Source: an optimization exercise on an open RTL-to-GDS flow (aim: small area). Production flows keep margins and buffers that such runs may drop.
At most, simulation tests tie the RTL to the original design; equivalence was not proved.
Some runs may be left out. An edit can pass the tests and still lose a function that they never use.
No functional check of the RTL was part of runs 4 and 5.

--- design/flow/config.mk ---
export PLATFORM = sky130hd
export DESIGN_NAME = CORDIC_Top
export DESIGN_NICKNAME = CORDIC_Top
export VERILOG_FILES = /design/flow/design.v
export SDC_FILE = /design/flow/constraint.sdc
export NUM_CORES = 4
export LEC_CHECK = 0
export CAP_MARGIN = 10
export CORE_MARGIN = 2
export CORE_UTILIZATION = 60
export CTS_BUF_LIST = sky130_fd_sc_hd__clkbuf_4
export GPL_TIMING_DRIVEN = 0
export SLEW_MARGIN = 10
--- design/flow/constraint.sdc ---
create_clock -name core_clock -period 10.0 [get_ports {clk}]
set_input_delay 2.0000 -clock core_clock [delete_from_list [all_inputs] [get_ports {clk}]]
set_output_delay 2.0000 -clock core_clock [all_outputs]
set_load 0.01 [all_outputs]
--- design/flow/design.v ---
module CORDIC_Stage_8 (input s, input [31:0] x, output [31:0] y);
	wire cin = ~s & ~(|x[7:0]);
	wire ns = ~s;
	wire as_1 = x[0] ^ (x[8] ^ ns) ^ cin;
	wire ac_2 = (x[0] & (x[8] ^ ns)) | (x[0] & cin) | ((x[8] ^ ns) & cin);
	wire as_3 = x[1] ^ (x[9] ^ ns) ^ ac_2;
	wire ac_4 = (x[1] & (x[9] ^ ns)) | (x[1] & ac_2) | ((x[9] ^ ns) & ac_2);
	wire as_5 = x[2] ^ (x[10] ^ ns) ^ ac_4;
	wire ac_6 = (x[2] & (x[10] ^ ns)) | (x[2] & ac_4) | ((x[10] ^ ns) & ac_4);
	wire as_7 = x[3] ^ (x[11] ^ ns) ^ ac_6;
	wire ac_8 = (x[3] & (x[11] ^ ns)) | (x[3] & ac_6) | ((x[11] ^ ns) & ac_6);
	wire as_9 = x[4] ^ (x[12] ^ ns) ^ ac_8;
	wire ac_10 = (x[4] & (x[12] ^ ns)) | (x[4] & ac_8) | ((x[12] ^ ns) & ac_8);
	wire az_11 = x[5] ^ (x[13] ^ ns);
	wire ak_12 = x[5] & (x[13] ^ ns);
	wire az_13 = x[6] ^ (x[14] ^ ns) ^ ak_12;
	wire ak_14 = (x[6] & (x[14] ^ ns)) | (x[6] & ak_12) | ((x[14] ^ ns) & ak_12);
	wire az_15 = x[7] ^ (x[15] ^ ns) ^ ak_14;
	wire ak_16 = (x[7] & (x[15] ^ ns)) | (x[7] & ak_14) | ((x[15] ^ ns) & ak_14);
	wire az_17 = x[8] ^ (x[16] ^ ns) ^ ak_16;
	wire ak_18 = (x[8] & (x[16] ^ ns)) | (x[8] & ak_16) | ((x[16] ^ ns) & ak_16);
	wire az_19 = x[9] ^ (x[17] ^ ns) ^ ak_18;
	wire ak_20 = (x[9] & (x[17] ^ ns)) | (x[9] & ak_18) | ((x[17] ^ ns) & ak_18);
	wire ao_21 = az_11 ^ ac_10;
	wire ao_22 = az_13 ^ (ac_10 & az_11);
	wire ap_23 = az_11 & az_13;
	wire ao_24 = az_15 ^ (ac_10 & ap_23);
	wire ap_25 = ap_23 & az_15;
	wire ao_26 = az_17 ^ (ac_10 & ap_25);
	wire ap_27 = ap_25 & az_17;
	wire ao_28 = az_19 ^ (ac_10 & ap_27);
	wire ap_29 = ap_27 & az_19;
	wire aco_30 = ak_20 | (ac_10 & ap_29);
	wire az_31 = x[10] ^ (x[18] ^ ns);
	wire ak_32 = x[10] & (x[18] ^ ns);
	wire az_33 = x[11] ^ (x[19] ^ ns) ^ ak_32;
	wire ak_34 = (x[11] & (x[19] ^ ns)) | (x[11] & ak_32) | ((x[19] ^ ns) & ak_32);
	wire az_35 = x[12] ^ (x[20] ^ ns) ^ ak_34;
	wire ak_36 = (x[12] & (x[20] ^ ns)) | (x[12] & ak_34) | ((x[20] ^ ns) & ak_34);
	wire az_37 = x[13] ^ (x[21] ^ ns) ^ ak_36;
	wire ak_38 = (x[13] & (x[21] ^ ns)) | (x[13] & ak_36) | ((x[21] ^ ns) & ak_36);
	wire az_39 = x[14] ^ (x[22] ^ ns) ^ ak_38;
	wire ak_40 = (x[14] & (x[22] ^ ns)) | (x[14] & ak_38) | ((x[22] ^ ns) & ak_38);
	wire ao_41 = az_31 ^ aco_30;
	wire ao_42 = az_33 ^ (aco_30 & az_31);
	wire ap_43 = az_31 & az_33;
	wire ao_44 = az_35 ^ (aco_30 & ap_43);
	wire ap_45 = ap_43 & az_35;
	wire ao_46 = az_37 ^ (aco_30 & ap_45);
	wire ap_47 = ap_45 & az_37;
	wire ao_48 = az_39 ^ (aco_30 & ap_47);
	wire ap_49 = ap_47 & az_39;
	wire aco_50 = ak_40 | (aco_30 & ap_49);
	wire az_51 = x[15] ^ (x[23] ^ ns);
	wire ak_52 = x[15] & (x[23] ^ ns);
	wire az_53 = x[16] ^ (x[24] ^ ns) ^ ak_52;
	wire ak_54 = (x[16] & (x[24] ^ ns)) | (x[16] & ak_52) | ((x[24] ^ ns) & ak_52);
	wire az_55 = x[17] ^ (x[25] ^ ns) ^ ak_54;
	wire ak_56 = (x[17] & (x[25] ^ ns)) | (x[17] & ak_54) | ((x[25] ^ ns) & ak_54);
	wire az_57 = x[18] ^ (x[26] ^ ns) ^ ak_56;
	wire ak_58 = (x[18] & (x[26] ^ ns)) | (x[18] & ak_56) | ((x[26] ^ ns) & ak_56);
	wire az_59 = x[19] ^ (x[27] ^ ns) ^ ak_58;
	wire ak_60 = (x[19] & (x[27] ^ ns)) | (x[19] & ak_58) | ((x[27] ^ ns) & ak_58);
	wire ao_61 = az_51 ^ aco_50;
	wire ao_62 = az_53 ^ (aco_50 & az_51);
	wire ap_63 = az_51 & az_53;
	wire ao_64 = az_55 ^ (aco_50 & ap_63);
	wire ap_65 = ap_63 & az_55;
	wire ao_66 = az_57 ^ (aco_50 & ap_65);
	wire ap_67 = ap_65 & az_57;
	wire ao_68 = az_59 ^ (aco_50 & ap_67);
	wire ap_69 = ap_67 & az_59;
	wire aco_70 = ak_60 | (aco_50 & ap_69);
	wire az_71 = x[20] ^ (x[28] ^ ns);
	wire ak_72 = x[20] & (x[28] ^ ns);
	wire az_73 = x[21] ^ (x[29] ^ ns) ^ ak_72;
	wire ak_74 = (x[21] & (x[29] ^ ns)) | (x[21] & ak_72) | ((x[29] ^ ns) & ak_72);
	wire az_75 = x[22] ^ (x[30] ^ ns) ^ ak_74;
	wire ak_76 = (x[22] & (x[30] ^ ns)) | (x[22] & ak_74) | ((x[30] ^ ns) & ak_74);
	wire az_77 = x[23] ^ (x[31] ^ ns) ^ ak_76;
	wire ak_78 = (x[23] & (x[31] ^ ns)) | (x[23] & ak_76) | ((x[31] ^ ns) & ak_76);
	wire ao_79 = az_71 ^ aco_70;
	wire ao_80 = az_73 ^ (aco_70 & az_71);
	wire ap_81 = az_71 & az_73;
	wire ao_82 = az_75 ^ (aco_70 & ap_81);
	wire ap_83 = ap_81 & az_75;
	wire ao_84 = az_77 ^ (aco_70 & ap_83);
	wire ap_85 = ap_83 & az_77;
	wire aco_86 = ak_78 | (aco_70 & ap_85);
	wire hi_87 = x[24] ^ aco_86;
	wire hq_88 = x[24];
	wire hi_89 = x[25] ^ (aco_86 & hq_88);
	wire hq_90 = hq_88 & x[25];
	wire hi_91 = x[26] ^ (aco_86 & hq_90);
	wire hq_92 = hq_90 & x[26];
	wire hi_93 = x[27] ^ (aco_86 & hq_92);
	wire hq_94 = hq_92 & x[27];
	wire hi_95 = x[28] ^ (aco_86 & hq_94);
	wire hq_96 = hq_94 & x[28];
	wire hi_97 = x[29] ^ (aco_86 & hq_96);
	wire hq_98 = hq_96 & x[29];
	wire hi_99 = x[30] ^ (aco_86 & hq_98);
	wire hq_100 = hq_98 & x[30];
	wire hi_101 = x[31] ^ (aco_86 & hq_100);
	wire hq_102 = hq_100 & x[31];
	wire hco_103 = aco_86 & hq_102;
	assign y = {hi_101, hi_99, hi_97, hi_95, hi_93, hi_91, hi_89, hi_87, ao_84, ao_82, ao_80, ao_79, ao_68, ao_66, ao_64, ao_62, ao_61, ao_48, ao_46, ao_44, ao_42, ao_41, ao_28, ao_26, ao_24, ao_22, ao_21, as_9, as_7, as_5, as_3, as_1};
endmodule
module CORDIC_Stage_9 (input s, input [31:0] x, output [31:0] y);
	wire cin = ~s & ~(|x[8:0]);
	wire ns = ~s;
	wire as_1 = x[0] ^ (x[9] ^ ns) ^ cin;
	wire ac_2 = (x[0] & (x[9] ^ ns)) | (x[0] & cin) | ((x[9] ^ ns) & cin);
	wire as_3 = x[1] ^ (x[10] ^ ns) ^ ac_2;
	wire ac_4 = (x[1] & (x[10] ^ ns)) | (x[1] & ac_2) | ((x[10] ^ ns) & ac_2);
	wire as_5 = x[2] ^ (x[11] ^ ns) ^ ac_4;
	wire ac_6 = (x[2] & (x[11] ^ ns)) | (x[2] & ac_4) | ((x[11] ^ ns) & ac_4);
	wire as_7 = x[3] ^ (x[12] ^ ns) ^ ac_6;
	wire ac_8 = (x[3] & (x[12] ^ ns)) | (x[3] & ac_6) | ((x[12] ^ ns) & ac_6);
	wire as_9 = x[4] ^ (x[13] ^ ns) ^ ac_8;
	wire ac_10 = (x[4] & (x[13] ^ ns)) | (x[4] & ac_8) | ((x[13] ^ ns) & ac_8);
	wire az_11 = x[5] ^ (x[14] ^ ns);
	wire ak_12 = x[5] & (x[14] ^ ns);
	wire az_13 = x[6] ^ (x[15] ^ ns) ^ ak_12;
	wire ak_14 = (x[6] & (x[15] ^ ns)) | (x[6] & ak_12) | ((x[15] ^ ns) & ak_12);
	wire az_15 = x[7] ^ (x[16] ^ ns) ^ ak_14;
	wire ak_16 = (x[7] & (x[16] ^ ns)) | (x[7] & ak_14) | ((x[16] ^ ns) & ak_14);
	wire az_17 = x[8] ^ (x[17] ^ ns) ^ ak_16;
	wire ak_18 = (x[8] & (x[17] ^ ns)) | (x[8] & ak_16) | ((x[17] ^ ns) & ak_16);
	wire az_19 = x[9] ^ (x[18] ^ ns) ^ ak_18;
	wire ak_20 = (x[9] & (x[18] ^ ns)) | (x[9] & ak_18) | ((x[18] ^ ns) & ak_18);
	wire ao_21 = az_11 ^ ac_10;
	wire ao_22 = az_13 ^ (ac_10 & az_11);
	wire ap_23 = az_11 & az_13;
	wire ao_24 = az_15 ^ (ac_10 & ap_23);
	wire ap_25 = ap_23 & az_15;
	wire ao_26 = az_17 ^ (ac_10 & ap_25);
	wire ap_27 = ap_25 & az_17;
	wire ao_28 = az_19 ^ (ac_10 & ap_27);
	wire ap_29 = ap_27 & az_19;
	wire aco_30 = ak_20 | (ac_10 & ap_29);
	wire az_31 = x[10] ^ (x[19] ^ ns);
	wire ak_32 = x[10] & (x[19] ^ ns);
	wire az_33 = x[11] ^ (x[20] ^ ns) ^ ak_32;
	wire ak_34 = (x[11] & (x[20] ^ ns)) | (x[11] & ak_32) | ((x[20] ^ ns) & ak_32);
	wire az_35 = x[12] ^ (x[21] ^ ns) ^ ak_34;
	wire ak_36 = (x[12] & (x[21] ^ ns)) | (x[12] & ak_34) | ((x[21] ^ ns) & ak_34);
	wire az_37 = x[13] ^ (x[22] ^ ns) ^ ak_36;
	wire ak_38 = (x[13] & (x[22] ^ ns)) | (x[13] & ak_36) | ((x[22] ^ ns) & ak_36);
	wire az_39 = x[14] ^ (x[23] ^ ns) ^ ak_38;
	wire ak_40 = (x[14] & (x[23] ^ ns)) | (x[14] & ak_38) | ((x[23] ^ ns) & ak_38);
	wire ao_41 = az_31 ^ aco_30;
	wire ao_42 = az_33 ^ (aco_30 & az_31);
	wire ap_43 = az_31 & az_33;
	wire ao_44 = az_35 ^ (aco_30 & ap_43);
	wire ap_45 = ap_43 & az_35;
	wire ao_46 = az_37 ^ (aco_30 & ap_45);
	wire ap_47 = ap_45 & az_37;
	wire ao_48 = az_39 ^ (aco_30 & ap_47);
	wire ap_49 = ap_47 & az_39;
	wire aco_50 = ak_40 | (aco_30 & ap_49);
	wire az_51 = x[15] ^ (x[24] ^ ns);
	wire ak_52 = x[15] & (x[24] ^ ns);
	wire az_53 = x[16] ^ (x[25] ^ ns) ^ ak_52;
	wire ak_54 = (x[16] & (x[25] ^ ns)) | (x[16] & ak_52) | ((x[25] ^ ns) & ak_52);
	wire az_55 = x[17] ^ (x[26] ^ ns) ^ ak_54;
	wire ak_56 = (x[17] & (x[26] ^ ns)) | (x[17] & ak_54) | ((x[26] ^ ns) & ak_54);
	wire az_57 = x[18] ^ (x[27] ^ ns) ^ ak_56;
	wire ak_58 = (x[18] & (x[27] ^ ns)) | (x[18] & ak_56) | ((x[27] ^ ns) & ak_56);
	wire az_59 = x[19] ^ (x[28] ^ ns) ^ ak_58;
	wire ak_60 = (x[19] & (x[28] ^ ns)) | (x[19] & ak_58) | ((x[28] ^ ns) & ak_58);
	wire ao_61 = az_51 ^ aco_50;
	wire ao_62 = az_53 ^ (aco_50 & az_51);
	wire ap_63 = az_51 & az_53;
	wire ao_64 = az_55 ^ (aco_50 & ap_63);
	wire ap_65 = ap_63 & az_55;
	wire ao_66 = az_57 ^ (aco_50 & ap_65);
	wire ap_67 = ap_65 & az_57;
	wire ao_68 = az_59 ^ (aco_50 & ap_67);
	wire ap_69 = ap_67 & az_59;
	wire aco_70 = ak_60 | (aco_50 & ap_69);
	wire az_71 = x[20] ^ (x[29] ^ ns);
	wire ak_72 = x[20] & (x[29] ^ ns);
	wire az_73 = x[21] ^ (x[30] ^ ns) ^ ak_72;
	wire ak_74 = (x[21] & (x[30] ^ ns)) | (x[21] & ak_72) | ((x[30] ^ ns) & ak_72);
	wire az_75 = x[22] ^ (x[31] ^ ns) ^ ak_74;
	wire ak_76 = (x[22] & (x[31] ^ ns)) | (x[22] & ak_74) | ((x[31] ^ ns) & ak_74);
	wire ao_77 = az_71 ^ aco_70;
	wire ao_78 = az_73 ^ (aco_70 & az_71);
	wire ap_79 = az_71 & az_73;
	wire ao_80 = az_75 ^ (aco_70 & ap_79);
	wire ap_81 = ap_79 & az_75;
	wire aco_82 = ak_76 | (aco_70 & ap_81);
	wire hi_83 = x[23] ^ aco_82;
	wire hq_84 = x[23];
	wire hi_85 = x[24] ^ (aco_82 & hq_84);
	wire hq_86 = hq_84 & x[24];
	wire hi_87 = x[25] ^ (aco_82 & hq_86);
	wire hq_88 = hq_86 & x[25];
	wire hi_89 = x[26] ^ (aco_82 & hq_88);
	wire hq_90 = hq_88 & x[26];
	wire hi_91 = x[27] ^ (aco_82 & hq_90);
	wire hq_92 = hq_90 & x[27];
	wire hi_93 = x[28] ^ (aco_82 & hq_92);
	wire hq_94 = hq_92 & x[28];
	wire hi_95 = x[29] ^ (aco_82 & hq_94);
	wire hq_96 = hq_94 & x[29];
	wire hi_97 = x[30] ^ (aco_82 & hq_96);
	wire hq_98 = hq_96 & x[30];
	wire hi_99 = x[31] ^ (aco_82 & hq_98);
	wire hq_100 = hq_98 & x[31];
	wire hco_101 = aco_82 & hq_100;
	assign y = {hi_99, hi_97, hi_95, hi_93, hi_91, hi_89, hi_87, hi_85, hi_83, ao_80, ao_78, ao_77, ao_68, ao_66, ao_64, ao_62, ao_61, ao_48, ao_46, ao_44, ao_42, ao_41, ao_28, ao_26, ao_24, ao_22, ao_21, as_9, as_7, as_5, as_3, as_1};
endmodule
module CORDIC_Stage_10 (input s, input [31:0] x, output [31:0] y);
	wire cin = ~s & ~(|x[9:0]);
	wire ns = ~s;
	wire as_1 = x[0] ^ (x[10] ^ ns) ^ cin;
	wire ac_2 = (x[0] & (x[10] ^ ns)) | (x[0] & cin) | ((x[10] ^ ns) & cin);
	wire as_3 = x[1] ^ (x[11] ^ ns) ^ ac_2;
	wire ac_4 = (x[1] & (x[11] ^ ns)) | (x[1] & ac_2) | ((x[11] ^ ns) & ac_2);
	wire as_5 = x[2] ^ (x[12] ^ ns) ^ ac_4;
	wire ac_6 = (x[2] & (x[12] ^ ns)) | (x[2] & ac_4) | ((x[12] ^ ns) & ac_4);
	wire as_7 = x[3] ^ (x[13] ^ ns) ^ ac_6;
	wire ac_8 = (x[3] & (x[13] ^ ns)) | (x[3] & ac_6) | ((x[13] ^ ns) & ac_6);
	wire as_9 = x[4] ^ (x[14] ^ ns) ^ ac_8;
	wire ac_10 = (x[4] & (x[14] ^ ns)) | (x[4] & ac_8) | ((x[14] ^ ns) & ac_8);
	wire az_11 = x[5] ^ (x[15] ^ ns);
	wire ak_12 = x[5] & (x[15] ^ ns);
	wire az_13 = x[6] ^ (x[16] ^ ns) ^ ak_12;
	wire ak_14 = (x[6] & (x[16] ^ ns)) | (x[6] & ak_12) | ((x[16] ^ ns) & ak_12);
	wire az_15 = x[7] ^ (x[17] ^ ns) ^ ak_14;
	wire ak_16 = (x[7] & (x[17] ^ ns)) | (x[7] & ak_14) | ((x[17] ^ ns) & ak_14);
	wire az_17 = x[8] ^ (x[18] ^ ns) ^ ak_16;
	wire ak_18 = (x[8] & (x[18] ^ ns)) | (x[8] & ak_16) | ((x[18] ^ ns) & ak_16);
	wire az_19 = x[9] ^ (x[19] ^ ns) ^ ak_18;
	wire ak_20 = (x[9] & (x[19] ^ ns)) | (x[9] & ak_18) | ((x[19] ^ ns) & ak_18);
	wire ao_21 = az_11 ^ ac_10;
	wire ao_22 = az_13 ^ (ac_10 & az_11);
	wire ap_23 = az_11 & az_13;
	wire ao_24 = az_15 ^ (ac_10 & ap_23);
	wire ap_25 = ap_23 & az_15;
	wire ao_26 = az_17 ^ (ac_10 & ap_25);
	wire ap_27 = ap_25 & az_17;
	wire ao_28 = az_19 ^ (ac_10 & ap_27);
	wire ap_29 = ap_27 & az_19;
	wire aco_30 = ak_20 | (ac_10 & ap_29);
	wire az_31 = x[10] ^ (x[20] ^ ns);
	wire ak_32 = x[10] & (x[20] ^ ns);
	wire az_33 = x[11] ^ (x[21] ^ ns) ^ ak_32;
	wire ak_34 = (x[11] & (x[21] ^ ns)) | (x[11] & ak_32) | ((x[21] ^ ns) & ak_32);
	wire az_35 = x[12] ^ (x[22] ^ ns) ^ ak_34;
	wire ak_36 = (x[12] & (x[22] ^ ns)) | (x[12] & ak_34) | ((x[22] ^ ns) & ak_34);
	wire az_37 = x[13] ^ (x[23] ^ ns) ^ ak_36;
	wire ak_38 = (x[13] & (x[23] ^ ns)) | (x[13] & ak_36) | ((x[23] ^ ns) & ak_36);
	wire az_39 = x[14] ^ (x[24] ^ ns) ^ ak_38;
	wire ak_40 = (x[14] & (x[24] ^ ns)) | (x[14] & ak_38) | ((x[24] ^ ns) & ak_38);
	wire ao_41 = az_31 ^ aco_30;
	wire ao_42 = az_33 ^ (aco_30 & az_31);
	wire ap_43 = az_31 & az_33;
	wire ao_44 = az_35 ^ (aco_30 & ap_43);
	wire ap_45 = ap_43 & az_35;
	wire ao_46 = az_37 ^ (aco_30 & ap_45);
	wire ap_47 = ap_45 & az_37;
	wire ao_48 = az_39 ^ (aco_30 & ap_47);
	wire ap_49 = ap_47 & az_39;
	wire aco_50 = ak_40 | (aco_30 & ap_49);
	wire az_51 = x[15] ^ (x[25] ^ ns);
	wire ak_52 = x[15] & (x[25] ^ ns);
	wire az_53 = x[16] ^ (x[26] ^ ns) ^ ak_52;
	wire ak_54 = (x[16] & (x[26] ^ ns)) | (x[16] & ak_52) | ((x[26] ^ ns) & ak_52);
	wire az_55 = x[17] ^ (x[27] ^ ns) ^ ak_54;
	wire ak_56 = (x[17] & (x[27] ^ ns)) | (x[17] & ak_54) | ((x[27] ^ ns) & ak_54);
	wire az_57 = x[18] ^ (x[28] ^ ns) ^ ak_56;
	wire ak_58 = (x[18] & (x[28] ^ ns)) | (x[18] & ak_56) | ((x[28] ^ ns) & ak_56);
	wire az_59 = x[19] ^ (x[29] ^ ns) ^ ak_58;
	wire ak_60 = (x[19] & (x[29] ^ ns)) | (x[19] & ak_58) | ((x[29] ^ ns) & ak_58);
	wire ao_61 = az_51 ^ aco_50;
	wire ao_62 = az_53 ^ (aco_50 & az_51);
	wire ap_63 = az_51 & az_53;
	wire ao_64 = az_55 ^ (aco_50 & ap_63);
	wire ap_65 = ap_63 & az_55;
	wire ao_66 = az_57 ^ (aco_50 & ap_65);
	wire ap_67 = ap_65 & az_57;
	wire ao_68 = az_59 ^ (aco_50 & ap_67);
	wire ap_69 = ap_67 & az_59;
	wire aco_70 = ak_60 | (aco_50 & ap_69);
	wire az_71 = x[20] ^ (x[30] ^ ns);
	wire ak_72 = x[20] & (x[30] ^ ns);
	wire az_73 = x[21] ^ (x[31] ^ ns) ^ ak_72;
	wire ak_74 = (x[21] & (x[31] ^ ns)) | (x[21] & ak_72) | ((x[31] ^ ns) & ak_72);
	wire ao_75 = az_71 ^ aco_70;
	wire ao_76 = az_73 ^ (aco_70 & az_71);
	wire ap_77 = az_71 & az_73;
	wire aco_78 = ak_74 | (aco_70 & ap_77);
	wire hi_79 = x[22] ^ aco_78;
	wire hq_80 = x[22];
	wire hi_81 = x[23] ^ (aco_78 & hq_80);
	wire hq_82 = hq_80 & x[23];
	wire hi_83 = x[24] ^ (aco_78 & hq_82);
	wire hq_84 = hq_82 & x[24];
	wire hi_85 = x[25] ^ (aco_78 & hq_84);
	wire hq_86 = hq_84 & x[25];
	wire hi_87 = x[26] ^ (aco_78 & hq_86);
	wire hq_88 = hq_86 & x[26];
	wire hi_89 = x[27] ^ (aco_78 & hq_88);
	wire hq_90 = hq_88 & x[27];
	wire hi_91 = x[28] ^ (aco_78 & hq_90);
	wire hq_92 = hq_90 & x[28];
	wire hi_93 = x[29] ^ (aco_78 & hq_92);
	wire hq_94 = hq_92 & x[29];
	wire hi_95 = x[30] ^ (aco_78 & hq_94);
	wire hq_96 = hq_94 & x[30];
	wire hi_97 = x[31] ^ (aco_78 & hq_96);
	wire hq_98 = hq_96 & x[31];
	wire hco_99 = aco_78 & hq_98;
	assign y = {hi_97, hi_95, hi_93, hi_91, hi_89, hi_87, hi_85, hi_83, hi_81, hi_79, ao_76, ao_75, ao_68, ao_66, ao_64, ao_62, ao_61, ao_48, ao_46, ao_44, ao_42, ao_41, ao_28, ao_26, ao_24, ao_22, ao_21, as_9, as_7, as_5, as_3, as_1};
endmodule
module CORDIC_Stage_11 (input s, input [31:0] x, output [31:0] y);
	wire cin = ~s & ~(|x[10:0]);
	wire ns = ~s;
	wire as_1 = x[0] ^ (x[11] ^ ns) ^ cin;
	wire ac_2 = (x[0] & (x[11] ^ ns)) | (x[0] & cin) | ((x[11] ^ ns) & cin);
	wire as_3 = x[1] ^ (x[12] ^ ns) ^ ac_2;
	wire ac_4 = (x[1] & (x[12] ^ ns)) | (x[1] & ac_2) | ((x[12] ^ ns) & ac_2);
	wire as_5 = x[2] ^ (x[13] ^ ns) ^ ac_4;
	wire ac_6 = (x[2] & (x[13] ^ ns)) | (x[2] & ac_4) | ((x[13] ^ ns) & ac_4);
	wire as_7 = x[3] ^ (x[14] ^ ns) ^ ac_6;
	wire ac_8 = (x[3] & (x[14] ^ ns)) | (x[3] & ac_6) | ((x[14] ^ ns) & ac_6);
	wire as_9 = x[4] ^ (x[15] ^ ns) ^ ac_8;
	wire ac_10 = (x[4] & (x[15] ^ ns)) | (x[4] & ac_8) | ((x[15] ^ ns) & ac_8);
	wire az_11 = x[5] ^ (x[16] ^ ns);
	wire ak_12 = x[5] & (x[16] ^ ns);
	wire az_13 = x[6] ^ (x[17] ^ ns) ^ ak_12;
	wire ak_14 = (x[6] & (x[17] ^ ns)) | (x[6] & ak_12) | ((x[17] ^ ns) & ak_12);
	wire az_15 = x[7] ^ (x[18] ^ ns) ^ ak_14;
	wire ak_16 = (x[7] & (x[18] ^ ns)) | (x[7] & ak_14) | ((x[18] ^ ns) & ak_14);
	wire az_17 = x[8] ^ (x[19] ^ ns) ^ ak_16;
	wire ak_18 = (x[8] & (x[19] ^ ns)) | (x[8] & ak_16) | ((x[19] ^ ns) & ak_16);
	wire az_19 = x[9] ^ (x[20] ^ ns) ^ ak_18;
	wire ak_20 = (x[9] & (x[20] ^ ns)) | (x[9] & ak_18) | ((x[20] ^ ns) & ak_18);
	wire ao_21 = az_11 ^ ac_10;
	wire ao_22 = az_13 ^ (ac_10 & az_11);
	wire ap_23 = az_11 & az_13;
	wire ao_24 = az_15 ^ (ac_10 & ap_23);
	wire ap_25 = ap_23 & az_15;
	wire ao_26 = az_17 ^ (ac_10 & ap_25);
	wire ap_27 = ap_25 & az_17;
	wire ao_28 = az_19 ^ (ac_10 & ap_27);
	wire ap_29 = ap_27 & az_19;
	wire aco_30 = ak_20 | (ac_10 & ap_29);
	wire az_31 = x[10] ^ (x[21] ^ ns);
	wire ak_32 = x[10] & (x[21] ^ ns);
	wire az_33 = x[11] ^ (x[22] ^ ns) ^ ak_32;
	wire ak_34 = (x[11] & (x[22] ^ ns)) | (x[11] & ak_32) | ((x[22] ^ ns) & ak_32);
	wire az_35 = x[12] ^ (x[23] ^ ns) ^ ak_34;
	wire ak_36 = (x[12] & (x[23] ^ ns)) | (x[12] & ak_34) | ((x[23] ^ ns) & ak_34);
	wire az_37 = x[13] ^ (x[24] ^ ns) ^ ak_36;
	wire ak_38 = (x[13] & (x[24] ^ ns)) | (x[13] & ak_36) | ((x[24] ^ ns) & ak_36);
	wire az_39 = x[14] ^ (x[25] ^ ns) ^ ak_38;
	wire ak_40 = (x[14] & (x[25] ^ ns)) | (x[14] & ak_38) | ((x[25] ^ ns) & ak_38);
	wire ao_41 = az_31 ^ aco_30;
	wire ao_42 = az_33 ^ (aco_30 & az_31);
	wire ap_43 = az_31 & az_33;
	wire ao_44 = az_35 ^ (aco_30 & ap_43);
	wire ap_45 = ap_43 & az_35;
	wire ao_46 = az_37 ^ (aco_30 & ap_45);
	wire ap_47 = ap_45 & az_37;
	wire ao_48 = az_39 ^ (aco_30 & ap_47);
	wire ap_49 = ap_47 & az_39;
	wire aco_50 = ak_40 | (aco_30 & ap_49);
	wire az_51 = x[15] ^ (x[26] ^ ns);
	wire ak_52 = x[15] & (x[26] ^ ns);
	wire az_53 = x[16] ^ (x[27] ^ ns) ^ ak_52;
	wire ak_54 = (x[16] & (x[27] ^ ns)) | (x[16] & ak_52) | ((x[27] ^ ns) & ak_52);
	wire az_55 = x[17] ^ (x[28] ^ ns) ^ ak_54;
	wire ak_56 = (x[17] & (x[28] ^ ns)) | (x[17] & ak_54) | ((x[28] ^ ns) & ak_54);
	wire az_57 = x[18] ^ (x[29] ^ ns) ^ ak_56;
	wire ak_58 = (x[18] & (x[29] ^ ns)) | (x[18] & ak_56) | ((x[29] ^ ns) & ak_56);
	wire az_59 = x[19] ^ (x[30] ^ ns) ^ ak_58;
	wire ak_60 = (x[19] & (x[30] ^ ns)) | (x[19] & ak_58) | ((x[30] ^ ns) & ak_58);
	wire ao_61 = az_51 ^ aco_50;
	wire ao_62 = az_53 ^ (aco_50 & az_51);
	wire ap_63 = az_51 & az_53;
	wire ao_64 = az_55 ^ (aco_50 & ap_63);
	wire ap_65 = ap_63 & az_55;
	wire ao_66 = az_57 ^ (aco_50 & ap_65);
	wire ap_67 = ap_65 & az_57;
	wire ao_68 = az_59 ^ (aco_50 & ap_67);
	wire ap_69 = ap_67 & az_59;
	wire aco_70 = ak_60 | (aco_50 & ap_69);
	wire az_71 = x[20] ^ (x[31] ^ ns);
	wire ak_72 = x[20] & (x[31] ^ ns);
	wire ao_73 = az_71 ^ aco_70;
	wire aco_74 = ak_72 | (aco_70 & az_71);
	wire hi_75 = x[21] ^ aco_74;
	wire hq_76 = x[21];
	wire hi_77 = x[22] ^ (aco_74 & hq_76);
	wire hq_78 = hq_76 & x[22];
	wire hi_79 = x[23] ^ (aco_74 & hq_78);
	wire hq_80 = hq_78 & x[23];
	wire hi_81 = x[24] ^ (aco_74 & hq_80);
	wire hq_82 = hq_80 & x[24];
	wire hi_83 = x[25] ^ (aco_74 & hq_82);
	wire hq_84 = hq_82 & x[25];
	wire hi_85 = x[26] ^ (aco_74 & hq_84);
	wire hq_86 = hq_84 & x[26];
	wire hi_87 = x[27] ^ (aco_74 & hq_86);
	wire hq_88 = hq_86 & x[27];
	wire hi_89 = x[28] ^ (aco_74 & hq_88);
	wire hq_90 = hq_88 & x[28];
	wire hi_91 = x[29] ^ (aco_74 & hq_90);
	wire hq_92 = hq_90 & x[29];
	wire hi_93 = x[30] ^ (aco_74 & hq_92);
	wire hq_94 = hq_92 & x[30];
	wire hi_95 = x[31] ^ (aco_74 & hq_94);
	wire hq_96 = hq_94 & x[31];
	wire hco_97 = aco_74 & hq_96;
	assign y = {hi_95, hi_93, hi_91, hi_89, hi_87, hi_85, hi_83, hi_81, hi_79, hi_77, hi_75, ao_73, ao_68, ao_66, ao_64, ao_62, ao_61, ao_48, ao_46, ao_44, ao_42, ao_41, ao_28, ao_26, ao_24, ao_22, ao_21, as_9, as_7, as_5, as_3, as_1};
endmodule
module CORDIC_Stage_12 (input s, input [31:0] x, output [31:0] y);
	wire cin = ~s & ~(|x[11:0]);
	wire ns = ~s;
	wire as_1 = x[0] ^ (x[12] ^ ns) ^ cin;
	wire ac_2 = (x[0] & (x[12] ^ ns)) | (x[0] & cin) | ((x[12] ^ ns) & cin);
	wire as_3 = x[1] ^ (x[13] ^ ns) ^ ac_2;
	wire ac_4 = (x[1] & (x[13] ^ ns)) | (x[1] & ac_2) | ((x[13] ^ ns) & ac_2);
	wire as_5 = x[2] ^ (x[14] ^ ns) ^ ac_4;
	wire ac_6 = (x[2] & (x[14] ^ ns)) | (x[2] & ac_4) | ((x[14] ^ ns) & ac_4);
	wire as_7 = x[3] ^ (x[15] ^ ns) ^ ac_6;
	wire ac_8 = (x[3] & (x[15] ^ ns)) | (x[3] & ac_6) | ((x[15] ^ ns) & ac_6);
	wire as_9 = x[4] ^ (x[16] ^ ns) ^ ac_8;
	wire ac_10 = (x[4] & (x[16] ^ ns)) | (x[4] & ac_8) | ((x[16] ^ ns) & ac_8);
	wire az_11 = x[5] ^ (x[17] ^ ns);
	wire ak_12 = x[5] & (x[17] ^ ns);
	wire az_13 = x[6] ^ (x[18] ^ ns) ^ ak_12;
	wire ak_14 = (x[6] & (x[18] ^ ns)) | (x[6] & ak_12) | ((x[18] ^ ns) & ak_12);
	wire az_15 = x[7] ^ (x[19] ^ ns) ^ ak_14;
	wire ak_16 = (x[7] & (x[19] ^ ns)) | (x[7] & ak_14) | ((x[19] ^ ns) & ak_14);
	wire az_17 = x[8] ^ (x[20] ^ ns) ^ ak_16;
	wire ak_18 = (x[8] & (x[20] ^ ns)) | (x[8] & ak_16) | ((x[20] ^ ns) & ak_16);
	wire az_19 = x[9] ^ (x[21] ^ ns) ^ ak_18;
	wire ak_20 = (x[9] & (x[21] ^ ns)) | (x[9] & ak_18) | ((x[21] ^ ns) & ak_18);
	wire ao_21 = az_11 ^ ac_10;
	wire ao_22 = az_13 ^ (ac_10 & az_11);
	wire ap_23 = az_11 & az_13;
	wire ao_24 = az_15 ^ (ac_10 & ap_23);
	wire ap_25 = ap_23 & az_15;
	wire ao_26 = az_17 ^ (ac_10 & ap_25);
	wire ap_27 = ap_25 & az_17;
	wire ao_28 = az_19 ^ (ac_10 & ap_27);
	wire ap_29 = ap_27 & az_19;
	wire aco_30 = ak_20 | (ac_10 & ap_29);
	wire az_31 = x[10] ^ (x[22] ^ ns);
	wire ak_32 = x[10] & (x[22] ^ ns);
	wire az_33 = x[11] ^ (x[23] ^ ns) ^ ak_32;
	wire ak_34 = (x[11] & (x[23] ^ ns)) | (x[11] & ak_32) | ((x[23] ^ ns) & ak_32);
	wire az_35 = x[12] ^ (x[24] ^ ns) ^ ak_34;
	wire ak_36 = (x[12] & (x[24] ^ ns)) | (x[12] & ak_34) | ((x[24] ^ ns) & ak_34);
	wire az_37 = x[13] ^ (x[25] ^ ns) ^ ak_36;
	wire ak_38 = (x[13] & (x[25] ^ ns)) | (x[13] & ak_36) | ((x[25] ^ ns) & ak_36);
	wire az_39 = x[14] ^ (x[26] ^ ns) ^ ak_38;
	wire ak_40 = (x[14] & (x[26] ^ ns)) | (x[14] & ak_38) | ((x[26] ^ ns) & ak_38);
	wire ao_41 = az_31 ^ aco_30;
	wire ao_42 = az_33 ^ (aco_30 & az_31);
	wire ap_43 = az_31 & az_33;
	wire ao_44 = az_35 ^ (aco_30 & ap_43);
	wire ap_45 = ap_43 & az_35;
	wire ao_46 = az_37 ^ (aco_30 & ap_45);
	wire ap_47 = ap_45 & az_37;
	wire ao_48 = az_39 ^ (aco_30 & ap_47);
	wire ap_49 = ap_47 & az_39;
	wire aco_50 = ak_40 | (aco_30 & ap_49);
	wire az_51 = x[15] ^ (x[27] ^ ns);
	wire ak_52 = x[15] & (x[27] ^ ns);
	wire az_53 = x[16] ^ (x[28] ^ ns) ^ ak_52;
	wire ak_54 = (x[16] & (x[28] ^ ns)) | (x[16] & ak_52) | ((x[28] ^ ns) & ak_52);
	wire az_55 = x[17] ^ (x[29] ^ ns) ^ ak_54;
	wire ak_56 = (x[17] & (x[29] ^ ns)) | (x[17] & ak_54) | ((x[29] ^ ns) & ak_54);
	wire az_57 = x[18] ^ (x[30] ^ ns) ^ ak_56;
	wire ak_58 = (x[18] & (x[30] ^ ns)) | (x[18] & ak_56) | ((x[30] ^ ns) & ak_56);
	wire az_59 = x[19] ^ (x[31] ^ ns) ^ ak_58;
	wire ak_60 = (x[19] & (x[31] ^ ns)) | (x[19] & ak_58) | ((x[31] ^ ns) & ak_58);
	wire ao_61 = az_51 ^ aco_50;
	wire ao_62 = az_53 ^ (aco_50 & az_51);
	wire ap_63 = az_51 & az_53;
	wire ao_64 = az_55 ^ (aco_50 & ap_63);
	wire ap_65 = ap_63 & az_55;
	wire ao_66 = az_57 ^ (aco_50 & ap_65);
	wire ap_67 = ap_65 & az_57;
	wire ao_68 = az_59 ^ (aco_50 & ap_67);
	wire ap_69 = ap_67 & az_59;
	wire aco_70 = ak_60 | (aco_50 & ap_69);
	wire hi_71 = x[20] ^ aco_70;
	wire hq_72 = x[20];
	wire hi_73 = x[21] ^ (aco_70 & hq_72);
	wire hq_74 = hq_72 & x[21];
	wire hi_75 = x[22] ^ (aco_70 & hq_74);
	wire hq_76 = hq_74 & x[22];
	wire hi_77 = x[23] ^ (aco_70 & hq_76);
	wire hq_78 = hq_76 & x[23];
	wire hi_79 = x[24] ^ (aco_70 & hq_78);
	wire hq_80 = hq_78 & x[24];
	wire hi_81 = x[25] ^ (aco_70 & hq_80);
	wire hq_82 = hq_80 & x[25];
	wire hi_83 = x[26] ^ (aco_70 & hq_82);
	wire hq_84 = hq_82 & x[26];
	wire hi_85 = x[27] ^ (aco_70 & hq_84);
	wire hq_86 = hq_84 & x[27];
	wire hi_87 = x[28] ^ (aco_70 & hq_86);
	wire hq_88 = hq_86 & x[28];
	wire hi_89 = x[29] ^ (aco_70 & hq_88);
	wire hq_90 = hq_88 & x[29];
	wire hi_91 = x[30] ^ (aco_70 & hq_90);
	wire hq_92 = hq_90 & x[30];
	wire hi_93 = x[31] ^ (aco_70 & hq_92);
	wire hq_94 = hq_92 & x[31];
	wire hco_95 = aco_70 & hq_94;
	assign y = {hi_93, hi_91, hi_89, hi_87, hi_85, hi_83, hi_81, hi_79, hi_77, hi_75, hi_73, hi_71, ao_68, ao_66, ao_64, ao_62, ao_61, ao_48, ao_46, ao_44, ao_42, ao_41, ao_28, ao_26, ao_24, ao_22, ao_21, as_9, as_7, as_5, as_3, as_1};
endmodule
module CORDIC_Stage_13 (input s, input [31:0] x, output [31:0] y);
	wire cin = ~s & ~(|x[12:0]);
	wire ns = ~s;
	wire as_1 = x[0] ^ (x[13] ^ ns) ^ cin;
	wire ac_2 = (x[0] & (x[13] ^ ns)) | (x[0] & cin) | ((x[13] ^ ns) & cin);
	wire as_3 = x[1] ^ (x[14] ^ ns) ^ ac_2;
	wire ac_4 = (x[1] & (x[14] ^ ns)) | (x[1] & ac_2) | ((x[14] ^ ns) & ac_2);
	wire as_5 = x[2] ^ (x[15] ^ ns) ^ ac_4;
	wire ac_6 = (x[2] & (x[15] ^ ns)) | (x[2] & ac_4) | ((x[15] ^ ns) & ac_4);
	wire as_7 = x[3] ^ (x[16] ^ ns) ^ ac_6;
	wire ac_8 = (x[3] & (x[16] ^ ns)) | (x[3] & ac_6) | ((x[16] ^ ns) & ac_6);
	wire as_9 = x[4] ^ (x[17] ^ ns) ^ ac_8;
	wire ac_10 = (x[4] & (x[17] ^ ns)) | (x[4] & ac_8) | ((x[17] ^ ns) & ac_8);
	wire az_11 = x[5] ^ (x[18] ^ ns);
	wire ak_12 = x[5] & (x[18] ^ ns);
	wire az_13 = x[6] ^ (x[19] ^ ns) ^ ak_12;
	wire ak_14 = (x[6] & (x[19] ^ ns)) | (x[6] & ak_12) | ((x[19] ^ ns) & ak_12);
	wire az_15 = x[7] ^ (x[20] ^ ns) ^ ak_14;
	wire ak_16 = (x[7] & (x[20] ^ ns)) | (x[7] & ak_14) | ((x[20] ^ ns) & ak_14);
	wire az_17 = x[8] ^ (x[21] ^ ns) ^ ak_16;
	wire ak_18 = (x[8] & (x[21] ^ ns)) | (x[8] & ak_16) | ((x[21] ^ ns) & ak_16);
	wire az_19 = x[9] ^ (x[22] ^ ns) ^ ak_18;
	wire ak_20 = (x[9] & (x[22] ^ ns)) | (x[9] & ak_18) | ((x[22] ^ ns) & ak_18);
	wire ao_21 = az_11 ^ ac_10;
	wire ao_22 = az_13 ^ (ac_10 & az_11);
	wire ap_23 = az_11 & az_13;
	wire ao_24 = az_15 ^ (ac_10 & ap_23);
	wire ap_25 = ap_23 & az_15;
	wire ao_26 = az_17 ^ (ac_10 & ap_25);
	wire ap_27 = ap_25 & az_17;
	wire ao_28 = az_19 ^ (ac_10 & ap_27);
	wire ap_29 = ap_27 & az_19;
	wire aco_30 = ak_20 | (ac_10 & ap_29);
	wire az_31 = x[10] ^ (x[23] ^ ns);
	wire ak_32 = x[10] & (x[23] ^ ns);
	wire az_33 = x[11] ^ (x[24] ^ ns) ^ ak_32;
	wire ak_34 = (x[11] & (x[24] ^ ns)) | (x[11] & ak_32) | ((x[24] ^ ns) & ak_32);
	wire az_35 = x[12] ^ (x[25] ^ ns) ^ ak_34;
	wire ak_36 = (x[12] & (x[25] ^ ns)) | (x[12] & ak_34) | ((x[25] ^ ns) & ak_34);
	wire az_37 = x[13] ^ (x[26] ^ ns) ^ ak_36;
	wire ak_38 = (x[13] & (x[26] ^ ns)) | (x[13] & ak_36) | ((x[26] ^ ns) & ak_36);
	wire az_39 = x[14] ^ (x[27] ^ ns) ^ ak_38;
	wire ak_40 = (x[14] & (x[27] ^ ns)) | (x[14] & ak_38) | ((x[27] ^ ns) & ak_38);
	wire ao_41 = az_31 ^ aco_30;
	wire ao_42 = az_33 ^ (aco_30 & az_31);
	wire ap_43 = az_31 & az_33;
	wire ao_44 = az_35 ^ (aco_30 & ap_43);
	wire ap_45 = ap_43 & az_35;
	wire ao_46 = az_37 ^ (aco_30 & ap_45);
	wire ap_47 = ap_45 & az_37;
	wire ao_48 = az_39 ^ (aco_30 & ap_47);
	wire ap_49 = ap_47 & az_39;
	wire aco_50 = ak_40 | (aco_30 & ap_49);
	wire az_51 = x[15] ^ (x[28] ^ ns);
	wire ak_52 = x[15] & (x[28] ^ ns);
	wire az_53 = x[16] ^ (x[29] ^ ns) ^ ak_52;
	wire ak_54 = (x[16] & (x[29] ^ ns)) | (x[16] & ak_52) | ((x[29] ^ ns) & ak_52);
	wire az_55 = x[17] ^ (x[30] ^ ns) ^ ak_54;
	wire ak_56 = (x[17] & (x[30] ^ ns)) | (x[17] & ak_54) | ((x[30] ^ ns) & ak_54);
	wire az_57 = x[18] ^ (x[31] ^ ns) ^ ak_56;
	wire ak_58 = (x[18] & (x[31] ^ ns)) | (x[18] & ak_56) | ((x[31] ^ ns) & ak_56);
	wire ao_59 = az_51 ^ aco_50;
	wire ao_60 = az_53 ^ (aco_50 & az_51);
	wire ap_61 = az_51 & az_53;
	wire ao_62 = az_55 ^ (aco_50 & ap_61);
	wire ap_63 = ap_61 & az_55;
	wire ao_64 = az_57 ^ (aco_50 & ap_63);
	wire ap_65 = ap_63 & az_57;
	wire aco_66 = ak_58 | (aco_50 & ap_65);
	wire hi_67 = x[19] ^ aco_66;
	wire hq_68 = x[19];
	wire hi_69 = x[20] ^ (aco_66 & hq_68);
	wire hq_70 = hq_68 & x[20];
	wire hi_71 = x[21] ^ (aco_66 & hq_70);
	wire hq_72 = hq_70 & x[21];
	wire hi_73 = x[22] ^ (aco_66 & hq_72);
	wire hq_74 = hq_72 & x[22];
	wire hi_75 = x[23] ^ (aco_66 & hq_74);
	wire hq_76 = hq_74 & x[23];
	wire hi_77 = x[24] ^ (aco_66 & hq_76);
	wire hq_78 = hq_76 & x[24];
	wire hi_79 = x[25] ^ (aco_66 & hq_78);
	wire hq_80 = hq_78 & x[25];
	wire hi_81 = x[26] ^ (aco_66 & hq_80);
	wire hq_82 = hq_80 & x[26];
	wire hi_83 = x[27] ^ (aco_66 & hq_82);
	wire hq_84 = hq_82 & x[27];
	wire hi_85 = x[28] ^ (aco_66 & hq_84);
	wire hq_86 = hq_84 & x[28];
	wire hi_87 = x[29] ^ (aco_66 & hq_86);
	wire hq_88 = hq_86 & x[29];
	wire hi_89 = x[30] ^ (aco_66 & hq_88);
	wire hq_90 = hq_88 & x[30];
	wire hi_91 = x[31] ^ (aco_66 & hq_90);
	wire hq_92 = hq_90 & x[31];
	wire hco_93 = aco_66 & hq_92;
	assign y = {hi_91, hi_89, hi_87, hi_85, hi_83, hi_81, hi_79, hi_77, hi_75, hi_73, hi_71, hi_69, hi_67, ao_64, ao_62, ao_60, ao_59, ao_48, ao_46, ao_44, ao_42, ao_41, ao_28, ao_26, ao_24, ao_22, ao_21, as_9, as_7, as_5, as_3, as_1};
endmodule
module CORDIC_Stage_14 (input s, input [31:0] x, output [31:0] y);
	wire cin = ~s & ~(|x[13:0]);
	wire ns = ~s;
	wire as_1 = x[0] ^ (x[14] ^ ns) ^ cin;
	wire ac_2 = (x[0] & (x[14] ^ ns)) | (x[0] & cin) | ((x[14] ^ ns) & cin);
	wire as_3 = x[1] ^ (x[15] ^ ns) ^ ac_2;
	wire ac_4 = (x[1] & (x[15] ^ ns)) | (x[1] & ac_2) | ((x[15] ^ ns) & ac_2);
	wire as_5 = x[2] ^ (x[16] ^ ns) ^ ac_4;
	wire ac_6 = (x[2] & (x[16] ^ ns)) | (x[2] & ac_4) | ((x[16] ^ ns) & ac_4);
	wire as_7 = x[3] ^ (x[17] ^ ns) ^ ac_6;
	wire ac_8 = (x[3] & (x[17] ^ ns)) | (x[3] & ac_6) | ((x[17] ^ ns) & ac_6);
	wire as_9 = x[4] ^ (x[18] ^ ns) ^ ac_8;
	wire ac_10 = (x[4] & (x[18] ^ ns)) | (x[4] & ac_8) | ((x[18] ^ ns) & ac_8);
	wire az_11 = x[5] ^ (x[19] ^ ns);
	wire ak_12 = x[5] & (x[19] ^ ns);
	wire az_13 = x[6] ^ (x[20] ^ ns) ^ ak_12;
	wire ak_14 = (x[6] & (x[20] ^ ns)) | (x[6] & ak_12) | ((x[20] ^ ns) & ak_12);
	wire az_15 = x[7] ^ (x[21] ^ ns) ^ ak_14;
	wire ak_16 = (x[7] & (x[21] ^ ns)) | (x[7] & ak_14) | ((x[21] ^ ns) & ak_14);
	wire az_17 = x[8] ^ (x[22] ^ ns) ^ ak_16;
	wire ak_18 = (x[8] & (x[22] ^ ns)) | (x[8] & ak_16) | ((x[22] ^ ns) & ak_16);
	wire az_19 = x[9] ^ (x[23] ^ ns) ^ ak_18;
	wire ak_20 = (x[9] & (x[23] ^ ns)) | (x[9] & ak_18) | ((x[23] ^ ns) & ak_18);
	wire ao_21 = az_11 ^ ac_10;
	wire ao_22 = az_13 ^ (ac_10 & az_11);
	wire ap_23 = az_11 & az_13;
	wire ao_24 = az_15 ^ (ac_10 & ap_23);
	wire ap_25 = ap_23 & az_15;
	wire ao_26 = az_17 ^ (ac_10 & ap_25);
	wire ap_27 = ap_25 & az_17;
	wire ao_28 = az_19 ^ (ac_10 & ap_27);
	wire ap_29 = ap_27 & az_19;
	wire aco_30 = ak_20 | (ac_10 & ap_29);
	wire az_31 = x[10] ^ (x[24] ^ ns);
	wire ak_32 = x[10] & (x[24] ^ ns);
	wire az_33 = x[11] ^ (x[25] ^ ns) ^ ak_32;
	wire ak_34 = (x[11] & (x[25] ^ ns)) | (x[11] & ak_32) | ((x[25] ^ ns) & ak_32);
	wire az_35 = x[12] ^ (x[26] ^ ns) ^ ak_34;
	wire ak_36 = (x[12] & (x[26] ^ ns)) | (x[12] & ak_34) | ((x[26] ^ ns) & ak_34);
	wire az_37 = x[13] ^ (x[27] ^ ns) ^ ak_36;
	wire ak_38 = (x[13] & (x[27] ^ ns)) | (x[13] & ak_36) | ((x[27] ^ ns) & ak_36);
	wire az_39 = x[14] ^ (x[28] ^ ns) ^ ak_38;
	wire ak_40 = (x[14] & (x[28] ^ ns)) | (x[14] & ak_38) | ((x[28] ^ ns) & ak_38);
	wire ao_41 = az_31 ^ aco_30;
	wire ao_42 = az_33 ^ (aco_30 & az_31);
	wire ap_43 = az_31 & az_33;
	wire ao_44 = az_35 ^ (aco_30 & ap_43);
	wire ap_45 = ap_43 & az_35;
	wire ao_46 = az_37 ^ (aco_30 & ap_45);
	wire ap_47 = ap_45 & az_37;
	wire ao_48 = az_39 ^ (aco_30 & ap_47);
	wire ap_49 = ap_47 & az_39;
	wire aco_50 = ak_40 | (aco_30 & ap_49);
	wire az_51 = x[15] ^ (x[29] ^ ns);
	wire ak_52 = x[15] & (x[29] ^ ns);
	wire az_53 = x[16] ^ (x[30] ^ ns) ^ ak_52;
	wire ak_54 = (x[16] & (x[30] ^ ns)) | (x[16] & ak_52) | ((x[30] ^ ns) & ak_52);
	wire az_55 = x[17] ^ (x[31] ^ ns) ^ ak_54;
	wire ak_56 = (x[17] & (x[31] ^ ns)) | (x[17] & ak_54) | ((x[31] ^ ns) & ak_54);
	wire ao_57 = az_51 ^ aco_50;
	wire ao_58 = az_53 ^ (aco_50 & az_51);
	wire ap_59 = az_51 & az_53;
	wire ao_60 = az_55 ^ (aco_50 & ap_59);
	wire ap_61 = ap_59 & az_55;
	wire aco_62 = ak_56 | (aco_50 & ap_61);
	wire hi_63 = x[18] ^ aco_62;
	wire hq_64 = x[18];
	wire hi_65 = x[19] ^ (aco_62 & hq_64);
	wire hq_66 = hq_64 & x[19];
	wire hi_67 = x[20] ^ (aco_62 & hq_66);
	wire hq_68 = hq_66 & x[20];
	wire hi_69 = x[21] ^ (aco_62 & hq_68);
	wire hq_70 = hq_68 & x[21];
	wire hi_71 = x[22] ^ (aco_62 & hq_70);
	wire hq_72 = hq_70 & x[22];
	wire hi_73 = x[23] ^ (aco_62 & hq_72);
	wire hq_74 = hq_72 & x[23];
	wire hi_75 = x[24] ^ (aco_62 & hq_74);
	wire hq_76 = hq_74 & x[24];
	wire hi_77 = x[25] ^ (aco_62 & hq_76);
	wire hq_78 = hq_76 & x[25];
	wire hi_79 = x[26] ^ (aco_62 & hq_78);
	wire hq_80 = hq_78 & x[26];
	wire hi_81 = x[27] ^ (aco_62 & hq_80);
	wire hq_82 = hq_80 & x[27];
	wire hi_83 = x[28] ^ (aco_62 & hq_82);
	wire hq_84 = hq_82 & x[28];
	wire hi_85 = x[29] ^ (aco_62 & hq_84);
	wire hq_86 = hq_84 & x[29];
	wire hi_87 = x[30] ^ (aco_62 & hq_86);
	wire hq_88 = hq_86 & x[30];
	wire hi_89 = x[31] ^ (aco_62 & hq_88);
	wire hq_90 = hq_88 & x[31];
	wire hco_91 = aco_62 & hq_90;
	assign y = {hi_89, hi_87, hi_85, hi_83, hi_81, hi_79, hi_77, hi_75, hi_73, hi_71, hi_69, hi_67, hi_65, hi_63, ao_60, ao_58, ao_57, ao_48, ao_46, ao_44, ao_42, ao_41, ao_28, ao_26, ao_24, ao_22, ao_21, as_9, as_7, as_5, as_3, as_1};
endmodule
module CORDIC_Stage_15 (input s, input [31:0] x, output [31:0] y);
	wire cin = ~s & ~(|x[14:0]);
	wire ns = ~s;
	wire as_1 = x[0] ^ (x[15] ^ ns) ^ cin;
	wire ac_2 = (x[0] & (x[15] ^ ns)) | (x[0] & cin) | ((x[15] ^ ns) & cin);
	wire as_3 = x[1] ^ (x[16] ^ ns) ^ ac_2;
	wire ac_4 = (x[1] & (x[16] ^ ns)) | (x[1] & ac_2) | ((x[16] ^ ns) & ac_2);
	wire as_5 = x[2] ^ (x[17] ^ ns) ^ ac_4;
	wire ac_6 = (x[2] & (x[17] ^ ns)) | (x[2] & ac_4) | ((x[17] ^ ns) & ac_4);
	wire as_7 = x[3] ^ (x[18] ^ ns) ^ ac_6;
	wire ac_8 = (x[3] & (x[18] ^ ns)) | (x[3] & ac_6) | ((x[18] ^ ns) & ac_6);
	wire as_9 = x[4] ^ (x[19] ^ ns) ^ ac_8;
	wire ac_10 = (x[4] & (x[19] ^ ns)) | (x[4] & ac_8) | ((x[19] ^ ns) & ac_8);
	wire az_11 = x[5] ^ (x[20] ^ ns);
	wire ak_12 = x[5] & (x[20] ^ ns);
	wire az_13 = x[6] ^ (x[21] ^ ns) ^ ak_12;
	wire ak_14 = (x[6] & (x[21] ^ ns)) | (x[6] & ak_12) | ((x[21] ^ ns) & ak_12);
	wire az_15 = x[7] ^ (x[22] ^ ns) ^ ak_14;
	wire ak_16 = (x[7] & (x[22] ^ ns)) | (x[7] & ak_14) | ((x[22] ^ ns) & ak_14);
	wire az_17 = x[8] ^ (x[23] ^ ns) ^ ak_16;
	wire ak_18 = (x[8] & (x[23] ^ ns)) | (x[8] & ak_16) | ((x[23] ^ ns) & ak_16);
	wire az_19 = x[9] ^ (x[24] ^ ns) ^ ak_18;
	wire ak_20 = (x[9] & (x[24] ^ ns)) | (x[9] & ak_18) | ((x[24] ^ ns) & ak_18);
	wire ao_21 = az_11 ^ ac_10;
	wire ao_22 = az_13 ^ (ac_10 & az_11);
	wire ap_23 = az_11 & az_13;
	wire ao_24 = az_15 ^ (ac_10 & ap_23);
	wire ap_25 = ap_23 & az_15;
	wire ao_26 = az_17 ^ (ac_10 & ap_25);
	wire ap_27 = ap_25 & az_17;
	wire ao_28 = az_19 ^ (ac_10 & ap_27);
	wire ap_29 = ap_27 & az_19;
	wire aco_30 = ak_20 | (ac_10 & ap_29);
	wire az_31 = x[10] ^ (x[25] ^ ns);
	wire ak_32 = x[10] & (x[25] ^ ns);
	wire az_33 = x[11] ^ (x[26] ^ ns) ^ ak_32;
	wire ak_34 = (x[11] & (x[26] ^ ns)) | (x[11] & ak_32) | ((x[26] ^ ns) & ak_32);
	wire az_35 = x[12] ^ (x[27] ^ ns) ^ ak_34;
	wire ak_36 = (x[12] & (x[27] ^ ns)) | (x[12] & ak_34) | ((x[27] ^ ns) & ak_34);
	wire az_37 = x[13] ^ (x[28] ^ ns) ^ ak_36;
	wire ak_38 = (x[13] & (x[28] ^ ns)) | (x[13] & ak_36) | ((x[28] ^ ns) & ak_36);
	wire az_39 = x[14] ^ (x[29] ^ ns) ^ ak_38;
	wire ak_40 = (x[14] & (x[29] ^ ns)) | (x[14] & ak_38) | ((x[29] ^ ns) & ak_38);
	wire ao_41 = az_31 ^ aco_30;
	wire ao_42 = az_33 ^ (aco_30 & az_31);
	wire ap_43 = az_31 & az_33;
	wire ao_44 = az_35 ^ (aco_30 & ap_43);
	wire ap_45 = ap_43 & az_35;
	wire ao_46 = az_37 ^ (aco_30 & ap_45);
	wire ap_47 = ap_45 & az_37;
	wire ao_48 = az_39 ^ (aco_30 & ap_47);
	wire ap_49 = ap_47 & az_39;
	wire aco_50 = ak_40 | (aco_30 & ap_49);
	wire az_51 = x[15] ^ (x[30] ^ ns);
	wire ak_52 = x[15] & (x[30] ^ ns);
	wire az_53 = x[16] ^ (x[31] ^ ns) ^ ak_52;
	wire ak_54 = (x[16] & (x[31] ^ ns)) | (x[16] & ak_52) | ((x[31] ^ ns) & ak_52);
	wire ao_55 = az_51 ^ aco_50;
	wire ao_56 = az_53 ^ (aco_50 & az_51);
	wire ap_57 = az_51 & az_53;
	wire aco_58 = ak_54 | (aco_50 & ap_57);
	wire hi_59 = x[17] ^ aco_58;
	wire hq_60 = x[17];
	wire hi_61 = x[18] ^ (aco_58 & hq_60);
	wire hq_62 = hq_60 & x[18];
	wire hi_63 = x[19] ^ (aco_58 & hq_62);
	wire hq_64 = hq_62 & x[19];
	wire hi_65 = x[20] ^ (aco_58 & hq_64);
	wire hq_66 = hq_64 & x[20];
	wire hi_67 = x[21] ^ (aco_58 & hq_66);
	wire hq_68 = hq_66 & x[21];
	wire hi_69 = x[22] ^ (aco_58 & hq_68);
	wire hq_70 = hq_68 & x[22];
	wire hi_71 = x[23] ^ (aco_58 & hq_70);
	wire hq_72 = hq_70 & x[23];
	wire hi_73 = x[24] ^ (aco_58 & hq_72);
	wire hq_74 = hq_72 & x[24];
	wire hi_75 = x[25] ^ (aco_58 & hq_74);
	wire hq_76 = hq_74 & x[25];
	wire hi_77 = x[26] ^ (aco_58 & hq_76);
	wire hq_78 = hq_76 & x[26];
	wire hi_79 = x[27] ^ (aco_58 & hq_78);
	wire hq_80 = hq_78 & x[27];
	wire hi_81 = x[28] ^ (aco_58 & hq_80);
	wire hq_82 = hq_80 & x[28];
	wire hi_83 = x[29] ^ (aco_58 & hq_82);
	wire hq_84 = hq_82 & x[29];
	wire hi_85 = x[30] ^ (aco_58 & hq_84);
	wire hq_86 = hq_84 & x[30];
	wire hi_87 = x[31] ^ (aco_58 & hq_86);
	wire hq_88 = hq_86 & x[31];
	wire hco_89 = aco_58 & hq_88;
	assign y = {hi_87, hi_85, hi_83, hi_81, hi_79, hi_77, hi_75, hi_73, hi_71, hi_69, hi_67, hi_65, hi_63, hi_61, hi_59, ao_56, ao_55, ao_48, ao_46, ao_44, ao_42, ao_41, ao_28, ao_26, ao_24, ao_22, ao_21, as_9, as_7, as_5, as_3, as_1};
endmodule
module CORDIC_Mul (input [31:0] a, output [31:0] y);
	wire ms_1 = a[2] ^ a[0] ^ 1'b1;
	wire mc_2 = (a[2] & a[0]) | (a[2] & 1'b1) | (a[0] & 1'b1);
	wire ms_3 = a[3] ^ a[1] ^ 1'b1;
	wire mc_4 = (a[3] & a[1]) | (a[3] & 1'b1) | (a[1] & 1'b1);
	wire ms_5 = a[4] ^ a[2] ^ ~a[0];
	wire mc_6 = (a[4] & a[2]) | (a[4] & ~a[0]) | (a[2] & ~a[0]);
	wire ms_7 = a[5] ^ a[3] ^ ~a[1];
	wire mc_8 = (a[5] & a[3]) | (a[5] & ~a[1]) | (a[3] & ~a[1]);
	wire ms_9 = a[6] ^ a[4] ^ ~a[2];
	wire mc_10 = (a[6] & a[4]) | (a[6] & ~a[2]) | (a[4] & ~a[2]);
	wire ms_11 = a[7] ^ a[5] ^ a[0];
	wire mc_12 = (a[7] & a[5]) | (a[7] & a[0]) | (a[5] & a[0]);
	wire ms_13 = a[8] ^ a[6] ^ a[1];
	wire mc_14 = (a[8] & a[6]) | (a[8] & a[1]) | (a[6] & a[1]);
	wire ms_15 = a[9] ^ a[7] ^ a[2];
	wire mc_16 = (a[9] & a[7]) | (a[9] & a[2]) | (a[7] & a[2]);
	wire ms_17 = a[10] ^ a[8] ^ a[3];
	wire mc_18 = (a[10] & a[8]) | (a[10] & a[3]) | (a[8] & a[3]);
	wire ms_19 = a[11] ^ a[9] ^ a[4];
	wire mc_20 = (a[11] & a[9]) | (a[11] & a[4]) | (a[9] & a[4]);
	wire ms_21 = a[12] ^ a[10] ^ a[5];
	wire mc_22 = (a[12] & a[10]) | (a[12] & a[5]) | (a[10] & a[5]);
	wire ms_23 = a[3] ^ a[0] ^ ~a[8];
	wire mc_24 = (a[3] & a[0]) | (a[3] & ~a[8]) | (a[0] & ~a[8]);
	wire ms_25 = a[13] ^ a[11] ^ a[6];
	wire mc_26 = (a[13] & a[11]) | (a[13] & a[6]) | (a[11] & a[6]);
	wire ms_27 = a[4] ^ a[1] ^ ~a[9];
	wire mc_28 = (a[4] & a[1]) | (a[4] & ~a[9]) | (a[1] & ~a[9]);
	wire ms_29 = a[14] ^ a[12] ^ a[7];
	wire mc_30 = (a[14] & a[12]) | (a[14] & a[7]) | (a[12] & a[7]);
	wire ms_31 = a[5] ^ a[2] ^ a[0];
	wire mc_32 = (a[5] & a[2]) | (a[5] & a[0]) | (a[2] & a[0]);
	wire ms_33 = a[15] ^ a[13] ^ a[8];
	wire mc_34 = (a[15] & a[13]) | (a[15] & a[8]) | (a[13] & a[8]);
	wire ms_35 = a[6] ^ a[3] ^ a[1];
	wire mc_36 = (a[6] & a[3]) | (a[6] & a[1]) | (a[3] & a[1]);
	wire ms_37 = a[16] ^ a[14] ^ a[9];
	wire mc_38 = (a[16] & a[14]) | (a[16] & a[9]) | (a[14] & a[9]);
	wire ms_39 = a[7] ^ a[4] ^ a[2];
	wire mc_40 = (a[7] & a[4]) | (a[7] & a[2]) | (a[4] & a[2]);
	wire ms_41 = ~1'b1 ^ a[12] ^ a[0];
	wire mc_42 = (~1'b1 & a[12]) | (~1'b1 & a[0]) | (a[12] & a[0]);
	wire ms_43 = a[17] ^ a[15] ^ a[10];
	wire mc_44 = (a[17] & a[15]) | (a[17] & a[10]) | (a[15] & a[10]);
	wire ms_45 = a[8] ^ a[5] ^ a[3];
	wire mc_46 = (a[8] & a[5]) | (a[8] & a[3]) | (a[5] & a[3]);
	wire ms_47 = a[18] ^ a[16] ^ a[11];
	wire mc_48 = (a[18] & a[16]) | (a[18] & a[11]) | (a[16] & a[11]);
	wire ms_49 = a[9] ^ a[6] ^ a[4];
	wire mc_50 = (a[9] & a[6]) | (a[9] & a[4]) | (a[6] & a[4]);
	wire ms_51 = ~a[0] ^ a[14] ^ a[2];
	wire mc_52 = (~a[0] & a[14]) | (~a[0] & a[2]) | (a[14] & a[2]);
	wire ms_53 = a[19] ^ a[17] ^ a[12];
	wire mc_54 = (a[19] & a[17]) | (a[19] & a[12]) | (a[17] & a[12]);
	wire ms_55 = a[10] ^ a[7] ^ a[5];
	wire mc_56 = (a[10] & a[7]) | (a[10] & a[5]) | (a[7] & a[5]);
	wire ms_57 = ~a[1] ^ a[15] ^ a[3];
	wire mc_58 = (~a[1] & a[15]) | (~a[1] & a[3]) | (a[15] & a[3]);
	wire ms_59 = a[20] ^ a[18] ^ a[13];
	wire mc_60 = (a[20] & a[18]) | (a[20] & a[13]) | (a[18] & a[13]);
	wire ms_61 = a[11] ^ a[8] ^ a[6];
	wire mc_62 = (a[11] & a[8]) | (a[11] & a[6]) | (a[8] & a[6]);
	wire ms_63 = a[2] ^ a[0] ^ ~a[16];
	wire mc_64 = (a[2] & a[0]) | (a[2] & ~a[16]) | (a[0] & ~a[16]);
	wire ms_65 = a[21] ^ a[19] ^ a[14];
	wire mc_66 = (a[21] & a[19]) | (a[21] & a[14]) | (a[19] & a[14]);
	wire ms_67 = a[12] ^ a[9] ^ a[7];
	wire mc_68 = (a[12] & a[9]) | (a[12] & a[7]) | (a[9] & a[7]);
	wire ms_69 = a[3] ^ a[1] ^ ~a[17];
	wire mc_70 = (a[3] & a[1]) | (a[3] & ~a[17]) | (a[1] & ~a[17]);
	wire ms_71 = a[22] ^ a[20] ^ a[15];
	wire mc_72 = (a[22] & a[20]) | (a[22] & a[15]) | (a[20] & a[15]);
	wire ms_73 = a[13] ^ a[10] ^ a[8];
	wire mc_74 = (a[13] & a[10]) | (a[13] & a[8]) | (a[10] & a[8]);
	wire ms_75 = a[4] ^ a[2] ^ ~a[18];
	wire mc_76 = (a[4] & a[2]) | (a[4] & ~a[18]) | (a[2] & ~a[18]);
	wire ms_77 = a[23] ^ a[21] ^ a[16];
	wire mc_78 = (a[23] & a[21]) | (a[23] & a[16]) | (a[21] & a[16]);
	wire ms_79 = a[14] ^ a[11] ^ a[9];
	wire mc_80 = (a[14] & a[11]) | (a[14] & a[9]) | (a[11] & a[9]);
	wire ms_81 = a[5] ^ a[3] ^ ~a[19];
	wire mc_82 = (a[5] & a[3]) | (a[5] & ~a[19]) | (a[3] & ~a[19]);
	wire ms_83 = a[24] ^ a[22] ^ a[17];
	wire mc_84 = (a[24] & a[22]) | (a[24] & a[17]) | (a[22] & a[17]);
	wire ms_85 = a[15] ^ a[12] ^ a[10];
	wire mc_86 = (a[15] & a[12]) | (a[15] & a[10]) | (a[12] & a[10]);
	wire ms_87 = a[6] ^ a[4] ^ ~a[20];
	wire mc_88 = (a[6] & a[4]) | (a[6] & ~a[20]) | (a[4] & ~a[20]);
	wire ms_89 = a[25] ^ a[23] ^ a[18];
	wire mc_90 = (a[25] & a[23]) | (a[25] & a[18]) | (a[23] & a[18]);
	wire ms_91 = a[16] ^ a[13] ^ a[11];
	wire mc_92 = (a[16] & a[13]) | (a[16] & a[11]) | (a[13] & a[11]);
	wire ms_93 = a[7] ^ a[5] ^ a[0];
	wire mc_94 = (a[7] & a[5]) | (a[7] & a[0]) | (a[5] & a[0]);
	wire ms_95 = a[26] ^ a[24] ^ a[19];
	wire mc_96 = (a[26] & a[24]) | (a[26] & a[19]) | (a[24] & a[19]);
	wire ms_97 = a[17] ^ a[14] ^ a[12];
	wire mc_98 = (a[17] & a[14]) | (a[17] & a[12]) | (a[14] & a[12]);
	wire ms_99 = a[8] ^ a[6] ^ a[1];
	wire mc_100 = (a[8] & a[6]) | (a[8] & a[1]) | (a[6] & a[1]);
	wire ms_101 = a[27] ^ a[25] ^ a[20];
	wire mc_102 = (a[27] & a[25]) | (a[27] & a[20]) | (a[25] & a[20]);
	wire ms_103 = a[18] ^ a[15] ^ a[13];
	wire mc_104 = (a[18] & a[15]) | (a[18] & a[13]) | (a[15] & a[13]);
	wire ms_105 = a[9] ^ a[7] ^ a[2];
	wire mc_106 = (a[9] & a[7]) | (a[9] & a[2]) | (a[7] & a[2]);
	wire ms_107 = a[28] ^ a[26] ^ a[21];
	wire mc_108 = (a[28] & a[26]) | (a[28] & a[21]) | (a[26] & a[21]);
	wire ms_109 = a[19] ^ a[16] ^ a[14];
	wire mc_110 = (a[19] & a[16]) | (a[19] & a[14]) | (a[16] & a[14]);
	wire ms_111 = a[10] ^ a[8] ^ a[3];
	wire mc_112 = (a[10] & a[8]) | (a[10] & a[3]) | (a[8] & a[3]);
	wire ms_113 = ~a[0] ^ a[24] ^ a[12];
	wire mc_114 = (~a[0] & a[24]) | (~a[0] & a[12]) | (a[24] & a[12]);
	wire ms_115 = a[29] ^ a[27] ^ a[22];
	wire mc_116 = (a[29] & a[27]) | (a[29] & a[22]) | (a[27] & a[22]);
	wire ms_117 = a[20] ^ a[17] ^ a[15];
	wire mc_118 = (a[20] & a[17]) | (a[20] & a[15]) | (a[17] & a[15]);
	wire ms_119 = a[11] ^ a[9] ^ a[4];
	wire mc_120 = (a[11] & a[9]) | (a[11] & a[4]) | (a[9] & a[4]);
	wire ms_121 = ~a[1] ^ a[25] ^ a[13];
	wire mc_122 = (~a[1] & a[25]) | (~a[1] & a[13]) | (a[25] & a[13]);
	wire ms_123 = a[30] ^ a[28] ^ a[23];
	wire mc_124 = (a[30] & a[28]) | (a[30] & a[23]) | (a[28] & a[23]);
	wire ms_125 = a[21] ^ a[18] ^ a[16];
	wire mc_126 = (a[21] & a[18]) | (a[21] & a[16]) | (a[18] & a[16]);
	wire ms_127 = a[12] ^ a[10] ^ a[5];
	wire mc_128 = (a[12] & a[10]) | (a[12] & a[5]) | (a[10] & a[5]);
	wire ms_129 = ~a[2] ^ a[26] ^ a[14];
	wire mc_130 = (~a[2] & a[26]) | (~a[2] & a[14]) | (a[26] & a[14]);
	wire ms_131 = a[31] ^ a[29] ^ a[24];
	wire mc_132 = (a[31] & a[29]) | (a[31] & a[24]) | (a[29] & a[24]);
	wire ms_133 = a[22] ^ a[19] ^ a[17];
	wire mc_134 = (a[22] & a[19]) | (a[22] & a[17]) | (a[19] & a[17]);
	wire ms_135 = a[13] ^ a[11] ^ a[6];
	wire mc_136 = (a[13] & a[11]) | (a[13] & a[6]) | (a[11] & a[6]);
	wire ms_137 = a[27] ^ a[15] ^ a[0];
	wire mc_138 = (a[27] & a[15]) | (a[27] & a[0]) | (a[15] & a[0]);
	wire ms_139 = mc_10 ^ ms_11 ^ ~a[3];
	wire mc_140 = (mc_10 & ms_11) | (mc_10 & ~a[3]) | (ms_11 & ~a[3]);
	wire ms_141 = mc_12 ^ ms_13 ^ ~a[4];
	wire mc_142 = (mc_12 & ms_13) | (mc_12 & ~a[4]) | (ms_13 & ~a[4]);
	wire ms_143 = mc_14 ^ ms_15 ^ a[0];
	wire mc_144 = (mc_14 & ms_15) | (mc_14 & a[0]) | (ms_15 & a[0]);
	wire ms_145 = mc_16 ^ ms_17 ^ a[1];
	wire mc_146 = (mc_16 & ms_17) | (mc_16 & a[1]) | (ms_17 & a[1]);
	wire ms_147 = mc_18 ^ ms_19 ^ a[2];
	wire mc_148 = (mc_18 & ms_19) | (mc_18 & a[2]) | (ms_19 & a[2]);
	wire ms_149 = mc_20 ^ ms_21 ^ ms_23;
	wire mc_150 = (mc_20 & ms_21) | (mc_20 & ms_23) | (ms_21 & ms_23);
	wire ms_151 = mc_22 ^ mc_24 ^ ms_25;
	wire mc_152 = (mc_22 & mc_24) | (mc_22 & ms_25) | (mc_24 & ms_25);
	wire ms_153 = mc_26 ^ mc_28 ^ ms_29;
	wire mc_154 = (mc_26 & mc_28) | (mc_26 & ms_29) | (mc_28 & ms_29);
	wire ms_155 = mc_30 ^ mc_32 ^ ms_33;
	wire mc_156 = (mc_30 & mc_32) | (mc_30 & ms_33) | (mc_32 & ms_33);
	wire ms_157 = mc_34 ^ mc_36 ^ ms_37;
	wire mc_158 = (mc_34 & mc_36) | (mc_34 & ms_37) | (mc_36 & ms_37);
	wire ms_159 = mc_38 ^ mc_40 ^ ms_43;
	wire mc_160 = (mc_38 & mc_40) | (mc_38 & ms_43) | (mc_40 & ms_43);
	wire ms_161 = mc_42 ^ a[13] ^ a[1];
	wire mc_162 = (mc_42 & a[13]) | (mc_42 & a[1]) | (a[13] & a[1]);
	wire ms_163 = mc_44 ^ mc_46 ^ ms_47;
	wire mc_164 = (mc_44 & mc_46) | (mc_44 & ms_47) | (mc_46 & ms_47);
	wire ms_165 = mc_48 ^ mc_50 ^ ms_53;
	wire mc_166 = (mc_48 & mc_50) | (mc_48 & ms_53) | (mc_50 & ms_53);
	wire ms_167 = ~ms_55 ^ mc_52 ^ ms_57;
	wire mc_168 = (~ms_55 & mc_52) | (~ms_55 & ms_57) | (mc_52 & ms_57);
	wire ms_169 = mc_54 ^ mc_56 ^ ms_59;
	wire mc_170 = (mc_54 & mc_56) | (mc_54 & ms_59) | (mc_56 & ms_59);
	wire ms_171 = ms_61 ^ ms_63 ^ ~mc_58;
	wire mc_172 = (ms_61 & ms_63) | (ms_61 & ~mc_58) | (ms_63 & ~mc_58);
	wire ms_173 = mc_60 ^ mc_62 ^ mc_64;
	wire mc_174 = (mc_60 & mc_62) | (mc_60 & mc_64) | (mc_62 & mc_64);
	wire ms_175 = ms_65 ^ ms_67 ^ ms_69;
	wire mc_176 = (ms_65 & ms_67) | (ms_65 & ms_69) | (ms_67 & ms_69);
	wire ms_177 = mc_66 ^ mc_68 ^ mc_70;
	wire mc_178 = (mc_66 & mc_68) | (mc_66 & mc_70) | (mc_68 & mc_70);
	wire ms_179 = ms_71 ^ ms_73 ^ ms_75;
	wire mc_180 = (ms_71 & ms_73) | (ms_71 & ms_75) | (ms_73 & ms_75);
	wire ms_181 = mc_72 ^ mc_74 ^ mc_76;
	wire mc_182 = (mc_72 & mc_74) | (mc_72 & mc_76) | (mc_74 & mc_76);
	wire ms_183 = ms_77 ^ ms_79 ^ ms_81;
	wire mc_184 = (ms_77 & ms_79) | (ms_77 & ms_81) | (ms_79 & ms_81);
	wire ms_185 = mc_78 ^ mc_80 ^ mc_82;
	wire mc_186 = (mc_78 & mc_80) | (mc_78 & mc_82) | (mc_80 & mc_82);
	wire ms_187 = ms_83 ^ ms_85 ^ ms_87;
	wire mc_188 = (ms_83 & ms_85) | (ms_83 & ms_87) | (ms_85 & ms_87);
	wire ms_189 = mc_84 ^ mc_86 ^ mc_88;
	wire mc_190 = (mc_84 & mc_86) | (mc_84 & mc_88) | (mc_86 & mc_88);
	wire ms_191 = ms_89 ^ ms_91 ^ ms_93;
	wire mc_192 = (ms_89 & ms_91) | (ms_89 & ms_93) | (ms_91 & ms_93);
	wire ms_193 = mc_90 ^ mc_92 ^ mc_94;
	wire mc_194 = (mc_90 & mc_92) | (mc_90 & mc_94) | (mc_92 & mc_94);
	wire ms_195 = ms_95 ^ ms_97 ^ ms_99;
	wire mc_196 = (ms_95 & ms_97) | (ms_95 & ms_99) | (ms_97 & ms_99);
	wire ms_197 = mc_96 ^ mc_98 ^ mc_100;
	wire mc_198 = (mc_96 & mc_98) | (mc_96 & mc_100) | (mc_98 & mc_100);
	wire ms_199 = ms_101 ^ ms_103 ^ ms_105;
	wire mc_200 = (ms_101 & ms_103) | (ms_101 & ms_105) | (ms_103 & ms_105);
	wire ms_201 = mc_102 ^ mc_104 ^ mc_106;
	wire mc_202 = (mc_102 & mc_104) | (mc_102 & mc_106) | (mc_104 & mc_106);
	wire ms_203 = ms_107 ^ ms_109 ^ ms_111;
	wire mc_204 = (ms_107 & ms_109) | (ms_107 & ms_111) | (ms_109 & ms_111);
	wire ms_205 = mc_108 ^ mc_110 ^ mc_112;
	wire mc_206 = (mc_108 & mc_110) | (mc_108 & mc_112) | (mc_110 & mc_112);
	wire ms_207 = ms_115 ^ ms_117 ^ ms_119;
	wire mc_208 = (ms_115 & ms_117) | (ms_115 & ms_119) | (ms_117 & ms_119);
	wire ms_209 = mc_116 ^ mc_118 ^ mc_120;
	wire mc_210 = (mc_116 & mc_118) | (mc_116 & mc_120) | (mc_118 & mc_120);
	wire ms_211 = ms_123 ^ ms_125 ^ ms_127;
	wire mc_212 = (ms_123 & ms_125) | (ms_123 & ms_127) | (ms_125 & ms_127);
	wire ms_213 = mc_124 ^ mc_126 ^ mc_128;
	wire mc_214 = (mc_124 & mc_126) | (mc_124 & mc_128) | (mc_126 & mc_128);
	wire ms_215 = ms_131 ^ ms_133 ^ ms_135;
	wire mc_216 = (ms_131 & ms_133) | (ms_131 & ms_135) | (ms_133 & ms_135);
	wire ms_217 = a[3] ^ 1'b1 ^ ~mc_130;
	wire mc_218 = (a[3] & 1'b1) | (a[3] & ~mc_130) | (1'b1 & ~mc_130);
	wire ms_219 = mc_142 ^ ms_143 ^ ~a[5];
	wire mc_220 = (mc_142 & ms_143) | (mc_142 & ~a[5]) | (ms_143 & ~a[5]);
	wire ms_221 = mc_144 ^ ms_145 ^ ~a[6];
	wire mc_222 = (mc_144 & ms_145) | (mc_144 & ~a[6]) | (ms_145 & ~a[6]);
	wire ms_223 = mc_146 ^ ms_147 ^ ~a[7];
	wire mc_224 = (mc_146 & ms_147) | (mc_146 & ~a[7]) | (ms_147 & ~a[7]);
	wire ms_225 = mc_150 ^ ms_151 ^ ms_27;
	wire mc_226 = (mc_150 & ms_151) | (mc_150 & ms_27) | (ms_151 & ms_27);
	wire ms_227 = mc_152 ^ ms_153 ^ ms_31;
	wire mc_228 = (mc_152 & ms_153) | (mc_152 & ms_31) | (ms_153 & ms_31);
	wire ms_229 = mc_154 ^ ms_155 ^ ms_35;
	wire mc_230 = (mc_154 & ms_155) | (mc_154 & ms_35) | (ms_155 & ms_35);
	wire ms_231 = mc_156 ^ ms_157 ^ ms_39;
	wire mc_232 = (mc_156 & ms_157) | (mc_156 & ms_39) | (ms_157 & ms_39);
	wire ms_233 = mc_158 ^ ms_159 ^ ms_45;
	wire mc_234 = (mc_158 & ms_159) | (mc_158 & ms_45) | (ms_159 & ms_45);
	wire ms_235 = mc_160 ^ ms_163 ^ ms_49;
	wire mc_236 = (mc_160 & ms_163) | (mc_160 & ms_49) | (ms_163 & ms_49);
	wire ms_237 = mc_164 ^ ms_165 ^ ~ms_167;
	wire mc_238 = (mc_164 & ms_165) | (mc_164 & ~ms_167) | (ms_165 & ~ms_167);
	wire ms_239 = mc_166 ^ ms_169 ^ ms_171;
	wire mc_240 = (mc_166 & ms_169) | (mc_166 & ms_171) | (ms_169 & ms_171);
	wire ms_241 = mc_170 ^ mc_172 ^ ms_173;
	wire mc_242 = (mc_170 & mc_172) | (mc_170 & ms_173) | (mc_172 & ms_173);
	wire ms_243 = mc_174 ^ mc_176 ^ ms_177;
	wire mc_244 = (mc_174 & mc_176) | (mc_174 & ms_177) | (mc_176 & ms_177);
	wire ms_245 = mc_178 ^ mc_180 ^ ms_181;
	wire mc_246 = (mc_178 & mc_180) | (mc_178 & ms_181) | (mc_180 & ms_181);
	wire ms_247 = mc_182 ^ mc_184 ^ ms_185;
	wire mc_248 = (mc_182 & mc_184) | (mc_182 & ms_185) | (mc_184 & ms_185);
	wire ms_249 = mc_186 ^ mc_188 ^ ms_189;
	wire mc_250 = (mc_186 & mc_188) | (mc_186 & ms_189) | (mc_188 & ms_189);
	wire ms_251 = ~ms_191 ^ a[21] ^ a[9];
	wire mc_252 = (~ms_191 & a[21]) | (~ms_191 & a[9]) | (a[21] & a[9]);
	wire ms_253 = mc_190 ^ mc_192 ^ ms_193;
	wire mc_254 = (mc_190 & mc_192) | (mc_190 & ms_193) | (mc_192 & ms_193);
	wire ms_255 = ~ms_195 ^ a[22] ^ a[10];
	wire mc_256 = (~ms_195 & a[22]) | (~ms_195 & a[10]) | (a[22] & a[10]);
	wire ms_257 = mc_194 ^ mc_196 ^ ms_197;
	wire mc_258 = (mc_194 & mc_196) | (mc_194 & ms_197) | (mc_196 & ms_197);
	wire ms_259 = ~ms_199 ^ a[23] ^ a[11];
	wire mc_260 = (~ms_199 & a[23]) | (~ms_199 & a[11]) | (a[23] & a[11]);
	wire ms_261 = mc_198 ^ mc_200 ^ ms_201;
	wire mc_262 = (mc_198 & mc_200) | (mc_198 & ms_201) | (mc_200 & ms_201);
	wire ms_263 = mc_202 ^ mc_204 ^ ms_205;
	wire mc_264 = (mc_202 & mc_204) | (mc_202 & ms_205) | (mc_204 & ms_205);
	wire ms_265 = ~ms_207 ^ mc_114 ^ ms_121;
	wire mc_266 = (~ms_207 & mc_114) | (~ms_207 & ms_121) | (mc_114 & ms_121);
	wire ms_267 = mc_206 ^ mc_208 ^ ms_209;
	wire mc_268 = (mc_206 & mc_208) | (mc_206 & ms_209) | (mc_208 & ms_209);
	wire ms_269 = ~ms_211 ^ mc_122 ^ ms_129;
	wire mc_270 = (~ms_211 & mc_122) | (~ms_211 & ms_129) | (mc_122 & ms_129);
	wire ms_271 = mc_210 ^ mc_212 ^ ms_213;
	wire mc_272 = (mc_210 & mc_212) | (mc_210 & ms_213) | (mc_212 & ms_213);
	wire ms_273 = ms_215 ^ ms_217 ^ ~ms_137;
	wire mc_274 = (ms_215 & ms_217) | (ms_215 & ~ms_137) | (ms_217 & ~ms_137);
	wire ms_275 = mc_224 ^ mc_148 ^ ms_149;
	wire mc_276 = (mc_224 & mc_148) | (mc_224 & ms_149) | (mc_148 & ms_149);
	wire ms_277 = mc_226 ^ ms_227 ^ ~a[10];
	wire mc_278 = (mc_226 & ms_227) | (mc_226 & ~a[10]) | (ms_227 & ~a[10]);
	wire ms_279 = mc_228 ^ ms_229 ^ ~a[11];
	wire mc_280 = (mc_228 & ms_229) | (mc_228 & ~a[11]) | (ms_229 & ~a[11]);
	wire ms_281 = mc_230 ^ ms_231 ^ ~ms_41;
	wire mc_282 = (mc_230 & ms_231) | (mc_230 & ~ms_41) | (ms_231 & ~ms_41);
	wire ms_283 = mc_232 ^ ms_233 ^ ~ms_161;
	wire mc_284 = (mc_232 & ms_233) | (mc_232 & ~ms_161) | (ms_233 & ~ms_161);
	wire ms_285 = mc_234 ^ ms_235 ^ ~mc_162;
	wire mc_286 = (mc_234 & ms_235) | (mc_234 & ~mc_162) | (ms_235 & ~mc_162);
	wire ms_287 = mc_238 ^ ms_239 ^ ~mc_168;
	wire mc_288 = (mc_238 & ms_239) | (mc_238 & ~mc_168) | (ms_239 & ~mc_168);
	wire ms_289 = mc_240 ^ ms_241 ^ ms_175;
	wire mc_290 = (mc_240 & ms_241) | (mc_240 & ms_175) | (ms_241 & ms_175);
	wire ms_291 = mc_242 ^ ms_243 ^ ms_179;
	wire mc_292 = (mc_242 & ms_243) | (mc_242 & ms_179) | (ms_243 & ms_179);
	wire ms_293 = mc_244 ^ ms_245 ^ ms_183;
	wire mc_294 = (mc_244 & ms_245) | (mc_244 & ms_183) | (ms_245 & ms_183);
	wire ms_295 = mc_246 ^ ms_247 ^ ms_187;
	wire mc_296 = (mc_246 & ms_247) | (mc_246 & ms_187) | (ms_247 & ms_187);
	wire ms_297 = mc_248 ^ ms_249 ^ ~ms_251;
	wire mc_298 = (mc_248 & ms_249) | (mc_248 & ~ms_251) | (ms_249 & ~ms_251);
	wire ms_299 = mc_250 ^ ms_253 ^ ~mc_252;
	wire mc_300 = (mc_250 & ms_253) | (mc_250 & ~mc_252) | (ms_253 & ~mc_252);
	wire ms_301 = mc_254 ^ ms_257 ^ ~mc_256;
	wire mc_302 = (mc_254 & ms_257) | (mc_254 & ~mc_256) | (ms_257 & ~mc_256);
	wire ms_303 = mc_258 ^ ms_261 ^ ms_203;
	wire mc_304 = (mc_258 & ms_261) | (mc_258 & ms_203) | (ms_261 & ms_203);
	wire ms_305 = mc_262 ^ ms_263 ^ ~ms_265;
	wire mc_306 = (mc_262 & ms_263) | (mc_262 & ~ms_265) | (ms_263 & ~ms_265);
	wire ms_307 = mc_264 ^ ms_267 ^ ~mc_266;
	wire mc_308 = (mc_264 & ms_267) | (mc_264 & ~mc_266) | (ms_267 & ~mc_266);
	wire ms_309 = mc_268 ^ ms_271 ^ ms_273;
	wire mc_310 = (mc_268 & ms_271) | (mc_268 & ms_273) | (ms_271 & ms_273);
	wire ms_311 = mc_284 ^ ms_285 ^ ~ms_51;
	wire mc_312 = (mc_284 & ms_285) | (mc_284 & ~ms_51) | (ms_285 & ~ms_51);
	wire ms_313 = mc_286 ^ mc_236 ^ ms_237;
	wire mc_314 = (mc_286 & mc_236) | (mc_286 & ms_237) | (mc_236 & ms_237);
	wire ms_315 = mc_288 ^ ms_289 ^ ~a[5];
	wire mc_316 = (mc_288 & ms_289) | (mc_288 & ~a[5]) | (ms_289 & ~a[5]);
	wire ms_317 = mc_290 ^ ms_291 ^ ~a[6];
	wire mc_318 = (mc_290 & ms_291) | (mc_290 & ~a[6]) | (ms_291 & ~a[6]);
	wire ms_319 = mc_292 ^ ms_293 ^ ~a[7];
	wire mc_320 = (mc_292 & ms_293) | (mc_292 & ~a[7]) | (ms_293 & ~a[7]);
	wire ms_321 = mc_294 ^ ms_295 ^ ~a[8];
	wire mc_322 = (mc_294 & ms_295) | (mc_294 & ~a[8]) | (ms_295 & ~a[8]);
	wire ms_323 = mc_298 ^ ms_299 ^ ~ms_255;
	wire mc_324 = (mc_298 & ms_299) | (mc_298 & ~ms_255) | (ms_299 & ~ms_255);
	wire ms_325 = mc_300 ^ ms_301 ^ ~ms_259;
	wire mc_326 = (mc_300 & ms_301) | (mc_300 & ~ms_259) | (ms_301 & ~ms_259);
	wire ms_327 = mc_302 ^ ms_303 ^ ~mc_260;
	wire mc_328 = (mc_302 & ms_303) | (mc_302 & ~mc_260) | (ms_303 & ~mc_260);
	wire ms_329 = mc_306 ^ ms_307 ^ ~ms_269;
	wire mc_330 = (mc_306 & ms_307) | (mc_306 & ~ms_269) | (ms_307 & ~ms_269);
	wire ms_331 = mc_308 ^ ms_309 ^ ~mc_270;
	wire mc_332 = (mc_308 & ms_309) | (mc_308 & ~mc_270) | (ms_309 & ~mc_270);
	wire ms_333 = mc_314 ^ ms_287 ^ ~a[4];
	wire mc_334 = (mc_314 & ms_287) | (mc_314 & ~a[4]) | (ms_287 & ~a[4]);
	wire ms_335 = mc_322 ^ mc_296 ^ ms_297;
	wire mc_336 = (mc_322 & mc_296) | (mc_322 & ms_297) | (mc_296 & ms_297);
	wire ms_337 = mc_326 ^ ms_327 ^ ~ms_113;
	wire mc_338 = (mc_326 & ms_327) | (mc_326 & ~ms_113) | (ms_327 & ~ms_113);
	wire ms_339 = mc_328 ^ mc_304 ^ ms_305;
	wire mc_340 = (mc_328 & mc_304) | (mc_328 & ms_305) | (mc_304 & ms_305);
	wire fs_341 = a[0] ^ 1'b1 ^ 1'b0;
	wire fc_342 = (a[0] & 1'b1) | (a[0] & 1'b0) | (1'b1 & 1'b0);
	wire fs_343 = a[1] ^ 1'b1 ^ fc_342;
	wire fc_344 = (a[1] & 1'b1) | (a[1] & fc_342) | (1'b1 & fc_342);
	wire fs_345 = ms_1 ^ 1'b0 ^ fc_344;
	wire fc_346 = (ms_1 & 1'b0) | (ms_1 & fc_344) | (1'b0 & fc_344);
	wire fs_347 = mc_2 ^ ms_3 ^ fc_346;
	wire fc_348 = (mc_2 & ms_3) | (mc_2 & fc_346) | (ms_3 & fc_346);
	wire fs_349 = mc_4 ^ ms_5 ^ fc_348;
	wire fc_350 = (mc_4 & ms_5) | (mc_4 & fc_348) | (ms_5 & fc_348);
	wire fs_351 = mc_6 ^ ms_7 ^ fc_350;
	wire fc_352 = (mc_6 & ms_7) | (mc_6 & fc_350) | (ms_7 & fc_350);
	wire fz_353 = mc_8 ^ ms_9;
	wire fk_354 = mc_8 & ms_9;
	wire fz_355 = ms_139 ^ 1'b0 ^ fk_354;
	wire fk_356 = (ms_139 & 1'b0) | (ms_139 & fk_354) | (1'b0 & fk_354);
	wire fz_357 = mc_140 ^ ms_141 ^ fk_356;
	wire fk_358 = (mc_140 & ms_141) | (mc_140 & fk_356) | (ms_141 & fk_356);
	wire fz_359 = ms_219 ^ 1'b0 ^ fk_358;
	wire fk_360 = (ms_219 & 1'b0) | (ms_219 & fk_358) | (1'b0 & fk_358);
	wire fz_361 = mc_220 ^ ms_221 ^ fk_360;
	wire fk_362 = (mc_220 & ms_221) | (mc_220 & fk_360) | (ms_221 & fk_360);
	wire fz_363 = mc_222 ^ ms_223 ^ fk_362;
	wire fk_364 = (mc_222 & ms_223) | (mc_222 & fk_362) | (ms_223 & fk_362);
	wire fo_365 = fz_353 ^ fc_352;
	wire fo_366 = fz_355 ^ (fc_352 & fz_353);
	wire fp_367 = fz_353 & fz_355;
	wire fo_368 = fz_357 ^ (fc_352 & fp_367);
	wire fp_369 = fp_367 & fz_357;
	wire fo_370 = fz_359 ^ (fc_352 & fp_369);
	wire fp_371 = fp_369 & fz_359;
	wire fo_372 = fz_361 ^ (fc_352 & fp_371);
	wire fp_373 = fp_371 & fz_361;
	wire fo_374 = fz_363 ^ (fc_352 & fp_373);
	wire fp_375 = fp_373 & fz_363;
	wire fco_376 = fk_364 | (fc_352 & fp_375);
	wire fz_377 = ms_275 ^ 1'b0;
	wire fk_378 = ms_275 & 1'b0;
	wire fz_379 = mc_276 ^ ms_225 ^ fk_378;
	wire fk_380 = (mc_276 & ms_225) | (mc_276 & fk_378) | (ms_225 & fk_378);
	wire fz_381 = ms_277 ^ 1'b0 ^ fk_380;
	wire fk_382 = (ms_277 & 1'b0) | (ms_277 & fk_380) | (1'b0 & fk_380);
	wire fz_383 = mc_278 ^ ms_279 ^ fk_382;
	wire fk_384 = (mc_278 & ms_279) | (mc_278 & fk_382) | (ms_279 & fk_382);
	wire fz_385 = mc_280 ^ ms_281 ^ fk_384;
	wire fk_386 = (mc_280 & ms_281) | (mc_280 & fk_384) | (ms_281 & fk_384);
	wire fz_387 = mc_282 ^ ms_283 ^ fk_386;
	wire fk_388 = (mc_282 & ms_283) | (mc_282 & fk_386) | (ms_283 & fk_386);
	wire fo_389 = fz_377 ^ fco_376;
	wire fo_390 = fz_379 ^ (fco_376 & fz_377);
	wire fp_391 = fz_377 & fz_379;
	wire fo_392 = fz_381 ^ (fco_376 & fp_391);
	wire fp_393 = fp_391 & fz_381;
	wire fo_394 = fz_383 ^ (fco_376 & fp_393);
	wire fp_395 = fp_393 & fz_383;
	wire fo_396 = fz_385 ^ (fco_376 & fp_395);
	wire fp_397 = fp_395 & fz_385;
	wire fo_398 = fz_387 ^ (fco_376 & fp_397);
	wire fp_399 = fp_397 & fz_387;
	wire fco_400 = fk_388 | (fco_376 & fp_399);
	wire fz_401 = ms_311 ^ 1'b0;
	wire fk_402 = ms_311 & 1'b0;
	wire fz_403 = mc_312 ^ ms_313 ^ fk_402;
	wire fk_404 = (mc_312 & ms_313) | (mc_312 & fk_402) | (ms_313 & fk_402);
	wire fz_405 = ms_333 ^ 1'b0 ^ fk_404;
	wire fk_406 = (ms_333 & 1'b0) | (ms_333 & fk_404) | (1'b0 & fk_404);
	wire fz_407 = mc_334 ^ ms_315 ^ fk_406;
	wire fk_408 = (mc_334 & ms_315) | (mc_334 & fk_406) | (ms_315 & fk_406);
	wire fz_409 = mc_316 ^ ms_317 ^ fk_408;
	wire fk_410 = (mc_316 & ms_317) | (mc_316 & fk_408) | (ms_317 & fk_408);
	wire fz_411 = mc_318 ^ ms_319 ^ fk_410;
	wire fk_412 = (mc_318 & ms_319) | (mc_318 & fk_410) | (ms_319 & fk_410);
	wire fz_413 = mc_320 ^ ms_321 ^ fk_412;
	wire fk_414 = (mc_320 & ms_321) | (mc_320 & fk_412) | (ms_321 & fk_412);
	wire fo_415 = fz_401 ^ fco_400;
	wire fo_416 = fz_403 ^ (fco_400 & fz_401);
	wire fp_417 = fz_401 & fz_403;
	wire fo_418 = fz_405 ^ (fco_400 & fp_417);
	wire fp_419 = fp_417 & fz_405;
	wire fo_420 = fz_407 ^ (fco_400 & fp_419);
	wire fp_421 = fp_419 & fz_407;
	wire fo_422 = fz_409 ^ (fco_400 & fp_421);
	wire fp_423 = fp_421 & fz_409;
	wire fo_424 = fz_411 ^ (fco_400 & fp_423);
	wire fp_425 = fp_423 & fz_411;
	wire fo_426 = fz_413 ^ (fco_400 & fp_425);
	wire fp_427 = fp_425 & fz_413;
	wire fco_428 = fk_414 | (fco_400 & fp_427);
	wire fz_429 = ms_335 ^ 1'b0;
	wire fk_430 = ms_335 & 1'b0;
	wire fz_431 = mc_336 ^ ms_323 ^ fk_430;
	wire fk_432 = (mc_336 & ms_323) | (mc_336 & fk_430) | (ms_323 & fk_430);
	wire fz_433 = mc_324 ^ ms_325 ^ fk_432;
	wire fk_434 = (mc_324 & ms_325) | (mc_324 & fk_432) | (ms_325 & fk_432);
	wire fz_435 = ms_337 ^ 1'b0 ^ fk_434;
	wire fk_436 = (ms_337 & 1'b0) | (ms_337 & fk_434) | (1'b0 & fk_434);
	wire fz_437 = mc_338 ^ ms_339 ^ fk_436;
	wire fk_438 = (mc_338 & ms_339) | (mc_338 & fk_436) | (ms_339 & fk_436);
	wire fz_439 = mc_340 ^ ms_329 ^ fk_438;
	wire fk_440 = (mc_340 & ms_329) | (mc_340 & fk_438) | (ms_329 & fk_438);
	wire fz_441 = mc_330 ^ ms_331 ^ fk_440;
	wire fk_442 = (mc_330 & ms_331) | (mc_330 & fk_440) | (ms_331 & fk_440);
	wire fo_443 = fz_429 ^ fco_428;
	wire fo_444 = fz_431 ^ (fco_428 & fz_429);
	wire fp_445 = fz_429 & fz_431;
	wire fo_446 = fz_433 ^ (fco_428 & fp_445);
	wire fp_447 = fp_445 & fz_433;
	wire fo_448 = fz_435 ^ (fco_428 & fp_447);
	wire fp_449 = fp_447 & fz_435;
	wire fo_450 = fz_437 ^ (fco_428 & fp_449);
	wire fp_451 = fp_449 & fz_437;
	wire fo_452 = fz_439 ^ (fco_428 & fp_451);
	wire fp_453 = fp_451 & fz_439;
	wire fo_454 = fz_441 ^ (fco_428 & fp_453);
	wire fp_455 = fp_453 & fz_441;
	wire fco_456 = fk_442 | (fco_428 & fp_455);
	assign y = ~{fo_454, fo_452, fo_450, fo_448, fo_446, fo_444, fo_443, fo_426, fo_424, fo_422, fo_420, fo_418, fo_416, fo_415, fo_398, fo_396, fo_394, fo_392, fo_390, fo_389, fo_374, fo_372, fo_370, fo_368, fo_366, fo_365, fs_351, fs_349, fs_347, fs_345, fs_343, fs_341};
endmodule
module CORDIC_Top (
    input clk,
    input [31:0] target,
    output [31:0] cos_x
);
	wire s0 = target > 32'h3b58ce00;
	wire big = target > 32'hc90fdaa2;
	wire c0_1_e = target >= 32'h1bfd5800;
	wire c1_1_e = target <= 32'h6e5b96a2;
	wire c0_2_0 = target >= 32'h0c127ab0;
	wire c1_2_0 = target <= 32'h7e4673f2;
	wire c0_2_1 = target >= 32'h2be83550;
	wire c1_2_1 = target <= 32'h5e70b952;
	wire s1 = s0 ? (big | c1_1_e) : c0_1_e;
	wire s2 = s0 ? (big | (s1 ? c1_2_1 : c1_2_0)) : (s1 ? c0_2_1 : c0_2_0);
	wire [31:0] ea_a = target ^ {32{s0}};
	wire [31:0] ea_k = (s0 ? (s1 ? (s2 ? 32'h56736263 : 32'h666e1043) : (s2 ? 32'h76491d03 : 32'h8643cae3)) : (s1 ? (s2 ? 32'hcc1a73c0 : 32'hdc1521a0) : (s2 ? 32'hebf02e60 : 32'hfbeadc40)));
	wire eas_1 = ea_a[0] ^ ea_k[0] ^ 1'b0;
	wire eac_2 = (ea_a[0] & ea_k[0]) | (ea_a[0] & 1'b0) | (ea_k[0] & 1'b0);
	wire eas_3 = ea_a[1] ^ ea_k[1] ^ eac_2;
	wire eac_4 = (ea_a[1] & ea_k[1]) | (ea_a[1] & eac_2) | (ea_k[1] & eac_2);
	wire eas_5 = ea_a[2] ^ ea_k[2] ^ eac_4;
	wire eac_6 = (ea_a[2] & ea_k[2]) | (ea_a[2] & eac_4) | (ea_k[2] & eac_4);
	wire eas_7 = ea_a[3] ^ ea_k[3] ^ eac_6;
	wire eac_8 = (ea_a[3] & ea_k[3]) | (ea_a[3] & eac_6) | (ea_k[3] & eac_6);
	wire eas_9 = ea_a[4] ^ ea_k[4] ^ eac_8;
	wire eac_10 = (ea_a[4] & ea_k[4]) | (ea_a[4] & eac_8) | (ea_k[4] & eac_8);
	wire eaz_11 = ea_a[5] ^ ea_k[5];
	wire eak_12 = ea_a[5] & ea_k[5];
	wire eaz_13 = ea_a[6] ^ ea_k[6] ^ eak_12;
	wire eak_14 = (ea_a[6] & ea_k[6]) | (ea_a[6] & eak_12) | (ea_k[6] & eak_12);
	wire eaz_15 = ea_a[7] ^ ea_k[7] ^ eak_14;
	wire eak_16 = (ea_a[7] & ea_k[7]) | (ea_a[7] & eak_14) | (ea_k[7] & eak_14);
	wire eaz_17 = ea_a[8] ^ ea_k[8] ^ eak_16;
	wire eak_18 = (ea_a[8] & ea_k[8]) | (ea_a[8] & eak_16) | (ea_k[8] & eak_16);
	wire eaz_19 = ea_a[9] ^ ea_k[9] ^ eak_18;
	wire eak_20 = (ea_a[9] & ea_k[9]) | (ea_a[9] & eak_18) | (ea_k[9] & eak_18);
	wire eao_21 = eaz_11 ^ eac_10;
	wire eao_22 = eaz_13 ^ (eac_10 & eaz_11);
	wire eap_23 = eaz_11 & eaz_13;
	wire eao_24 = eaz_15 ^ (eac_10 & eap_23);
	wire eap_25 = eap_23 & eaz_15;
	wire eao_26 = eaz_17 ^ (eac_10 & eap_25);
	wire eap_27 = eap_25 & eaz_17;
	wire eao_28 = eaz_19 ^ (eac_10 & eap_27);
	wire eap_29 = eap_27 & eaz_19;
	wire eaco_30 = eak_20 | (eac_10 & eap_29);
	wire eaz_31 = ea_a[10] ^ ea_k[10];
	wire eak_32 = ea_a[10] & ea_k[10];
	wire eaz_33 = ea_a[11] ^ ea_k[11] ^ eak_32;
	wire eak_34 = (ea_a[11] & ea_k[11]) | (ea_a[11] & eak_32) | (ea_k[11] & eak_32);
	wire eaz_35 = ea_a[12] ^ ea_k[12] ^ eak_34;
	wire eak_36 = (ea_a[12] & ea_k[12]) | (ea_a[12] & eak_34) | (ea_k[12] & eak_34);
	wire eaz_37 = ea_a[13] ^ ea_k[13] ^ eak_36;
	wire eak_38 = (ea_a[13] & ea_k[13]) | (ea_a[13] & eak_36) | (ea_k[13] & eak_36);
	wire eaz_39 = ea_a[14] ^ ea_k[14] ^ eak_38;
	wire eak_40 = (ea_a[14] & ea_k[14]) | (ea_a[14] & eak_38) | (ea_k[14] & eak_38);
	wire eao_41 = eaz_31 ^ eaco_30;
	wire eao_42 = eaz_33 ^ (eaco_30 & eaz_31);
	wire eap_43 = eaz_31 & eaz_33;
	wire eao_44 = eaz_35 ^ (eaco_30 & eap_43);
	wire eap_45 = eap_43 & eaz_35;
	wire eao_46 = eaz_37 ^ (eaco_30 & eap_45);
	wire eap_47 = eap_45 & eaz_37;
	wire eao_48 = eaz_39 ^ (eaco_30 & eap_47);
	wire eap_49 = eap_47 & eaz_39;
	wire eaco_50 = eak_40 | (eaco_30 & eap_49);
	wire eaz_51 = ea_a[15] ^ ea_k[15];
	wire eak_52 = ea_a[15] & ea_k[15];
	wire eaz_53 = ea_a[16] ^ ea_k[16] ^ eak_52;
	wire eak_54 = (ea_a[16] & ea_k[16]) | (ea_a[16] & eak_52) | (ea_k[16] & eak_52);
	wire eaz_55 = ea_a[17] ^ ea_k[17] ^ eak_54;
	wire eak_56 = (ea_a[17] & ea_k[17]) | (ea_a[17] & eak_54) | (ea_k[17] & eak_54);
	wire eaz_57 = ea_a[18] ^ ea_k[18] ^ eak_56;
	wire eak_58 = (ea_a[18] & ea_k[18]) | (ea_a[18] & eak_56) | (ea_k[18] & eak_56);
	wire eaz_59 = ea_a[19] ^ ea_k[19] ^ eak_58;
	wire eak_60 = (ea_a[19] & ea_k[19]) | (ea_a[19] & eak_58) | (ea_k[19] & eak_58);
	wire eao_61 = eaz_51 ^ eaco_50;
	wire eao_62 = eaz_53 ^ (eaco_50 & eaz_51);
	wire eap_63 = eaz_51 & eaz_53;
	wire eao_64 = eaz_55 ^ (eaco_50 & eap_63);
	wire eap_65 = eap_63 & eaz_55;
	wire eao_66 = eaz_57 ^ (eaco_50 & eap_65);
	wire eap_67 = eap_65 & eaz_57;
	wire eao_68 = eaz_59 ^ (eaco_50 & eap_67);
	wire eap_69 = eap_67 & eaz_59;
	wire eaco_70 = eak_60 | (eaco_50 & eap_69);
	wire eaz_71 = ea_a[20] ^ ea_k[20];
	wire eak_72 = ea_a[20] & ea_k[20];
	wire eaz_73 = ea_a[21] ^ ea_k[21] ^ eak_72;
	wire eak_74 = (ea_a[21] & ea_k[21]) | (ea_a[21] & eak_72) | (ea_k[21] & eak_72);
	wire eaz_75 = ea_a[22] ^ ea_k[22] ^ eak_74;
	wire eak_76 = (ea_a[22] & ea_k[22]) | (ea_a[22] & eak_74) | (ea_k[22] & eak_74);
	wire eaz_77 = ea_a[23] ^ ea_k[23] ^ eak_76;
	wire eak_78 = (ea_a[23] & ea_k[23]) | (ea_a[23] & eak_76) | (ea_k[23] & eak_76);
	wire eaz_79 = ea_a[24] ^ ea_k[24] ^ eak_78;
	wire eak_80 = (ea_a[24] & ea_k[24]) | (ea_a[24] & eak_78) | (ea_k[24] & eak_78);
	wire eao_81 = eaz_71 ^ eaco_70;
	wire eao_82 = eaz_73 ^ (eaco_70 & eaz_71);
	wire eap_83 = eaz_71 & eaz_73;
	wire eao_84 = eaz_75 ^ (eaco_70 & eap_83);
	wire eap_85 = eap_83 & eaz_75;
	wire eao_86 = eaz_77 ^ (eaco_70 & eap_85);
	wire eap_87 = eap_85 & eaz_77;
	wire eao_88 = eaz_79 ^ (eaco_70 & eap_87);
	wire eap_89 = eap_87 & eaz_79;
	wire eaco_90 = eak_80 | (eaco_70 & eap_89);
	wire eaz_91 = ea_a[25] ^ ea_k[25];
	wire eak_92 = ea_a[25] & ea_k[25];
	wire eaz_93 = ea_a[26] ^ ea_k[26] ^ eak_92;
	wire eak_94 = (ea_a[26] & ea_k[26]) | (ea_a[26] & eak_92) | (ea_k[26] & eak_92);
	wire eaz_95 = ea_a[27] ^ ea_k[27] ^ eak_94;
	wire eak_96 = (ea_a[27] & ea_k[27]) | (ea_a[27] & eak_94) | (ea_k[27] & eak_94);
	wire eaz_97 = ea_a[28] ^ ea_k[28] ^ eak_96;
	wire eak_98 = (ea_a[28] & ea_k[28]) | (ea_a[28] & eak_96) | (ea_k[28] & eak_96);
	wire eaz_99 = ea_a[29] ^ ea_k[29] ^ eak_98;
	wire eak_100 = (ea_a[29] & ea_k[29]) | (ea_a[29] & eak_98) | (ea_k[29] & eak_98);
	wire eao_101 = eaz_91 ^ eaco_90;
	wire eao_102 = eaz_93 ^ (eaco_90 & eaz_91);
	wire eap_103 = eaz_91 & eaz_93;
	wire eao_104 = eaz_95 ^ (eaco_90 & eap_103);
	wire eap_105 = eap_103 & eaz_95;
	wire eao_106 = eaz_97 ^ (eaco_90 & eap_105);
	wire eap_107 = eap_105 & eaz_97;
	wire eao_108 = eaz_99 ^ (eaco_90 & eap_107);
	wire eap_109 = eap_107 & eaz_99;
	wire eaco_110 = eak_100 | (eaco_90 & eap_109);
	wire eaz_111 = ea_a[30] ^ ea_k[30];
	wire eak_112 = ea_a[30] & ea_k[30];
	wire eaz_113 = ea_a[31] ^ ea_k[31] ^ eak_112;
	wire eak_114 = (ea_a[31] & ea_k[31]) | (ea_a[31] & eak_112) | (ea_k[31] & eak_112);
	wire eao_115 = eaz_111 ^ eaco_110;
	wire eao_116 = eaz_113 ^ (eaco_110 & eaz_111);
	wire eap_117 = eaz_111 & eaz_113;
	wire eaco_118 = eak_114 | (eaco_110 & eap_117);
	wire [31:0] r3w = {eao_116, eao_115, eao_108, eao_106, eao_104, eao_102, eao_101, eao_88, eao_86, eao_84, eao_82, eao_81, eao_68, eao_66, eao_64, eao_62, eao_61, eao_48, eao_46, eao_44, eao_42, eao_41, eao_28, eao_26, eao_24, eao_22, eao_21, eas_9, eas_7, eas_5, eas_3, eas_1};
	wire r3pos = big | (~r3w[31] & (|r3w[30:27]));
	wire r3neg = ~big & r3w[31] & ~(&r3w[30:27]);
	wire [27:0] r3c = r3pos ? 28'h7ffffff : r3neg ? 28'h8000000 : r3w[27:0];
	reg [27:0] q1_r; reg [2:0] q1_s;
	always @(posedge clk) begin q1_r <= r3c; q1_s <= {s2, s1, s0}; end
	wire s3 = ~q1_r[27];
	wire d4_0 = ((q1_r) ^ 28'h8000000) >= 28'h4005548;
	wire d4_1 = ((q1_r) ^ 28'h8000000) >= 28'hbffaab8;
	wire d5_00 = ((q1_r) ^ 28'h8000000) >= 28'h2005ff2;
	wire d5_01 = ((q1_r) ^ 28'h8000000) >= 28'h6004a9e;
	wire d5_10 = ((q1_r) ^ 28'h8000000) >= 28'h9ffb562;
	wire d5_11 = ((q1_r) ^ 28'h8000000) >= 28'hdffa00e;
	wire s4 = s3 ? d4_1 : d4_0;
	wire wrapz = ~(s4 | s3 | (|q1_s));
	wire s5 = ~wrapz & (s3 ? (s4 ? d5_11 : d5_10) : (s4 ? d5_01 : d5_00));
	wire [27:0] eb_a = q1_r;
	wire [27:0] eb_k = (s3 ? (s4 ? (s5 ? 28'h9006147 : 28'hb005e9d) : (s5 ? 28'hd004bf3 : 28'hf004949)) : (s4 ? (s5 ? 28'hffb6b7 : 28'h2ffb40d) : (s5 ? 28'h4ffa163 : 28'h6ff9eb9)));
	wire ebs_1 = eb_a[0] ^ eb_k[0] ^ 1'b0;
	wire ebc_2 = (eb_a[0] & eb_k[0]) | (eb_a[0] & 1'b0) | (eb_k[0] & 1'b0);
	wire ebs_3 = eb_a[1] ^ eb_k[1] ^ ebc_2;
	wire ebc_4 = (eb_a[1] & eb_k[1]) | (eb_a[1] & ebc_2) | (eb_k[1] & ebc_2);
	wire ebs_5 = eb_a[2] ^ eb_k[2] ^ ebc_4;
	wire ebc_6 = (eb_a[2] & eb_k[2]) | (eb_a[2] & ebc_4) | (eb_k[2] & ebc_4);
	wire ebs_7 = eb_a[3] ^ eb_k[3] ^ ebc_6;
	wire ebc_8 = (eb_a[3] & eb_k[3]) | (eb_a[3] & ebc_6) | (eb_k[3] & ebc_6);
	wire ebs_9 = eb_a[4] ^ eb_k[4] ^ ebc_8;
	wire ebc_10 = (eb_a[4] & eb_k[4]) | (eb_a[4] & ebc_8) | (eb_k[4] & ebc_8);
	wire ebz_11 = eb_a[5] ^ eb_k[5];
	wire ebk_12 = eb_a[5] & eb_k[5];
	wire ebz_13 = eb_a[6] ^ eb_k[6] ^ ebk_12;
	wire ebk_14 = (eb_a[6] & eb_k[6]) | (eb_a[6] & ebk_12) | (eb_k[6] & ebk_12);
	wire ebz_15 = eb_a[7] ^ eb_k[7] ^ ebk_14;
	wire ebk_16 = (eb_a[7] & eb_k[7]) | (eb_a[7] & ebk_14) | (eb_k[7] & ebk_14);
	wire ebz_17 = eb_a[8] ^ eb_k[8] ^ ebk_16;
	wire ebk_18 = (eb_a[8] & eb_k[8]) | (eb_a[8] & ebk_16) | (eb_k[8] & ebk_16);
	wire ebz_19 = eb_a[9] ^ eb_k[9] ^ ebk_18;
	wire ebk_20 = (eb_a[9] & eb_k[9]) | (eb_a[9] & ebk_18) | (eb_k[9] & ebk_18);
	wire ebo_21 = ebz_11 ^ ebc_10;
	wire ebo_22 = ebz_13 ^ (ebc_10 & ebz_11);
	wire ebp_23 = ebz_11 & ebz_13;
	wire ebo_24 = ebz_15 ^ (ebc_10 & ebp_23);
	wire ebp_25 = ebp_23 & ebz_15;
	wire ebo_26 = ebz_17 ^ (ebc_10 & ebp_25);
	wire ebp_27 = ebp_25 & ebz_17;
	wire ebo_28 = ebz_19 ^ (ebc_10 & ebp_27);
	wire ebp_29 = ebp_27 & ebz_19;
	wire ebco_30 = ebk_20 | (ebc_10 & ebp_29);
	wire ebz_31 = eb_a[10] ^ eb_k[10];
	wire ebk_32 = eb_a[10] & eb_k[10];
	wire ebz_33 = eb_a[11] ^ eb_k[11] ^ ebk_32;
	wire ebk_34 = (eb_a[11] & eb_k[11]) | (eb_a[11] & ebk_32) | (eb_k[11] & ebk_32);
	wire ebz_35 = eb_a[12] ^ eb_k[12] ^ ebk_34;
	wire ebk_36 = (eb_a[12] & eb_k[12]) | (eb_a[12] & ebk_34) | (eb_k[12] & ebk_34);
	wire ebz_37 = eb_a[13] ^ eb_k[13] ^ ebk_36;
	wire ebk_38 = (eb_a[13] & eb_k[13]) | (eb_a[13] & ebk_36) | (eb_k[13] & ebk_36);
	wire ebz_39 = eb_a[14] ^ eb_k[14] ^ ebk_38;
	wire ebk_40 = (eb_a[14] & eb_k[14]) | (eb_a[14] & ebk_38) | (eb_k[14] & ebk_38);
	wire ebo_41 = ebz_31 ^ ebco_30;
	wire ebo_42 = ebz_33 ^ (ebco_30 & ebz_31);
	wire ebp_43 = ebz_31 & ebz_33;
	wire ebo_44 = ebz_35 ^ (ebco_30 & ebp_43);
	wire ebp_45 = ebp_43 & ebz_35;
	wire ebo_46 = ebz_37 ^ (ebco_30 & ebp_45);
	wire ebp_47 = ebp_45 & ebz_37;
	wire ebo_48 = ebz_39 ^ (ebco_30 & ebp_47);
	wire ebp_49 = ebp_47 & ebz_39;
	wire ebco_50 = ebk_40 | (ebco_30 & ebp_49);
	wire ebz_51 = eb_a[15] ^ eb_k[15];
	wire ebk_52 = eb_a[15] & eb_k[15];
	wire ebz_53 = eb_a[16] ^ eb_k[16] ^ ebk_52;
	wire ebk_54 = (eb_a[16] & eb_k[16]) | (eb_a[16] & ebk_52) | (eb_k[16] & ebk_52);
	wire ebz_55 = eb_a[17] ^ eb_k[17] ^ ebk_54;
	wire ebk_56 = (eb_a[17] & eb_k[17]) | (eb_a[17] & ebk_54) | (eb_k[17] & ebk_54);
	wire ebz_57 = eb_a[18] ^ eb_k[18] ^ ebk_56;
	wire ebk_58 = (eb_a[18] & eb_k[18]) | (eb_a[18] & ebk_56) | (eb_k[18] & ebk_56);
	wire ebz_59 = eb_a[19] ^ eb_k[19] ^ ebk_58;
	wire ebk_60 = (eb_a[19] & eb_k[19]) | (eb_a[19] & ebk_58) | (eb_k[19] & ebk_58);
	wire ebo_61 = ebz_51 ^ ebco_50;
	wire ebo_62 = ebz_53 ^ (ebco_50 & ebz_51);
	wire ebp_63 = ebz_51 & ebz_53;
	wire ebo_64 = ebz_55 ^ (ebco_50 & ebp_63);
	wire ebp_65 = ebp_63 & ebz_55;
	wire ebo_66 = ebz_57 ^ (ebco_50 & ebp_65);
	wire ebp_67 = ebp_65 & ebz_57;
	wire ebo_68 = ebz_59 ^ (ebco_50 & ebp_67);
	wire ebp_69 = ebp_67 & ebz_59;
	wire ebco_70 = ebk_60 | (ebco_50 & ebp_69);
	wire ebz_71 = eb_a[20] ^ eb_k[20];
	wire ebk_72 = eb_a[20] & eb_k[20];
	wire ebz_73 = eb_a[21] ^ eb_k[21] ^ ebk_72;
	wire ebk_74 = (eb_a[21] & eb_k[21]) | (eb_a[21] & ebk_72) | (eb_k[21] & ebk_72);
	wire ebz_75 = eb_a[22] ^ eb_k[22] ^ ebk_74;
	wire ebk_76 = (eb_a[22] & eb_k[22]) | (eb_a[22] & ebk_74) | (eb_k[22] & ebk_74);
	wire ebz_77 = eb_a[23] ^ eb_k[23] ^ ebk_76;
	wire ebk_78 = (eb_a[23] & eb_k[23]) | (eb_a[23] & ebk_76) | (eb_k[23] & ebk_76);
	wire ebz_79 = eb_a[24] ^ eb_k[24] ^ ebk_78;
	wire ebk_80 = (eb_a[24] & eb_k[24]) | (eb_a[24] & ebk_78) | (eb_k[24] & ebk_78);
	wire ebo_81 = ebz_71 ^ ebco_70;
	wire ebo_82 = ebz_73 ^ (ebco_70 & ebz_71);
	wire ebp_83 = ebz_71 & ebz_73;
	wire ebo_84 = ebz_75 ^ (ebco_70 & ebp_83);
	wire ebp_85 = ebp_83 & ebz_75;
	wire ebo_86 = ebz_77 ^ (ebco_70 & ebp_85);
	wire ebp_87 = ebp_85 & ebz_77;
	wire ebo_88 = ebz_79 ^ (ebco_70 & ebp_87);
	wire ebp_89 = ebp_87 & ebz_79;
	wire ebco_90 = ebk_80 | (ebco_70 & ebp_89);
	wire ebz_91 = eb_a[25] ^ eb_k[25];
	wire ebk_92 = eb_a[25] & eb_k[25];
	wire ebz_93 = eb_a[26] ^ eb_k[26] ^ ebk_92;
	wire ebk_94 = (eb_a[26] & eb_k[26]) | (eb_a[26] & ebk_92) | (eb_k[26] & ebk_92);
	wire ebz_95 = eb_a[27] ^ eb_k[27] ^ ebk_94;
	wire ebk_96 = (eb_a[27] & eb_k[27]) | (eb_a[27] & ebk_94) | (eb_k[27] & ebk_94);
	wire ebo_97 = ebz_91 ^ ebco_90;
	wire ebo_98 = ebz_93 ^ (ebco_90 & ebz_91);
	wire ebp_99 = ebz_91 & ebz_93;
	wire ebo_100 = ebz_95 ^ (ebco_90 & ebp_99);
	wire ebp_101 = ebp_99 & ebz_95;
	wire ebco_102 = ebk_96 | (ebco_90 & ebp_101);
	wire [27:0] r6w = {ebo_100, ebo_98, ebo_97, ebo_88, ebo_86, ebo_84, ebo_82, ebo_81, ebo_68, ebo_66, ebo_64, ebo_62, ebo_61, ebo_48, ebo_46, ebo_44, ebo_42, ebo_41, ebo_28, ebo_26, ebo_24, ebo_22, ebo_21, ebs_9, ebs_7, ebs_5, ebs_3, ebs_1};
	wire r6pos = ~r6w[27] & (|r6w[26:24]);
	wire r6neg = wrapz | (r6w[27] & ~(&r6w[26:24]));
	wire [24:0] r6c = r6neg ? 25'h1000000 : r6pos ? 25'h0ffffff : r6w[24:0];
	reg [24:0] q2_r; reg [5:0] q2_s;
	always @(posedge clk) begin q2_r <= r6c; q2_s <= {s5, s4, s3, q1_s}; end
	wire s6 = ~q2_r[24];
	wire e7_0 = ((q2_r) ^ 25'h1000000) >= 25'h80002a;
	wire e7_1 = ((q2_r) ^ 25'h1000000) >= 25'h17fffd6;
	wire e8_00 = ((q2_r) ^ 25'h1000000) >= 25'h40002f;
	wire e8_01 = ((q2_r) ^ 25'h1000000) >= 25'hc00025;
	wire e8_10 = ((q2_r) ^ 25'h1000000) >= 25'h13fffdb;
	wire e8_11 = ((q2_r) ^ 25'h1000000) >= 25'h1bfffd1;
	wire s7 = s6 ? e7_1 : e7_0;
	wire s8 = s6 ? (s7 ? e8_11 : e8_10) : (s7 ? e8_01 : e8_00);
	wire [24:0] ec_k = (s6 ? (s7 ? (s8 ? 25'h1200030 : 25'h160002e) : (s8 ? 25'h1a00026 : 25'h1e00024)) : (s7 ? (s8 ? 25'h1fffdc : 25'h5fffda) : (s8 ? 25'h9fffd2 : 25'hdfffd0)));
	wire [16:0] ec_c;
	assign ec_c[0] = 1'b0;
	genvar gi;
	generate for (gi = 0; gi < 16; gi = gi + 1) begin : ecc
		assign ec_c[gi+1] = (q2_r[gi] & ec_k[gi]) | (ec_c[gi] & (q2_r[gi] | ec_k[gi]));
	end endgenerate
	wire [8:0] r9h = q2_r[24:16] + ec_k[24:16] + {8'b0, ec_c[16]};
	wire [8:0] q9 = r9h;
	wire q9pos = ~q9[8] & (|q9[7:5]);
	wire q9neg = q9[8] & ~(&q9[7:5]);
	wire [5:0] u = q9pos ? 6'h3f : q9neg ? 6'h00 : {~q9[5], q9[4:0]};
	reg [13:0] q3_s;
	always @(posedge clk) q3_s <= {u[1], u[2], u[3], u[4], u[5], s8, s7, s6, q2_s};
	wire [31:0] x6 = (q3_s[0] ? (q3_s[1] ? (q3_s[2] ? (q3_s[3] ? (q3_s[4] ? (q3_s[5] ? 32'h1 : 32'h2000000) : (q3_s[5] ? 32'h4080000 : 32'h5f80000)) : (q3_s[4] ? (q3_s[5] ? 32'h8304000 : 32'ha0fc000) : (q3_s[5] ? 32'hbf7c000 : 32'hdc84000))) : (q3_s[3] ? (q3_s[4] ? (q3_s[5] ? 32'h10e38400 : 32'h12a07c00) : (q3_s[5] ? 32'h14667c00 : 32'h16158400)) : (q3_s[4] ? (q3_s[5] ? 32'h180dbc00 : 32'h19ae4400) : (q3_s[5] ? 32'h1b584400 : 32'h1cebbc00)))) : (q3_s[2] ? (q3_s[3] ? (q3_s[4] ? (q3_s[5] ? 32'h23e37880 : 32'h25550780) : (q3_s[5] ? 32'h26d0c780 : 32'h2836b880)) : (q3_s[4] ? (q3_s[5] ? 32'h29e6e780 : 32'h2b409880) : (q3_s[5] ? 32'h2ca4d880 : 32'h2df3a780))) : (q3_s[3] ? (q3_s[4] ? (q3_s[5] ? 32'h308e1b80 : 32'h31cd6480) : (q3_s[5] ? 32'h3317a480 : 32'h344cdb80)) : (q3_s[4] ? (q3_s[5] ? 32'h35cd0480 : 32'h36f77b80) : (q3_s[5] ? 32'h382d3b80 : 32'h394e4480))))) : (q3_s[1] ? (q3_s[2] ? (q3_s[3] ? (q3_s[4] ? (q3_s[5] ? 32'h50bfcf20 : 32'h517f50e0) : (q3_s[5] ? 32'h524bc0e0 : 32'h53051f20)) : (q3_s[4] ? (q3_s[5] ? 32'h540b38e0 : 32'h54bda720) : (q3_s[5] ? 32'h557d3720 : 32'h5629e8e0))) : (q3_s[3] ? (q3_s[4] ? (q3_s[5] ? 32'h582358e0 : 32'h58c58720) : (q3_s[5] ? 32'h59751720 : 32'h5a1208e0)) : (q3_s[4] ? (q3_s[5] ? 32'h5afc1f20 : 32'h5b9300e0) : (q3_s[5] ? 32'h5c3770e0 : 32'h5cc96f20)))) : (q3_s[2] ? (q3_s[3] ? (q3_s[4] ? (q3_s[5] ? 32'h62b18b60 : 32'h6329d4a0) : (q3_s[5] ? 32'h63b024a0 : 32'h64247b60)) : (q3_s[4] ? (q3_s[5] ? 32'h64e68ca0 : 32'h65561360) : (q3_s[5] ? 32'h65d3c360 : 32'h663f9ca0))) : (q3_s[3] ? (q3_s[4] ? (q3_s[5] ? 32'h67f8a4a0 : 32'h685bfb60) : (q3_s[5] ? 32'h68cdab60 : 32'h692db4a0)) : (q3_s[4] ? (q3_s[5] ? 32'h69dbc360 : 32'h6a379ca0) : (q3_s[5] ? 32'h6aa1eca0 : 32'h6afab360))))));
	wire [31:0] x7, x8;
	CORDIC_Stage_8 it6 (.s(q3_s[6]), .x(x6), .y(x7));
	CORDIC_Stage_9 it7 (.s(q3_s[7]), .x(x7), .y(x8));
	reg [31:0] q4_x; reg [13:8] q4_s;
	always @(posedge clk) begin q4_x <= x8; q4_s <= q3_s[13:8]; end
	wire [31:0] x9, x10;
	CORDIC_Stage_10 it8 (.s(q4_s[8]), .x(q4_x), .y(x9));
	CORDIC_Stage_11 it9 (.s(q4_s[9]), .x(x9), .y(x10));
	reg [31:0] q5_x; reg [13:10] q5_s;
	always @(posedge clk) begin q5_x <= x10; q5_s <= q4_s[13:10]; end
	wire [31:0] x11, x12;
	CORDIC_Stage_12 it10 (.s(q5_s[10]), .x(q5_x), .y(x11));
	CORDIC_Stage_13 it11 (.s(q5_s[11]), .x(x11), .y(x12));
	reg [31:0] q6_x; reg [13:12] q6_s;
	always @(posedge clk) begin q6_x <= x12; q6_s <= q5_s[13:12]; end
	wire [31:0] x13, x14;
	CORDIC_Stage_14 it12 (.s(q6_s[12]), .x(q6_x), .y(x13));
	CORDIC_Stage_15 it13 (.s(q6_s[13]), .x(x13), .y(x14));
	reg [31:0] q7_x;
	always @(posedge clk) q7_x <= x14;
	CORDIC_Mul mul (.a(q7_x), .y(cos_x));
endmodule
--- design/flow/run.sh ---
#!/bin/bash
# synth_recipe.tcl (not shown) runs the flow's synth.tcl, then flattens the netlist and writes it again
# the make line also repeats each setting of config.mk as NAME=value (left out here)
make -C /OpenROAD-flow-scripts/flow DESIGN_CONFIG=/design/flow/config.mk WORK_HOME=/design/flow/orfs CLKGATE_MAP_FILE= SYNTH_SCRIPT=/design/flow/synth_recipe.tcl finish
**Run 1: ports around the boundary**

Pins as bars across the die edge, other pins in grey.
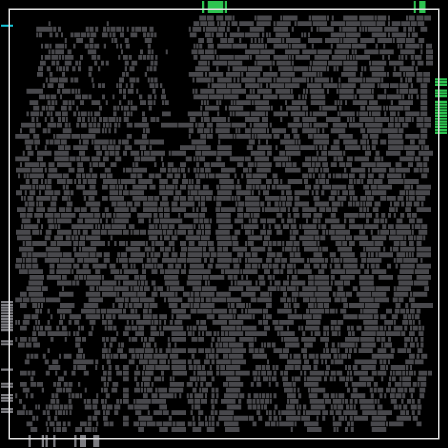
[cyan] clk | pins: 1 | direction: input | edge: west
[green] cos_x | pins: 32 | direction: output | edge: 18 east, 14 north
all pins by edge: 22 west, 18 east, 14 north, 11 south

**Run 1: selected gate families**

The bar under the picture is 50 µm long.
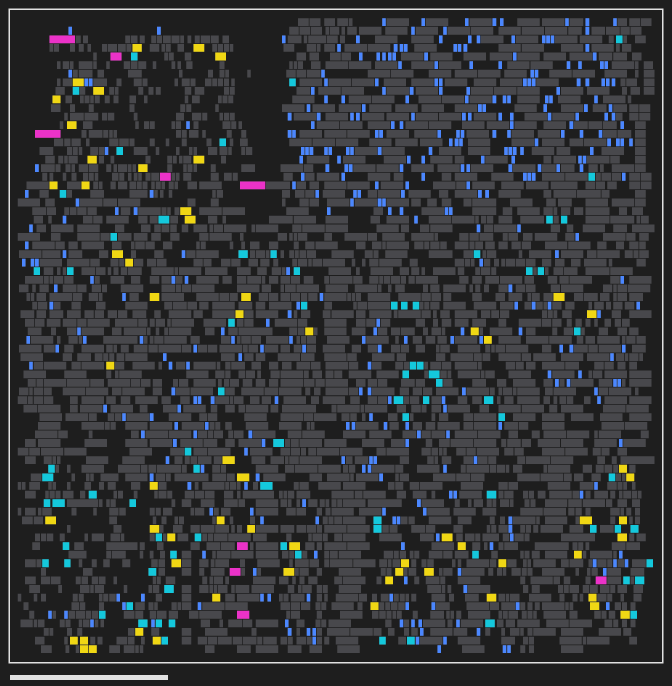
[magenta] multiplexers | cells: 9
[cyan] AND and OR gates | cells: 78 | where: all over the die
[blue] inverters | cells: 371 | where: all over the die
[yellow] AND-OR and OR-AND gates | cells: 61 | where: all over the die
commonest non-fill, non-tap cell in the layout: inv_1
Non-Filler Instances: 3312
multi-input gate share of the layout cell area: 0.693

==> summary.txt, run 1 <==
Place
  • GPL Wtd Cong: between 0.9 and 1
  • PortBufs: 50
  • Final HPWL DP: around 50000 µm

GRT
  • GRT overflow: 0
  • First-pass GRT wire length: approximately 100000 µm

Die
  • Top Ports: 65
  • DIE HEIGHT: just over 200 µm
  • Row cnt: between 70 and 80

Logic synthesis
  • Post-Syn Area: 24600 µm²
  • Simple-gate area share of the yosys netlist: 0.130
  • Synthesized net count: between 3000 and 4000
  • Ys Warns: 1
  • Seq/Total Area, Yosys: 0.176
  • Synth async-reset ratio: 0

CTS
  • Postcts setup bufs: 0
  • Resized cells post-CTS: 8
  • CTS tree: built

Final layout
  • Area grow syn2layout: 8.68%
  • Layout cell share with drive strength beyond 1: 0.0580
  • Reg area: 4340 µm²
  • Final Cell Area: 26700 µm²

Setup path
  • Critical Path AT: slightly above 10 ns
  • Worst path max stage delay: ~0.51 ns

Timing
  • Max Clk Rate: about 100 MHz
  • Max-slew headroom: 0.388

Drt
  • Wirelength per Cell: around 18 µm
  • Met2 WL post-DR: 28200 µm
  • Met1 Routed Length: ~28000 µm
  • Residual DRC count: 0
  • Met3 Wirelength: roughly 3700 µm
  • Vias per cell: around 5.7
  • Starting DRT DRC Count: between 1000 and 1500
  • Post-route ant nets: 0

Status
  • Status: complete, no violations
**Run 1: cell density map**

The bar under the picture is 50 µm long. The die is cut into 21 by 21 equal tiles; white is low, dark blue is high, 0 to 100% covered.
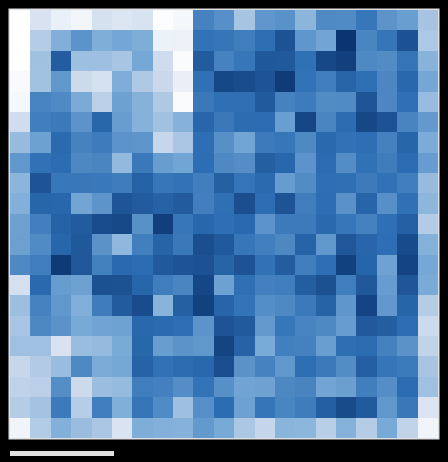
tiles over 75% full: 27%
nearly empty tiles: 0.90%
fullest tile: 98%
emptiest ninth of the die: north-west
mean over tiles: 61%

**Run 1: routing congestion**

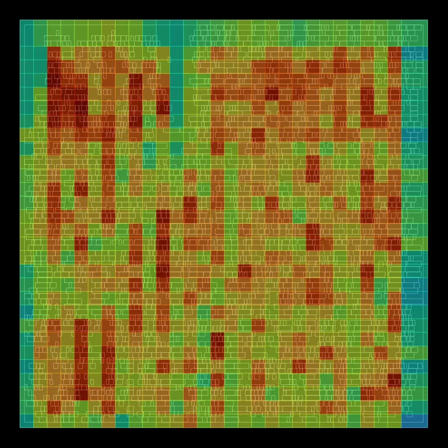
fin util: 0.658
met3 GRT Util: 0.0416
GRT Util Overall: 0.298
GR Layer Usage met2: 0.478

[run 1: critical path, delay by kind of cell]
family                     cells  cell delay, ns
AOI/OAI and AO/OA              8            1.69
xor gates and xnor gates       3            0.53
adders and majority gates      7            2.39
buffers and inverters          5            1.40
and+or+nand+nor                9            2.12
[run 1: Yosys cell counts (all sizes together) (9+ instances only)]
library cell  instances  area share
ha                  152       0.077
a21oi               104       0.021
o21ai                97       0.020
o31ai                12      0.0037
nor4                 35      0.0089
nor2                108       0.016
fa                  337        0.27
nor3                 44      0.0090
o211ai               12      0.0042
xnor2               309        0.11
nor2b                18      0.0046
o21a                 16      0.0049
a2111oi               9      0.0037
nand3                85       0.017
and3                 24      0.0061
nand4b               18      0.0064
a31oi                16      0.0041
nand2               135       0.021
or3                  15      0.0042
clkbuf               76       0.012
nand2b               22      0.0056
and2                 13      0.0033
a41oi                 9      0.0040
dfxtp               216        0.18
nand4                34      0.0086
a211oi               19      0.0060
xor2                130       0.046
inv                 367       0.056
a21o                 15      0.0046
buf                  35      0.0069
nor4b                10      0.0036
[run 1: registers in the layout, indices dropped and copies added (netlist names)]
signal,cells
q2_r,25
q3_s,14
q6_x,32
q6_s,2
q7_x,32
q2_s,6
q1_s,3
q4_s,6
q5_s,4
q5_x,32
q4_x,32
q1_r,28
[run 1: through the flow]
step | utilization | setup WS [ns] | TNS (ns) | hold slack (ns)
2_1_floorplan | - | 1.21 | 0 | 0.310
3_3_place_gp | 0.634 | -1.06 | -27.00 | 0.313
3_5_place_dp | 0.634 | -1.17 | -30.17 | 0.312
4_1_cts | 0.655 | 0.00129 | 0 | 0.328
5_1_grt | 0.658 | -0.0164 | -0.0757 | 0.332
6_report | 0.658 | 0.410 | 0 | 0.328
[run 1: layout make-up]
type                            count  share of cell area
Antenna cell                        2            0.000187
Buffer                            108              0.0173
Clock buffer                       64              0.0180
Clock inverter                     30              0.0125
Inverter                          371              0.0521
Multi-Input combinational cell   1937               0.693
Sequential cell                   216               0.162
Tap cell                          532              0.0249
Timing Repair Buffer               52              0.0193
[run 1: path summary, 6_finish.rpt]
path,end,depth (start not counted),slack [ns],startpoint
setup / recovery,q1_r[11],32,0.41,target[26]
hold / removal,q5_s[12],0,0.33,q4_s[12]
setup reg to reg,q4_x[29],36,0.53,q3_s[2]
hold reg to reg,q5_s[12],0,0.33,q4_s[12]
**Run 1: metal 4**

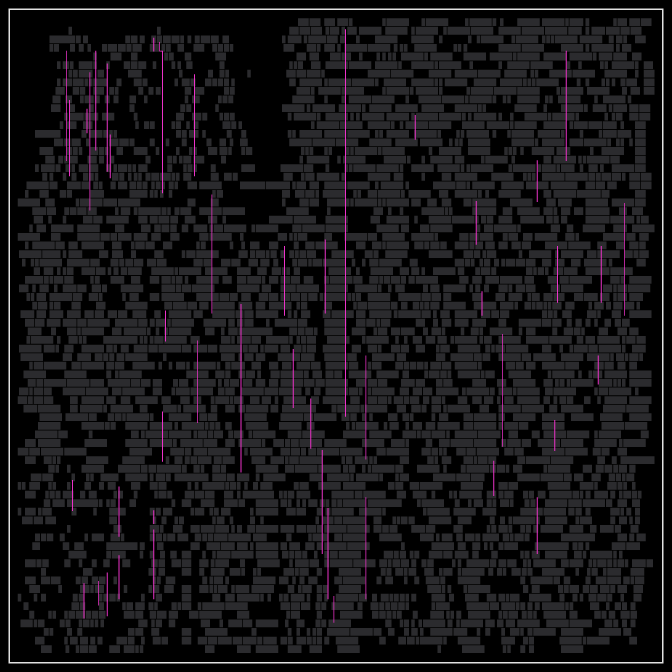

## Run 2: what changed since run 1
--- a/design/flow/config.mk
+++ b/design/flow/config.mk
@@ -8,5 +8,5 @@
 export CAP_MARGIN = 10
 export CORE_MARGIN = 2
-export CORE_UTILIZATION = 60
+export CORE_UTILIZATION = 40
 export CTS_BUF_LIST = sky130_fd_sc_hd__clkbuf_4
 export GPL_TIMING_DRIVEN = 0
**Run 2: metal 4**

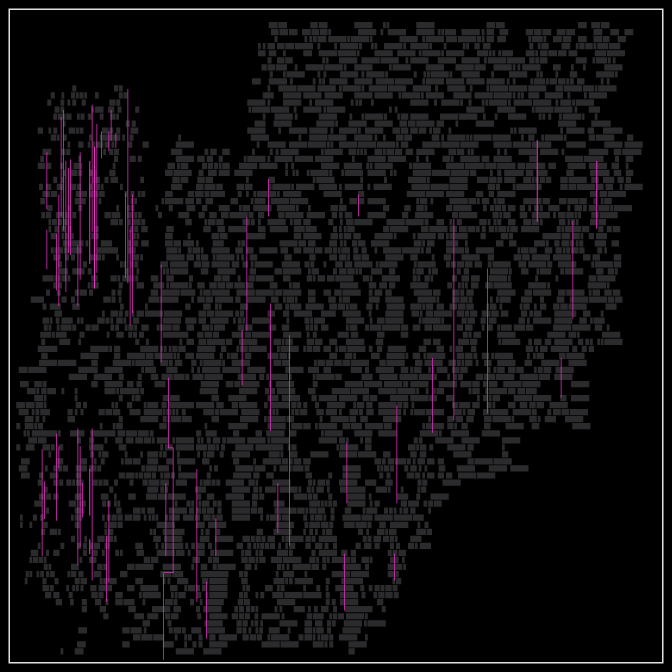
nets with wire on the layer: 47
wire length on this layer: 2010 µm
share of all routed wire: 3.2%
longest straight run: 80.9 µm
main direction: vertical

**Run 2: ports around the boundary**

Pins as bars across the die edge, other pins in grey.
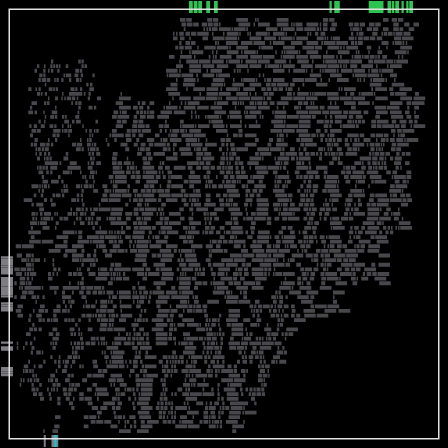
PortBufs: 50
DIE HEIGHT: 252 µm
Die X: 252 µm

==> summary.txt, run 2 <==
Hold path
  • Worst hold stages: 0
  • Worst hold start: q4_s[13]
  • Hold path endpoint: q5_s[13]

Final layout
  • Final Cell Area: ~27000 µm²
  • Layout cell share with drive strength beyond 1: 0.0640
  • Commonest non-fill, non-tap cell in the layout: inv_1
  • Non-Filler Instances: roughly 3600
  • Area grow syn2layout: 9.74%

GRT
  • First-pass GRT wire length: 105000 µm
  • GRT Util Overall: 0.205
  • Vias in the first global route: 19800
  • GRT overflow: 0

Timing
  • Hold slack: 0.311 ns
  • TNS Setup: 0 ns
  • Final hold violations: 0
  • Worst Tran Pin Value: around 1 ns
  • Max-slew headroom: 0.329
  • PnR worst setup slack: between 0.4 and 0.5 ns
  • Setup-failing EPs final: 0
  • Max Clk Rate: roughly 100 MHz

Setup path
  • Reg2reg end: q4_x[29]
  • Critical Path AT: ~7.6 ns
  • Slack of the worst reg-to-reg path: about 0.54 ns
  • Reg2reg path depth: 33
  • RR Startpoint: q3_s[2]

Status
  • Status: complete, no violations

Logic synthesis
  • Synth async-reset ratio: 0
  • Synthesized area per cell: 9.34 µm²
  • FF+latch count, synth: about 220
  • Cell taking the most area after synthesis: fa_1
  • Dominant cells by area after synthesis: fa_1 (27%), dfxtp_1 (18%), xnor2_1 (11%)
  • Yosys top cell area share: 0.274
  • Most frequent cells after synthesis: inv_1 (366), fa_1 (337), xnor2_1 (309)
  • Count leader, synth: inv_1
  • Ys Warns: 1
  • Post-Syn Area: 24600 µm²
  • Seq/Total Area, Yosys: 0.176
  • Synthesized net count: approximately 3200

Drt
  • Wirelength per Cell: 17.7 µm
  • Residual DRC count: 0
  • Post-route ant nets: 0
  • Starting DRT DRC Count: around 1100
  • Vias per cell: around 5.2

CTS
  • CTS tree: built

Place
  • Dpl ws: -1.22 ns
  • Final HPWL DP: 52600 µm
  • GPL Wtd Cong: around 0.93

Die
  • Row cnt: 90
  • Top Ports: 65
**Run 2: selected gate families**

The bar under the picture is 100 µm long.
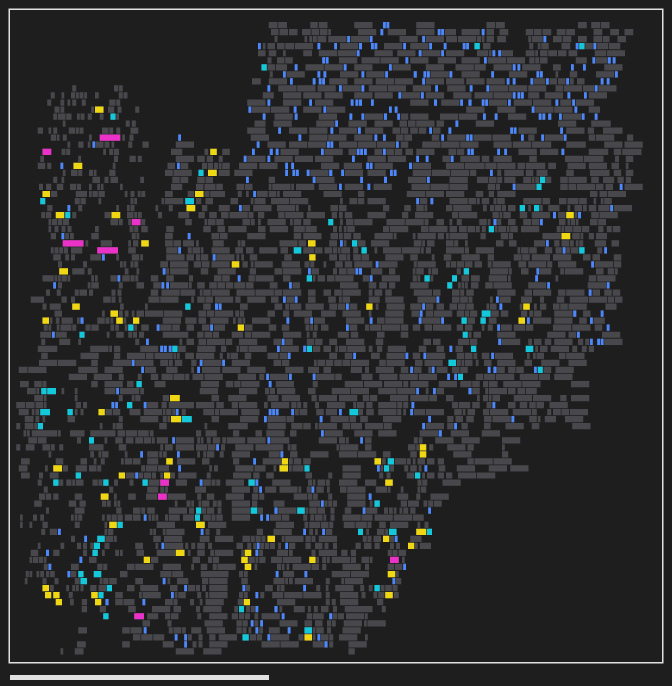
[magenta] multiplexers | cells: 9
[cyan] AND and OR gates | cells: 78
[yellow] AND-OR and OR-AND gates | cells: 61
[blue] inverters | cells: 371

**Run 2: cell density map**

The bar under the picture is 100 µm long. The die is cut into 25 by 25 equal tiles; white is low, dark blue is high, 0 to 100% covered.
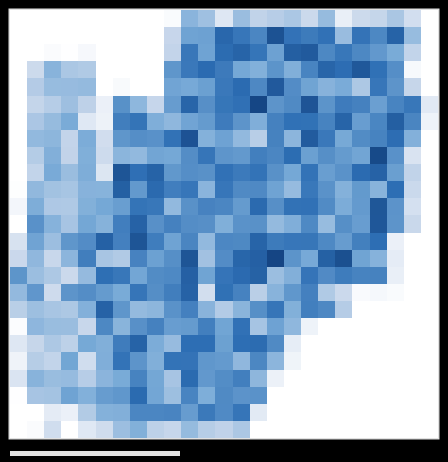
core footprint: 60600 µm²
fin util: 0.446
starting density of the core: 0.406

==> run 2: cell counts after synthesis <==
Identical to the previous run, type by type.
==> run 2: critical path, cell delays in order (launching register included) <==
cell and delay (ns):
dfxtp_1 0.57, inv_1 0.24, fa_1 0.44, fa_1 0.55, inv_1 0.05, fa_1 0.50
inv_1 0.05, fa_1 0.37, inv_1 0.08, fa_1 0.16, inv_1 0.05, fa_1 0.53
inv_1 0.04, ha_1 0.18, inv_1 0.06, fa_1 0.16, inv_1 0.05, fa_1 0.38
fa_1 0.37, inv_1 0.07, fa_1 0.41, nand4b_1 0.27, a21oi_2 0.30, nand4b_1 0.15
xnor2_1 0.18, clkdlybuf4s50_1 0.56
==> run 2: how the worst max path moves through the flow <==
stage	startpoint	end	cells past startpoint
2_1_floorplan	target[11]	q1_r[17]	31
3_3_place_gp	target[26]	q1_r[15]	32
3_5_place_dp	target[11]	q1_r[22]	32
4_1_cts	q3_s[3]	q4_x[30]	32
5_1_grt	q7_x[17]	cos_x[31]	25
6_report	q7_x[17]	cos_x[31]	25
==> run 2: repair_timing <==
item | in CTS | in global routing
pin swaps | 0 | 1
buffers inserted | 0 | 2
hold buffers | 0 | 0
setup endpoints to repair | 38 | 47
gates resized for setup | 15 | 57
==> run 2: cells by family after synthesis <==
kind of cell | count (synthesis) | share of synthesized area
AND/OR/NAND/NOR | 607 | 0.130
flip-flops | 216 | 0.176
adder cells (fa/ha/maj) | 491 | 0.352
multiplexers | 9 | 0.00524
other | 1 | 0.000152
AO/OA/AOI/OAI | 390 | 0.106
XOR/XNOR | 439 | 0.156
buffers and inverters | 482 | 0.0751
==> run 2: per-layer routing <==
metal,global-route usage,vias up,part of all wire
li1,-,8930,-
met1,0.264,9150,0.44
met2,0.355,459,0.49
met3,0.0254,131,0.039
met4,0.0698,0,0.032
met5,0,-,0
==> run 2: final cells by class <==
class                      count  area (µm²)
multi-input combinational   1937       18600
fill                        5911       33600
timing repair buffer          52         515
clock buffer                  72         541
buffer                       109         473
tap                          782         978
sequential                   216        4340
clock inverter                23         180
inverter                     371        1390
antenna                        1        2.50
**Run 2: routing congestion**

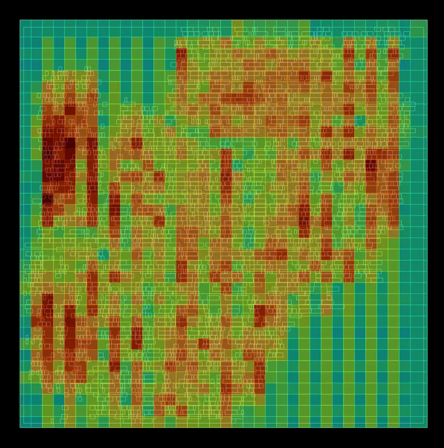

## Run 3: what changed since run 2
--- a/design/flow/config.mk
+++ b/design/flow/config.mk
@@ -9,5 +9,7 @@
 export CORE_MARGIN = 2
 export CORE_UTILIZATION = 40
-export CTS_BUF_LIST = sky130_fd_sc_hd__clkbuf_4
+export CTS_BUF_LIST = sky130_fd_sc_hd__clkbuf_8
+export CTS_CLUSTER_DIAMETER = 60
+export CTS_CLUSTER_SIZE = 16
 export GPL_TIMING_DRIVEN = 0
 export SLEW_MARGIN = 10
**Run 3: routing congestion**

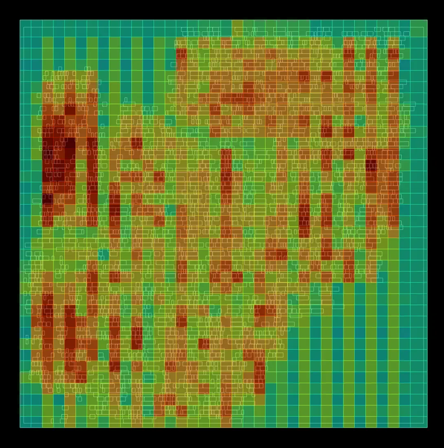
Wirelength per Cell: 17.9 µm
grt peak-use layer: met2
GRT Util Overall: 0.203

**Run 3: cell density map**

The bar under the picture is 100 µm long. The die is cut into 25 by 25 equal tiles; white is low, dark blue is high, 0 to 100% covered.
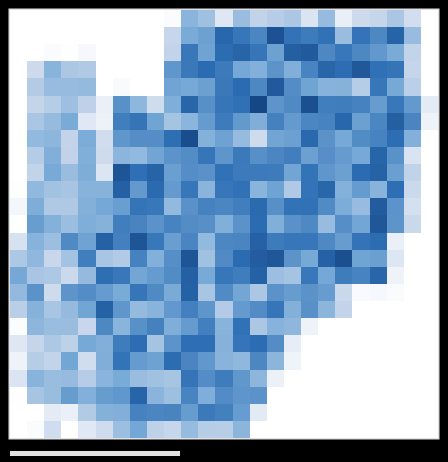
fin util: 0.443

==> summary.txt, run 3 <==
Status
  • Status: complete, no violations

GRT
  • Antenna violations before repair: 0
  • First-pass GRT wire length: 104000 µm
  • Vias in the first global route: just under 20000
  • GRT overflow: 0

Place
  • PortBufs: 50
  • DP Area: about 26000 µm²
  • GPL Wtd Cong: about 0.93
  • Final HPWL DP: between 50000 and 60000 µm

Logic synthesis
  • Ys Warns: 1
  • Cell taking the most area after synthesis: fa_1
  • Synthesized area per cell: about 9.3 µm²
  • Unique masters post-synth: 87
  • Seq/Total Area, Yosys: 0.176
  • Synth async-reset ratio: 0
  • Synthesized net count: between 3000 and 4000
  • Dominant cells by area after synthesis: fa_1 (27%), dfxtp_1 (18%), xnor2_1 (11%)
  • Most frequent cells after synthesis: inv_1 (366), fa_1 (337), xnor2_1 (309)
  • FF+latch count, synth: around 220
  • Syn Inst Count: about 2600
  • Yosys top cell area share: 0.274
  • Count leader, synth: inv_1
  • Post-Syn Area: approximately 25000 µm²
  • Post-synth EDFFs: 0

CTS
  • Reg clk slew, reported paths: approximately 0.10 ns
  • Resized cells post-CTS: 18
  • CTS Hold Bufs: 0
  • Postcts setup bufs: 0
  • CTS buffer count: 23
  • Worst-Skew Late Latency: ~0.57 ns
  • Clock sink count: between 200 and 250
  • Clock Tree Buf Depth: 3
  • CTS tree: built
  • H-tree depth: 1

Drt
  • Residual DRC count: 0
  • Starting DRT DRC Count: between 1000 and 1500
  • Post-route ant nets: 0
  • Vias per cell: 5.25
  • Via count: about 18000
  • Routed WL: between 60000 and 70000 µm
  • Drt pass-1 iters: 7

Die
  • Die X: about 250 µm
  • Core footprint: ~60000 µm²
  • Die area: around 64000 µm²
  • DIE HEIGHT: 252 µm
  • Top Ports: 65
  • Row cnt: 90
  • Starting density of the core: 0.406

Final layout
  • Non-Filler Instances: roughly 3500
  • Commonest non-fill, non-tap cell in the layout: inv_1
  • Final Cell Area: between 20000 and 30000 µm²
  • Area grow syn2layout: 9.00%
  • Fin nets: roughly 3200
  • Layout cell share with drive strength beyond 1: 0.0474

Timing
  • Max Clk Rate: 105 MHz
  • Final hold violations: 0
  • Slew Viols, Final: 0
  • Setup-failing EPs final: 0
  • Worst Tran Pin Value: between 1 and 1.5 ns
  • Max-slew headroom: 0.321

Hold path
  • Worst min path class: reg2reg

Setup path
  • CP endpoint kind: output port
  • CP max FO: 5
  • Critical Path AT: about 7.5 ns
**Run 3: metal 4**

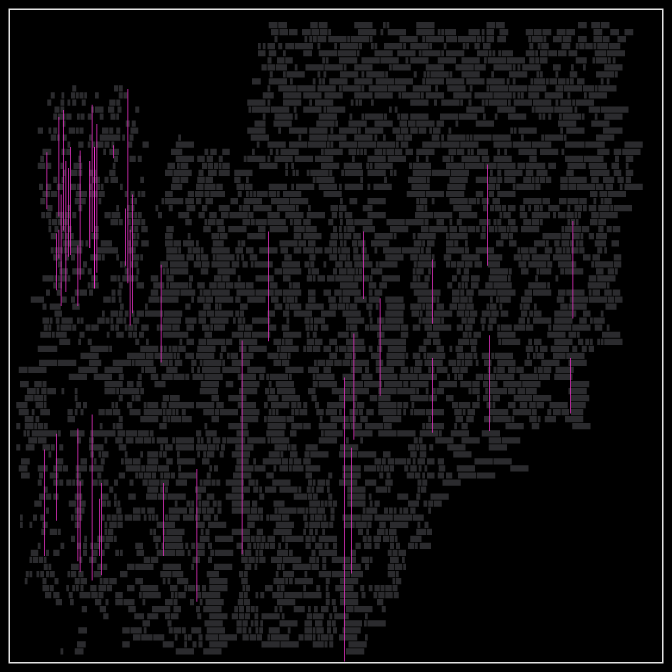
longest straight run: 110 µm
share of all routed wire: 2.8%
main direction: vertical
wire length on this layer: 1730 µm
nets with wire on the layer: 33

**Run 3: selected gate families**

The bar under the picture is 100 µm long.
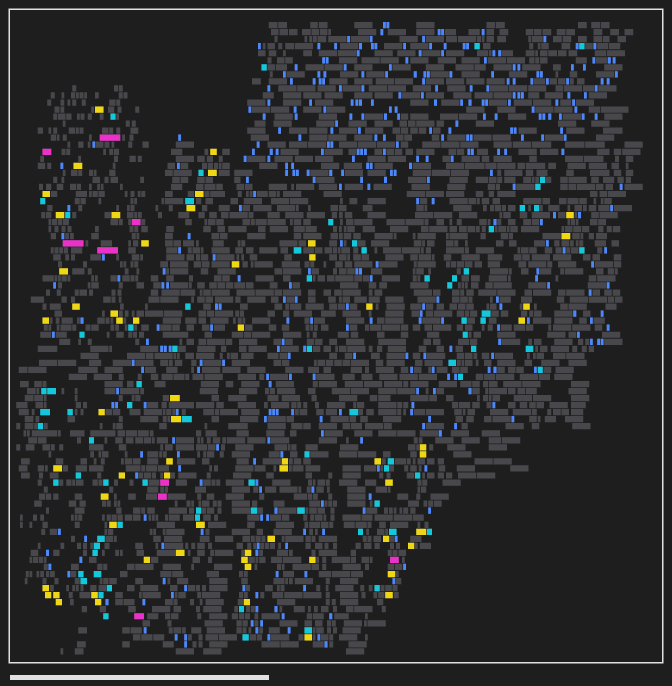
[magenta] multiplexers | cells: 9
[cyan] AND and OR gates | cells: 78
[blue] inverters | cells: 371
[yellow] AND-OR and OR-AND gates | cells: 61

## run 3: cell counts after synthesis
Identical to the previous run, type by type.
## run 3: routing by layer
layer	vias to the layer above	track usage	share of wire
li1	8827	-	-
met4	0	0.0544	0.028
met1	9100	0.264	0.44
met5	-	0	0
met2	380	0.357	0.50
met3	102	0.0222	0.036
## run 3: final cells by class
cell class | instances | area [µm²]
diodes | 1 | 2.50
plain buffers | 107 | 465
clock buffers | 25 | 344
clock inverters | 13 | 180
fillers | 5913 | 33800
inverters | 371 | 1390
multi-input cells | 1937 | 18600
flip-flops and latches | 216 | 4340
well taps | 782 | 978
repair buffers | 54 | 533
## run 3: cells by family (layout without fill, tap and decap cells)
kind of cell               count (synthesis)  in the layout  synth area share
AOI/OAI and AO/OA                        390            390             0.106
xor gates and xnor gates                 439            439             0.156
adders and majority gates                491            491             0.352
buffers and inverters                    482            570            0.0751
DFF                                      216            216             0.176
muxes                                      9              9           0.00524
other                                      1              2          0.000152
and+or+nand+nor                          607            607             0.130
## run 3: critical path, stage by stage, from the launching register on
cell and delay, ns:
dfxtp_1 0.60, inv_1 0.25, fa_1 0.45, fa_1 0.55, inv_1 0.05, fa_1 0.50, inv_1 0.05, fa_1 0.37
inv_1 0.08, fa_1 0.16, inv_1 0.05, fa_1 0.53, inv_1 0.04, ha_1 0.18, inv_1 0.06, fa_1 0.16
inv_1 0.05, fa_1 0.38, fa_1 0.37, inv_1 0.07, fa_1 0.41, nand4b_1 0.24, a21oi_1 0.39, nand4b_1 0.17
xnor2_1 0.19, clkdlybuf4s50_1 0.56
## run 3: through the flow
step	worst slack, ns	hold slack (ns)	utilization	setup TNS (ns)
after floorplan	1.21	0.310	-	0
after global placement	-1.08	0.314	0.430	-28.73
after detailed placement	-1.22	0.312	0.430	-32.68
after CTS	0.00666	0.323	0.440	0
after global routing	-0.0208	0.316	0.443	-0.0380
final	0.485	0.326	0.443	0
## run 3: final timing paths
| path | start | depth (start not counted) | to | slack [ns] |
|---|---|---|---|---|
| min reg2reg | q3_s[8] | 0 | q4_s[8] | 0.33 |
| max reg2reg | q3_s[2] | 34 | q4_x[29] | 0.58 |
| min | q3_s[8] | 0 | q4_s[8] | 0.33 |
| max | q7_x[17] | 25 | cos_x[31] | 0.48 |
**Run 3: ports around the boundary**

Pins as bars across the die edge, other pins in grey.
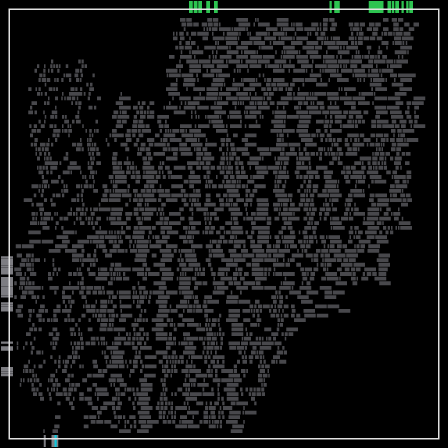

## Run 4: what changed since run 3
--- a/design/flow/design.v
+++ b/design/flow/design.v
@@ -1402,21 +1402,21 @@
 	wire eaco_118 = eak_114 | (eaco_110 & eap_117);
 	wire [31:0] r3w = {eao_116, eao_115, eao_108, eao_106, eao_104, eao_102, eao_101, eao_88, eao_86, eao_84, eao_82, eao_81, eao_68, eao_66, eao_64, eao_62, eao_61, eao_48, eao_46, eao_44, eao_42, eao_41, eao_28, eao_26, eao_24, eao_22, eao_21, eas_9, eas_7, eas_5, eas_3, eas_1};
-	wire r3pos = big | (~r3w[31] & (|r3w[30:27]));
-	wire r3neg = ~big & r3w[31] & ~(&r3w[30:27]);
-	wire [27:0] r3c = r3pos ? 28'h7ffffff : r3neg ? 28'h8000000 : r3w[27:0];
-	reg [27:0] q1_r; reg [2:0] q1_s;
+	wire r3sg = ~big & r3w[31];
+	wire r3b = big | (r3w[31] ? (&r3w[30:27]) : (|r3w[30:27]));
+	wire [28:0] r3c = {r3sg, r3b, r3w[26:0]};
+	reg [28:0] q1_r; reg [2:0] q1_s;
 	always @(posedge clk) begin q1_r <= r3c; q1_s <= {s2, s1, s0}; end
-	wire s3 = ~q1_r[27];
-	wire d4_0 = ((q1_r) ^ 28'h8000000) >= 28'h4005548;
-	wire d4_1 = ((q1_r) ^ 28'h8000000) >= 28'hbffaab8;
-	wire d5_00 = ((q1_r) ^ 28'h8000000) >= 28'h2005ff2;
-	wire d5_01 = ((q1_r) ^ 28'h8000000) >= 28'h6004a9e;
-	wire d5_10 = ((q1_r) ^ 28'h8000000) >= 28'h9ffb562;
-	wire d5_11 = ((q1_r) ^ 28'h8000000) >= 28'hdffa00e;
+	wire s3 = ~q1_r[28];
+	wire d4_0 = ((q1_r) ^ 29'h10000000) >= 29'hc005548;
+	wire d4_1 = ((q1_r) ^ 29'h10000000) >= 29'h13ffaab8;
+	wire d5_00 = ((q1_r) ^ 29'h10000000) >= 29'ha005ff2;
+	wire d5_01 = ((q1_r) ^ 29'h10000000) >= 29'he004a9e;
+	wire d5_10 = ((q1_r) ^ 29'h10000000) >= 29'h11ffb562;
+	wire d5_11 = ((q1_r) ^ 29'h10000000) >= 29'h15ffa00e;
 	wire s4 = s3 ? d4_1 : d4_0;
 	wire wrapz = ~(s4 | s3 | (|q1_s));
 	wire s5 = ~wrapz & (s3 ? (s4 ? d5_11 : d5_10) : (s4 ? d5_01 : d5_00));
-	wire [27:0] eb_a = q1_r;
-	wire [27:0] eb_k = (s3 ? (s4 ? (s5 ? 28'h9006147 : 28'hb005e9d) : (s5 ? 28'hd004bf3 : 28'hf004949)) : (s4 ? (s5 ? 28'hffb6b7 : 28'h2ffb40d) : (s5 ? 28'h4ffa163 : 28'h6ff9eb9)));
+	wire [28:0] eb_a = q1_r;
+	wire [28:0] eb_k = (s3 ? (s4 ? (s5 ? 29'h19006147 : 29'h1b005e9d) : (s5 ? 29'h1d004bf3 : 29'h1f004949)) : (s4 ? (s5 ? 29'hffb6b7 : 29'h2ffb40d) : (s5 ? 29'h4ffa163 : 29'h6ff9eb9)));
 	wire ebs_1 = eb_a[0] ^ eb_k[0] ^ 1'b0;
 	wire ebc_2 = (eb_a[0] & eb_k[0]) | (eb_a[0] & 1'b0) | (eb_k[0] & 1'b0);
@@ -1515,26 +1515,30 @@
 	wire ebz_95 = eb_a[27] ^ eb_k[27] ^ ebk_94;
 	wire ebk_96 = (eb_a[27] & eb_k[27]) | (eb_a[27] & ebk_94) | (eb_k[27] & ebk_94);
-	wire ebo_97 = ebz_91 ^ ebco_90;
-	wire ebo_98 = ebz_93 ^ (ebco_90 & ebz_91);
-	wire ebp_99 = ebz_91 & ebz_93;
-	wire ebo_100 = ebz_95 ^ (ebco_90 & ebp_99);
-	wire ebp_101 = ebp_99 & ebz_95;
-	wire ebco_102 = ebk_96 | (ebco_90 & ebp_101);
-	wire [27:0] r6w = {ebo_100, ebo_98, ebo_97, ebo_88, ebo_86, ebo_84, ebo_82, ebo_81, ebo_68, ebo_66, ebo_64, ebo_62, ebo_61, ebo_48, ebo_46, ebo_44, ebo_42, ebo_41, ebo_28, ebo_26, ebo_24, ebo_22, ebo_21, ebs_9, ebs_7, ebs_5, ebs_3, ebs_1};
-	wire r6pos = ~r6w[27] & (|r6w[26:24]);
-	wire r6neg = wrapz | (r6w[27] & ~(&r6w[26:24]));
-	wire [24:0] r6c = r6neg ? 25'h1000000 : r6pos ? 25'h0ffffff : r6w[24:0];
-	reg [24:0] q2_r; reg [5:0] q2_s;
+	wire ebz_97 = eb_a[28] ^ eb_k[28] ^ ebk_96;
+	wire ebk_98 = (eb_a[28] & eb_k[28]) | (eb_a[28] & ebk_96) | (eb_k[28] & ebk_96);
+	wire ebo_99 = ebz_91 ^ ebco_90;
+	wire ebo_100 = ebz_93 ^ (ebco_90 & ebz_91);
+	wire ebp_101 = ebz_91 & ebz_93;
+	wire ebo_102 = ebz_95 ^ (ebco_90 & ebp_101);
+	wire ebp_103 = ebp_101 & ebz_95;
+	wire ebo_104 = ebz_97 ^ (ebco_90 & ebp_103);
+	wire ebp_105 = ebp_103 & ebz_97;
+	wire ebco_106 = ebk_98 | (ebco_90 & ebp_105);
+	wire [28:0] r6w = {ebo_104, ebo_102, ebo_100, ebo_99, ebo_88, ebo_86, ebo_84, ebo_82, ebo_81, ebo_68, ebo_66, ebo_64, ebo_62, ebo_61, ebo_48, ebo_46, ebo_44, ebo_42, ebo_41, ebo_28, ebo_26, ebo_24, ebo_22, ebo_21, ebs_9, ebs_7, ebs_5, ebs_3, ebs_1};
+	wire r6sg = wrapz | r6w[28];
+	wire r6b = ~wrapz & (r6w[28] ? (&r6w[27:24]) : (|r6w[27:24]));
+	wire [25:0] r6c = {r6sg, r6b, r6w[23:0]};
+	reg [25:0] q2_r; reg [5:0] q2_s;
 	always @(posedge clk) begin q2_r <= r6c; q2_s <= {s5, s4, s3, q1_s}; end
-	wire s6 = ~q2_r[24];
-	wire e7_0 = ((q2_r) ^ 25'h1000000) >= 25'h80002a;
-	wire e7_1 = ((q2_r) ^ 25'h1000000) >= 25'h17fffd6;
-	wire e8_00 = ((q2_r) ^ 25'h1000000) >= 25'h40002f;
-	wire e8_01 = ((q2_r) ^ 25'h1000000) >= 25'hc00025;
-	wire e8_10 = ((q2_r) ^ 25'h1000000) >= 25'h13fffdb;
-	wire e8_11 = ((q2_r) ^ 25'h1000000) >= 25'h1bfffd1;
+	wire s6 = ~q2_r[25];
+	wire e7_0 = ((q2_r) ^ 26'h2000000) >= 26'h180002a;
+	wire e7_1 = ((q2_r) ^ 26'h2000000) >= 26'h27fffd6;
+	wire e8_00 = ((q2_r) ^ 26'h2000000) >= 26'h140002f;
+	wire e8_01 = ((q2_r) ^ 26'h2000000) >= 26'h1c00025;
+	wire e8_10 = ((q2_r) ^ 26'h2000000) >= 26'h23fffdb;
+	wire e8_11 = ((q2_r) ^ 26'h2000000) >= 26'h2bfffd1;
 	wire s7 = s6 ? e7_1 : e7_0;
 	wire s8 = s6 ? (s7 ? e8_11 : e8_10) : (s7 ? e8_01 : e8_00);
-	wire [24:0] ec_k = (s6 ? (s7 ? (s8 ? 25'h1200030 : 25'h160002e) : (s8 ? 25'h1a00026 : 25'h1e00024)) : (s7 ? (s8 ? 25'h1fffdc : 25'h5fffda) : (s8 ? 25'h9fffd2 : 25'hdfffd0)));
+	wire [25:0] ec_k = (s6 ? (s7 ? (s8 ? 26'h3200030 : 26'h360002e) : (s8 ? 26'h3a00026 : 26'h3e00024)) : (s7 ? (s8 ? 26'h1fffdc : 26'h5fffda) : (s8 ? 26'h9fffd2 : 26'hdfffd0)));
 	wire [16:0] ec_c;
 	assign ec_c[0] = 1'b0;
@@ -1543,8 +1547,8 @@
 		assign ec_c[gi+1] = (q2_r[gi] & ec_k[gi]) | (ec_c[gi] & (q2_r[gi] | ec_k[gi]));
 	end endgenerate
-	wire [8:0] r9h = q2_r[24:16] + ec_k[24:16] + {8'b0, ec_c[16]};
-	wire [8:0] q9 = r9h;
-	wire q9pos = ~q9[8] & (|q9[7:5]);
-	wire q9neg = q9[8] & ~(&q9[7:5]);
+	wire [9:0] r9h = q2_r[25:16] + ec_k[25:16] + {9'b0, ec_c[16]};
+	wire [9:0] q9 = r9h;
+	wire q9pos = ~q9[9] & (|q9[8:5]);
+	wire q9neg = q9[9] & ~(&q9[8:5]);
 	wire [5:0] u = q9pos ? 6'h3f : q9neg ? 6'h00 : {~q9[5], q9[4:0]};
 	reg [13:0] q3_s;
--- a/design/flow/config.mk
+++ b/design/flow/config.mk
@@ -9,7 +9,7 @@
 export CORE_MARGIN = 2
 export CORE_UTILIZATION = 40
-export CTS_BUF_LIST = sky130_fd_sc_hd__clkbuf_8
-export CTS_CLUSTER_DIAMETER = 60
-export CTS_CLUSTER_SIZE = 16
+export CTS_BUF_LIST = sky130_fd_sc_hd__clkbuf_16
+export CTS_CLUSTER_DIAMETER = 80
+export CTS_CLUSTER_SIZE = 30
 export GPL_TIMING_DRIVEN = 0
 export SLEW_MARGIN = 10
**Run 4: ports around the boundary**

Pins as bars across the die edge, other pins in grey.
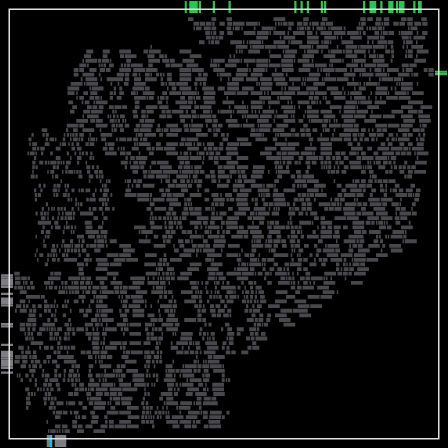
[cyan] clk | pins: 1 | direction: input | edge: south
[green] cos_x | pins: 32 | direction: output | edge: 30 north, 2 east
all pins by edge: 30 north, 23 west, 10 south, 2 east

**Run 4: selected gate families**

The bar under the picture is 100 µm long.
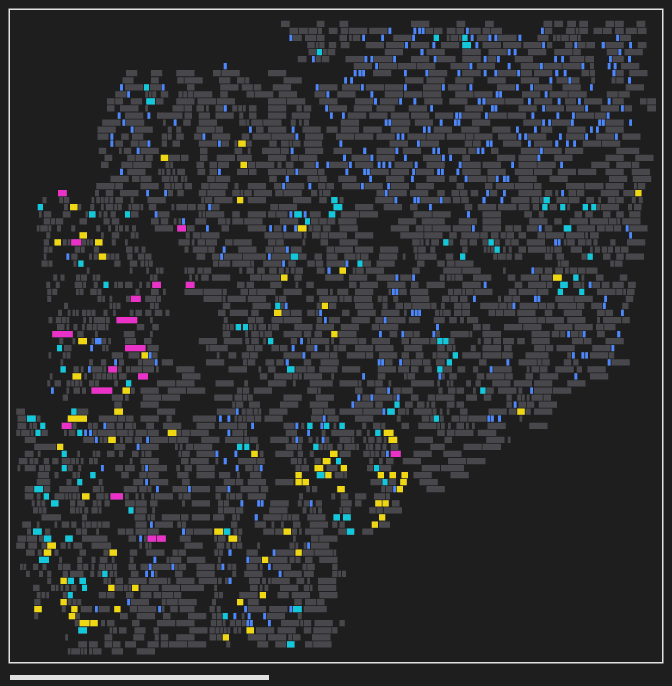
[cyan] AND and OR gates | cells: 91
[blue] inverters | cells: 358 | where: all over the die
[yellow] AND-OR and OR-AND gates | cells: 71
[magenta] multiplexers | cells: 17 | where: west

**Run 4: cell density map**

The bar under the picture is 100 µm long. The die is cut into 25 by 25 equal tiles; white is low, dark blue is high, 0 to 100% covered.
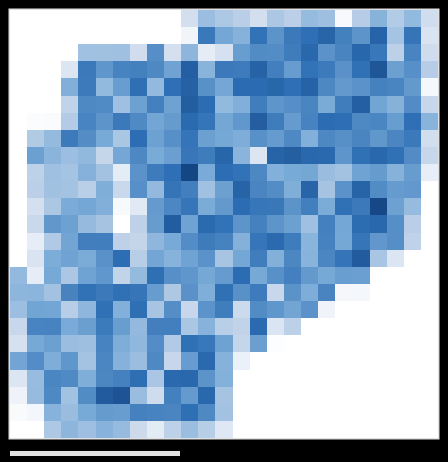
mean over tiles: 41%
tiles over 75% full: 7.5%
fullest tile: 91%
emptiest ninth of the die: south-east
fin util: 0.441
starting density of the core: 0.405
core footprint: 60500 µm²

**Run 4: metal 4**

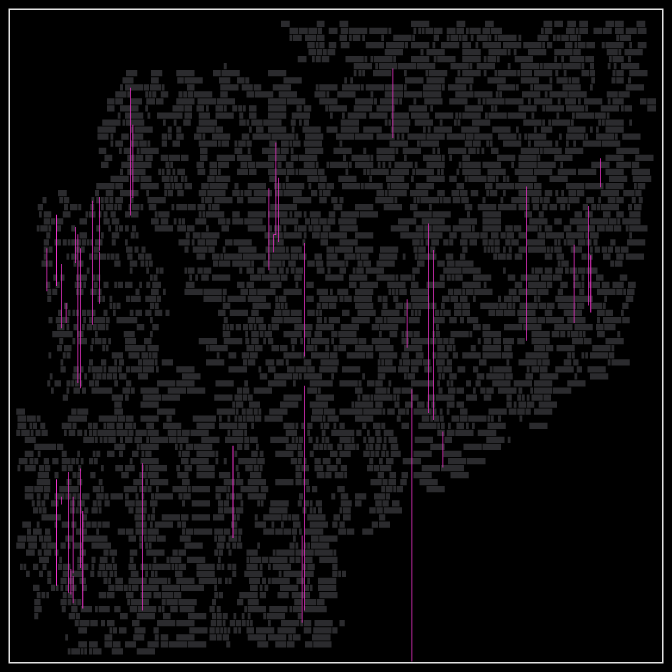
nets with wire on the layer: 34
wire length on this layer: 1390 µm
main direction: vertical
longest straight run: 105 µm
Routed WL: 60200 µm
via count: 17900

==> summary.txt, run 4 <==
Logic synthesis
  • Ys Warns: 1
  • FF+latch count, synth: around 220
  • Synthesized area per cell: 9.53 µm²
  • Synthesized net count: 3100
  • Seq/Total Area, Yosys: 0.178
  • Most frequent cells after synthesis: inv_1 (355), fa_1 (338), xnor2_1 (288)
  • Syn Inst Count: around 2600
  • Dominant cells by area after synthesis: fa_1 (28%), dfxtp_1 (18%), xnor2_1 (10%)
  • Cell taking the most area after synthesis: fa_1
  • Synth async-reset ratio: 0
  • Post-synth EDFFs: 0
  • Post-Syn Area: about 25000 µm²
  • Unique masters post-synth: between 90 and 100

Drt
  • Vias per cell: between 5 and 6
  • Drt pass-1 iters: 5
  • Residual DRC count: 0
  • Wirelength per Cell: 17.5 µm

Timing
  • Slew Viols, Final: 0
  • Setup-failing EPs final: 0
  • Max Clk Rate: slightly above 100 MHz
  • Worst Tran Pin Value: between 1 and 1.5 ns
  • Max-slew headroom: 0.238
  • PnR worst setup slack: around 0.37 ns
  • Final hold violations: 0

Setup path
  • Worst path max stage delay: 0.56 ns
  • CP endpoint kind: flop
  • CP max FO: 6
  • Crit path max-delay cell type: or4_1
  • Critical Path AT: between 10 and 15 ns
  • Cell family with most CP delay: adder cells

CTS
  • H-tree depth: 1
  • CTS buffer count: 14
  • Clock sink count: between 200 and 250
  • Reg clk slew, reported paths: ~0.10 ns
  • CTS Hold Bufs: 0
  • Worst-Skew Late Latency: 0.51 ns
  • CTS tree: built

Final layout
  • Fin nets: ~3200
  • Antenna cell count: 0
  • Commonest non-fill, non-tap cell in the layout: inv_1
  • Reg area: between 4000 and 5000 µm²
  • Multi-input logic area: approximately 18000 µm²
  • Area grow syn2layout: 8.87%
  • # fillers: around 5800
  • Layout cell share with drive strength beyond 1: 0.0453

Place
  • PortBufs: slightly above 50
  • Final HPWL DP: approximately 50000 µm
  • Dpl ws: -1.25 ns
  • GPL Wtd Cong: 0.898

Status
  • Status: complete, no violations

Die
  • Top Ports: 65
  • Die X: between 200 and 300 µm
  • Row cnt: 90

GRT
  • Vias in the first global route: ~19000
  • GRT overflow: 0
  • First-pass GRT wire length: roughly 100000 µm
  • Grt met1 use: 0.250
  • Antenna violations before repair: 0
-- run 4: cell count changes in the layout (fill, tap and decap cells not counted), moves of 12 or more --
cell       change
nand3_1       -17
a211oi_1      -12
dfxtp_1       +13
xor2_1        +22
a21oi_1       -27
clkbuf_16     +15
xnor2_1       -20
o21ai_0       -22
clkbuf_8      -25
-- run 4: logic make-up after synthesis --
logic type / synth area share
AO/OA/AOI/OAI: 0.0925
XOR/XNOR: 0.158
adder cells (fa/ha/maj): 0.359
buffers and inverters: 0.0737
flip-flops: 0.178
multiplexers: 0.00924
other: 0.000153
AND/OR/NAND/NOR: 0.130
-- run 4: final timing paths --
kind	startpoint	endpoint	slack (ns)	depth (start not counted)
min reg2reg	q5_s[12]	q6_s[12]	0.32	0
max reg2reg	q3_s[3]	q4_x[29]	0.55	34
min	q5_s[12]	q6_s[12]	0.32	0
max	target[0]	q1_r[27]	0.37	31
-- run 4: repair_timing --
item                                    CTS  global route
setup buffers                             1             1
cloned                                    0             0
gates resized for setup                  14            43
pin swaps                                 2             2
endpoints found under the setup margin    3            12
-- run 4: per-layer routing --
layer / up-vias / wire [µm]
li1: 8589 / -
met5: - / 0
met4: 0 / 1390
met3: 87 / 2550
met2: 438 / 30100
met1: 8792 / 26200
-- run 4: stage by stage --
step                setup TNS [ns]  std cells  hold slack [ns]  area, µm²
detailed placement           -2.38       3405            0.312      26000
global route             -0.000773       3431            0.328      26700
global placement             -1.94       3405            0.316      26000
floorplan                        0       2572            0.310      24500
CTS                              0       3430            0.319      26500
finish                           0       3431            0.316      26700
-- run 4: area by class of cell --
class                   instances  share of cell area
clock buffers                  15              0.0141
inverters                     358              0.0505
plain buffers                 112              0.0181
multi-input cells            1884               0.693
repair buffers                 53              0.0199
well taps                     782              0.0367
clock inverters                 9             0.00422
flip-flops and latches        218               0.164
**Run 4: routing congestion**

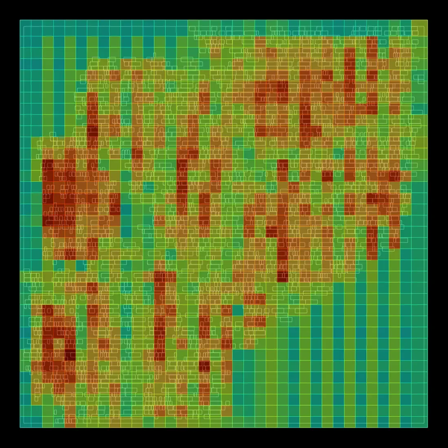

## Run 5: what changed since run 4
--- a/design/flow/config.mk
+++ b/design/flow/config.mk
@@ -9,7 +9,7 @@
 export CORE_MARGIN = 2
 export CORE_UTILIZATION = 40
-export CTS_BUF_LIST = sky130_fd_sc_hd__clkbuf_16
-export CTS_CLUSTER_DIAMETER = 80
-export CTS_CLUSTER_SIZE = 30
+export CTS_BUF_LIST = sky130_fd_sc_hd__clkbuf_8
+export CTS_CLUSTER_DIAMETER = 50
+export CTS_CLUSTER_SIZE = 20
 export GPL_TIMING_DRIVEN = 0
 export SLEW_MARGIN = 10
**Run 5: routing congestion**

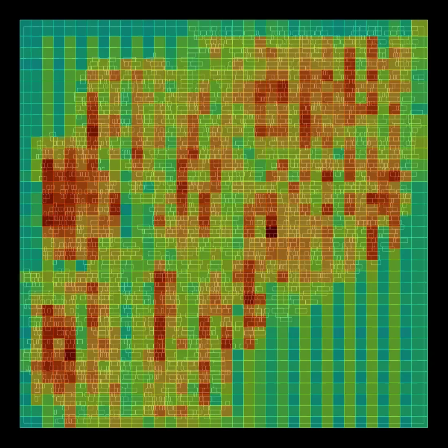
met3 GRT Util: 0.0210
fin util: 0.441
GR Layer Usage met2: 0.349
Wirelength per Cell: 17.5 µm
grt met1 use: 0.248

**Run 5: metal 4**

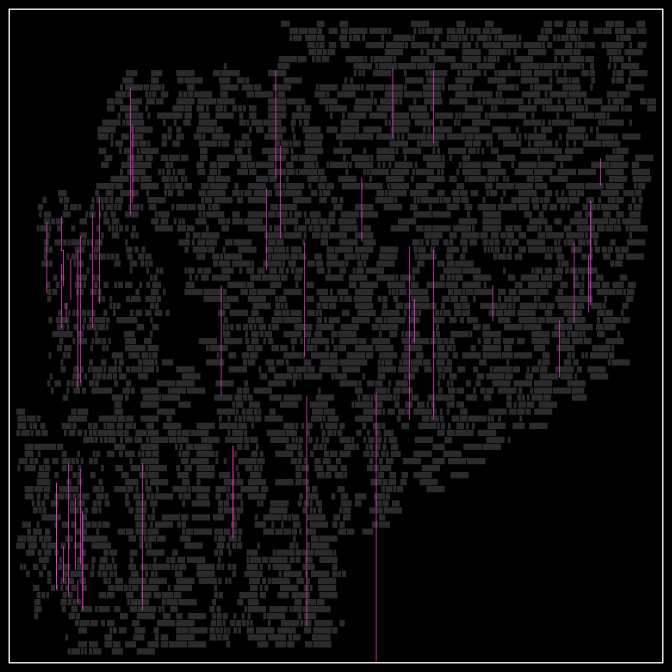
main direction: vertical
nets with wire on the layer: 33
longest straight run: 103 µm
share of all routed wire: 2.4%
Routed WL: 60300 µm
via count: 17900

==> summary.txt, run 5 <==
Final layout
  • Area grow syn2layout: 8.92%
  • Commonest non-fill, non-tap cell in the layout: inv_1
  • Fin nets: 3179
  • Commonest cells after routing, fill and taps aside: inv_1 (357), fa_1 (338), xnor2_1 (288)
  • Layout cell share with drive strength beyond 1: 0.0499
  • Antenna cell count: 0

CTS
  • CTS buffer count: 22
  • Clock Tree Buf Depth: 3
  • CTS tree: built
  • H-tree depth: 1
  • Worst-Skew Late Latency: slightly below 0.6 ns
  • Resized cells post-CTS: 13
  • Postcts setup bufs: 0
  • CTS Hold Bufs: 0
  • Root Driver: clkbuf_8
  • Clock sink count: approximately 220
  • Reg clk slew, reported paths: 0.10 ns

Logic synthesis
  • Yosys top cell area share: 0.276
  • Post-synth EDFFs: 0
  • Synth async-reset ratio: 0
  • Synthesized net count: 3100
  • Syn Inst Count: approximately 2600
  • Ys Warns: 1
  • Synthesized area per cell: approximately 9.5 µm²
  • Most frequent cells after synthesis: inv_1 (355), fa_1 (338), xnor2_1 (288)
  • FF+latch count, synth: roughly 220
  • Count leader, synth: inv_1
  • Unique masters post-synth: ~90
  • Seq/Total Area, Yosys: 0.178
  • Ys flop type: dfxtp_1
  • Cell taking the most area after synthesis: fa_1
  • Dominant cells by area after synthesis: fa_1 (28%), dfxtp_1 (18%), xnor2_1 (10%)
  • Post-Syn Area: 24500 µm²

Timing
  • Setup-failing EPs final: 0
  • Min cycle time layout: between 9 and 10 ns
  • Final hold violations: 0
  • Hold slack: around 0.33 ns
  • Slew Viols, Final: 0
  • Max-slew headroom: 0.185
  • Max Clk Rate: a little over 100 MHz
  • Worst Tran Pin Value: ~1.2 ns
  • Final Skew: between 0.03 and 0.04 ns
  • Fin crit share: 0.970

Setup path
  • Critical path required time: between 10 and 15 ns
  • Slack of the worst reg-to-reg path: between 0.5 and 0.6 ns
  • Setup crit start kind: input pin
  • CP endpoint kind: flop
  • Crit Path Class: in2reg
  • CP max FO: 10
  • Worst path max stage delay: 0.51 ns
  • Critical Path AT: 10.17 ns
  • Crit path max-delay cell type: clkdlybuf4s50_1
  • Reg2reg path depth: 37
  • Reg2reg end: q4_x[29]
  • RR Startpoint: q3_s[2]

GRT
  • Largest net degree at the start of global routing: 18
  • Vias in the first global route: approximately 19000
  • Grt peak-use layer: met2
  • GRT Util Overall: 0.194
  • GRT overflow: 0
  • Antenna violations before repair: 0
  • First-pass GRT wire length: between 90000 and 100000 µm

Drt
  • Drt pass-1 iters: 7
  • Starting DRT DRC Count: approximately 900
  • Vias per cell: 5.21
  • Residual DRC count: 0
  • Post-route ant nets: 0

Die
  • Starting density of the core: 0.405
  • Core footprint: 60500 µm²
  • Die X: approximately 250 µm
  • Row cnt: 90
  • Top Ports: 65
  • Die area: about 63000 µm²

Place
  • GPL Wtd Cong: approximately 0.90
  • Dpl cells: between 3000 and 4000
  • Final HPWL DP: between 50000 and 60000 µm

Hold path
  • Worst hold stages: 0
  • Hold path endpoint: q4_s[10]
  • Worst hold start: q3_s[10]
  • Worst min path class: reg2reg

Job
  • Max Cap Viol: 0

Status
  • Status: complete, no violations
**Run 5: selected gate families**

The bar under the picture is 100 µm long.
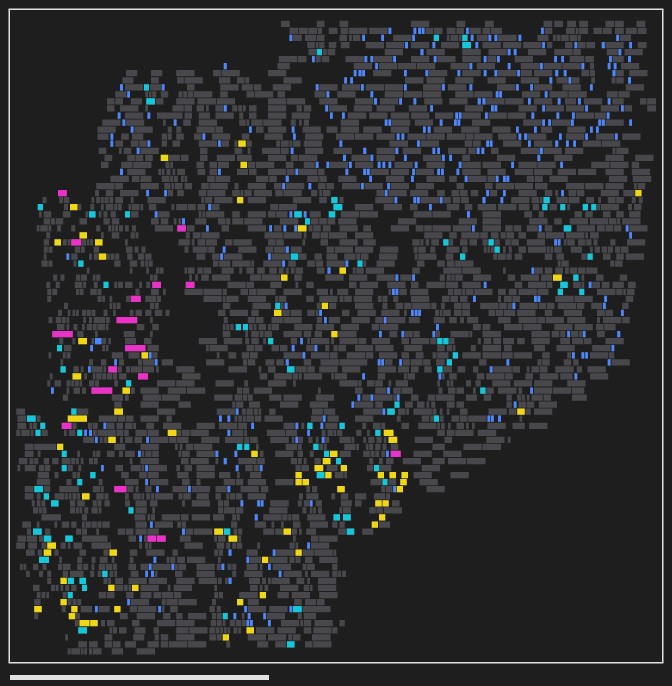
[cyan] AND and OR gates | cells: 91
[magenta] multiplexers | cells: 17 | where: west
[yellow] AND-OR and OR-AND gates | cells: 71
[blue] inverters | cells: 358 | where: all over the die
Non-Filler Instances: 3448
multi-input gate share of the layout cell area: 0.692

**Run 5: ports around the boundary**

Pins as bars across the die edge, other pins in grey.
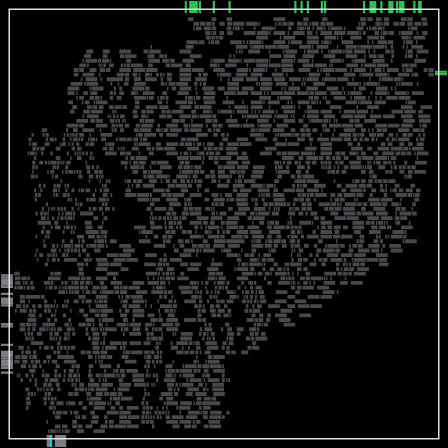
[cyan] clk | pins: 1 | direction: input | edge: south
[green] cos_x | pins: 32 | direction: output | edge: 30 north, 2 east
PortBufs: 51
DIE HEIGHT: 252 µm

==> run 5: worst max path at each step <==
stage | to | start | depth (start not counted)
6_report | q1_r[27] | target[9] | 32
5_1_grt | q4_x[29] | q3_s[2] | 37
4_1_cts | q4_x[29] | q3_s[3] | 34
3_5_place_dp | q1_r[27] | target[18] | 32
3_3_place_gp | q1_r[27] | target[19] | 32
2_1_floorplan | q1_r[27] | target[10] | 30
==> run 5: worst max-delay path, delay by kind of cell <==
family,cells,cell delay (ns)
AO/OA/AOI/OAI,9,2.41
multiplexers,1,0.19
adder cells (fa/ha/maj),7,2.38
XOR/XNOR,4,0.57
buffers and inverters,3,0.84
AND/OR/NAND/NOR,8,1.72
==> run 5: final cells by class <==
type | instances | area, µm²
Clock inverter | 14 | 161
Tap cell | 782 | 978
Inverter | 358 | 1350
Multi-Input combinational cell | 1884 | 18500
Timing Repair Buffer | 55 | 543
Clock buffer | 25 | 344
Fill cell | 5782 | 33800
Buffer | 112 | 480
Sequential cell | 218 | 4360
==> run 5: logic make-up (layout without fill, tap and decap cells) <==
kind of cell	Yosys count	in the layout	synth area share
DFF	218	218	0.178
adders and majority gates	501	501	0.359
AOI/OAI and AO/OA	330	330	0.0925
buffers and inverters	470	564	0.0737
and+or+nand+nor	595	595	0.130
muxes	17	17	0.00924
xor gates and xnor gates	440	440	0.158
other	1	1	0.000153
==> run 5: per-stage QoR <==
| stage | util | TNS (ns) | area (µm²) | setup slack, ns |
|---|---|---|---|---|
| 2_1_floorplan | - | 0 | 24500 | 0.748 |
| 3_3_place_gp | 0.430 | -1.94 | 26000 | -1.09 |
| 3_5_place_dp | 0.430 | -2.38 | 26000 | -1.25 |
| 4_1_cts | 0.439 | 0 | 26600 | 0.0151 |
| 5_1_grt | 0.441 | -0.0152 | 26700 | -0.0130 |
| 6_report | 0.441 | 0 | 26700 | 0.302 |
==> run 5: layer usage <==
metal | wire length (µm) | vias to the layer above
met1 | 26300 | 8803
met4 | 1430 | 0
met5 | 0 | -
met2 | 30100 | 443
li1 | - | 8616
met3 | 2560 | 87
**Run 5: cell density map**

The bar under the picture is 100 µm long. The die is cut into 25 by 25 equal tiles; white is low, dark blue is high, 0 to 100% covered.
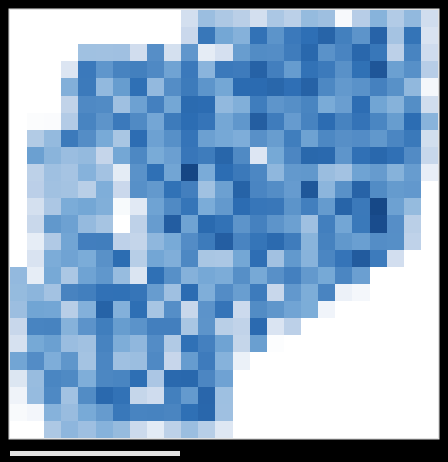

## Run 6: large edit since run 5, in outline
design/flow/design.v: 1578 -> 1550 lines; modules unchanged: 4
  CORDIC_Stage_12: edited, 100 -> 96 lines
  CORDIC_Stage_13: edited, 98 -> 94 lines
  CORDIC_Stage_14: edited, 96 -> 94 lines
  CORDIC_Stage_15: edited, 94 -> 92 lines
  CORDIC_Mul: edited, 459 -> 453 lines
  CORDIC_Top: edited, 311 -> 301 lines
==> module CORDIC_Stage_15 as of run 6 <==
module CORDIC_Stage_15 (input s, input [31:0] x, output [31:0] y);
	wire cin = ~s & ~(|x[14:0]);
	wire ns = ~s;
	wire as_1 = x[0] ^ (x[15] ^ ns) ^ cin;
	wire ac_2 = (x[0] & (x[15] ^ ns)) | (x[0] & cin) | ((x[15] ^ ns) & cin);
	wire as_3 = x[1] ^ (x[16] ^ ns) ^ ac_2;
	wire ac_4 = (x[1] & (x[16] ^ ns)) | (x[1] & ac_2) | ((x[16] ^ ns) & ac_2);
	wire as_5 = x[2] ^ (x[17] ^ ns) ^ ac_4;
	wire ac_6 = (x[2] & (x[17] ^ ns)) | (x[2] & ac_4) | ((x[17] ^ ns) & ac_4);
	wire as_7 = x[3] ^ (x[18] ^ ns) ^ ac_6;
	wire ac_8 = (x[3] & (x[18] ^ ns)) | (x[3] & ac_6) | ((x[18] ^ ns) & ac_6);
	wire as_9 = x[4] ^ (x[19] ^ ns) ^ ac_8;
	wire ac_10 = (x[4] & (x[19] ^ ns)) | (x[4] & ac_8) | ((x[19] ^ ns) & ac_8);
	wire as_11 = x[5] ^ (x[20] ^ ns) ^ ac_10;
	wire ac_12 = (x[5] & (x[20] ^ ns)) | (x[5] & ac_10) | ((x[20] ^ ns) & ac_10);
	wire az_13 = x[6] ^ (x[21] ^ ns);
	wire ak_14 = x[6] & (x[21] ^ ns);
	wire az_15 = x[7] ^ (x[22] ^ ns) ^ ak_14;
	wire ak_16 = (x[7] & (x[22] ^ ns)) | (x[7] & ak_14) | ((x[22] ^ ns) & ak_14);
	wire az_17 = x[8] ^ (x[23] ^ ns) ^ ak_16;
	wire ak_18 = (x[8] & (x[23] ^ ns)) | (x[8] & ak_16) | ((x[23] ^ ns) & ak_16);
	wire az_19 = x[9] ^ (x[24] ^ ns) ^ ak_18;
	wire ak_20 = (x[9] & (x[24] ^ ns)) | (x[9] & ak_18) | ((x[24] ^ ns) & ak_18);
	wire az_21 = x[10] ^ (x[25] ^ ns) ^ ak_20;
	wire ak_22 = (x[10] & (x[25] ^ ns)) | (x[10] & ak_20) | ((x[25] ^ ns) & ak_20);
	wire ao_23 = az_13 ^ ac_12;
	wire ao_24 = az_15 ^ (ac_12 & az_13);
	wire ap_25 = az_13 & az_15;
	wire ao_26 = az_17 ^ (ac_12 & ap_25);
	wire ap_27 = ap_25 & az_17;
	wire ao_28 = az_19 ^ (ac_12 & ap_27);
	wire ap_29 = ap_27 & az_19;
	wire ao_30 = az_21 ^ (ac_12 & ap_29);
	wire ap_31 = ap_29 & az_21;
	wire aco_32 = ak_22 | (ac_12 & ap_31);
	wire az_33 = x[11] ^ (x[26] ^ ns);
	wire ak_34 = x[11] & (x[26] ^ ns);
	wire az_35 = x[12] ^ (x[27] ^ ns) ^ ak_34;
	wire ak_36 = (x[12] & (x[27] ^ ns)) | (x[12] & ak_34) | ((x[27] ^ ns) & ak_34);
	wire az_37 = x[13] ^ (x[28] ^ ns) ^ ak_36;
	wire ak_38 = (x[13] & (x[28] ^ ns)) | (x[13] & ak_36) | ((x[28] ^ ns) & ak_36);
	wire az_39 = x[14] ^ (x[29] ^ ns) ^ ak_38;
	wire ak_40 = (x[14] & (x[29] ^ ns)) | (x[14] & ak_38) | ((x[29] ^ ns) & ak_38);
	wire az_41 = x[15] ^ (x[30] ^ ns) ^ ak_40;
	wire ak_42 = (x[15] & (x[30] ^ ns)) | (x[15] & ak_40) | ((x[30] ^ ns) & ak_40);
	wire ao_43 = az_33 ^ aco_32;
	wire ao_44 = az_35 ^ (aco_32 & az_33);
	wire ap_45 = az_33 & az_35;
	wire ao_46 = az_37 ^ (aco_32 & ap_45);
	wire ap_47 = ap_45 & az_37;
	wire ao_48 = az_39 ^ (aco_32 & ap_47);
	wire ap_49 = ap_47 & az_39;
	wire ao_50 = az_41 ^ (aco_32 & ap_49);
	wire ap_51 = ap_49 & az_41;
	wire aco_52 = ak_42 | (aco_32 & ap_51);
	wire az_53 = x[16] ^ (x[31] ^ ns);
	wire ak_54 = x[16] & (x[31] ^ ns);
	wire ao_55 = az_53 ^ aco_52;
	wire aco_56 = ak_54 | (aco_52 & az_53);
	wire hi_57 = x[17] ^ aco_56;
	wire hq_58 = x[17];
	wire hi_59 = x[18] ^ (aco_56 & hq_58);
	wire hq_60 = hq_58 & x[18];
	wire hi_61 = x[19] ^ (aco_56 & hq_60);
	wire hq_62 = hq_60 & x[19];
	wire hi_63 = x[20] ^ (aco_56 & hq_62);
	wire hq_64 = hq_62 & x[20];
	wire hi_65 = x[21] ^ (aco_56 & hq_64);
	wire hq_66 = hq_64 & x[21];
	wire hi_67 = x[22] ^ (aco_56 & hq_66);
	wire hq_68 = hq_66 & x[22];
	wire hi_69 = x[23] ^ (aco_56 & hq_68);
	wire hq_70 = hq_68 & x[23];
	wire hi_71 = x[24] ^ (aco_56 & hq_70);
	wire hq_72 = hq_70 & x[24];
	wire hi_73 = x[25] ^ (aco_56 & hq_72);
	wire hq_74 = hq_72 & x[25];
	wire hi_75 = x[26] ^ (aco_56 & hq_74);
	wire hq_76 = hq_74 & x[26];
	wire hi_77 = x[27] ^ (aco_56 & hq_76);
	wire hq_78 = hq_76 & x[27];
	wire hi_79 = x[28] ^ (aco_56 & hq_78);
	wire hq_80 = hq_78 & x[28];
	wire hi_81 = x[29] ^ (aco_56 & hq_80);
	wire hq_82 = hq_80 & x[29];
	wire hi_83 = x[30] ^ (aco_56 & hq_82);
	wire hq_84 = hq_82 & x[30];
	wire hi_85 = x[31] ^ (aco_56 & hq_84);
	wire hq_86 = hq_84 & x[31];
	wire hco_87 = aco_56 & hq_86;
	assign y = {hi_85, hi_83, hi_81, hi_79, hi_77, hi_75, hi_73, hi_71, hi_69, hi_67, hi_65, hi_63, hi_61, hi_59, hi_57, ao_55, ao_50, ao_48, ao_46, ao_44, ao_43, ao_30, ao_28, ao_26, ao_24, ao_23, as_11, as_9, as_7, as_5, as_3, as_1};
endmodule
==> module CORDIC_Stage_13 as of run 6 <==
module CORDIC_Stage_13 (input s, input [31:0] x, output [31:0] y);
	wire cin = ~s & ~(|x[12:0]);
	wire ns = ~s;
	wire as_1 = x[0] ^ (x[13] ^ ns) ^ cin;
	wire ac_2 = (x[0] & (x[13] ^ ns)) | (x[0] & cin) | ((x[13] ^ ns) & cin);
	wire as_3 = x[1] ^ (x[14] ^ ns) ^ ac_2;
	wire ac_4 = (x[1] & (x[14] ^ ns)) | (x[1] & ac_2) | ((x[14] ^ ns) & ac_2);
	wire as_5 = x[2] ^ (x[15] ^ ns) ^ ac_4;
	wire ac_6 = (x[2] & (x[15] ^ ns)) | (x[2] & ac_4) | ((x[15] ^ ns) & ac_4);
	wire as_7 = x[3] ^ (x[16] ^ ns) ^ ac_6;
	wire ac_8 = (x[3] & (x[16] ^ ns)) | (x[3] & ac_6) | ((x[16] ^ ns) & ac_6);
	wire as_9 = x[4] ^ (x[17] ^ ns) ^ ac_8;
	wire ac_10 = (x[4] & (x[17] ^ ns)) | (x[4] & ac_8) | ((x[17] ^ ns) & ac_8);
	wire as_11 = x[5] ^ (x[18] ^ ns) ^ ac_10;
	wire ac_12 = (x[5] & (x[18] ^ ns)) | (x[5] & ac_10) | ((x[18] ^ ns) & ac_10);
	wire as_13 = x[6] ^ (x[19] ^ ns) ^ ac_12;
	wire ac_14 = (x[6] & (x[19] ^ ns)) | (x[6] & ac_12) | ((x[19] ^ ns) & ac_12);
	wire az_15 = x[7] ^ (x[20] ^ ns);
	wire ak_16 = x[7] & (x[20] ^ ns);
	wire az_17 = x[8] ^ (x[21] ^ ns) ^ ak_16;
	wire ak_18 = (x[8] & (x[21] ^ ns)) | (x[8] & ak_16) | ((x[21] ^ ns) & ak_16);
	wire az_19 = x[9] ^ (x[22] ^ ns) ^ ak_18;
	wire ak_20 = (x[9] & (x[22] ^ ns)) | (x[9] & ak_18) | ((x[22] ^ ns) & ak_18);
	wire az_21 = x[10] ^ (x[23] ^ ns) ^ ak_20;
	wire ak_22 = (x[10] & (x[23] ^ ns)) | (x[10] & ak_20) | ((x[23] ^ ns) & ak_20);
	wire az_23 = x[11] ^ (x[24] ^ ns) ^ ak_22;
	wire ak_24 = (x[11] & (x[24] ^ ns)) | (x[11] & ak_22) | ((x[24] ^ ns) & ak_22);
	wire ao_25 = az_15 ^ ac_14;
	wire ao_26 = az_17 ^ (ac_14 & az_15);
	wire ap_27 = az_15 & az_17;
	wire ao_28 = az_19 ^ (ac_14 & ap_27);
	wire ap_29 = ap_27 & az_19;
	wire ao_30 = az_21 ^ (ac_14 & ap_29);
	wire ap_31 = ap_29 & az_21;
	wire ao_32 = az_23 ^ (ac_14 & ap_31);
	wire ap_33 = ap_31 & az_23;
	wire aco_34 = ak_24 | (ac_14 & ap_33);
	wire az_35 = x[12] ^ (x[25] ^ ns);
	wire ak_36 = x[12] & (x[25] ^ ns);
	wire az_37 = x[13] ^ (x[26] ^ ns) ^ ak_36;
	wire ak_38 = (x[13] & (x[26] ^ ns)) | (x[13] & ak_36) | ((x[26] ^ ns) & ak_36);
	wire az_39 = x[14] ^ (x[27] ^ ns) ^ ak_38;
	wire ak_40 = (x[14] & (x[27] ^ ns)) | (x[14] & ak_38) | ((x[27] ^ ns) & ak_38);
	wire az_41 = x[15] ^ (x[28] ^ ns) ^ ak_40;
	wire ak_42 = (x[15] & (x[28] ^ ns)) | (x[15] & ak_40) | ((x[28] ^ ns) & ak_40);
	wire az_43 = x[16] ^ (x[29] ^ ns) ^ ak_42;
	wire ak_44 = (x[16] & (x[29] ^ ns)) | (x[16] & ak_42) | ((x[29] ^ ns) & ak_42);
	wire ao_45 = az_35 ^ aco_34;
	wire ao_46 = az_37 ^ (aco_34 & az_35);
	wire ap_47 = az_35 & az_37;
	wire ao_48 = az_39 ^ (aco_34 & ap_47);
	wire ap_49 = ap_47 & az_39;
	wire ao_50 = az_41 ^ (aco_34 & ap_49);
	wire ap_51 = ap_49 & az_41;
	wire ao_52 = az_43 ^ (aco_34 & ap_51);
	wire ap_53 = ap_51 & az_43;
	wire aco_54 = ak_44 | (aco_34 & ap_53);
	wire az_55 = x[17] ^ (x[30] ^ ns);
	wire ak_56 = x[17] & (x[30] ^ ns);
	wire az_57 = x[18] ^ (x[31] ^ ns) ^ ak_56;
	wire ak_58 = (x[18] & (x[31] ^ ns)) | (x[18] & ak_56) | ((x[31] ^ ns) & ak_56);
	wire ao_59 = az_55 ^ aco_54;
	wire ao_60 = az_57 ^ (aco_54 & az_55);
	wire ap_61 = az_55 & az_57;
	wire aco_62 = ak_58 | (aco_54 & ap_61);
	wire hi_63 = x[19] ^ aco_62;
	wire hq_64 = x[19];
	wire hi_65 = x[20] ^ (aco_62 & hq_64);
	wire hq_66 = hq_64 & x[20];
	wire hi_67 = x[21] ^ (aco_62 & hq_66);
	wire hq_68 = hq_66 & x[21];
	wire hi_69 = x[22] ^ (aco_62 & hq_68);
	wire hq_70 = hq_68 & x[22];
	wire hi_71 = x[23] ^ (aco_62 & hq_70);
	wire hq_72 = hq_70 & x[23];
	wire hi_73 = x[24] ^ (aco_62 & hq_72);
	wire hq_74 = hq_72 & x[24];
	wire hi_75 = x[25] ^ (aco_62 & hq_74);
	wire hq_76 = hq_74 & x[25];
	wire hi_77 = x[26] ^ (aco_62 & hq_76);
	wire hq_78 = hq_76 & x[26];
	wire hi_79 = x[27] ^ (aco_62 & hq_78);
	wire hq_80 = hq_78 & x[27];
	wire hi_81 = x[28] ^ (aco_62 & hq_80);
	wire hq_82 = hq_80 & x[28];
	wire hi_83 = x[29] ^ (aco_62 & hq_82);
	wire hq_84 = hq_82 & x[29];
	wire hi_85 = x[30] ^ (aco_62 & hq_84);
	wire hq_86 = hq_84 & x[30];
	wire hi_87 = x[31] ^ (aco_62 & hq_86);
	wire hq_88 = hq_86 & x[31];
	wire hco_89 = aco_62 & hq_88;
	assign y = {hi_87, hi_85, hi_83, hi_81, hi_79, hi_77, hi_75, hi_73, hi_71, hi_69, hi_67, hi_65, hi_63, ao_60, ao_59, ao_52, ao_50, ao_48, ao_46, ao_45, ao_32, ao_30, ao_28, ao_26, ao_25, as_13, as_11, as_9, as_7, as_5, as_3, as_1};
endmodule
--- a/design/flow/config.mk
+++ b/design/flow/config.mk
@@ -9,7 +9,7 @@
 export CORE_MARGIN = 2
 export CORE_UTILIZATION = 40
-export CTS_BUF_LIST = sky130_fd_sc_hd__clkbuf_8
-export CTS_CLUSTER_DIAMETER = 50
-export CTS_CLUSTER_SIZE = 20
+export CTS_BUF_LIST = sky130_fd_sc_hd__clkbuf_16
+export CTS_CLUSTER_DIAMETER = 80
+export CTS_CLUSTER_SIZE = 30
 export GPL_TIMING_DRIVEN = 0
 export SLEW_MARGIN = 10
**Run 6: cell density map**

The bar under the picture is 100 µm long. The die is cut into 25 by 25 equal tiles; white is low, dark blue is high, 0 to 100% covered.
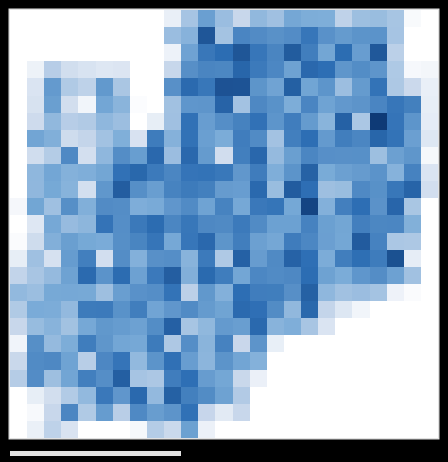
fullest tile: 96%
tiles over 75% full: 8.0%
emptiest ninth of the die: south-east
mean over tiles: 41%
nearly empty tiles: 21%
densest ninth of the die: centre
fin util: 0.441
starting density of the core: 0.404
core footprint: 60200 µm²

**Run 6: ports around the boundary**

Pins as bars across the die edge, other pins in grey.
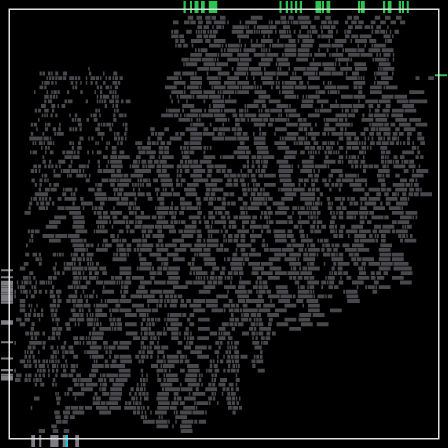
[green] cos_x | pins: 32 | direction: output | edge: 31 north, 1 east
[cyan] clk | pins: 1 | direction: input | edge: south
all pins by edge: 31 north, 20 west, 13 south, 1 east

==> summary.txt, run 6 <==
Logic synthesis
  • Post-synth EDFFs: 0
  • Ys Warns: 1
  • Dominant cells by area after synthesis: fa_1 (28%), dfxtp_1 (18%), xnor2_1 (9.9%)
  • Synthesized area per cell: about 9.5 µm²
  • Syn Inst Count: 2573
  • Cell taking the most area after synthesis: fa_1
  • Unique masters post-synth: 94
  • Count leader, synth: inv_1
  • Most frequent cells after synthesis: inv_1 (355), fa_1 (341), xnor2_1 (276)
  • Yosys top cell area share: 0.280
  • Seq/Total Area, Yosys: 0.179
  • Synth async-reset ratio: 0
  • Post-Syn Area: around 24000 µm²
  • Synthesized net count: 3100
  • FF+latch count, synth: between 200 and 250

Die
  • Die area: 62900 µm²
  • Row cnt: 90
  • DIE HEIGHT: roughly 250 µm
  • Top Ports: 65

Drt
  • Drt pass-1 iters: 5
  • Residual DRC count: 0
  • Post-route ant nets: 0
  • Starting DRT DRC Count: 975
  • Routed WL: 61200 µm

Timing
  • Min cycle time layout: around 9.6 ns
  • Fin crit share: 0.956
  • Final hold violations: 0
  • Final Skew: ~0.025 ns
  • Setup-failing EPs final: 0
  • Worst Tran Pin Value: 0.743 ns
  • TNS Setup: 0 ns
  • PnR worst setup slack: between 0.4 and 0.5 ns
  • Hold slack: approximately 0.32 ns

Setup path
  • Reg2reg path depth: 40
  • Setup crit start kind: flop
  • Critical path origin: q7_x[15]
  • Critical path required time: roughly 8.0 ns
  • Worst path max stage delay: ~0.65 ns
  • RR Startpoint: q3_s[4]
  • CP endpoint kind: output port
  • WP buf/inv: 11
  • CP max FO: 6

Status
  • Status: complete, no violations

GRT
  • GRT overflow: 0
  • First-pass GRT wire length: a little over 100000 µm
  • Largest net degree at the start of global routing: 29
  • Vias in the first global route: 19200
  • Antenna violations before repair: 0

Hold path
  • Worst min path class: reg2reg
  • Hold path endpoint: q3_s[4]

Place
  • Final HPWL DP: 51300 µm
  • GPL Wtd Cong: between 0.9 and 1
  • DP Area: approximately 26000 µm²

CTS
  • Root Driver: clkbuf_16
  • CTS tree: built
  • Clock sink count: around 220
  • CTS Hold Bufs: 0
  • Reg clk slew, reported paths: around 0.090 ns
  • CTS buffer count: 16
  • Worst-Skew Late Latency: between 0.5 and 0.6 ns

Final layout
  • Commonest cells after routing, fill and taps aside: inv_1 (354), fa_1 (341), xnor2_1 (275)
  • # fillers: just under 6000
  • Area grow syn2layout: 9.05%
  • Antenna cell count: 0
  • Layout cell share with drive strength beyond 1: 0.0448
  • Commonest non-fill, non-tap cell in the layout: inv_1
  • Final Cell Area: roughly 27000 µm²
  • Reg area: ~4400 µm²
**Run 6: selected gate families**

The bar under the picture is 100 µm long.
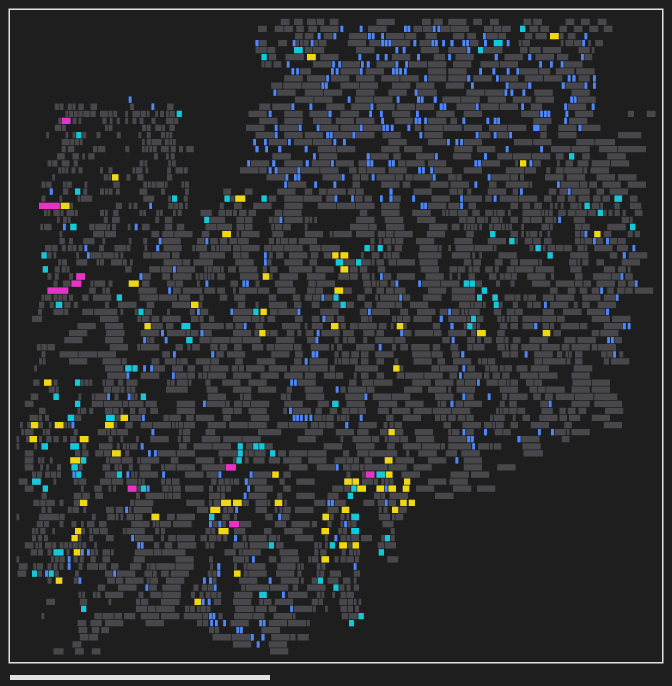
Non-Filler Instances: 3436
multi-input gate share of the layout cell area: 0.687

**Run 6: metal 4**

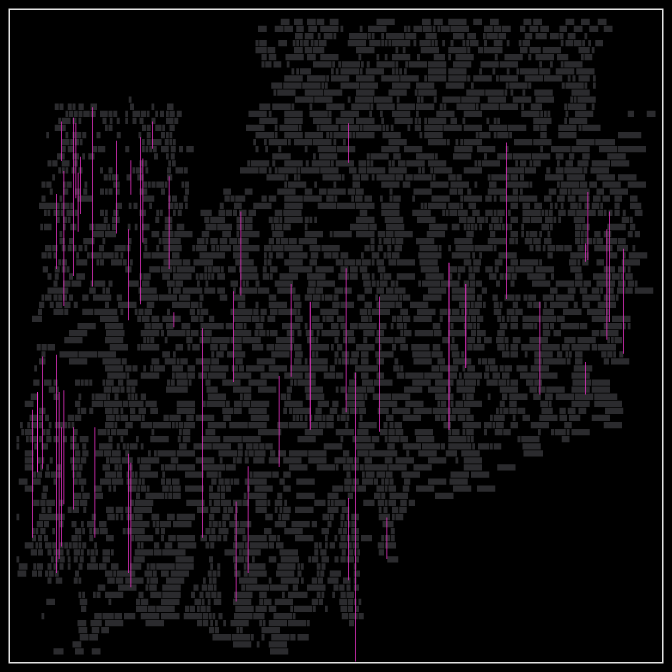
longest straight run: 111 µm
share of all routed wire: 3.3%

run 6: layout make-up:
class / count / share of cell area
clock buffers: 17 / 0.0160
flip-flops and latches: 218 / 0.164
well taps: 782 / 0.0368
multi-input cells: 1890 / 0.687
plain buffers: 102 / 0.0164
clock inverters: 11 / 0.00749
repair buffers: 55 / 0.0204
inverters: 361 / 0.0512
run 6: timing repair:
action                                  in CTS  in global routing
endpoints found under the setup margin       6                 26
resized for setup                            6                 29
setup buffers                                0                  4
run 6: worst max-delay path by stage:
stage                     end  slack [ns]  cells past startpoint
global placement     q1_r[27]       -0.45                     32
finish              cos_x[31]        0.44                     28
CTS                  q1_r[27]        0.02                     32
detailed placement   q1_r[27]       -0.53                     32
floorplan            q1_r[27]        1.13                     32
global route        cos_x[31]        0.01                     28
run 6: routing by layer:
metal	track usage	up-vias	wire [µm]
met5	0	-	0
met2	0.342	499	29400
met3	0.0243	113	2900
met4	0.0701	0	2040
met1	0.259	8737	26900
li1	-	8530	-
run 6: cells by family (layout without fill, tap and decap cells):
logic type,count (synthesis),in the layout,share of synthesized area
AO/OA/AOI/OAI,360,360,0.101
XOR/XNOR,428,428,0.154
adder cells (fa/ha/maj),495,495,0.359
buffers and inverters,465,546,0.0731
flip-flops,218,218,0.179
multiplexers,9,9,0.00488
other,1,1,0.000154
AND/OR/NAND/NOR,597,597,0.128
**Run 6: routing congestion**

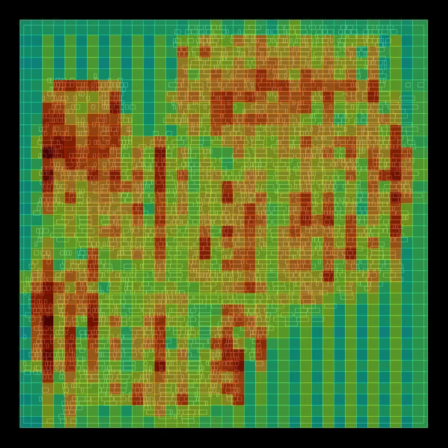

## Run 7: what changed since run 6
==> design/flow/flow/run.sh (new file) <==
#!/bin/bash
# The standard layout (standard.sh: standard synthesis and ORFS flow with
# config.mk's settings), with the port buffers made of the smallest buffer
# cell instead of the one buffer_ports picks by itself.  Every input and
# output port still gets its own buffer.
set -euo pipefail
export BUFFER_PORTS_ARGS="-buffer_cell sky130_fd_sc_hd__buf_1"
bash standard.sh > standard.log 2>&1
==> design/flow/standard.sh (new file) <==
#!/bin/bash
# synth_recipe.tcl (not shown) runs the flow's synth.tcl, then flattens the netlist and writes it again
# the make line also repeats each setting of config.mk as NAME=value (left out here)
make -C /OpenROAD-flow-scripts/flow DESIGN_CONFIG=/design/flow/config.mk WORK_HOME=/design/flow/orfs CLKGATE_MAP_FILE= SYNTH_SCRIPT=/design/flow/synth_recipe.tcl "${@:-finish}"
removed: design/flow/run.sh
**Run 7: routing congestion**

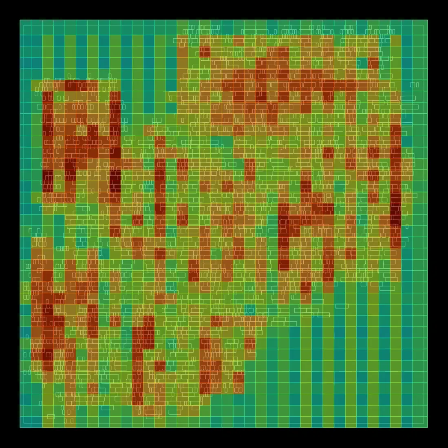
grt met1 use: 0.251
met3 GRT Util: 0.0258
GR Layer Usage met2: 0.344
fin util: 0.435

**Run 7: metal 4**

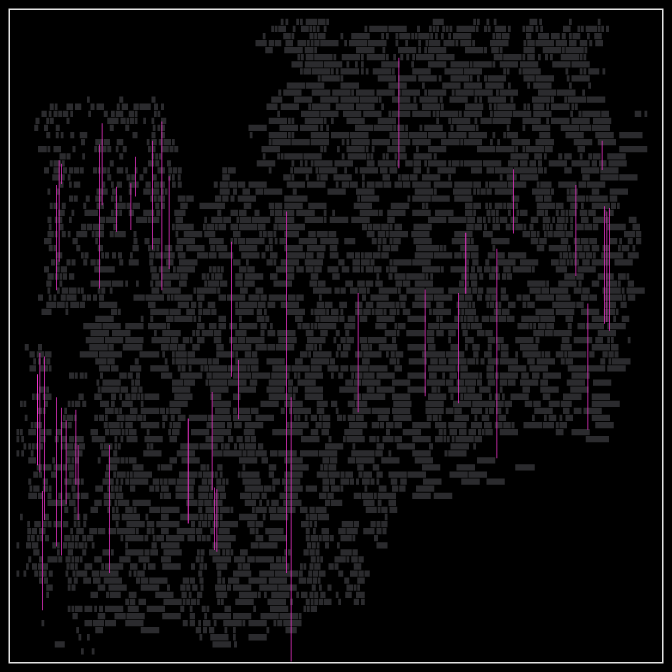
via count: 17900
Routed WL: 60700 µm

==> summary.txt, run 7 <==
Setup path
  • CP most frequent cell: fa_1
  • Crit path max-delay cell type: fa_1
  • WP buf/inv: 7
  • RR Startpoint: q3_s[4]
  • Crit Path Class: reg2reg
  • Setup crit start kind: flop
  • Cell family with most CP delay: adder cells
  • CP endpoint kind: flop
  • Reg2reg end: q4_x[29]
  • Critical Path AT: 9.96 ns
  • Worst path max stage delay: approximately 0.5 ns
  • Critical path required time: around 10 ns
  • Slack of the worst reg-to-reg path: between 0.4 and 0.5 ns
  • Reg2reg path depth: 39

Drt
  • Residual DRC count: 0
  • Starting DRT DRC Count: between 900 and 1000
  • Wirelength per Cell: 17.7 µm
  • Drt pass-1 iters: 5
  • Vias per cell: about 5.2
  • Post-route ant nets: 0

Hold path
  • Worst hold start: q2_s[3]
  • Worst hold stages: 0
  • Worst min path class: reg2reg

Die
  • Row cnt: 90
  • Die X: 251 µm
  • Starting density of the core: 0.404
  • Core footprint: ~60000 µm²
  • Die area: between 60000 and 70000 µm²
  • Top Ports: between 60 and 70
  • DIE HEIGHT: 251 µm

Logic synthesis
  • Count leader, synth: inv_1
  • Cell taking the most area after synthesis: fa_1
  • Synthesized area per cell: roughly 9.5 µm²
  • Seq/Total Area, Yosys: 0.179
  • Post-Syn Area: about 24000 µm²
  • Ys Warns: 1
  • Most frequent cells after synthesis: inv_1 (355), fa_1 (341), xnor2_1 (276)
  • Syn Inst Count: around 2600
  • Dominant cells by area after synthesis: fa_1 (28%), dfxtp_1 (18%), xnor2_1 (9.9%)
  • Synth async-reset ratio: 0
  • FF+latch count, synth: roughly 220
  • Yosys top cell area share: 0.280
  • Ys flop type: dfxtp_1
  • Unique masters post-synth: between 90 and 100
  • Post-synth EDFFs: 0

Timing
  • Min cycle time layout: roughly 9.6 ns
  • Max Clk Rate: between 100 and 150 MHz
  • Final Skew: 0.0190 ns
  • TNS Setup: 0 ns
  • Setup-failing EPs final: 0
  • Final hold violations: 0
  • Max-slew headroom: 0.444
  • Worst Tran Pin Value: 0.834 ns
  • PnR worst setup slack: approximately 0.45 ns
  • Hold slack: roughly 0.32 ns
  • Fin crit share: 0.955
  • Slew Viols, Final: 0

Final layout
  • Commonest cells after routing, fill and taps aside: inv_1 (355), fa_1 (341), xnor2_1 (275)
  • Fin nets: roughly 3200
  • Non-Filler Instances: 3433
  • Layout cell share with drive strength beyond 1: 0.0426
  • Area grow syn2layout: 7.67%
  • Commonest non-fill, non-tap cell in the layout: inv_1
  • # fillers: ~5800
  • Final Cell Area: 26200 µm²

CTS
  • Root Driver: clkbuf_16
  • Clock Tree Buf Depth: 3
  • Worst-Skew Late Latency: between 0.5 and 0.6 ns
  • Reg clk slew, reported paths: ~0.09 ns
  • H-tree depth: 1
  • CTS Hold Bufs: 0
  • Postcts setup bufs: 0

GRT
  • Largest net degree at the start of global routing: 31
  • Vias in the first global route: roughly 19000
  • First-pass GRT wire length: about 100000 µm
  • GRT overflow: 0
  • Antenna violations before repair: 0

Place
  • PortBufs: 51
  • Dpl cells: 3406
  • DP Area: between 20000 and 30000 µm²

Status
  • Status: complete, no violations

Job
  • Max Cap Viol: 0
**Run 7: cell density map**

The bar under the picture is 100 µm long. The die is cut into 25 by 25 equal tiles; white is low, dark blue is high, 0 to 100% covered.
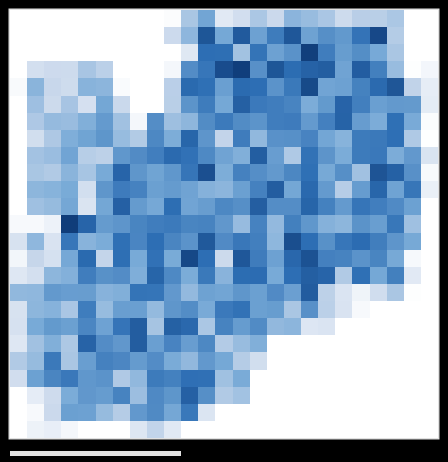

**Run 7: selected gate families**

The bar under the picture is 100 µm long.
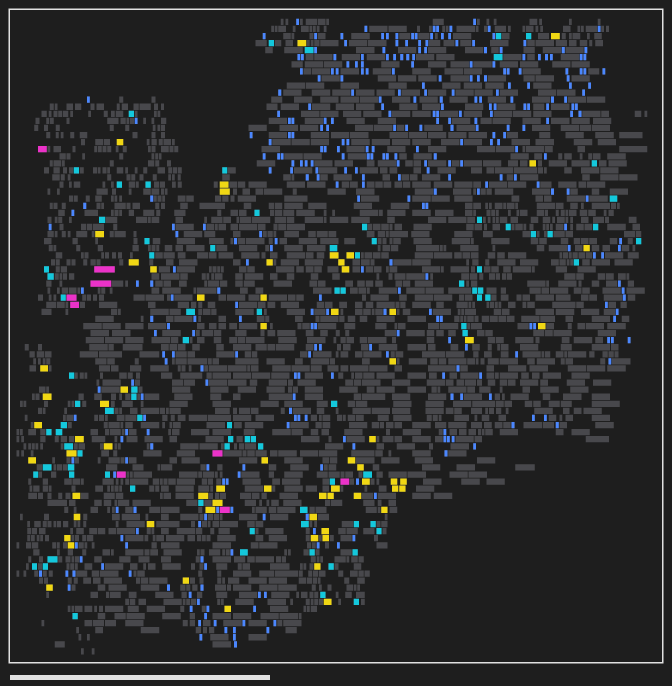
[magenta] multiplexers | cells: 9 | where: west
[blue] inverters | cells: 361 | where: all over the die
[cyan] AND and OR gates | cells: 87
[yellow] AND-OR and OR-AND gates | cells: 65

run 7: cell types whose count changed in the layout (fill, tap and decap cells not counted), moves of 2 or more:
cell             before  now
clkbuf_1             62   64
clkinvlp_4            2    0
clkdlybuf4s50_1      51    0
inv_6                 2    0
buf_4                 5    1
buf_1                18   68
clkinv_8              2    4
run 7: per-layer routing:
| layer | GRT usage | vias to the layer above | share of wire |
|---|---|---|---|
| met1 | 0.251 | 8796 | 0.43 |
| li1 | - | 8526 | - |
| met3 | 0.0258 | 93 | 0.044 |
| met2 | 0.344 | 448 | 0.49 |
| met5 | 0 | - | 0 |
| met4 | 0.0573 | 0 | 0.029 |
run 7: cell families (layout without fill, tap and decap cells):
| family | after synthesis | after routing | synth area share |
|---|---|---|---|
| xor+xnor | 428 | 428 | 0.154 |
| other cells | 1 | 1 | 0.000154 |
| buf+inv | 465 | 543 | 0.0731 |
| fa+ha+maj | 495 | 495 | 0.359 |
| simple gates | 597 | 597 | 0.128 |
| mux | 9 | 9 | 0.00488 |
| compound gates | 360 | 360 | 0.101 |
| flops | 218 | 218 | 0.179 |
run 7: area by class of cell:
cell class	count	area [µm²]	share of cell area
buffer	102	433	0.0165
clock buffer	17	425	0.0162
clock inverter	12	234	0.00892
inverter	361	1360	0.0517
multi-input combinational	1890	18200	0.695
sequential	218	4370	0.167
tap	782	978	0.0373
timing repair buffer	51	191	0.00730
run 7: how the worst max path moves through the flow:
| stage | end | from | depth (start not counted) |
|---|---|---|---|
| final | q4_x[29] | q3_s[4] | 39 |
| after global routing | q4_x[29] | q3_s[4] | 39 |
| after global placement | q4_x[29] | q3_s[4] | 40 |
| after CTS | q4_x[29] | q3_s[4] | 40 |
| after floorplan | q1_r[27] | target[26] | 32 |
| after detailed placement | q4_x[29] | q3_s[4] | 40 |
run 7: what timing repair did:
item | in CTS | in global routing
hold endpoints to repair | 0 | 0
pin swaps | 0 | 0
gates resized for setup | 5 | 22
endpoints found under the setup margin | 11 | 32
**Run 7: ports around the boundary**

Pins as bars across the die edge, other pins in grey.
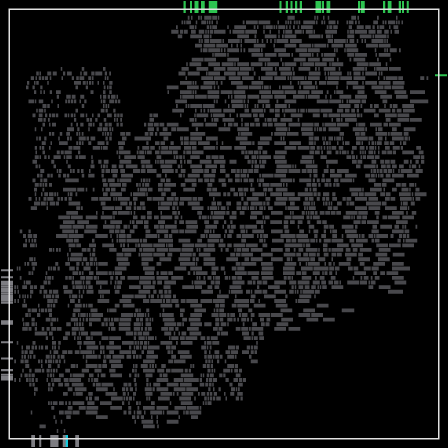

## Run 8: what changed since run 7
==> design/flow/flow/run.sh (replaced) <==
#!/bin/bash
# The standard layout (standard.sh: standard synthesis and ORFS flow with
# config.mk's settings), with two changes:
#  - the port buffers are made of the smallest buffer cell instead of the one
#    buffer_ports picks by itself (every input and output port still gets its
#    own buffer);
#  - clock tree synthesis adds no dummy loads (same arguments as ORFS builds
#    from config.mk, plus -dont_use_dummy_load).
set -euo pipefail
export BUFFER_PORTS_ARGS="-buffer_cell sky130_fd_sc_hd__buf_1"
export CTS_ARGS="-sink_clustering_enable -repair_clock_nets -sink_clustering_size 30 -sink_clustering_max_diameter 80 -buf_list sky130_fd_sc_hd__clkbuf_16 -dont_use_dummy_load"
bash standard.sh > standard.log 2>&1
**Run 8: ports around the boundary**

Pins as bars across the die edge, other pins in grey.
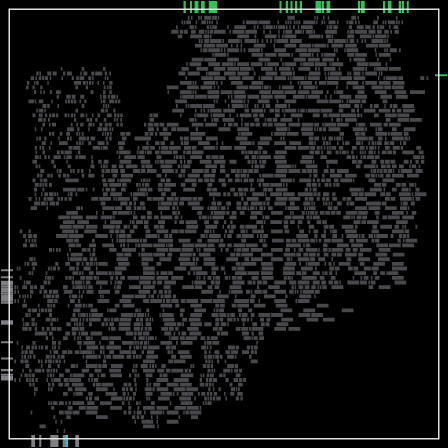
[cyan] clk | pins: 1 | direction: input | edge: south
[green] cos_x | pins: 32 | direction: output | edge: 31 north, 1 east
all pins by edge: 31 north, 20 west, 13 south, 1 east

**Run 8: selected gate families**

The bar under the picture is 100 µm long.
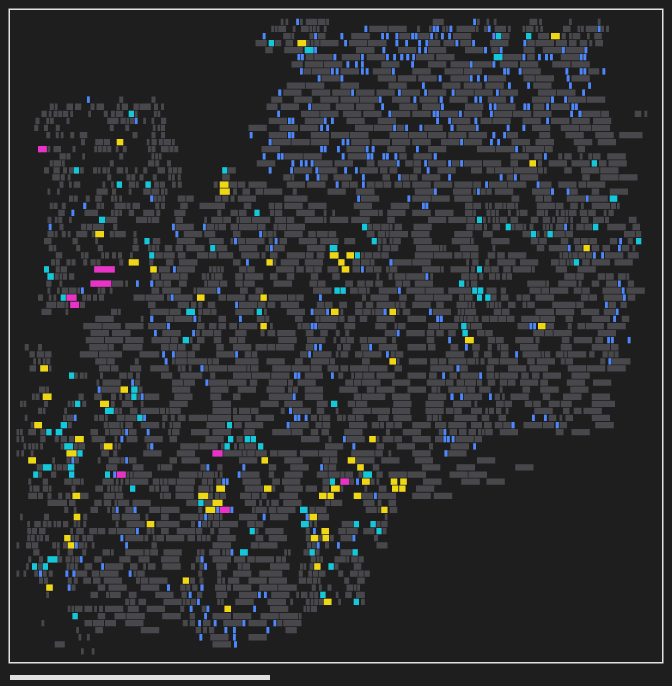
[cyan] AND and OR gates | cells: 87
[blue] inverters | cells: 361 | where: all over the die
[yellow] AND-OR and OR-AND gates | cells: 65
[magenta] multiplexers | cells: 9 | where: west
multi-input gate share of the layout cell area: 0.702
Non-Filler Instances: 3421

==> summary.txt, run 8 <==
Status
  • Status: complete, no violations

Final layout
  • Antenna cell count: 0
  • Area grow syn2layout: 6.71%

CTS
  • Clock Tree Buf Depth: 3
  • CTS tree: built
  • Clock sink count: 218
  • CTS buffer count: 17

Setup path
  • Critical path origin: q3_s[4]
  • Worst path max stage delay: 0.56 ns
  • Crit path max-delay cell type: fa_1
  • Reg2reg end: q4_x[29]

Timing
  • Slew Viols, Final: 0
  • Max-slew headroom: 0.433
  • Final Skew: ~0.05 ns
  • Worst Tran Pin Value: roughly 0.85 ns

Place
  • PortBufs: 51
  • GPL Wtd Cong: approximately 0.95

Hold path
  • Hold path endpoint: q3_s[3]
  • Worst hold start: q2_s[3]
  • Worst hold stages: 0

Die
  • Die X: 251 µm
  • Die area: about 63000 µm²
  • Starting density of the core: 0.404
  • Row cnt: 90

Logic synthesis
  • Synthesized net count: 3100
  • Post-Syn Area: 24300 µm²
  • Unique masters post-synth: 94
  • Ys flop type: dfxtp_1
  • Largest family of logic cells by synthesized area: adder cells
  • Adder-Cell Fraction of Synth Area: 0.359

Drt
  • Vias per cell: around 5.2

GRT
  • Antenna violations before repair: 0
  • Largest net degree at the start of global routing: 31
  • GRT overflow: 0
**Run 8: metal 4**

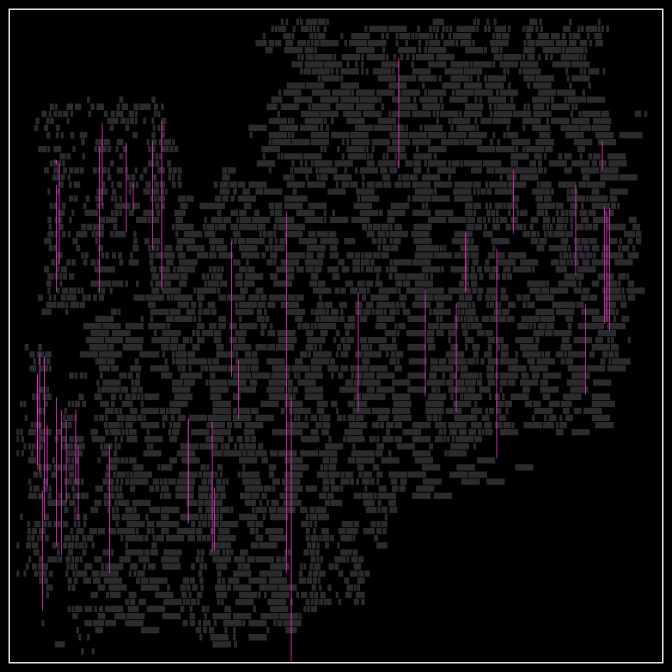
share of all routed wire: 2.8%
wire length on this layer: 1720 µm
longest straight run: 139 µm
main direction: vertical

**Run 8: routing congestion**

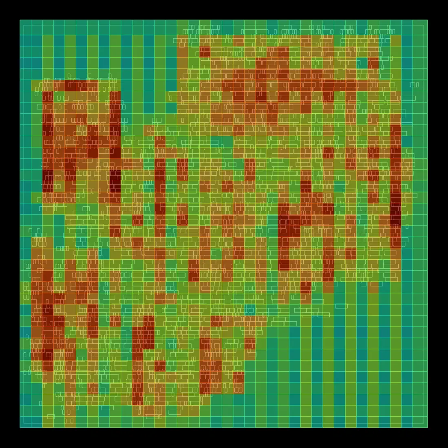
Wirelength per Cell: 17.7 µm
grt met1 use: 0.251
GRT Util Overall: 0.196

## run 8: cell families (layout without fill, tap and decap cells)
family	after synthesis	after routing
buffers and inverters	465	531
AO/OA/AOI/OAI	360	360
adder cells (fa/ha/maj)	495	495
AND/OR/NAND/NOR	597	597
other	1	1
flip-flops	218	218
multiplexers	9	9
XOR/XNOR	428	428
## run 8: routing by layer
metal	wire (µm)	GRT usage	share of wire	vias to the layer above
met5	0	0	0	-
li1	-	-	-	8514
met1	26300	0.251	0.43	8749
met4	1720	0.0570	0.028	0
met2	29800	0.344	0.49	476
met3	2900	0.0250	0.048	92
## run 8: how the worst max path moves through the flow
stage	depth (start not counted)	end	slack, ns
after floorplan	32	q1_r[27]	1.13
after global placement	40	q4_x[29]	-0.47
after detailed placement	40	q4_x[29]	-0.55
after CTS	40	q4_x[29]	0.02
after global routing	39	q4_x[29]	-0.11
final	39	q4_x[29]	0.42
## run 8: timing repair
action | CTS | global route
hold endpoints to repair | 0 | 0
buffers inserted | 0 | 0
gates resized for setup | 3 | 23
setup endpoints to repair | 9 | 33
## run 8: layout make-up
type / count / area, µm² / share of cell area
Tap cell: 782 / 978 / 0.0377
Clock buffer: 17 / 425 / 0.0164
Inverter: 361 / 1360 / 0.0522
Multi-Input combinational cell: 1890 / 18200 / 0.702
Buffer: 102 / 433 / 0.0167
Sequential cell: 218 / 4370 / 0.168
Timing Repair Buffer: 51 / 191 / 0.00737
## run 8: critical path, delay by kind of cell (launching register included)
kind                       cells  cell delay (ns)
xor gates and xnor gates       2             0.41
adders and majority gates     12             3.84
AOI/OAI and AO/OA              8             2.04
buffers and inverters          7             1.07
DFF                            1             0.43
and+or+nand+nor               10             1.66
## run 8: per-stage QoR
step           TNS, ns  cell area [µm²]   util  worst slack (ns)
2_1_floorplan        0            24300      -              1.13
3_3_place_gp     -1.23            25500  0.424            -0.471
3_5_place_dp     -1.83            25500  0.424            -0.550
4_1_cts              0            26000  0.431            0.0246
5_1_grt         -0.108            26000  0.431            -0.108
6_report             0            26000  0.431             0.417
**Run 8: cell density map**

The bar under the picture is 100 µm long. The die is cut into 25 by 25 equal tiles; white is low, dark blue is high, 0 to 100% covered.
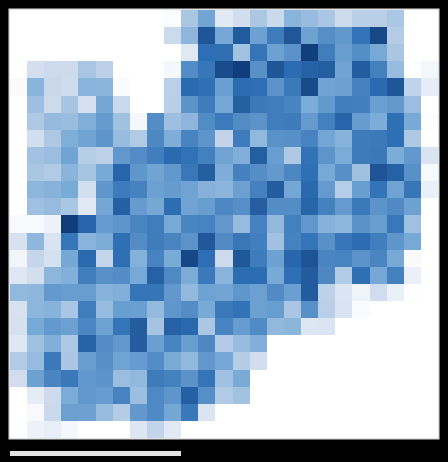

## Run 9: what changed since run 8
--- a/design/flow/flow/run.sh
+++ b/design/flow/flow/run.sh
@@ -9,4 +9,4 @@
 set -euo pipefail
 export BUFFER_PORTS_ARGS="-buffer_cell sky130_fd_sc_hd__buf_1"
-export CTS_ARGS="-sink_clustering_enable -repair_clock_nets -sink_clustering_size 30 -sink_clustering_max_diameter 80 -buf_list sky130_fd_sc_hd__clkbuf_16 -dont_use_dummy_load"
+export CTS_ARGS="-sink_clustering_enable -repair_clock_nets -sink_clustering_size 20 -sink_clustering_max_diameter 50 -buf_list sky130_fd_sc_hd__clkbuf_8 -dont_use_dummy_load"
 bash standard.sh > standard.log 2>&1
--- a/design/flow/config.mk
+++ b/design/flow/config.mk
@@ -9,7 +9,7 @@
 export CORE_MARGIN = 2
 export CORE_UTILIZATION = 40
-export CTS_BUF_LIST = sky130_fd_sc_hd__clkbuf_16
-export CTS_CLUSTER_DIAMETER = 80
-export CTS_CLUSTER_SIZE = 30
+export CTS_BUF_LIST = sky130_fd_sc_hd__clkbuf_8
+export CTS_CLUSTER_DIAMETER = 50
+export CTS_CLUSTER_SIZE = 20
 export GPL_TIMING_DRIVEN = 0
 export SLEW_MARGIN = 10
**Run 9: cell density map**

The bar under the picture is 100 µm long. The die is cut into 25 by 25 equal tiles; white is low, dark blue is high, 0 to 100% covered.
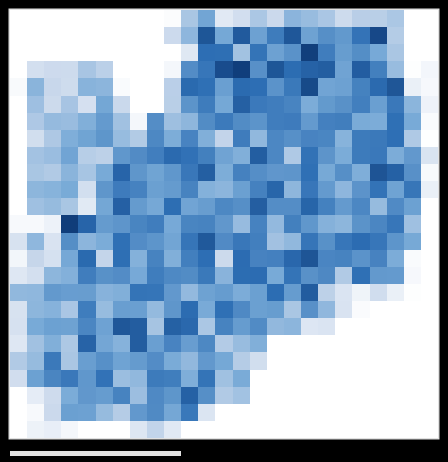
nearly empty tiles: 23%
emptiest ninth of the die: south-east
tiles over 75% full: 8.2%
fin util: 0.430

**Run 9: metal 4**

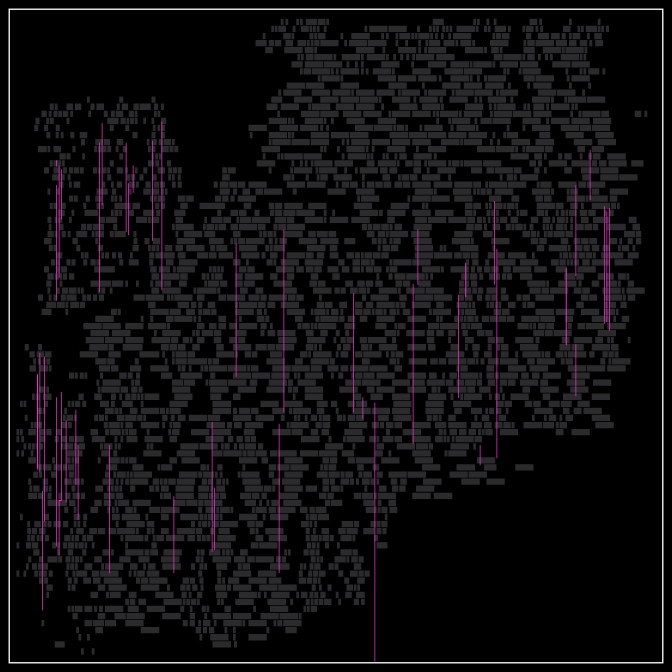
main direction: vertical
nets with wire on the layer: 35
share of all routed wire: 2.9%
longest straight run: 99.3 µm
wire length on this layer: 1740 µm
via count: 17900
Routed WL: 60600 µm

**Run 9: ports around the boundary**

Pins as bars across the die edge, other pins in grey.
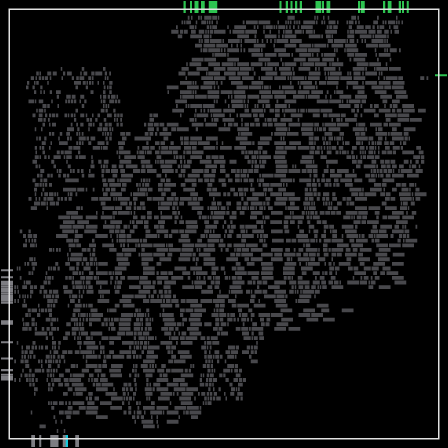
Die X: 251 µm
DIE HEIGHT: 251 µm

**Run 9: selected gate families**

The bar under the picture is 100 µm long.
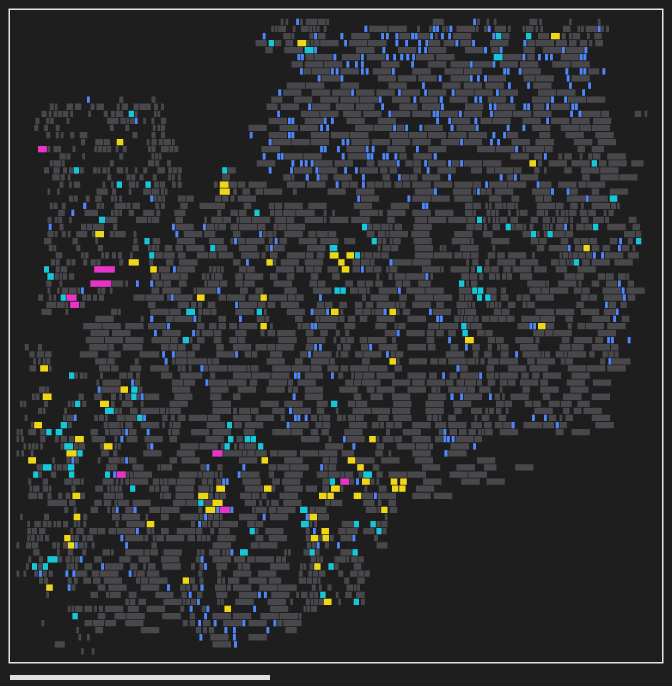
multi-input gate share of the layout cell area: 0.704
Non-Filler Instances: 3429

==> summary.txt, run 9 <==
Status
  • Status: complete, no violations

Place
  • GPL Wtd Cong: between 0.9 and 1
  • PortBufs: 51
  • Dpl ws: -0.550 ns
  • Final HPWL DP: between 50000 and 60000 µm
  • DP Area: 25500 µm²

Setup path
  • Worst path max stage delay: 0.56 ns
  • Reg2reg end: q4_x[29]
  • Crit path max-delay cell type: fa_1
  • CP endpoint kind: flop
  • Setup crit start kind: flop
  • CP max FO: 10
  • Cell family with most CP delay: adder cells
  • Critical Path AT: 10.05 ns
  • WP buf/inv: 7
  • Crit Path Class: reg2reg
  • Reg2reg path depth: 39
  • Slack of the worst reg-to-reg path: 0.41 ns
  • CP most frequent cell: fa_1
  • RR Startpoint: q3_s[4]
  • Critical path required time: about 10 ns

Timing
  • Min cycle time layout: 9.59 ns
  • Fin crit share: 0.959
  • Max Clk Rate: about 100 MHz
  • Slew Viols, Final: 0
  • TNS Setup: 0 ns
  • Setup-failing EPs final: 0
  • Worst Tran Pin Value: approximately 0.84 ns
  • Final hold violations: 0
  • Max-slew headroom: 0.438
  • Final Skew: a little under 0.08 ns
  • PnR worst setup slack: between 0.4 and 0.5 ns
  • RSZ-0062 raised after global routing: yes

Hold path
  • Worst hold start: q3_s[9]
  • Worst hold stages: 0
  • Worst min path class: reg2reg
  • Hold path endpoint: q4_s[9]

Logic synthesis
  • Post-Syn Area: ~24000 µm²
  • Dominant cells by area after synthesis: fa_1 (28%), dfxtp_1 (18%), xnor2_1 (9.9%)
  • Synthesized area per cell: around 9.5 µm²
  • Synthesized net count: just over 3000
  • Unique masters post-synth: 94
  • Ys flop type: dfxtp_1
  • Cell taking the most area after synthesis: fa_1
  • Count leader, synth: inv_1
  • Synth async-reset ratio: 0
  • Seq/Total Area, Yosys: 0.179
  • Syn Inst Count: between 2000 and 3000
  • Ys Warns: 1
  • Yosys top cell area share: 0.280
  • Most frequent cells after synthesis: inv_1 (355), fa_1 (341), xnor2_1 (276)
  • Post-synth EDFFs: 0
  • FF+latch count, synth: 218

CTS
  • H-tree depth: 1
  • CTS Hold Bufs: 0
  • Worst-Skew Late Latency: 0.58 ns
  • Reg clk slew, reported paths: around 0.090 ns
  • Root Driver: clkbuf_8
  • CTS buffer count: 25
  • Clock sink count: 218
  • CTS tree: built
  • Clock Tree Buf Depth: 3

Die
  • Die area: 62900 µm²
  • Top Ports: 65
  • Core footprint: roughly 60000 µm²
  • Starting density of the core: 0.404
  • Row cnt: 90

GRT
  • GRT Util Overall: 0.195
  • Antenna violations before repair: 0
  • First-pass GRT wire length: around 100000 µm
  • Vias in the first global route: approximately 19000
  • Largest net degree at the start of global routing: 17
  • GRT overflow: 0

Final layout
  • # fillers: 5887
  • Fin nets: 3176
  • Area grow syn2layout: 6.36%
  • Final Cell Area: about 26000 µm²
  • Antenna cell count: 0
  • Layout cell share with drive strength beyond 1: 0.0404
  • Commonest non-fill, non-tap cell in the layout: inv_1
  • Commonest cells after routing, fill and taps aside: inv_1 (355), fa_1 (341), xnor2_1 (275)

Drt
  • Vias per cell: roughly 5.2
  • Wirelength per Cell: ~18 µm
  • Starting DRT DRC Count: 1000
  • Residual DRC count: 0
  • Drt pass-1 iters: 6
  • Post-route ant nets: 0

Job
  • Max Cap Viol: 0
run 9: cell counts after synthesis:
No cell type changed its count.
run 9: repair_timing:
item                                    in CTS  in global routing
setup buffers                                0                  0
gates resized for setup                      3                 22
endpoints found under the setup margin       7                 32
run 9: kinds of logic (layout without fill, tap and decap cells):
| family | after synthesis | in the layout | synth area share |
|---|---|---|---|
| and+or+nand+nor | 597 | 597 | 0.128 |
| adders and majority gates | 495 | 495 | 0.359 |
| buffers and inverters | 465 | 539 | 0.0731 |
| xor gates and xnor gates | 428 | 428 | 0.154 |
| AOI/OAI and AO/OA | 360 | 360 | 0.101 |
| DFF | 218 | 218 | 0.179 |
| muxes | 9 | 9 | 0.00488 |
| other | 1 | 1 | 0.000154 |
run 9: layout make-up:
type | instances | area, µm² | area share
tap | 782 | 978 | 0.0378
timing repair buffer | 51 | 191 | 0.00739
sequential | 218 | 4370 | 0.169
inverter | 361 | 1360 | 0.0523
clock buffer | 25 | 344 | 0.0133
multi-input combinational | 1890 | 18200 | 0.704
buffer | 102 | 433 | 0.0167
run 9: per-layer routing:
layer	GRT usage	part of all wire	up-vias	wire, µm
met5	0	0	-	0
met4	0.0580	0.029	0	1740
met3	0.0264	0.047	101	2850
met2	0.343	0.49	492	29700
met1	0.250	0.43	8726	26200
li1	-	-	8537	-
run 9: metrics by stage:
stage	instances	hold slack (ns)
6_report	3429	0.271
5_1_grt	3429	0.284
4_1_cts	3430	0.277
3_5_place_dp	3406	0.312
3_3_place_gp	3406	0.312
2_1_floorplan	2573	0.310
run 9: worst max-delay path by stage:
stage | cells past startpoint | end | from
final | 39 | q4_x[29] | q3_s[4]
after global routing | 39 | q4_x[29] | q3_s[4]
after CTS | 40 | q4_x[29] | q3_s[4]
after detailed placement | 40 | q4_x[29] | q3_s[4]
after global placement | 40 | q4_x[29] | q3_s[4]
after floorplan | 32 | q1_r[27] | target[26]
## Run 10: what changed since run 9
--- a/design/flow/flow/run.sh
+++ b/design/flow/flow/run.sh
@@ -1,5 +1,5 @@
 #!/bin/bash
 # The standard layout (standard.sh: standard synthesis and ORFS flow with
-# config.mk's settings), with two changes:
+# config.mk's settings), with these changes:
 #  - the port buffers are made of the smallest buffer cell instead of the one
 #    buffer_ports picks by itself (every input and output port still gets its
**Run 10: routing congestion**

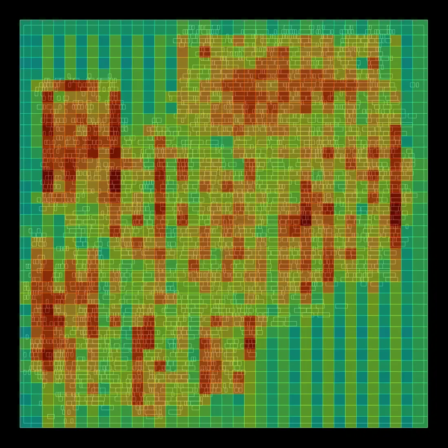
Wirelength per Cell: 17.7 µm
GR Layer Usage met2: 0.343

==> summary.txt, run 10 <==
Timing
  • TNS Setup: 0 ns
  • Hold slack: between 0.2 and 0.3 ns
  • RSZ-0062 raised after global routing: yes
  • Min cycle time layout: 9.59 ns
  • Final hold violations: 0
  • Setup-failing EPs final: 0

Logic synthesis
  • Synth Area in XOR/XNOR: 0.154
  • Largest family of logic cells by synthesized area: adder cells
  • Synthesized area per cell: about 9.5 µm²
  • Count leader, synth: inv_1
  • Synth async-reset ratio: 0
  • Ys flop type: dfxtp_1
  • Post-synth EDFFs: 0
  • FF+latch count, synth: about 220
  • Post-synthesis mux area share: 0.00488

GRT
  • First-pass GRT wire length: 98900 µm
  • Vias in the first global route: approximately 19000
  • GRT Util Overall: 0.195
  • Met3 GRT Util: 0.0264
  • Antenna violations before repair: 0
  • Grt met1 use: 0.250

Setup path
  • Setup crit start kind: flop
  • CP endpoint kind: flop
  • Crit path max-delay cell type: fa_1
  • WP buf/inv: 7
  • Critical path origin: q3_s[4]
  • Cell family with most CP delay: adder cells
  • Critical Path AT: between 10 and 15 ns
  • CP max FO: 10

Die
  • Core footprint: 60200 µm²
  • Row cnt: 90
  • Starting density of the core: 0.404
  • Top Ports: 65
  • Die area: approximately 63000 µm²

Status
  • Status: complete, no violations

Hold path
  • Worst min path class: reg2reg
  • Worst hold start: q3_s[9]

Final layout
  • # fillers: 5887
  • Fin nets: 3176
  • Area grow syn2layout: 6.36%
  • Commonest non-fill, non-tap cell in the layout: inv_1
  • Commonest cells after routing, fill and taps aside: inv_1 (355), fa_1 (341), xnor2_1 (275)
  • Multi-input logic area: 18200 µm²
  • Antenna cell count: 0
  • Reg area: roughly 4400 µm²

Drt
  • Starting DRT DRC Count: 1000
  • Drt pass-1 iters: 6
  • Residual DRC count: 0
  • Via count: 17900

CTS
  • CTS tree: built
  • CTS buffer count: 25

Place
  • Final HPWL DP: about 50000 µm
==> run 10: cell counts after synthesis <==
Identical to the previous run, type by type.
==> run 10: layout make-up <==
cell class / instances / share of cell area
Tap cell: 782 / 0.0378
Timing Repair Buffer: 51 / 0.00739
Sequential cell: 218 / 0.169
Clock buffer: 25 / 0.0133
Multi-Input combinational cell: 1890 / 0.704
Buffer: 102 / 0.0167
Inverter: 361 / 0.0523
==> run 10: path summary, 6_finish.rpt <==
| kind | to | cells after the start | slack (ns) |
|---|---|---|---|
| hold / removal | q4_s[9] | 0 | 0.27 |
| setup / recovery | q4_x[29] | 39 | 0.41 |
| hold reg to reg | q4_s[9] | 0 | 0.27 |
| setup reg to reg | q4_x[29] | 39 | 0.41 |
==> run 10: logic make-up after synthesis <==
| group | Yosys count |
|---|---|
| simple gates | 597 |
| buf+inv | 465 |
| other cells | 1 |
| mux | 9 |
| compound gates | 360 |
| fa+ha+maj | 495 |
| xor+xnor | 428 |
| flops | 218 |
==> run 10: through the flow <==
stage | setup WS, ns | util | area (µm²) | std cells
floorplan | 1.13 | - | 24300 | 2573
global placement | -0.471 | 0.424 | 25500 | 3406
detailed placement | -0.550 | 0.424 | 25500 | 3406
CTS | 0.0229 | 0.429 | 25900 | 3430
global route | -0.106 | 0.430 | 25900 | 3429
finish | 0.406 | 0.430 | 25900 | 3429
==> run 10: layer usage <==
metal  vias to the layer above  wire length, µm
met2                       492            29700
met3                       101             2850
met4                         0             1740
met1                      8726            26200
met5                         -                0
li1                       8537                -
==> run 10: what timing repair did <==
action                     CTS  global route
resized for setup            3            22
hold endpoints to repair     0             0
setup endpoints to repair    7            32
hold buffers                 0             0
==> run 10: worst register-to-register path, delay by kind of cell (launching register included) <==
| kind | cells | cell delay, ns |
|---|---|---|
| compound gates | 8 | 2.04 |
| xor+xnor | 2 | 0.41 |
| fa+ha+maj | 12 | 3.85 |
| buf+inv | 7 | 1.08 |
| flops | 1 | 0.44 |
| simple gates | 10 | 1.68 |
## Run 11: what changed since run 10
==> design/flow/flow/run.sh (replaced) <==
#!/bin/bash
# The standard layout (standard.sh: standard synthesis and ORFS flow with
# config.mk's settings), with two changes:
#  - the port buffers are made of the smallest buffer cell instead of the one
#    buffer_ports picks by itself (every input and output port still gets its
#    own buffer);
#  - after global routing, repair_timing -recover_power downsizes the gates
#    that are not timing-critical (ORFS RECOVER_POWER);
#  - clock tree synthesis adds no dummy loads (same arguments as ORFS builds
#    from config.mk, plus -dont_use_dummy_load).
set -euo pipefail
export BUFFER_PORTS_ARGS="-buffer_cell sky130_fd_sc_hd__buf_1"
export CTS_ARGS="-sink_clustering_enable -repair_clock_nets -sink_clustering_size 20 -sink_clustering_max_diameter 50 -buf_list sky130_fd_sc_hd__clkbuf_8 -dont_use_dummy_load"
export RECOVER_POWER=100
bash standard.sh > standard.log 2>&1
**Run 11: cell density map**

The bar under the picture is 100 µm long. The die is cut into 25 by 25 equal tiles; white is low, dark blue is high, 0 to 100% covered.
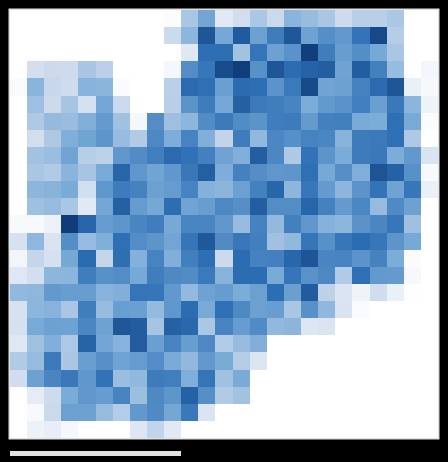
densest ninth of the die: centre
emptiest ninth of the die: south-east
fullest tile: 95%
mean over tiles: 40%
fin util: 0.430

**Run 11: metal 4**

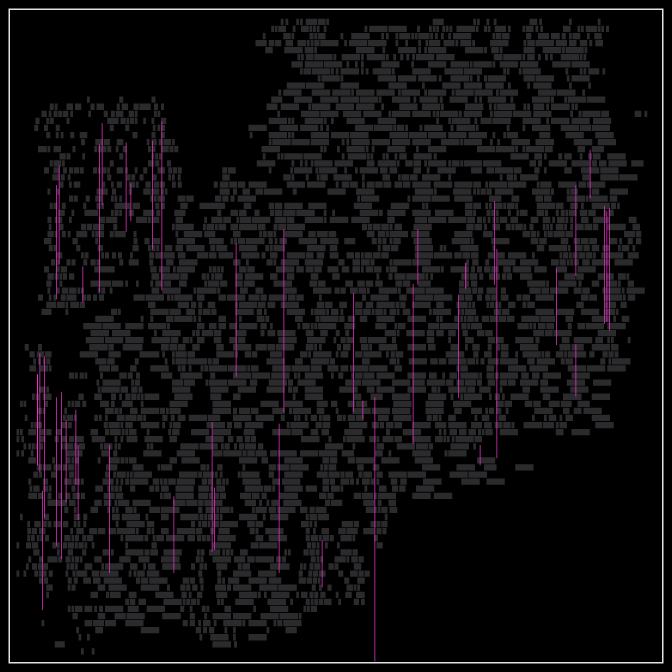
nets with wire on the layer: 34
share of all routed wire: 2.9%
longest straight run: 101 µm
main direction: vertical
wire length on this layer: 1720 µm

**Run 11: ports around the boundary**

Pins as bars across the die edge, other pins in grey.
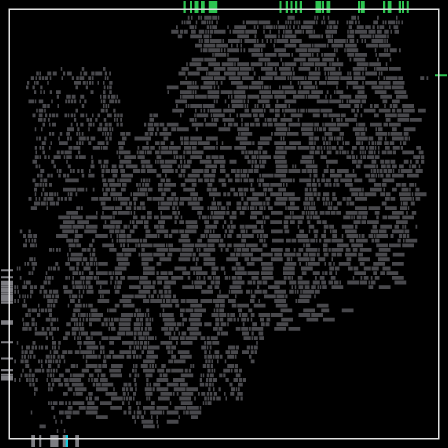

**Run 11: selected gate families**

The bar under the picture is 100 µm long.
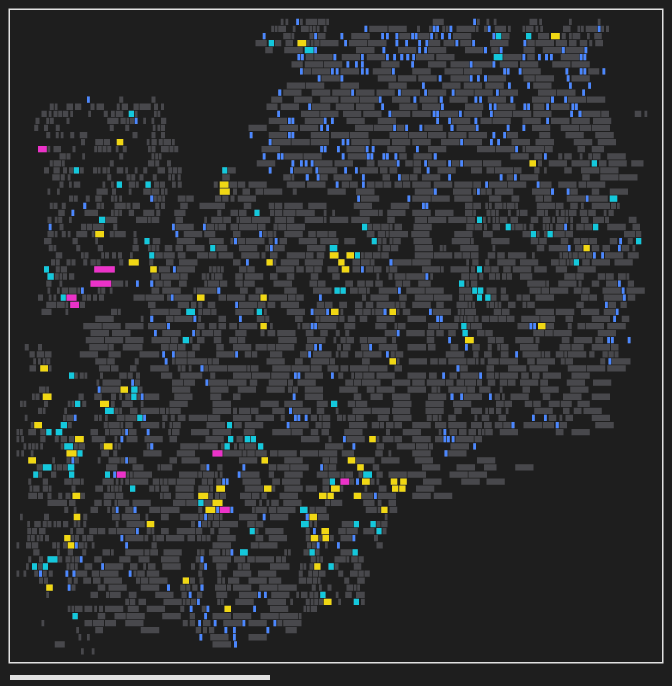
[magenta] multiplexers | cells: 9 | where: west
[yellow] AND-OR and OR-AND gates | cells: 65
[cyan] AND and OR gates | cells: 87
[blue] inverters | cells: 361 | where: all over the die

==> summary.txt, run 11 <==
Job
  • Max Cap Viol: 0

Drt
  • Residual DRC count: 0
  • Wirelength per Cell: around 18 µm
  • Via count: 17900

Final layout
  • Fin nets: between 3000 and 4000
  • Antenna cell count: 0
  • Non-Filler Instances: approximately 3400
  • Final Cell Area: 25900 µm²

Setup path
  • Crit path max-delay cell type: fa_1
  • Crit Path Class: reg2reg
  • Slack of the worst reg-to-reg path: 0.42 ns
  • CP most frequent cell: fa_1
  • Cell family with most CP delay: adder cells
  • CP endpoint kind: flop
  • Critical path required time: roughly 10 ns
  • Worst path max stage delay: about 0.56 ns

Timing
  • Max Clk Rate: 104 MHz
  • PnR worst setup slack: 0.419 ns
  • Worst Tran Pin Value: between 0.8 and 0.9 ns
  • Final hold violations: 0
  • Slew Viols, Final: 0
  • Setup-failing EPs final: 0
  • Final Skew: between 0.07 and 0.08 ns

Place
  • Final HPWL DP: between 50000 and 60000 µm
  • DP Area: between 20000 and 30000 µm²
  • PortBufs: 51

Logic synthesis
  • FF+latch count, synth: around 220
  • Synth async-reset ratio: 0
  • Ys flop type: dfxtp_1
  • Unique masters post-synth: 94
  • Seq/Total Area, Yosys: 0.179
  • Count leader, synth: inv_1
  • Yosys top cell area share: 0.280
  • Cell taking the most area after synthesis: fa_1
  • Dominant cells by area after synthesis: fa_1 (28%), dfxtp_1 (18%), xnor2_1 (9.9%)

CTS
  • Clock sink count: about 220
  • Reg clk slew, reported paths: approximately 0.090 ns
  • Worst-Skew Late Latency: between 0.5 and 0.6 ns
  • Postcts setup bufs: 0
  • CTS buffer count: 25

Hold path
  • Worst min path class: reg2reg

Die
  • Row cnt: 90
  • DIE HEIGHT: 251 µm

Status
  • Status: complete, no violations

GRT
  • Vias in the first global route: around 19000
  • GRT Util Overall: 0.195
  • GRT overflow: 0
  • First-pass GRT wire length: roughly 99000 µm
[run 11: changes by cell type in the layout (fill, tap and decap cells not counted), moves of 2 or more]
cell,change
buf_1,-2
o211ai_1,+2
clkbuf_1,+5
o211ai_2,-2
and2_0,+2
clkbuf_2,-2
and2_1,-2
[run 11: path summary, 6_finish.rpt]
kind / from / depth (start not counted) / endpoint
setup reg to reg: q3_s[4] / 39 / q4_x[29]
hold / removal: q3_s[9] / 0 / q4_s[9]
hold reg to reg: q3_s[9] / 0 / q4_s[9]
setup / recovery: q3_s[4] / 39 / q4_x[29]
[run 11: area by class of cell]
cell class | instances | area, µm²
Sequential cell | 218 | 4370
Fill cell | 5892 | 34400
Buffer | 102 | 429
Multi-Input combinational cell | 1890 | 18200
Tap cell | 782 | 978
Timing Repair Buffer | 51 | 191
Clock buffer | 25 | 344
Inverter | 361 | 1360
[run 11: through the flow]
step | TNS [ns] | utilization
global route | -0.443 | 0.430
floorplan | 0 | -
finish | 0 | 0.430
CTS | 0 | 0.429
global placement | -1.23 | 0.424
detailed placement | -1.83 | 0.424
[run 11: cells by family after synthesis]
family	share of synthesized area
simple gates	0.128
fa+ha+maj	0.359
buf+inv	0.0731
xor+xnor	0.154
compound gates	0.101
flops	0.179
mux	0.00488
other cells	0.000154
[run 11: what timing repair did]
action                                  4_1_cts  5_1_grt
hold buffers                                  0        0
gates resized for setup                       3       22
endpoints found under the setup margin        7       32
pin swaps                                     0        0
[run 11: routing by layer]
metal  wire length (µm)  global-route usage
met4               1720              0.0580
met1              26200               0.250
met2              29700               0.343
met5                  0                   0
met3               2800              0.0264
**Run 11: routing congestion**

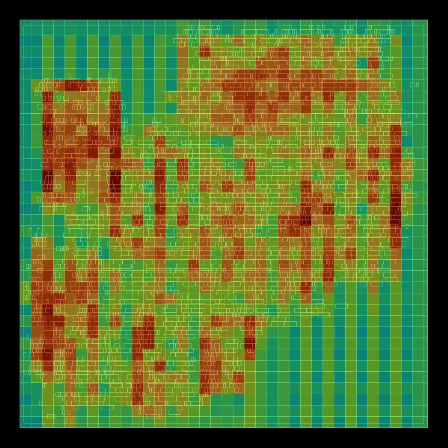

## Run 12: what changed since run 11
==> design/flow/flow/run.sh (replaced) <==
#!/bin/bash
# The standard layout (standard.sh: standard synthesis and ORFS flow with
# config.mk's settings), with these changes:
#  - the port buffers are made of the smallest buffer cell instead of the one
#    buffer_ports picks by itself (every input and output port still gets its
#    own buffer);
#  - clock tree synthesis adds no dummy loads (same arguments as ORFS builds
#    from config.mk, plus -dont_use_dummy_load).
set -euo pipefail
export BUFFER_PORTS_ARGS="-buffer_cell sky130_fd_sc_hd__buf_1"
export CTS_ARGS="-sink_clustering_enable -repair_clock_nets -sink_clustering_size 26 -sink_clustering_max_diameter 60 -buf_list sky130_fd_sc_hd__clkbuf_8 -dont_use_dummy_load"
bash standard.sh > standard.log 2>&1
--- a/design/flow/config.mk
+++ b/design/flow/config.mk
@@ -10,6 +10,6 @@
 export CORE_UTILIZATION = 40
 export CTS_BUF_LIST = sky130_fd_sc_hd__clkbuf_8
-export CTS_CLUSTER_DIAMETER = 50
-export CTS_CLUSTER_SIZE = 20
+export CTS_CLUSTER_DIAMETER = 60
+export CTS_CLUSTER_SIZE = 26
 export GPL_TIMING_DRIVEN = 0
 export SLEW_MARGIN = 10
**Run 12: routing congestion**

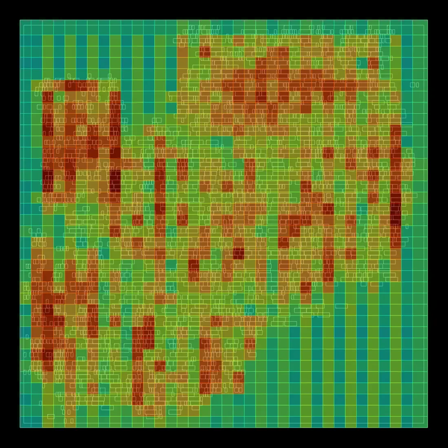
met3 GRT Util: 0.0263
GRT Util Overall: 0.195
grt met1 use: 0.250
GR Layer Usage met2: 0.343
Wirelength per Cell: 17.7 µm

**Run 12: metal 4**

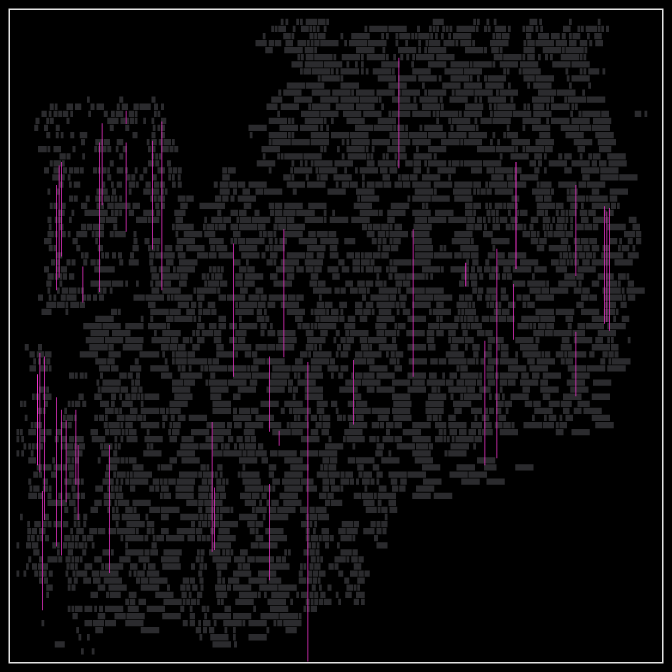
nets with wire on the layer: 34
main direction: vertical
share of all routed wire: 2.8%
wire length on this layer: 1680 µm
longest straight run: 115 µm
Routed WL: 60700 µm
via count: 17800

==> summary.txt, run 12 <==
GRT
  • Largest net degree at the start of global routing: 26
  • Antenna violations before repair: 1
  • Vias in the first global route: 18700
  • GRT overflow: 0
  • First-pass GRT wire length: ~99000 µm

CTS
  • Reg clk slew, reported paths: ~0.080 ns
  • CTS buffer count: 21
  • Root Driver: clkbuf_8
  • CTS tree: built
  • Worst-Skew Late Latency: around 0.6 ns
  • H-tree depth: 1
  • CTS Hold Bufs: 0
  • Clock Tree Buf Depth: 3
  • Clock sink count: 218

Setup path
  • Critical path required time: about 10 ns
  • CP max FO: 10
  • Cell family with most CP delay: compound AO/OA/AOI/OAI gates
  • Worst path max stage delay: around 0.54 ns
  • Crit Path Class: in2reg
  • CP endpoint kind: flop
  • Setup crit start kind: input pin
  • Crit path max-delay cell type: a21oi_1
  • WP buf/inv: 5
  • Critical Path AT: about 10 ns

Logic synthesis
  • Syn Inst Count: approximately 2600
  • Count leader, synth: inv_1
  • Yosys top cell area share: 0.280
  • Post-synth EDFFs: 0
  • Most frequent cells after synthesis: inv_1 (355), fa_1 (341), xnor2_1 (276)
  • Synthesized net count: between 3000 and 4000
  • Seq/Total Area, Yosys: 0.179
  • Post-Syn Area: ~24000 µm²
  • Synth async-reset ratio: 0
  • Ys flop type: dfxtp_1
  • Ys Warns: 1
  • Synthesized area per cell: between 9 and 10 µm²
  • Dominant cells by area after synthesis: fa_1 (28%), dfxtp_1 (18%), xnor2_1 (9.9%)
  • Cell taking the most area after synthesis: fa_1
  • Unique masters post-synth: 94
  • FF+latch count, synth: between 200 and 250

Final layout
  • Commonest non-fill, non-tap cell in the layout: inv_1
  • Area grow syn2layout: 6.27%
  • Layout cell share with drive strength beyond 1: 0.0408
  • Fin util: 0.430
  • Fin nets: 3174
  • Commonest cells after routing, fill and taps aside: inv_1 (354), fa_1 (341), xnor2_1 (275)

Die
  • DIE HEIGHT: 251 µm
  • Core footprint: between 60000 and 70000 µm²
  • Die X: around 250 µm
  • Die area: about 63000 µm²
  • Top Ports: 65
  • Starting density of the core: 0.404
  • Row cnt: 90

Timing
  • Worst Tran Pin Value: 0.832 ns
  • Final Skew: 0.0767 ns
  • Slew Viols, Final: 0
  • Setup-failing EPs final: 0
  • TNS Setup: 0 ns
  • Min cycle time layout: 9.55 ns
  • Max Clk Rate: ~100 MHz
  • Max-slew headroom: 0.444
  • Final hold violations: 0
  • Fin crit share: 0.955

Place
  • Dpl cells: between 3000 and 4000
  • PortBufs: 51
  • GPL Wtd Cong: 0.948
  • Final HPWL DP: approximately 51000 µm

Drt
  • Starting DRT DRC Count: just over 900
  • Residual DRC count: 0
  • Post-route ant nets: 0
  • Drt pass-1 iters: 5
  • Vias per cell: between 5 and 6

Job
  • Max Cap Viol: 0

Status
  • Status: complete, no violations

Hold path
  • Worst min path class: reg2reg
**Run 12: ports around the boundary**

Pins as bars across the die edge, other pins in grey.
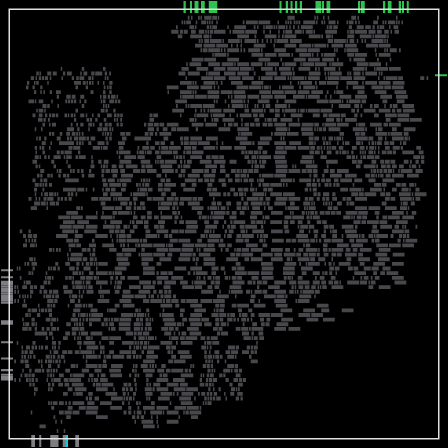
[green] cos_x | pins: 32 | direction: output | edge: 31 north, 1 east
[cyan] clk | pins: 1 | direction: input | edge: south
all pins by edge: 31 north, 20 west, 13 south, 1 east

**Run 12: selected gate families**

The bar under the picture is 100 µm long.
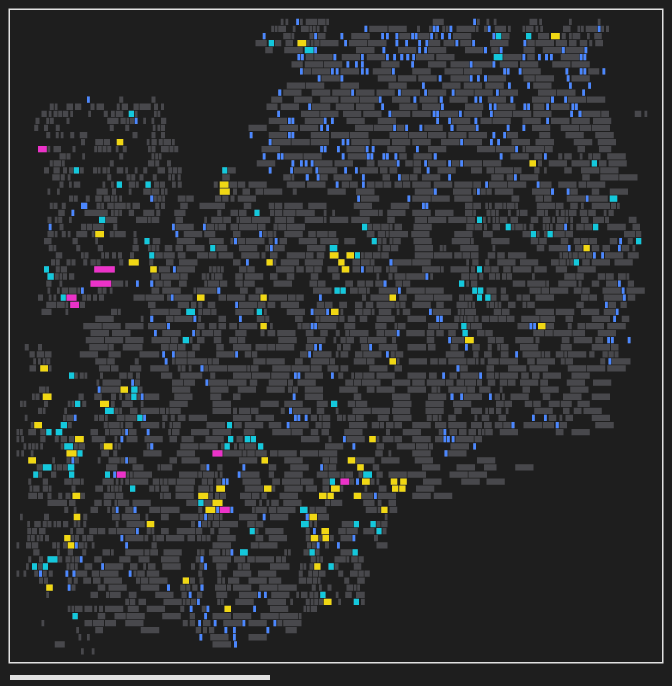
[magenta] multiplexers | cells: 9 | where: west
[cyan] AND and OR gates | cells: 87
[blue] inverters | cells: 361 | where: all over the die
[yellow] AND-OR and OR-AND gates | cells: 65
multi-input gate share of the layout cell area: 0.705
Non-Filler Instances: 3428

==> run 12: cell counts after synthesis <==
Identical to the previous run, type by type.
==> run 12: final cells by class <==
class | count | area (µm²)
clock buffer | 21 | 289
inverter | 361 | 1360
antenna | 1 | 2.50
tap | 782 | 978
multi-input combinational | 1890 | 18200
buffer | 102 | 435
timing repair buffer | 53 | 206
fill | 5879 | 34400
sequential | 218 | 4370
==> run 12: path summary, 6_finish.rpt <==
check                   from  endpoint  slack [ns]  cells past startpoint
hold / removal      q5_s[13]  q6_s[13]        0.33                      0
hold reg to reg     q5_s[13]  q6_s[13]        0.33                      0
setup / recovery  target[26]  q1_r[27]        0.45                     32
setup reg to reg     q3_s[2]  q4_x[29]        0.49                     35
==> run 12: through the flow <==
| step | setup WS, ns | instance area, µm² | hold WS, ns |
|---|---|---|---|
| after floorplan | 1.13 | 24300 | 0.310 |
| after global placement | -0.471 | 25500 | 0.312 |
| after detailed placement | -0.550 | 25500 | 0.312 |
| after CTS | 0.0144 | 25800 | 0.326 |
| after global routing | -0.00803 | 25900 | 0.336 |
| final | 0.452 | 25900 | 0.326 |
==> run 12: routing by layer <==
layer,vias to the layer above,part of all wire,track usage
li1,8521,-,-
met1,8720,0.43,0.250
met2,503,0.49,0.343
met3,92,0.048,0.0263
met4,0,0.028,0.0559
met5,-,0,0
==> run 12: cells by family after synthesis <==
family	share of synthesized area
compound gates	0.101
xor+xnor	0.154
fa+ha+maj	0.359
simple gates	0.128
other cells	0.000154
buf+inv	0.0731
mux	0.00488
flops	0.179
==> run 12: repair_timing <==
action / 4_1_cts / 5_1_grt
setup endpoints to repair: 5 / 30
resized for setup: 3 / 28
pin swaps: 0 / 1
setup buffers: 0 / 2

[re-timing with driven ports]
The flow's constraints put no driver on any port. The routed layouts listed below were extracted and timed again, unchanged, in two steps. Step 1: set_driving_cell puts a clkbuf_16 on clk and a buf_2 on each other input, an assumption about the parent block. Step 2 moves the port delays by t, midway between the first and last clock arrival at a register: inputs arrive t later, outputs are due t later. That takes back most of the time a late clock gives input paths. Three values: ideal ports, drivers, drivers and shift; two values: the first two.
run	t, ns	setup slack, ns	worst data-port slew with drivers (ns)	cell pins on the clock port's net
run 1	0.766	0.410 / 0.441 / -0.325	0.04	1
run 2	0.780	0.447 / 0.393 / -0.160	0.04	1
run 3	0.603	0.485 / 0.436 / -0.058	0.04	1
run 4	0.548	0.370 / 0.398 / -0.150	0.04	1
run 5	0.614	0.302 / 0.329 / -0.285	0.04	1
run 6	0.565	0.438 / 0.385 / 0.030	0.05	1
run 7	0.564	0.445 / 0.445 / 0.065	0.05	1
run 8	0.548	0.417 / 0.417 / 0.049	0.05	1
run 9	0.594	0.406 / 0.406 / -0.107	0.05	1
run 10	0.594	0.406 / 0.406 / -0.107	0.05	1
run 11	0.595	0.419 / 0.419 / -0.079	0.05	1
run 12	0.603	0.452 / 0.482 / -0.121	0.05	1
With both steps, setup timing fails in 9 of these runs, where it was met with ideal ports. The setup slack of run 1, which loses most, moves by +0.031 ns with the drivers and by -0.735 ns with both steps.
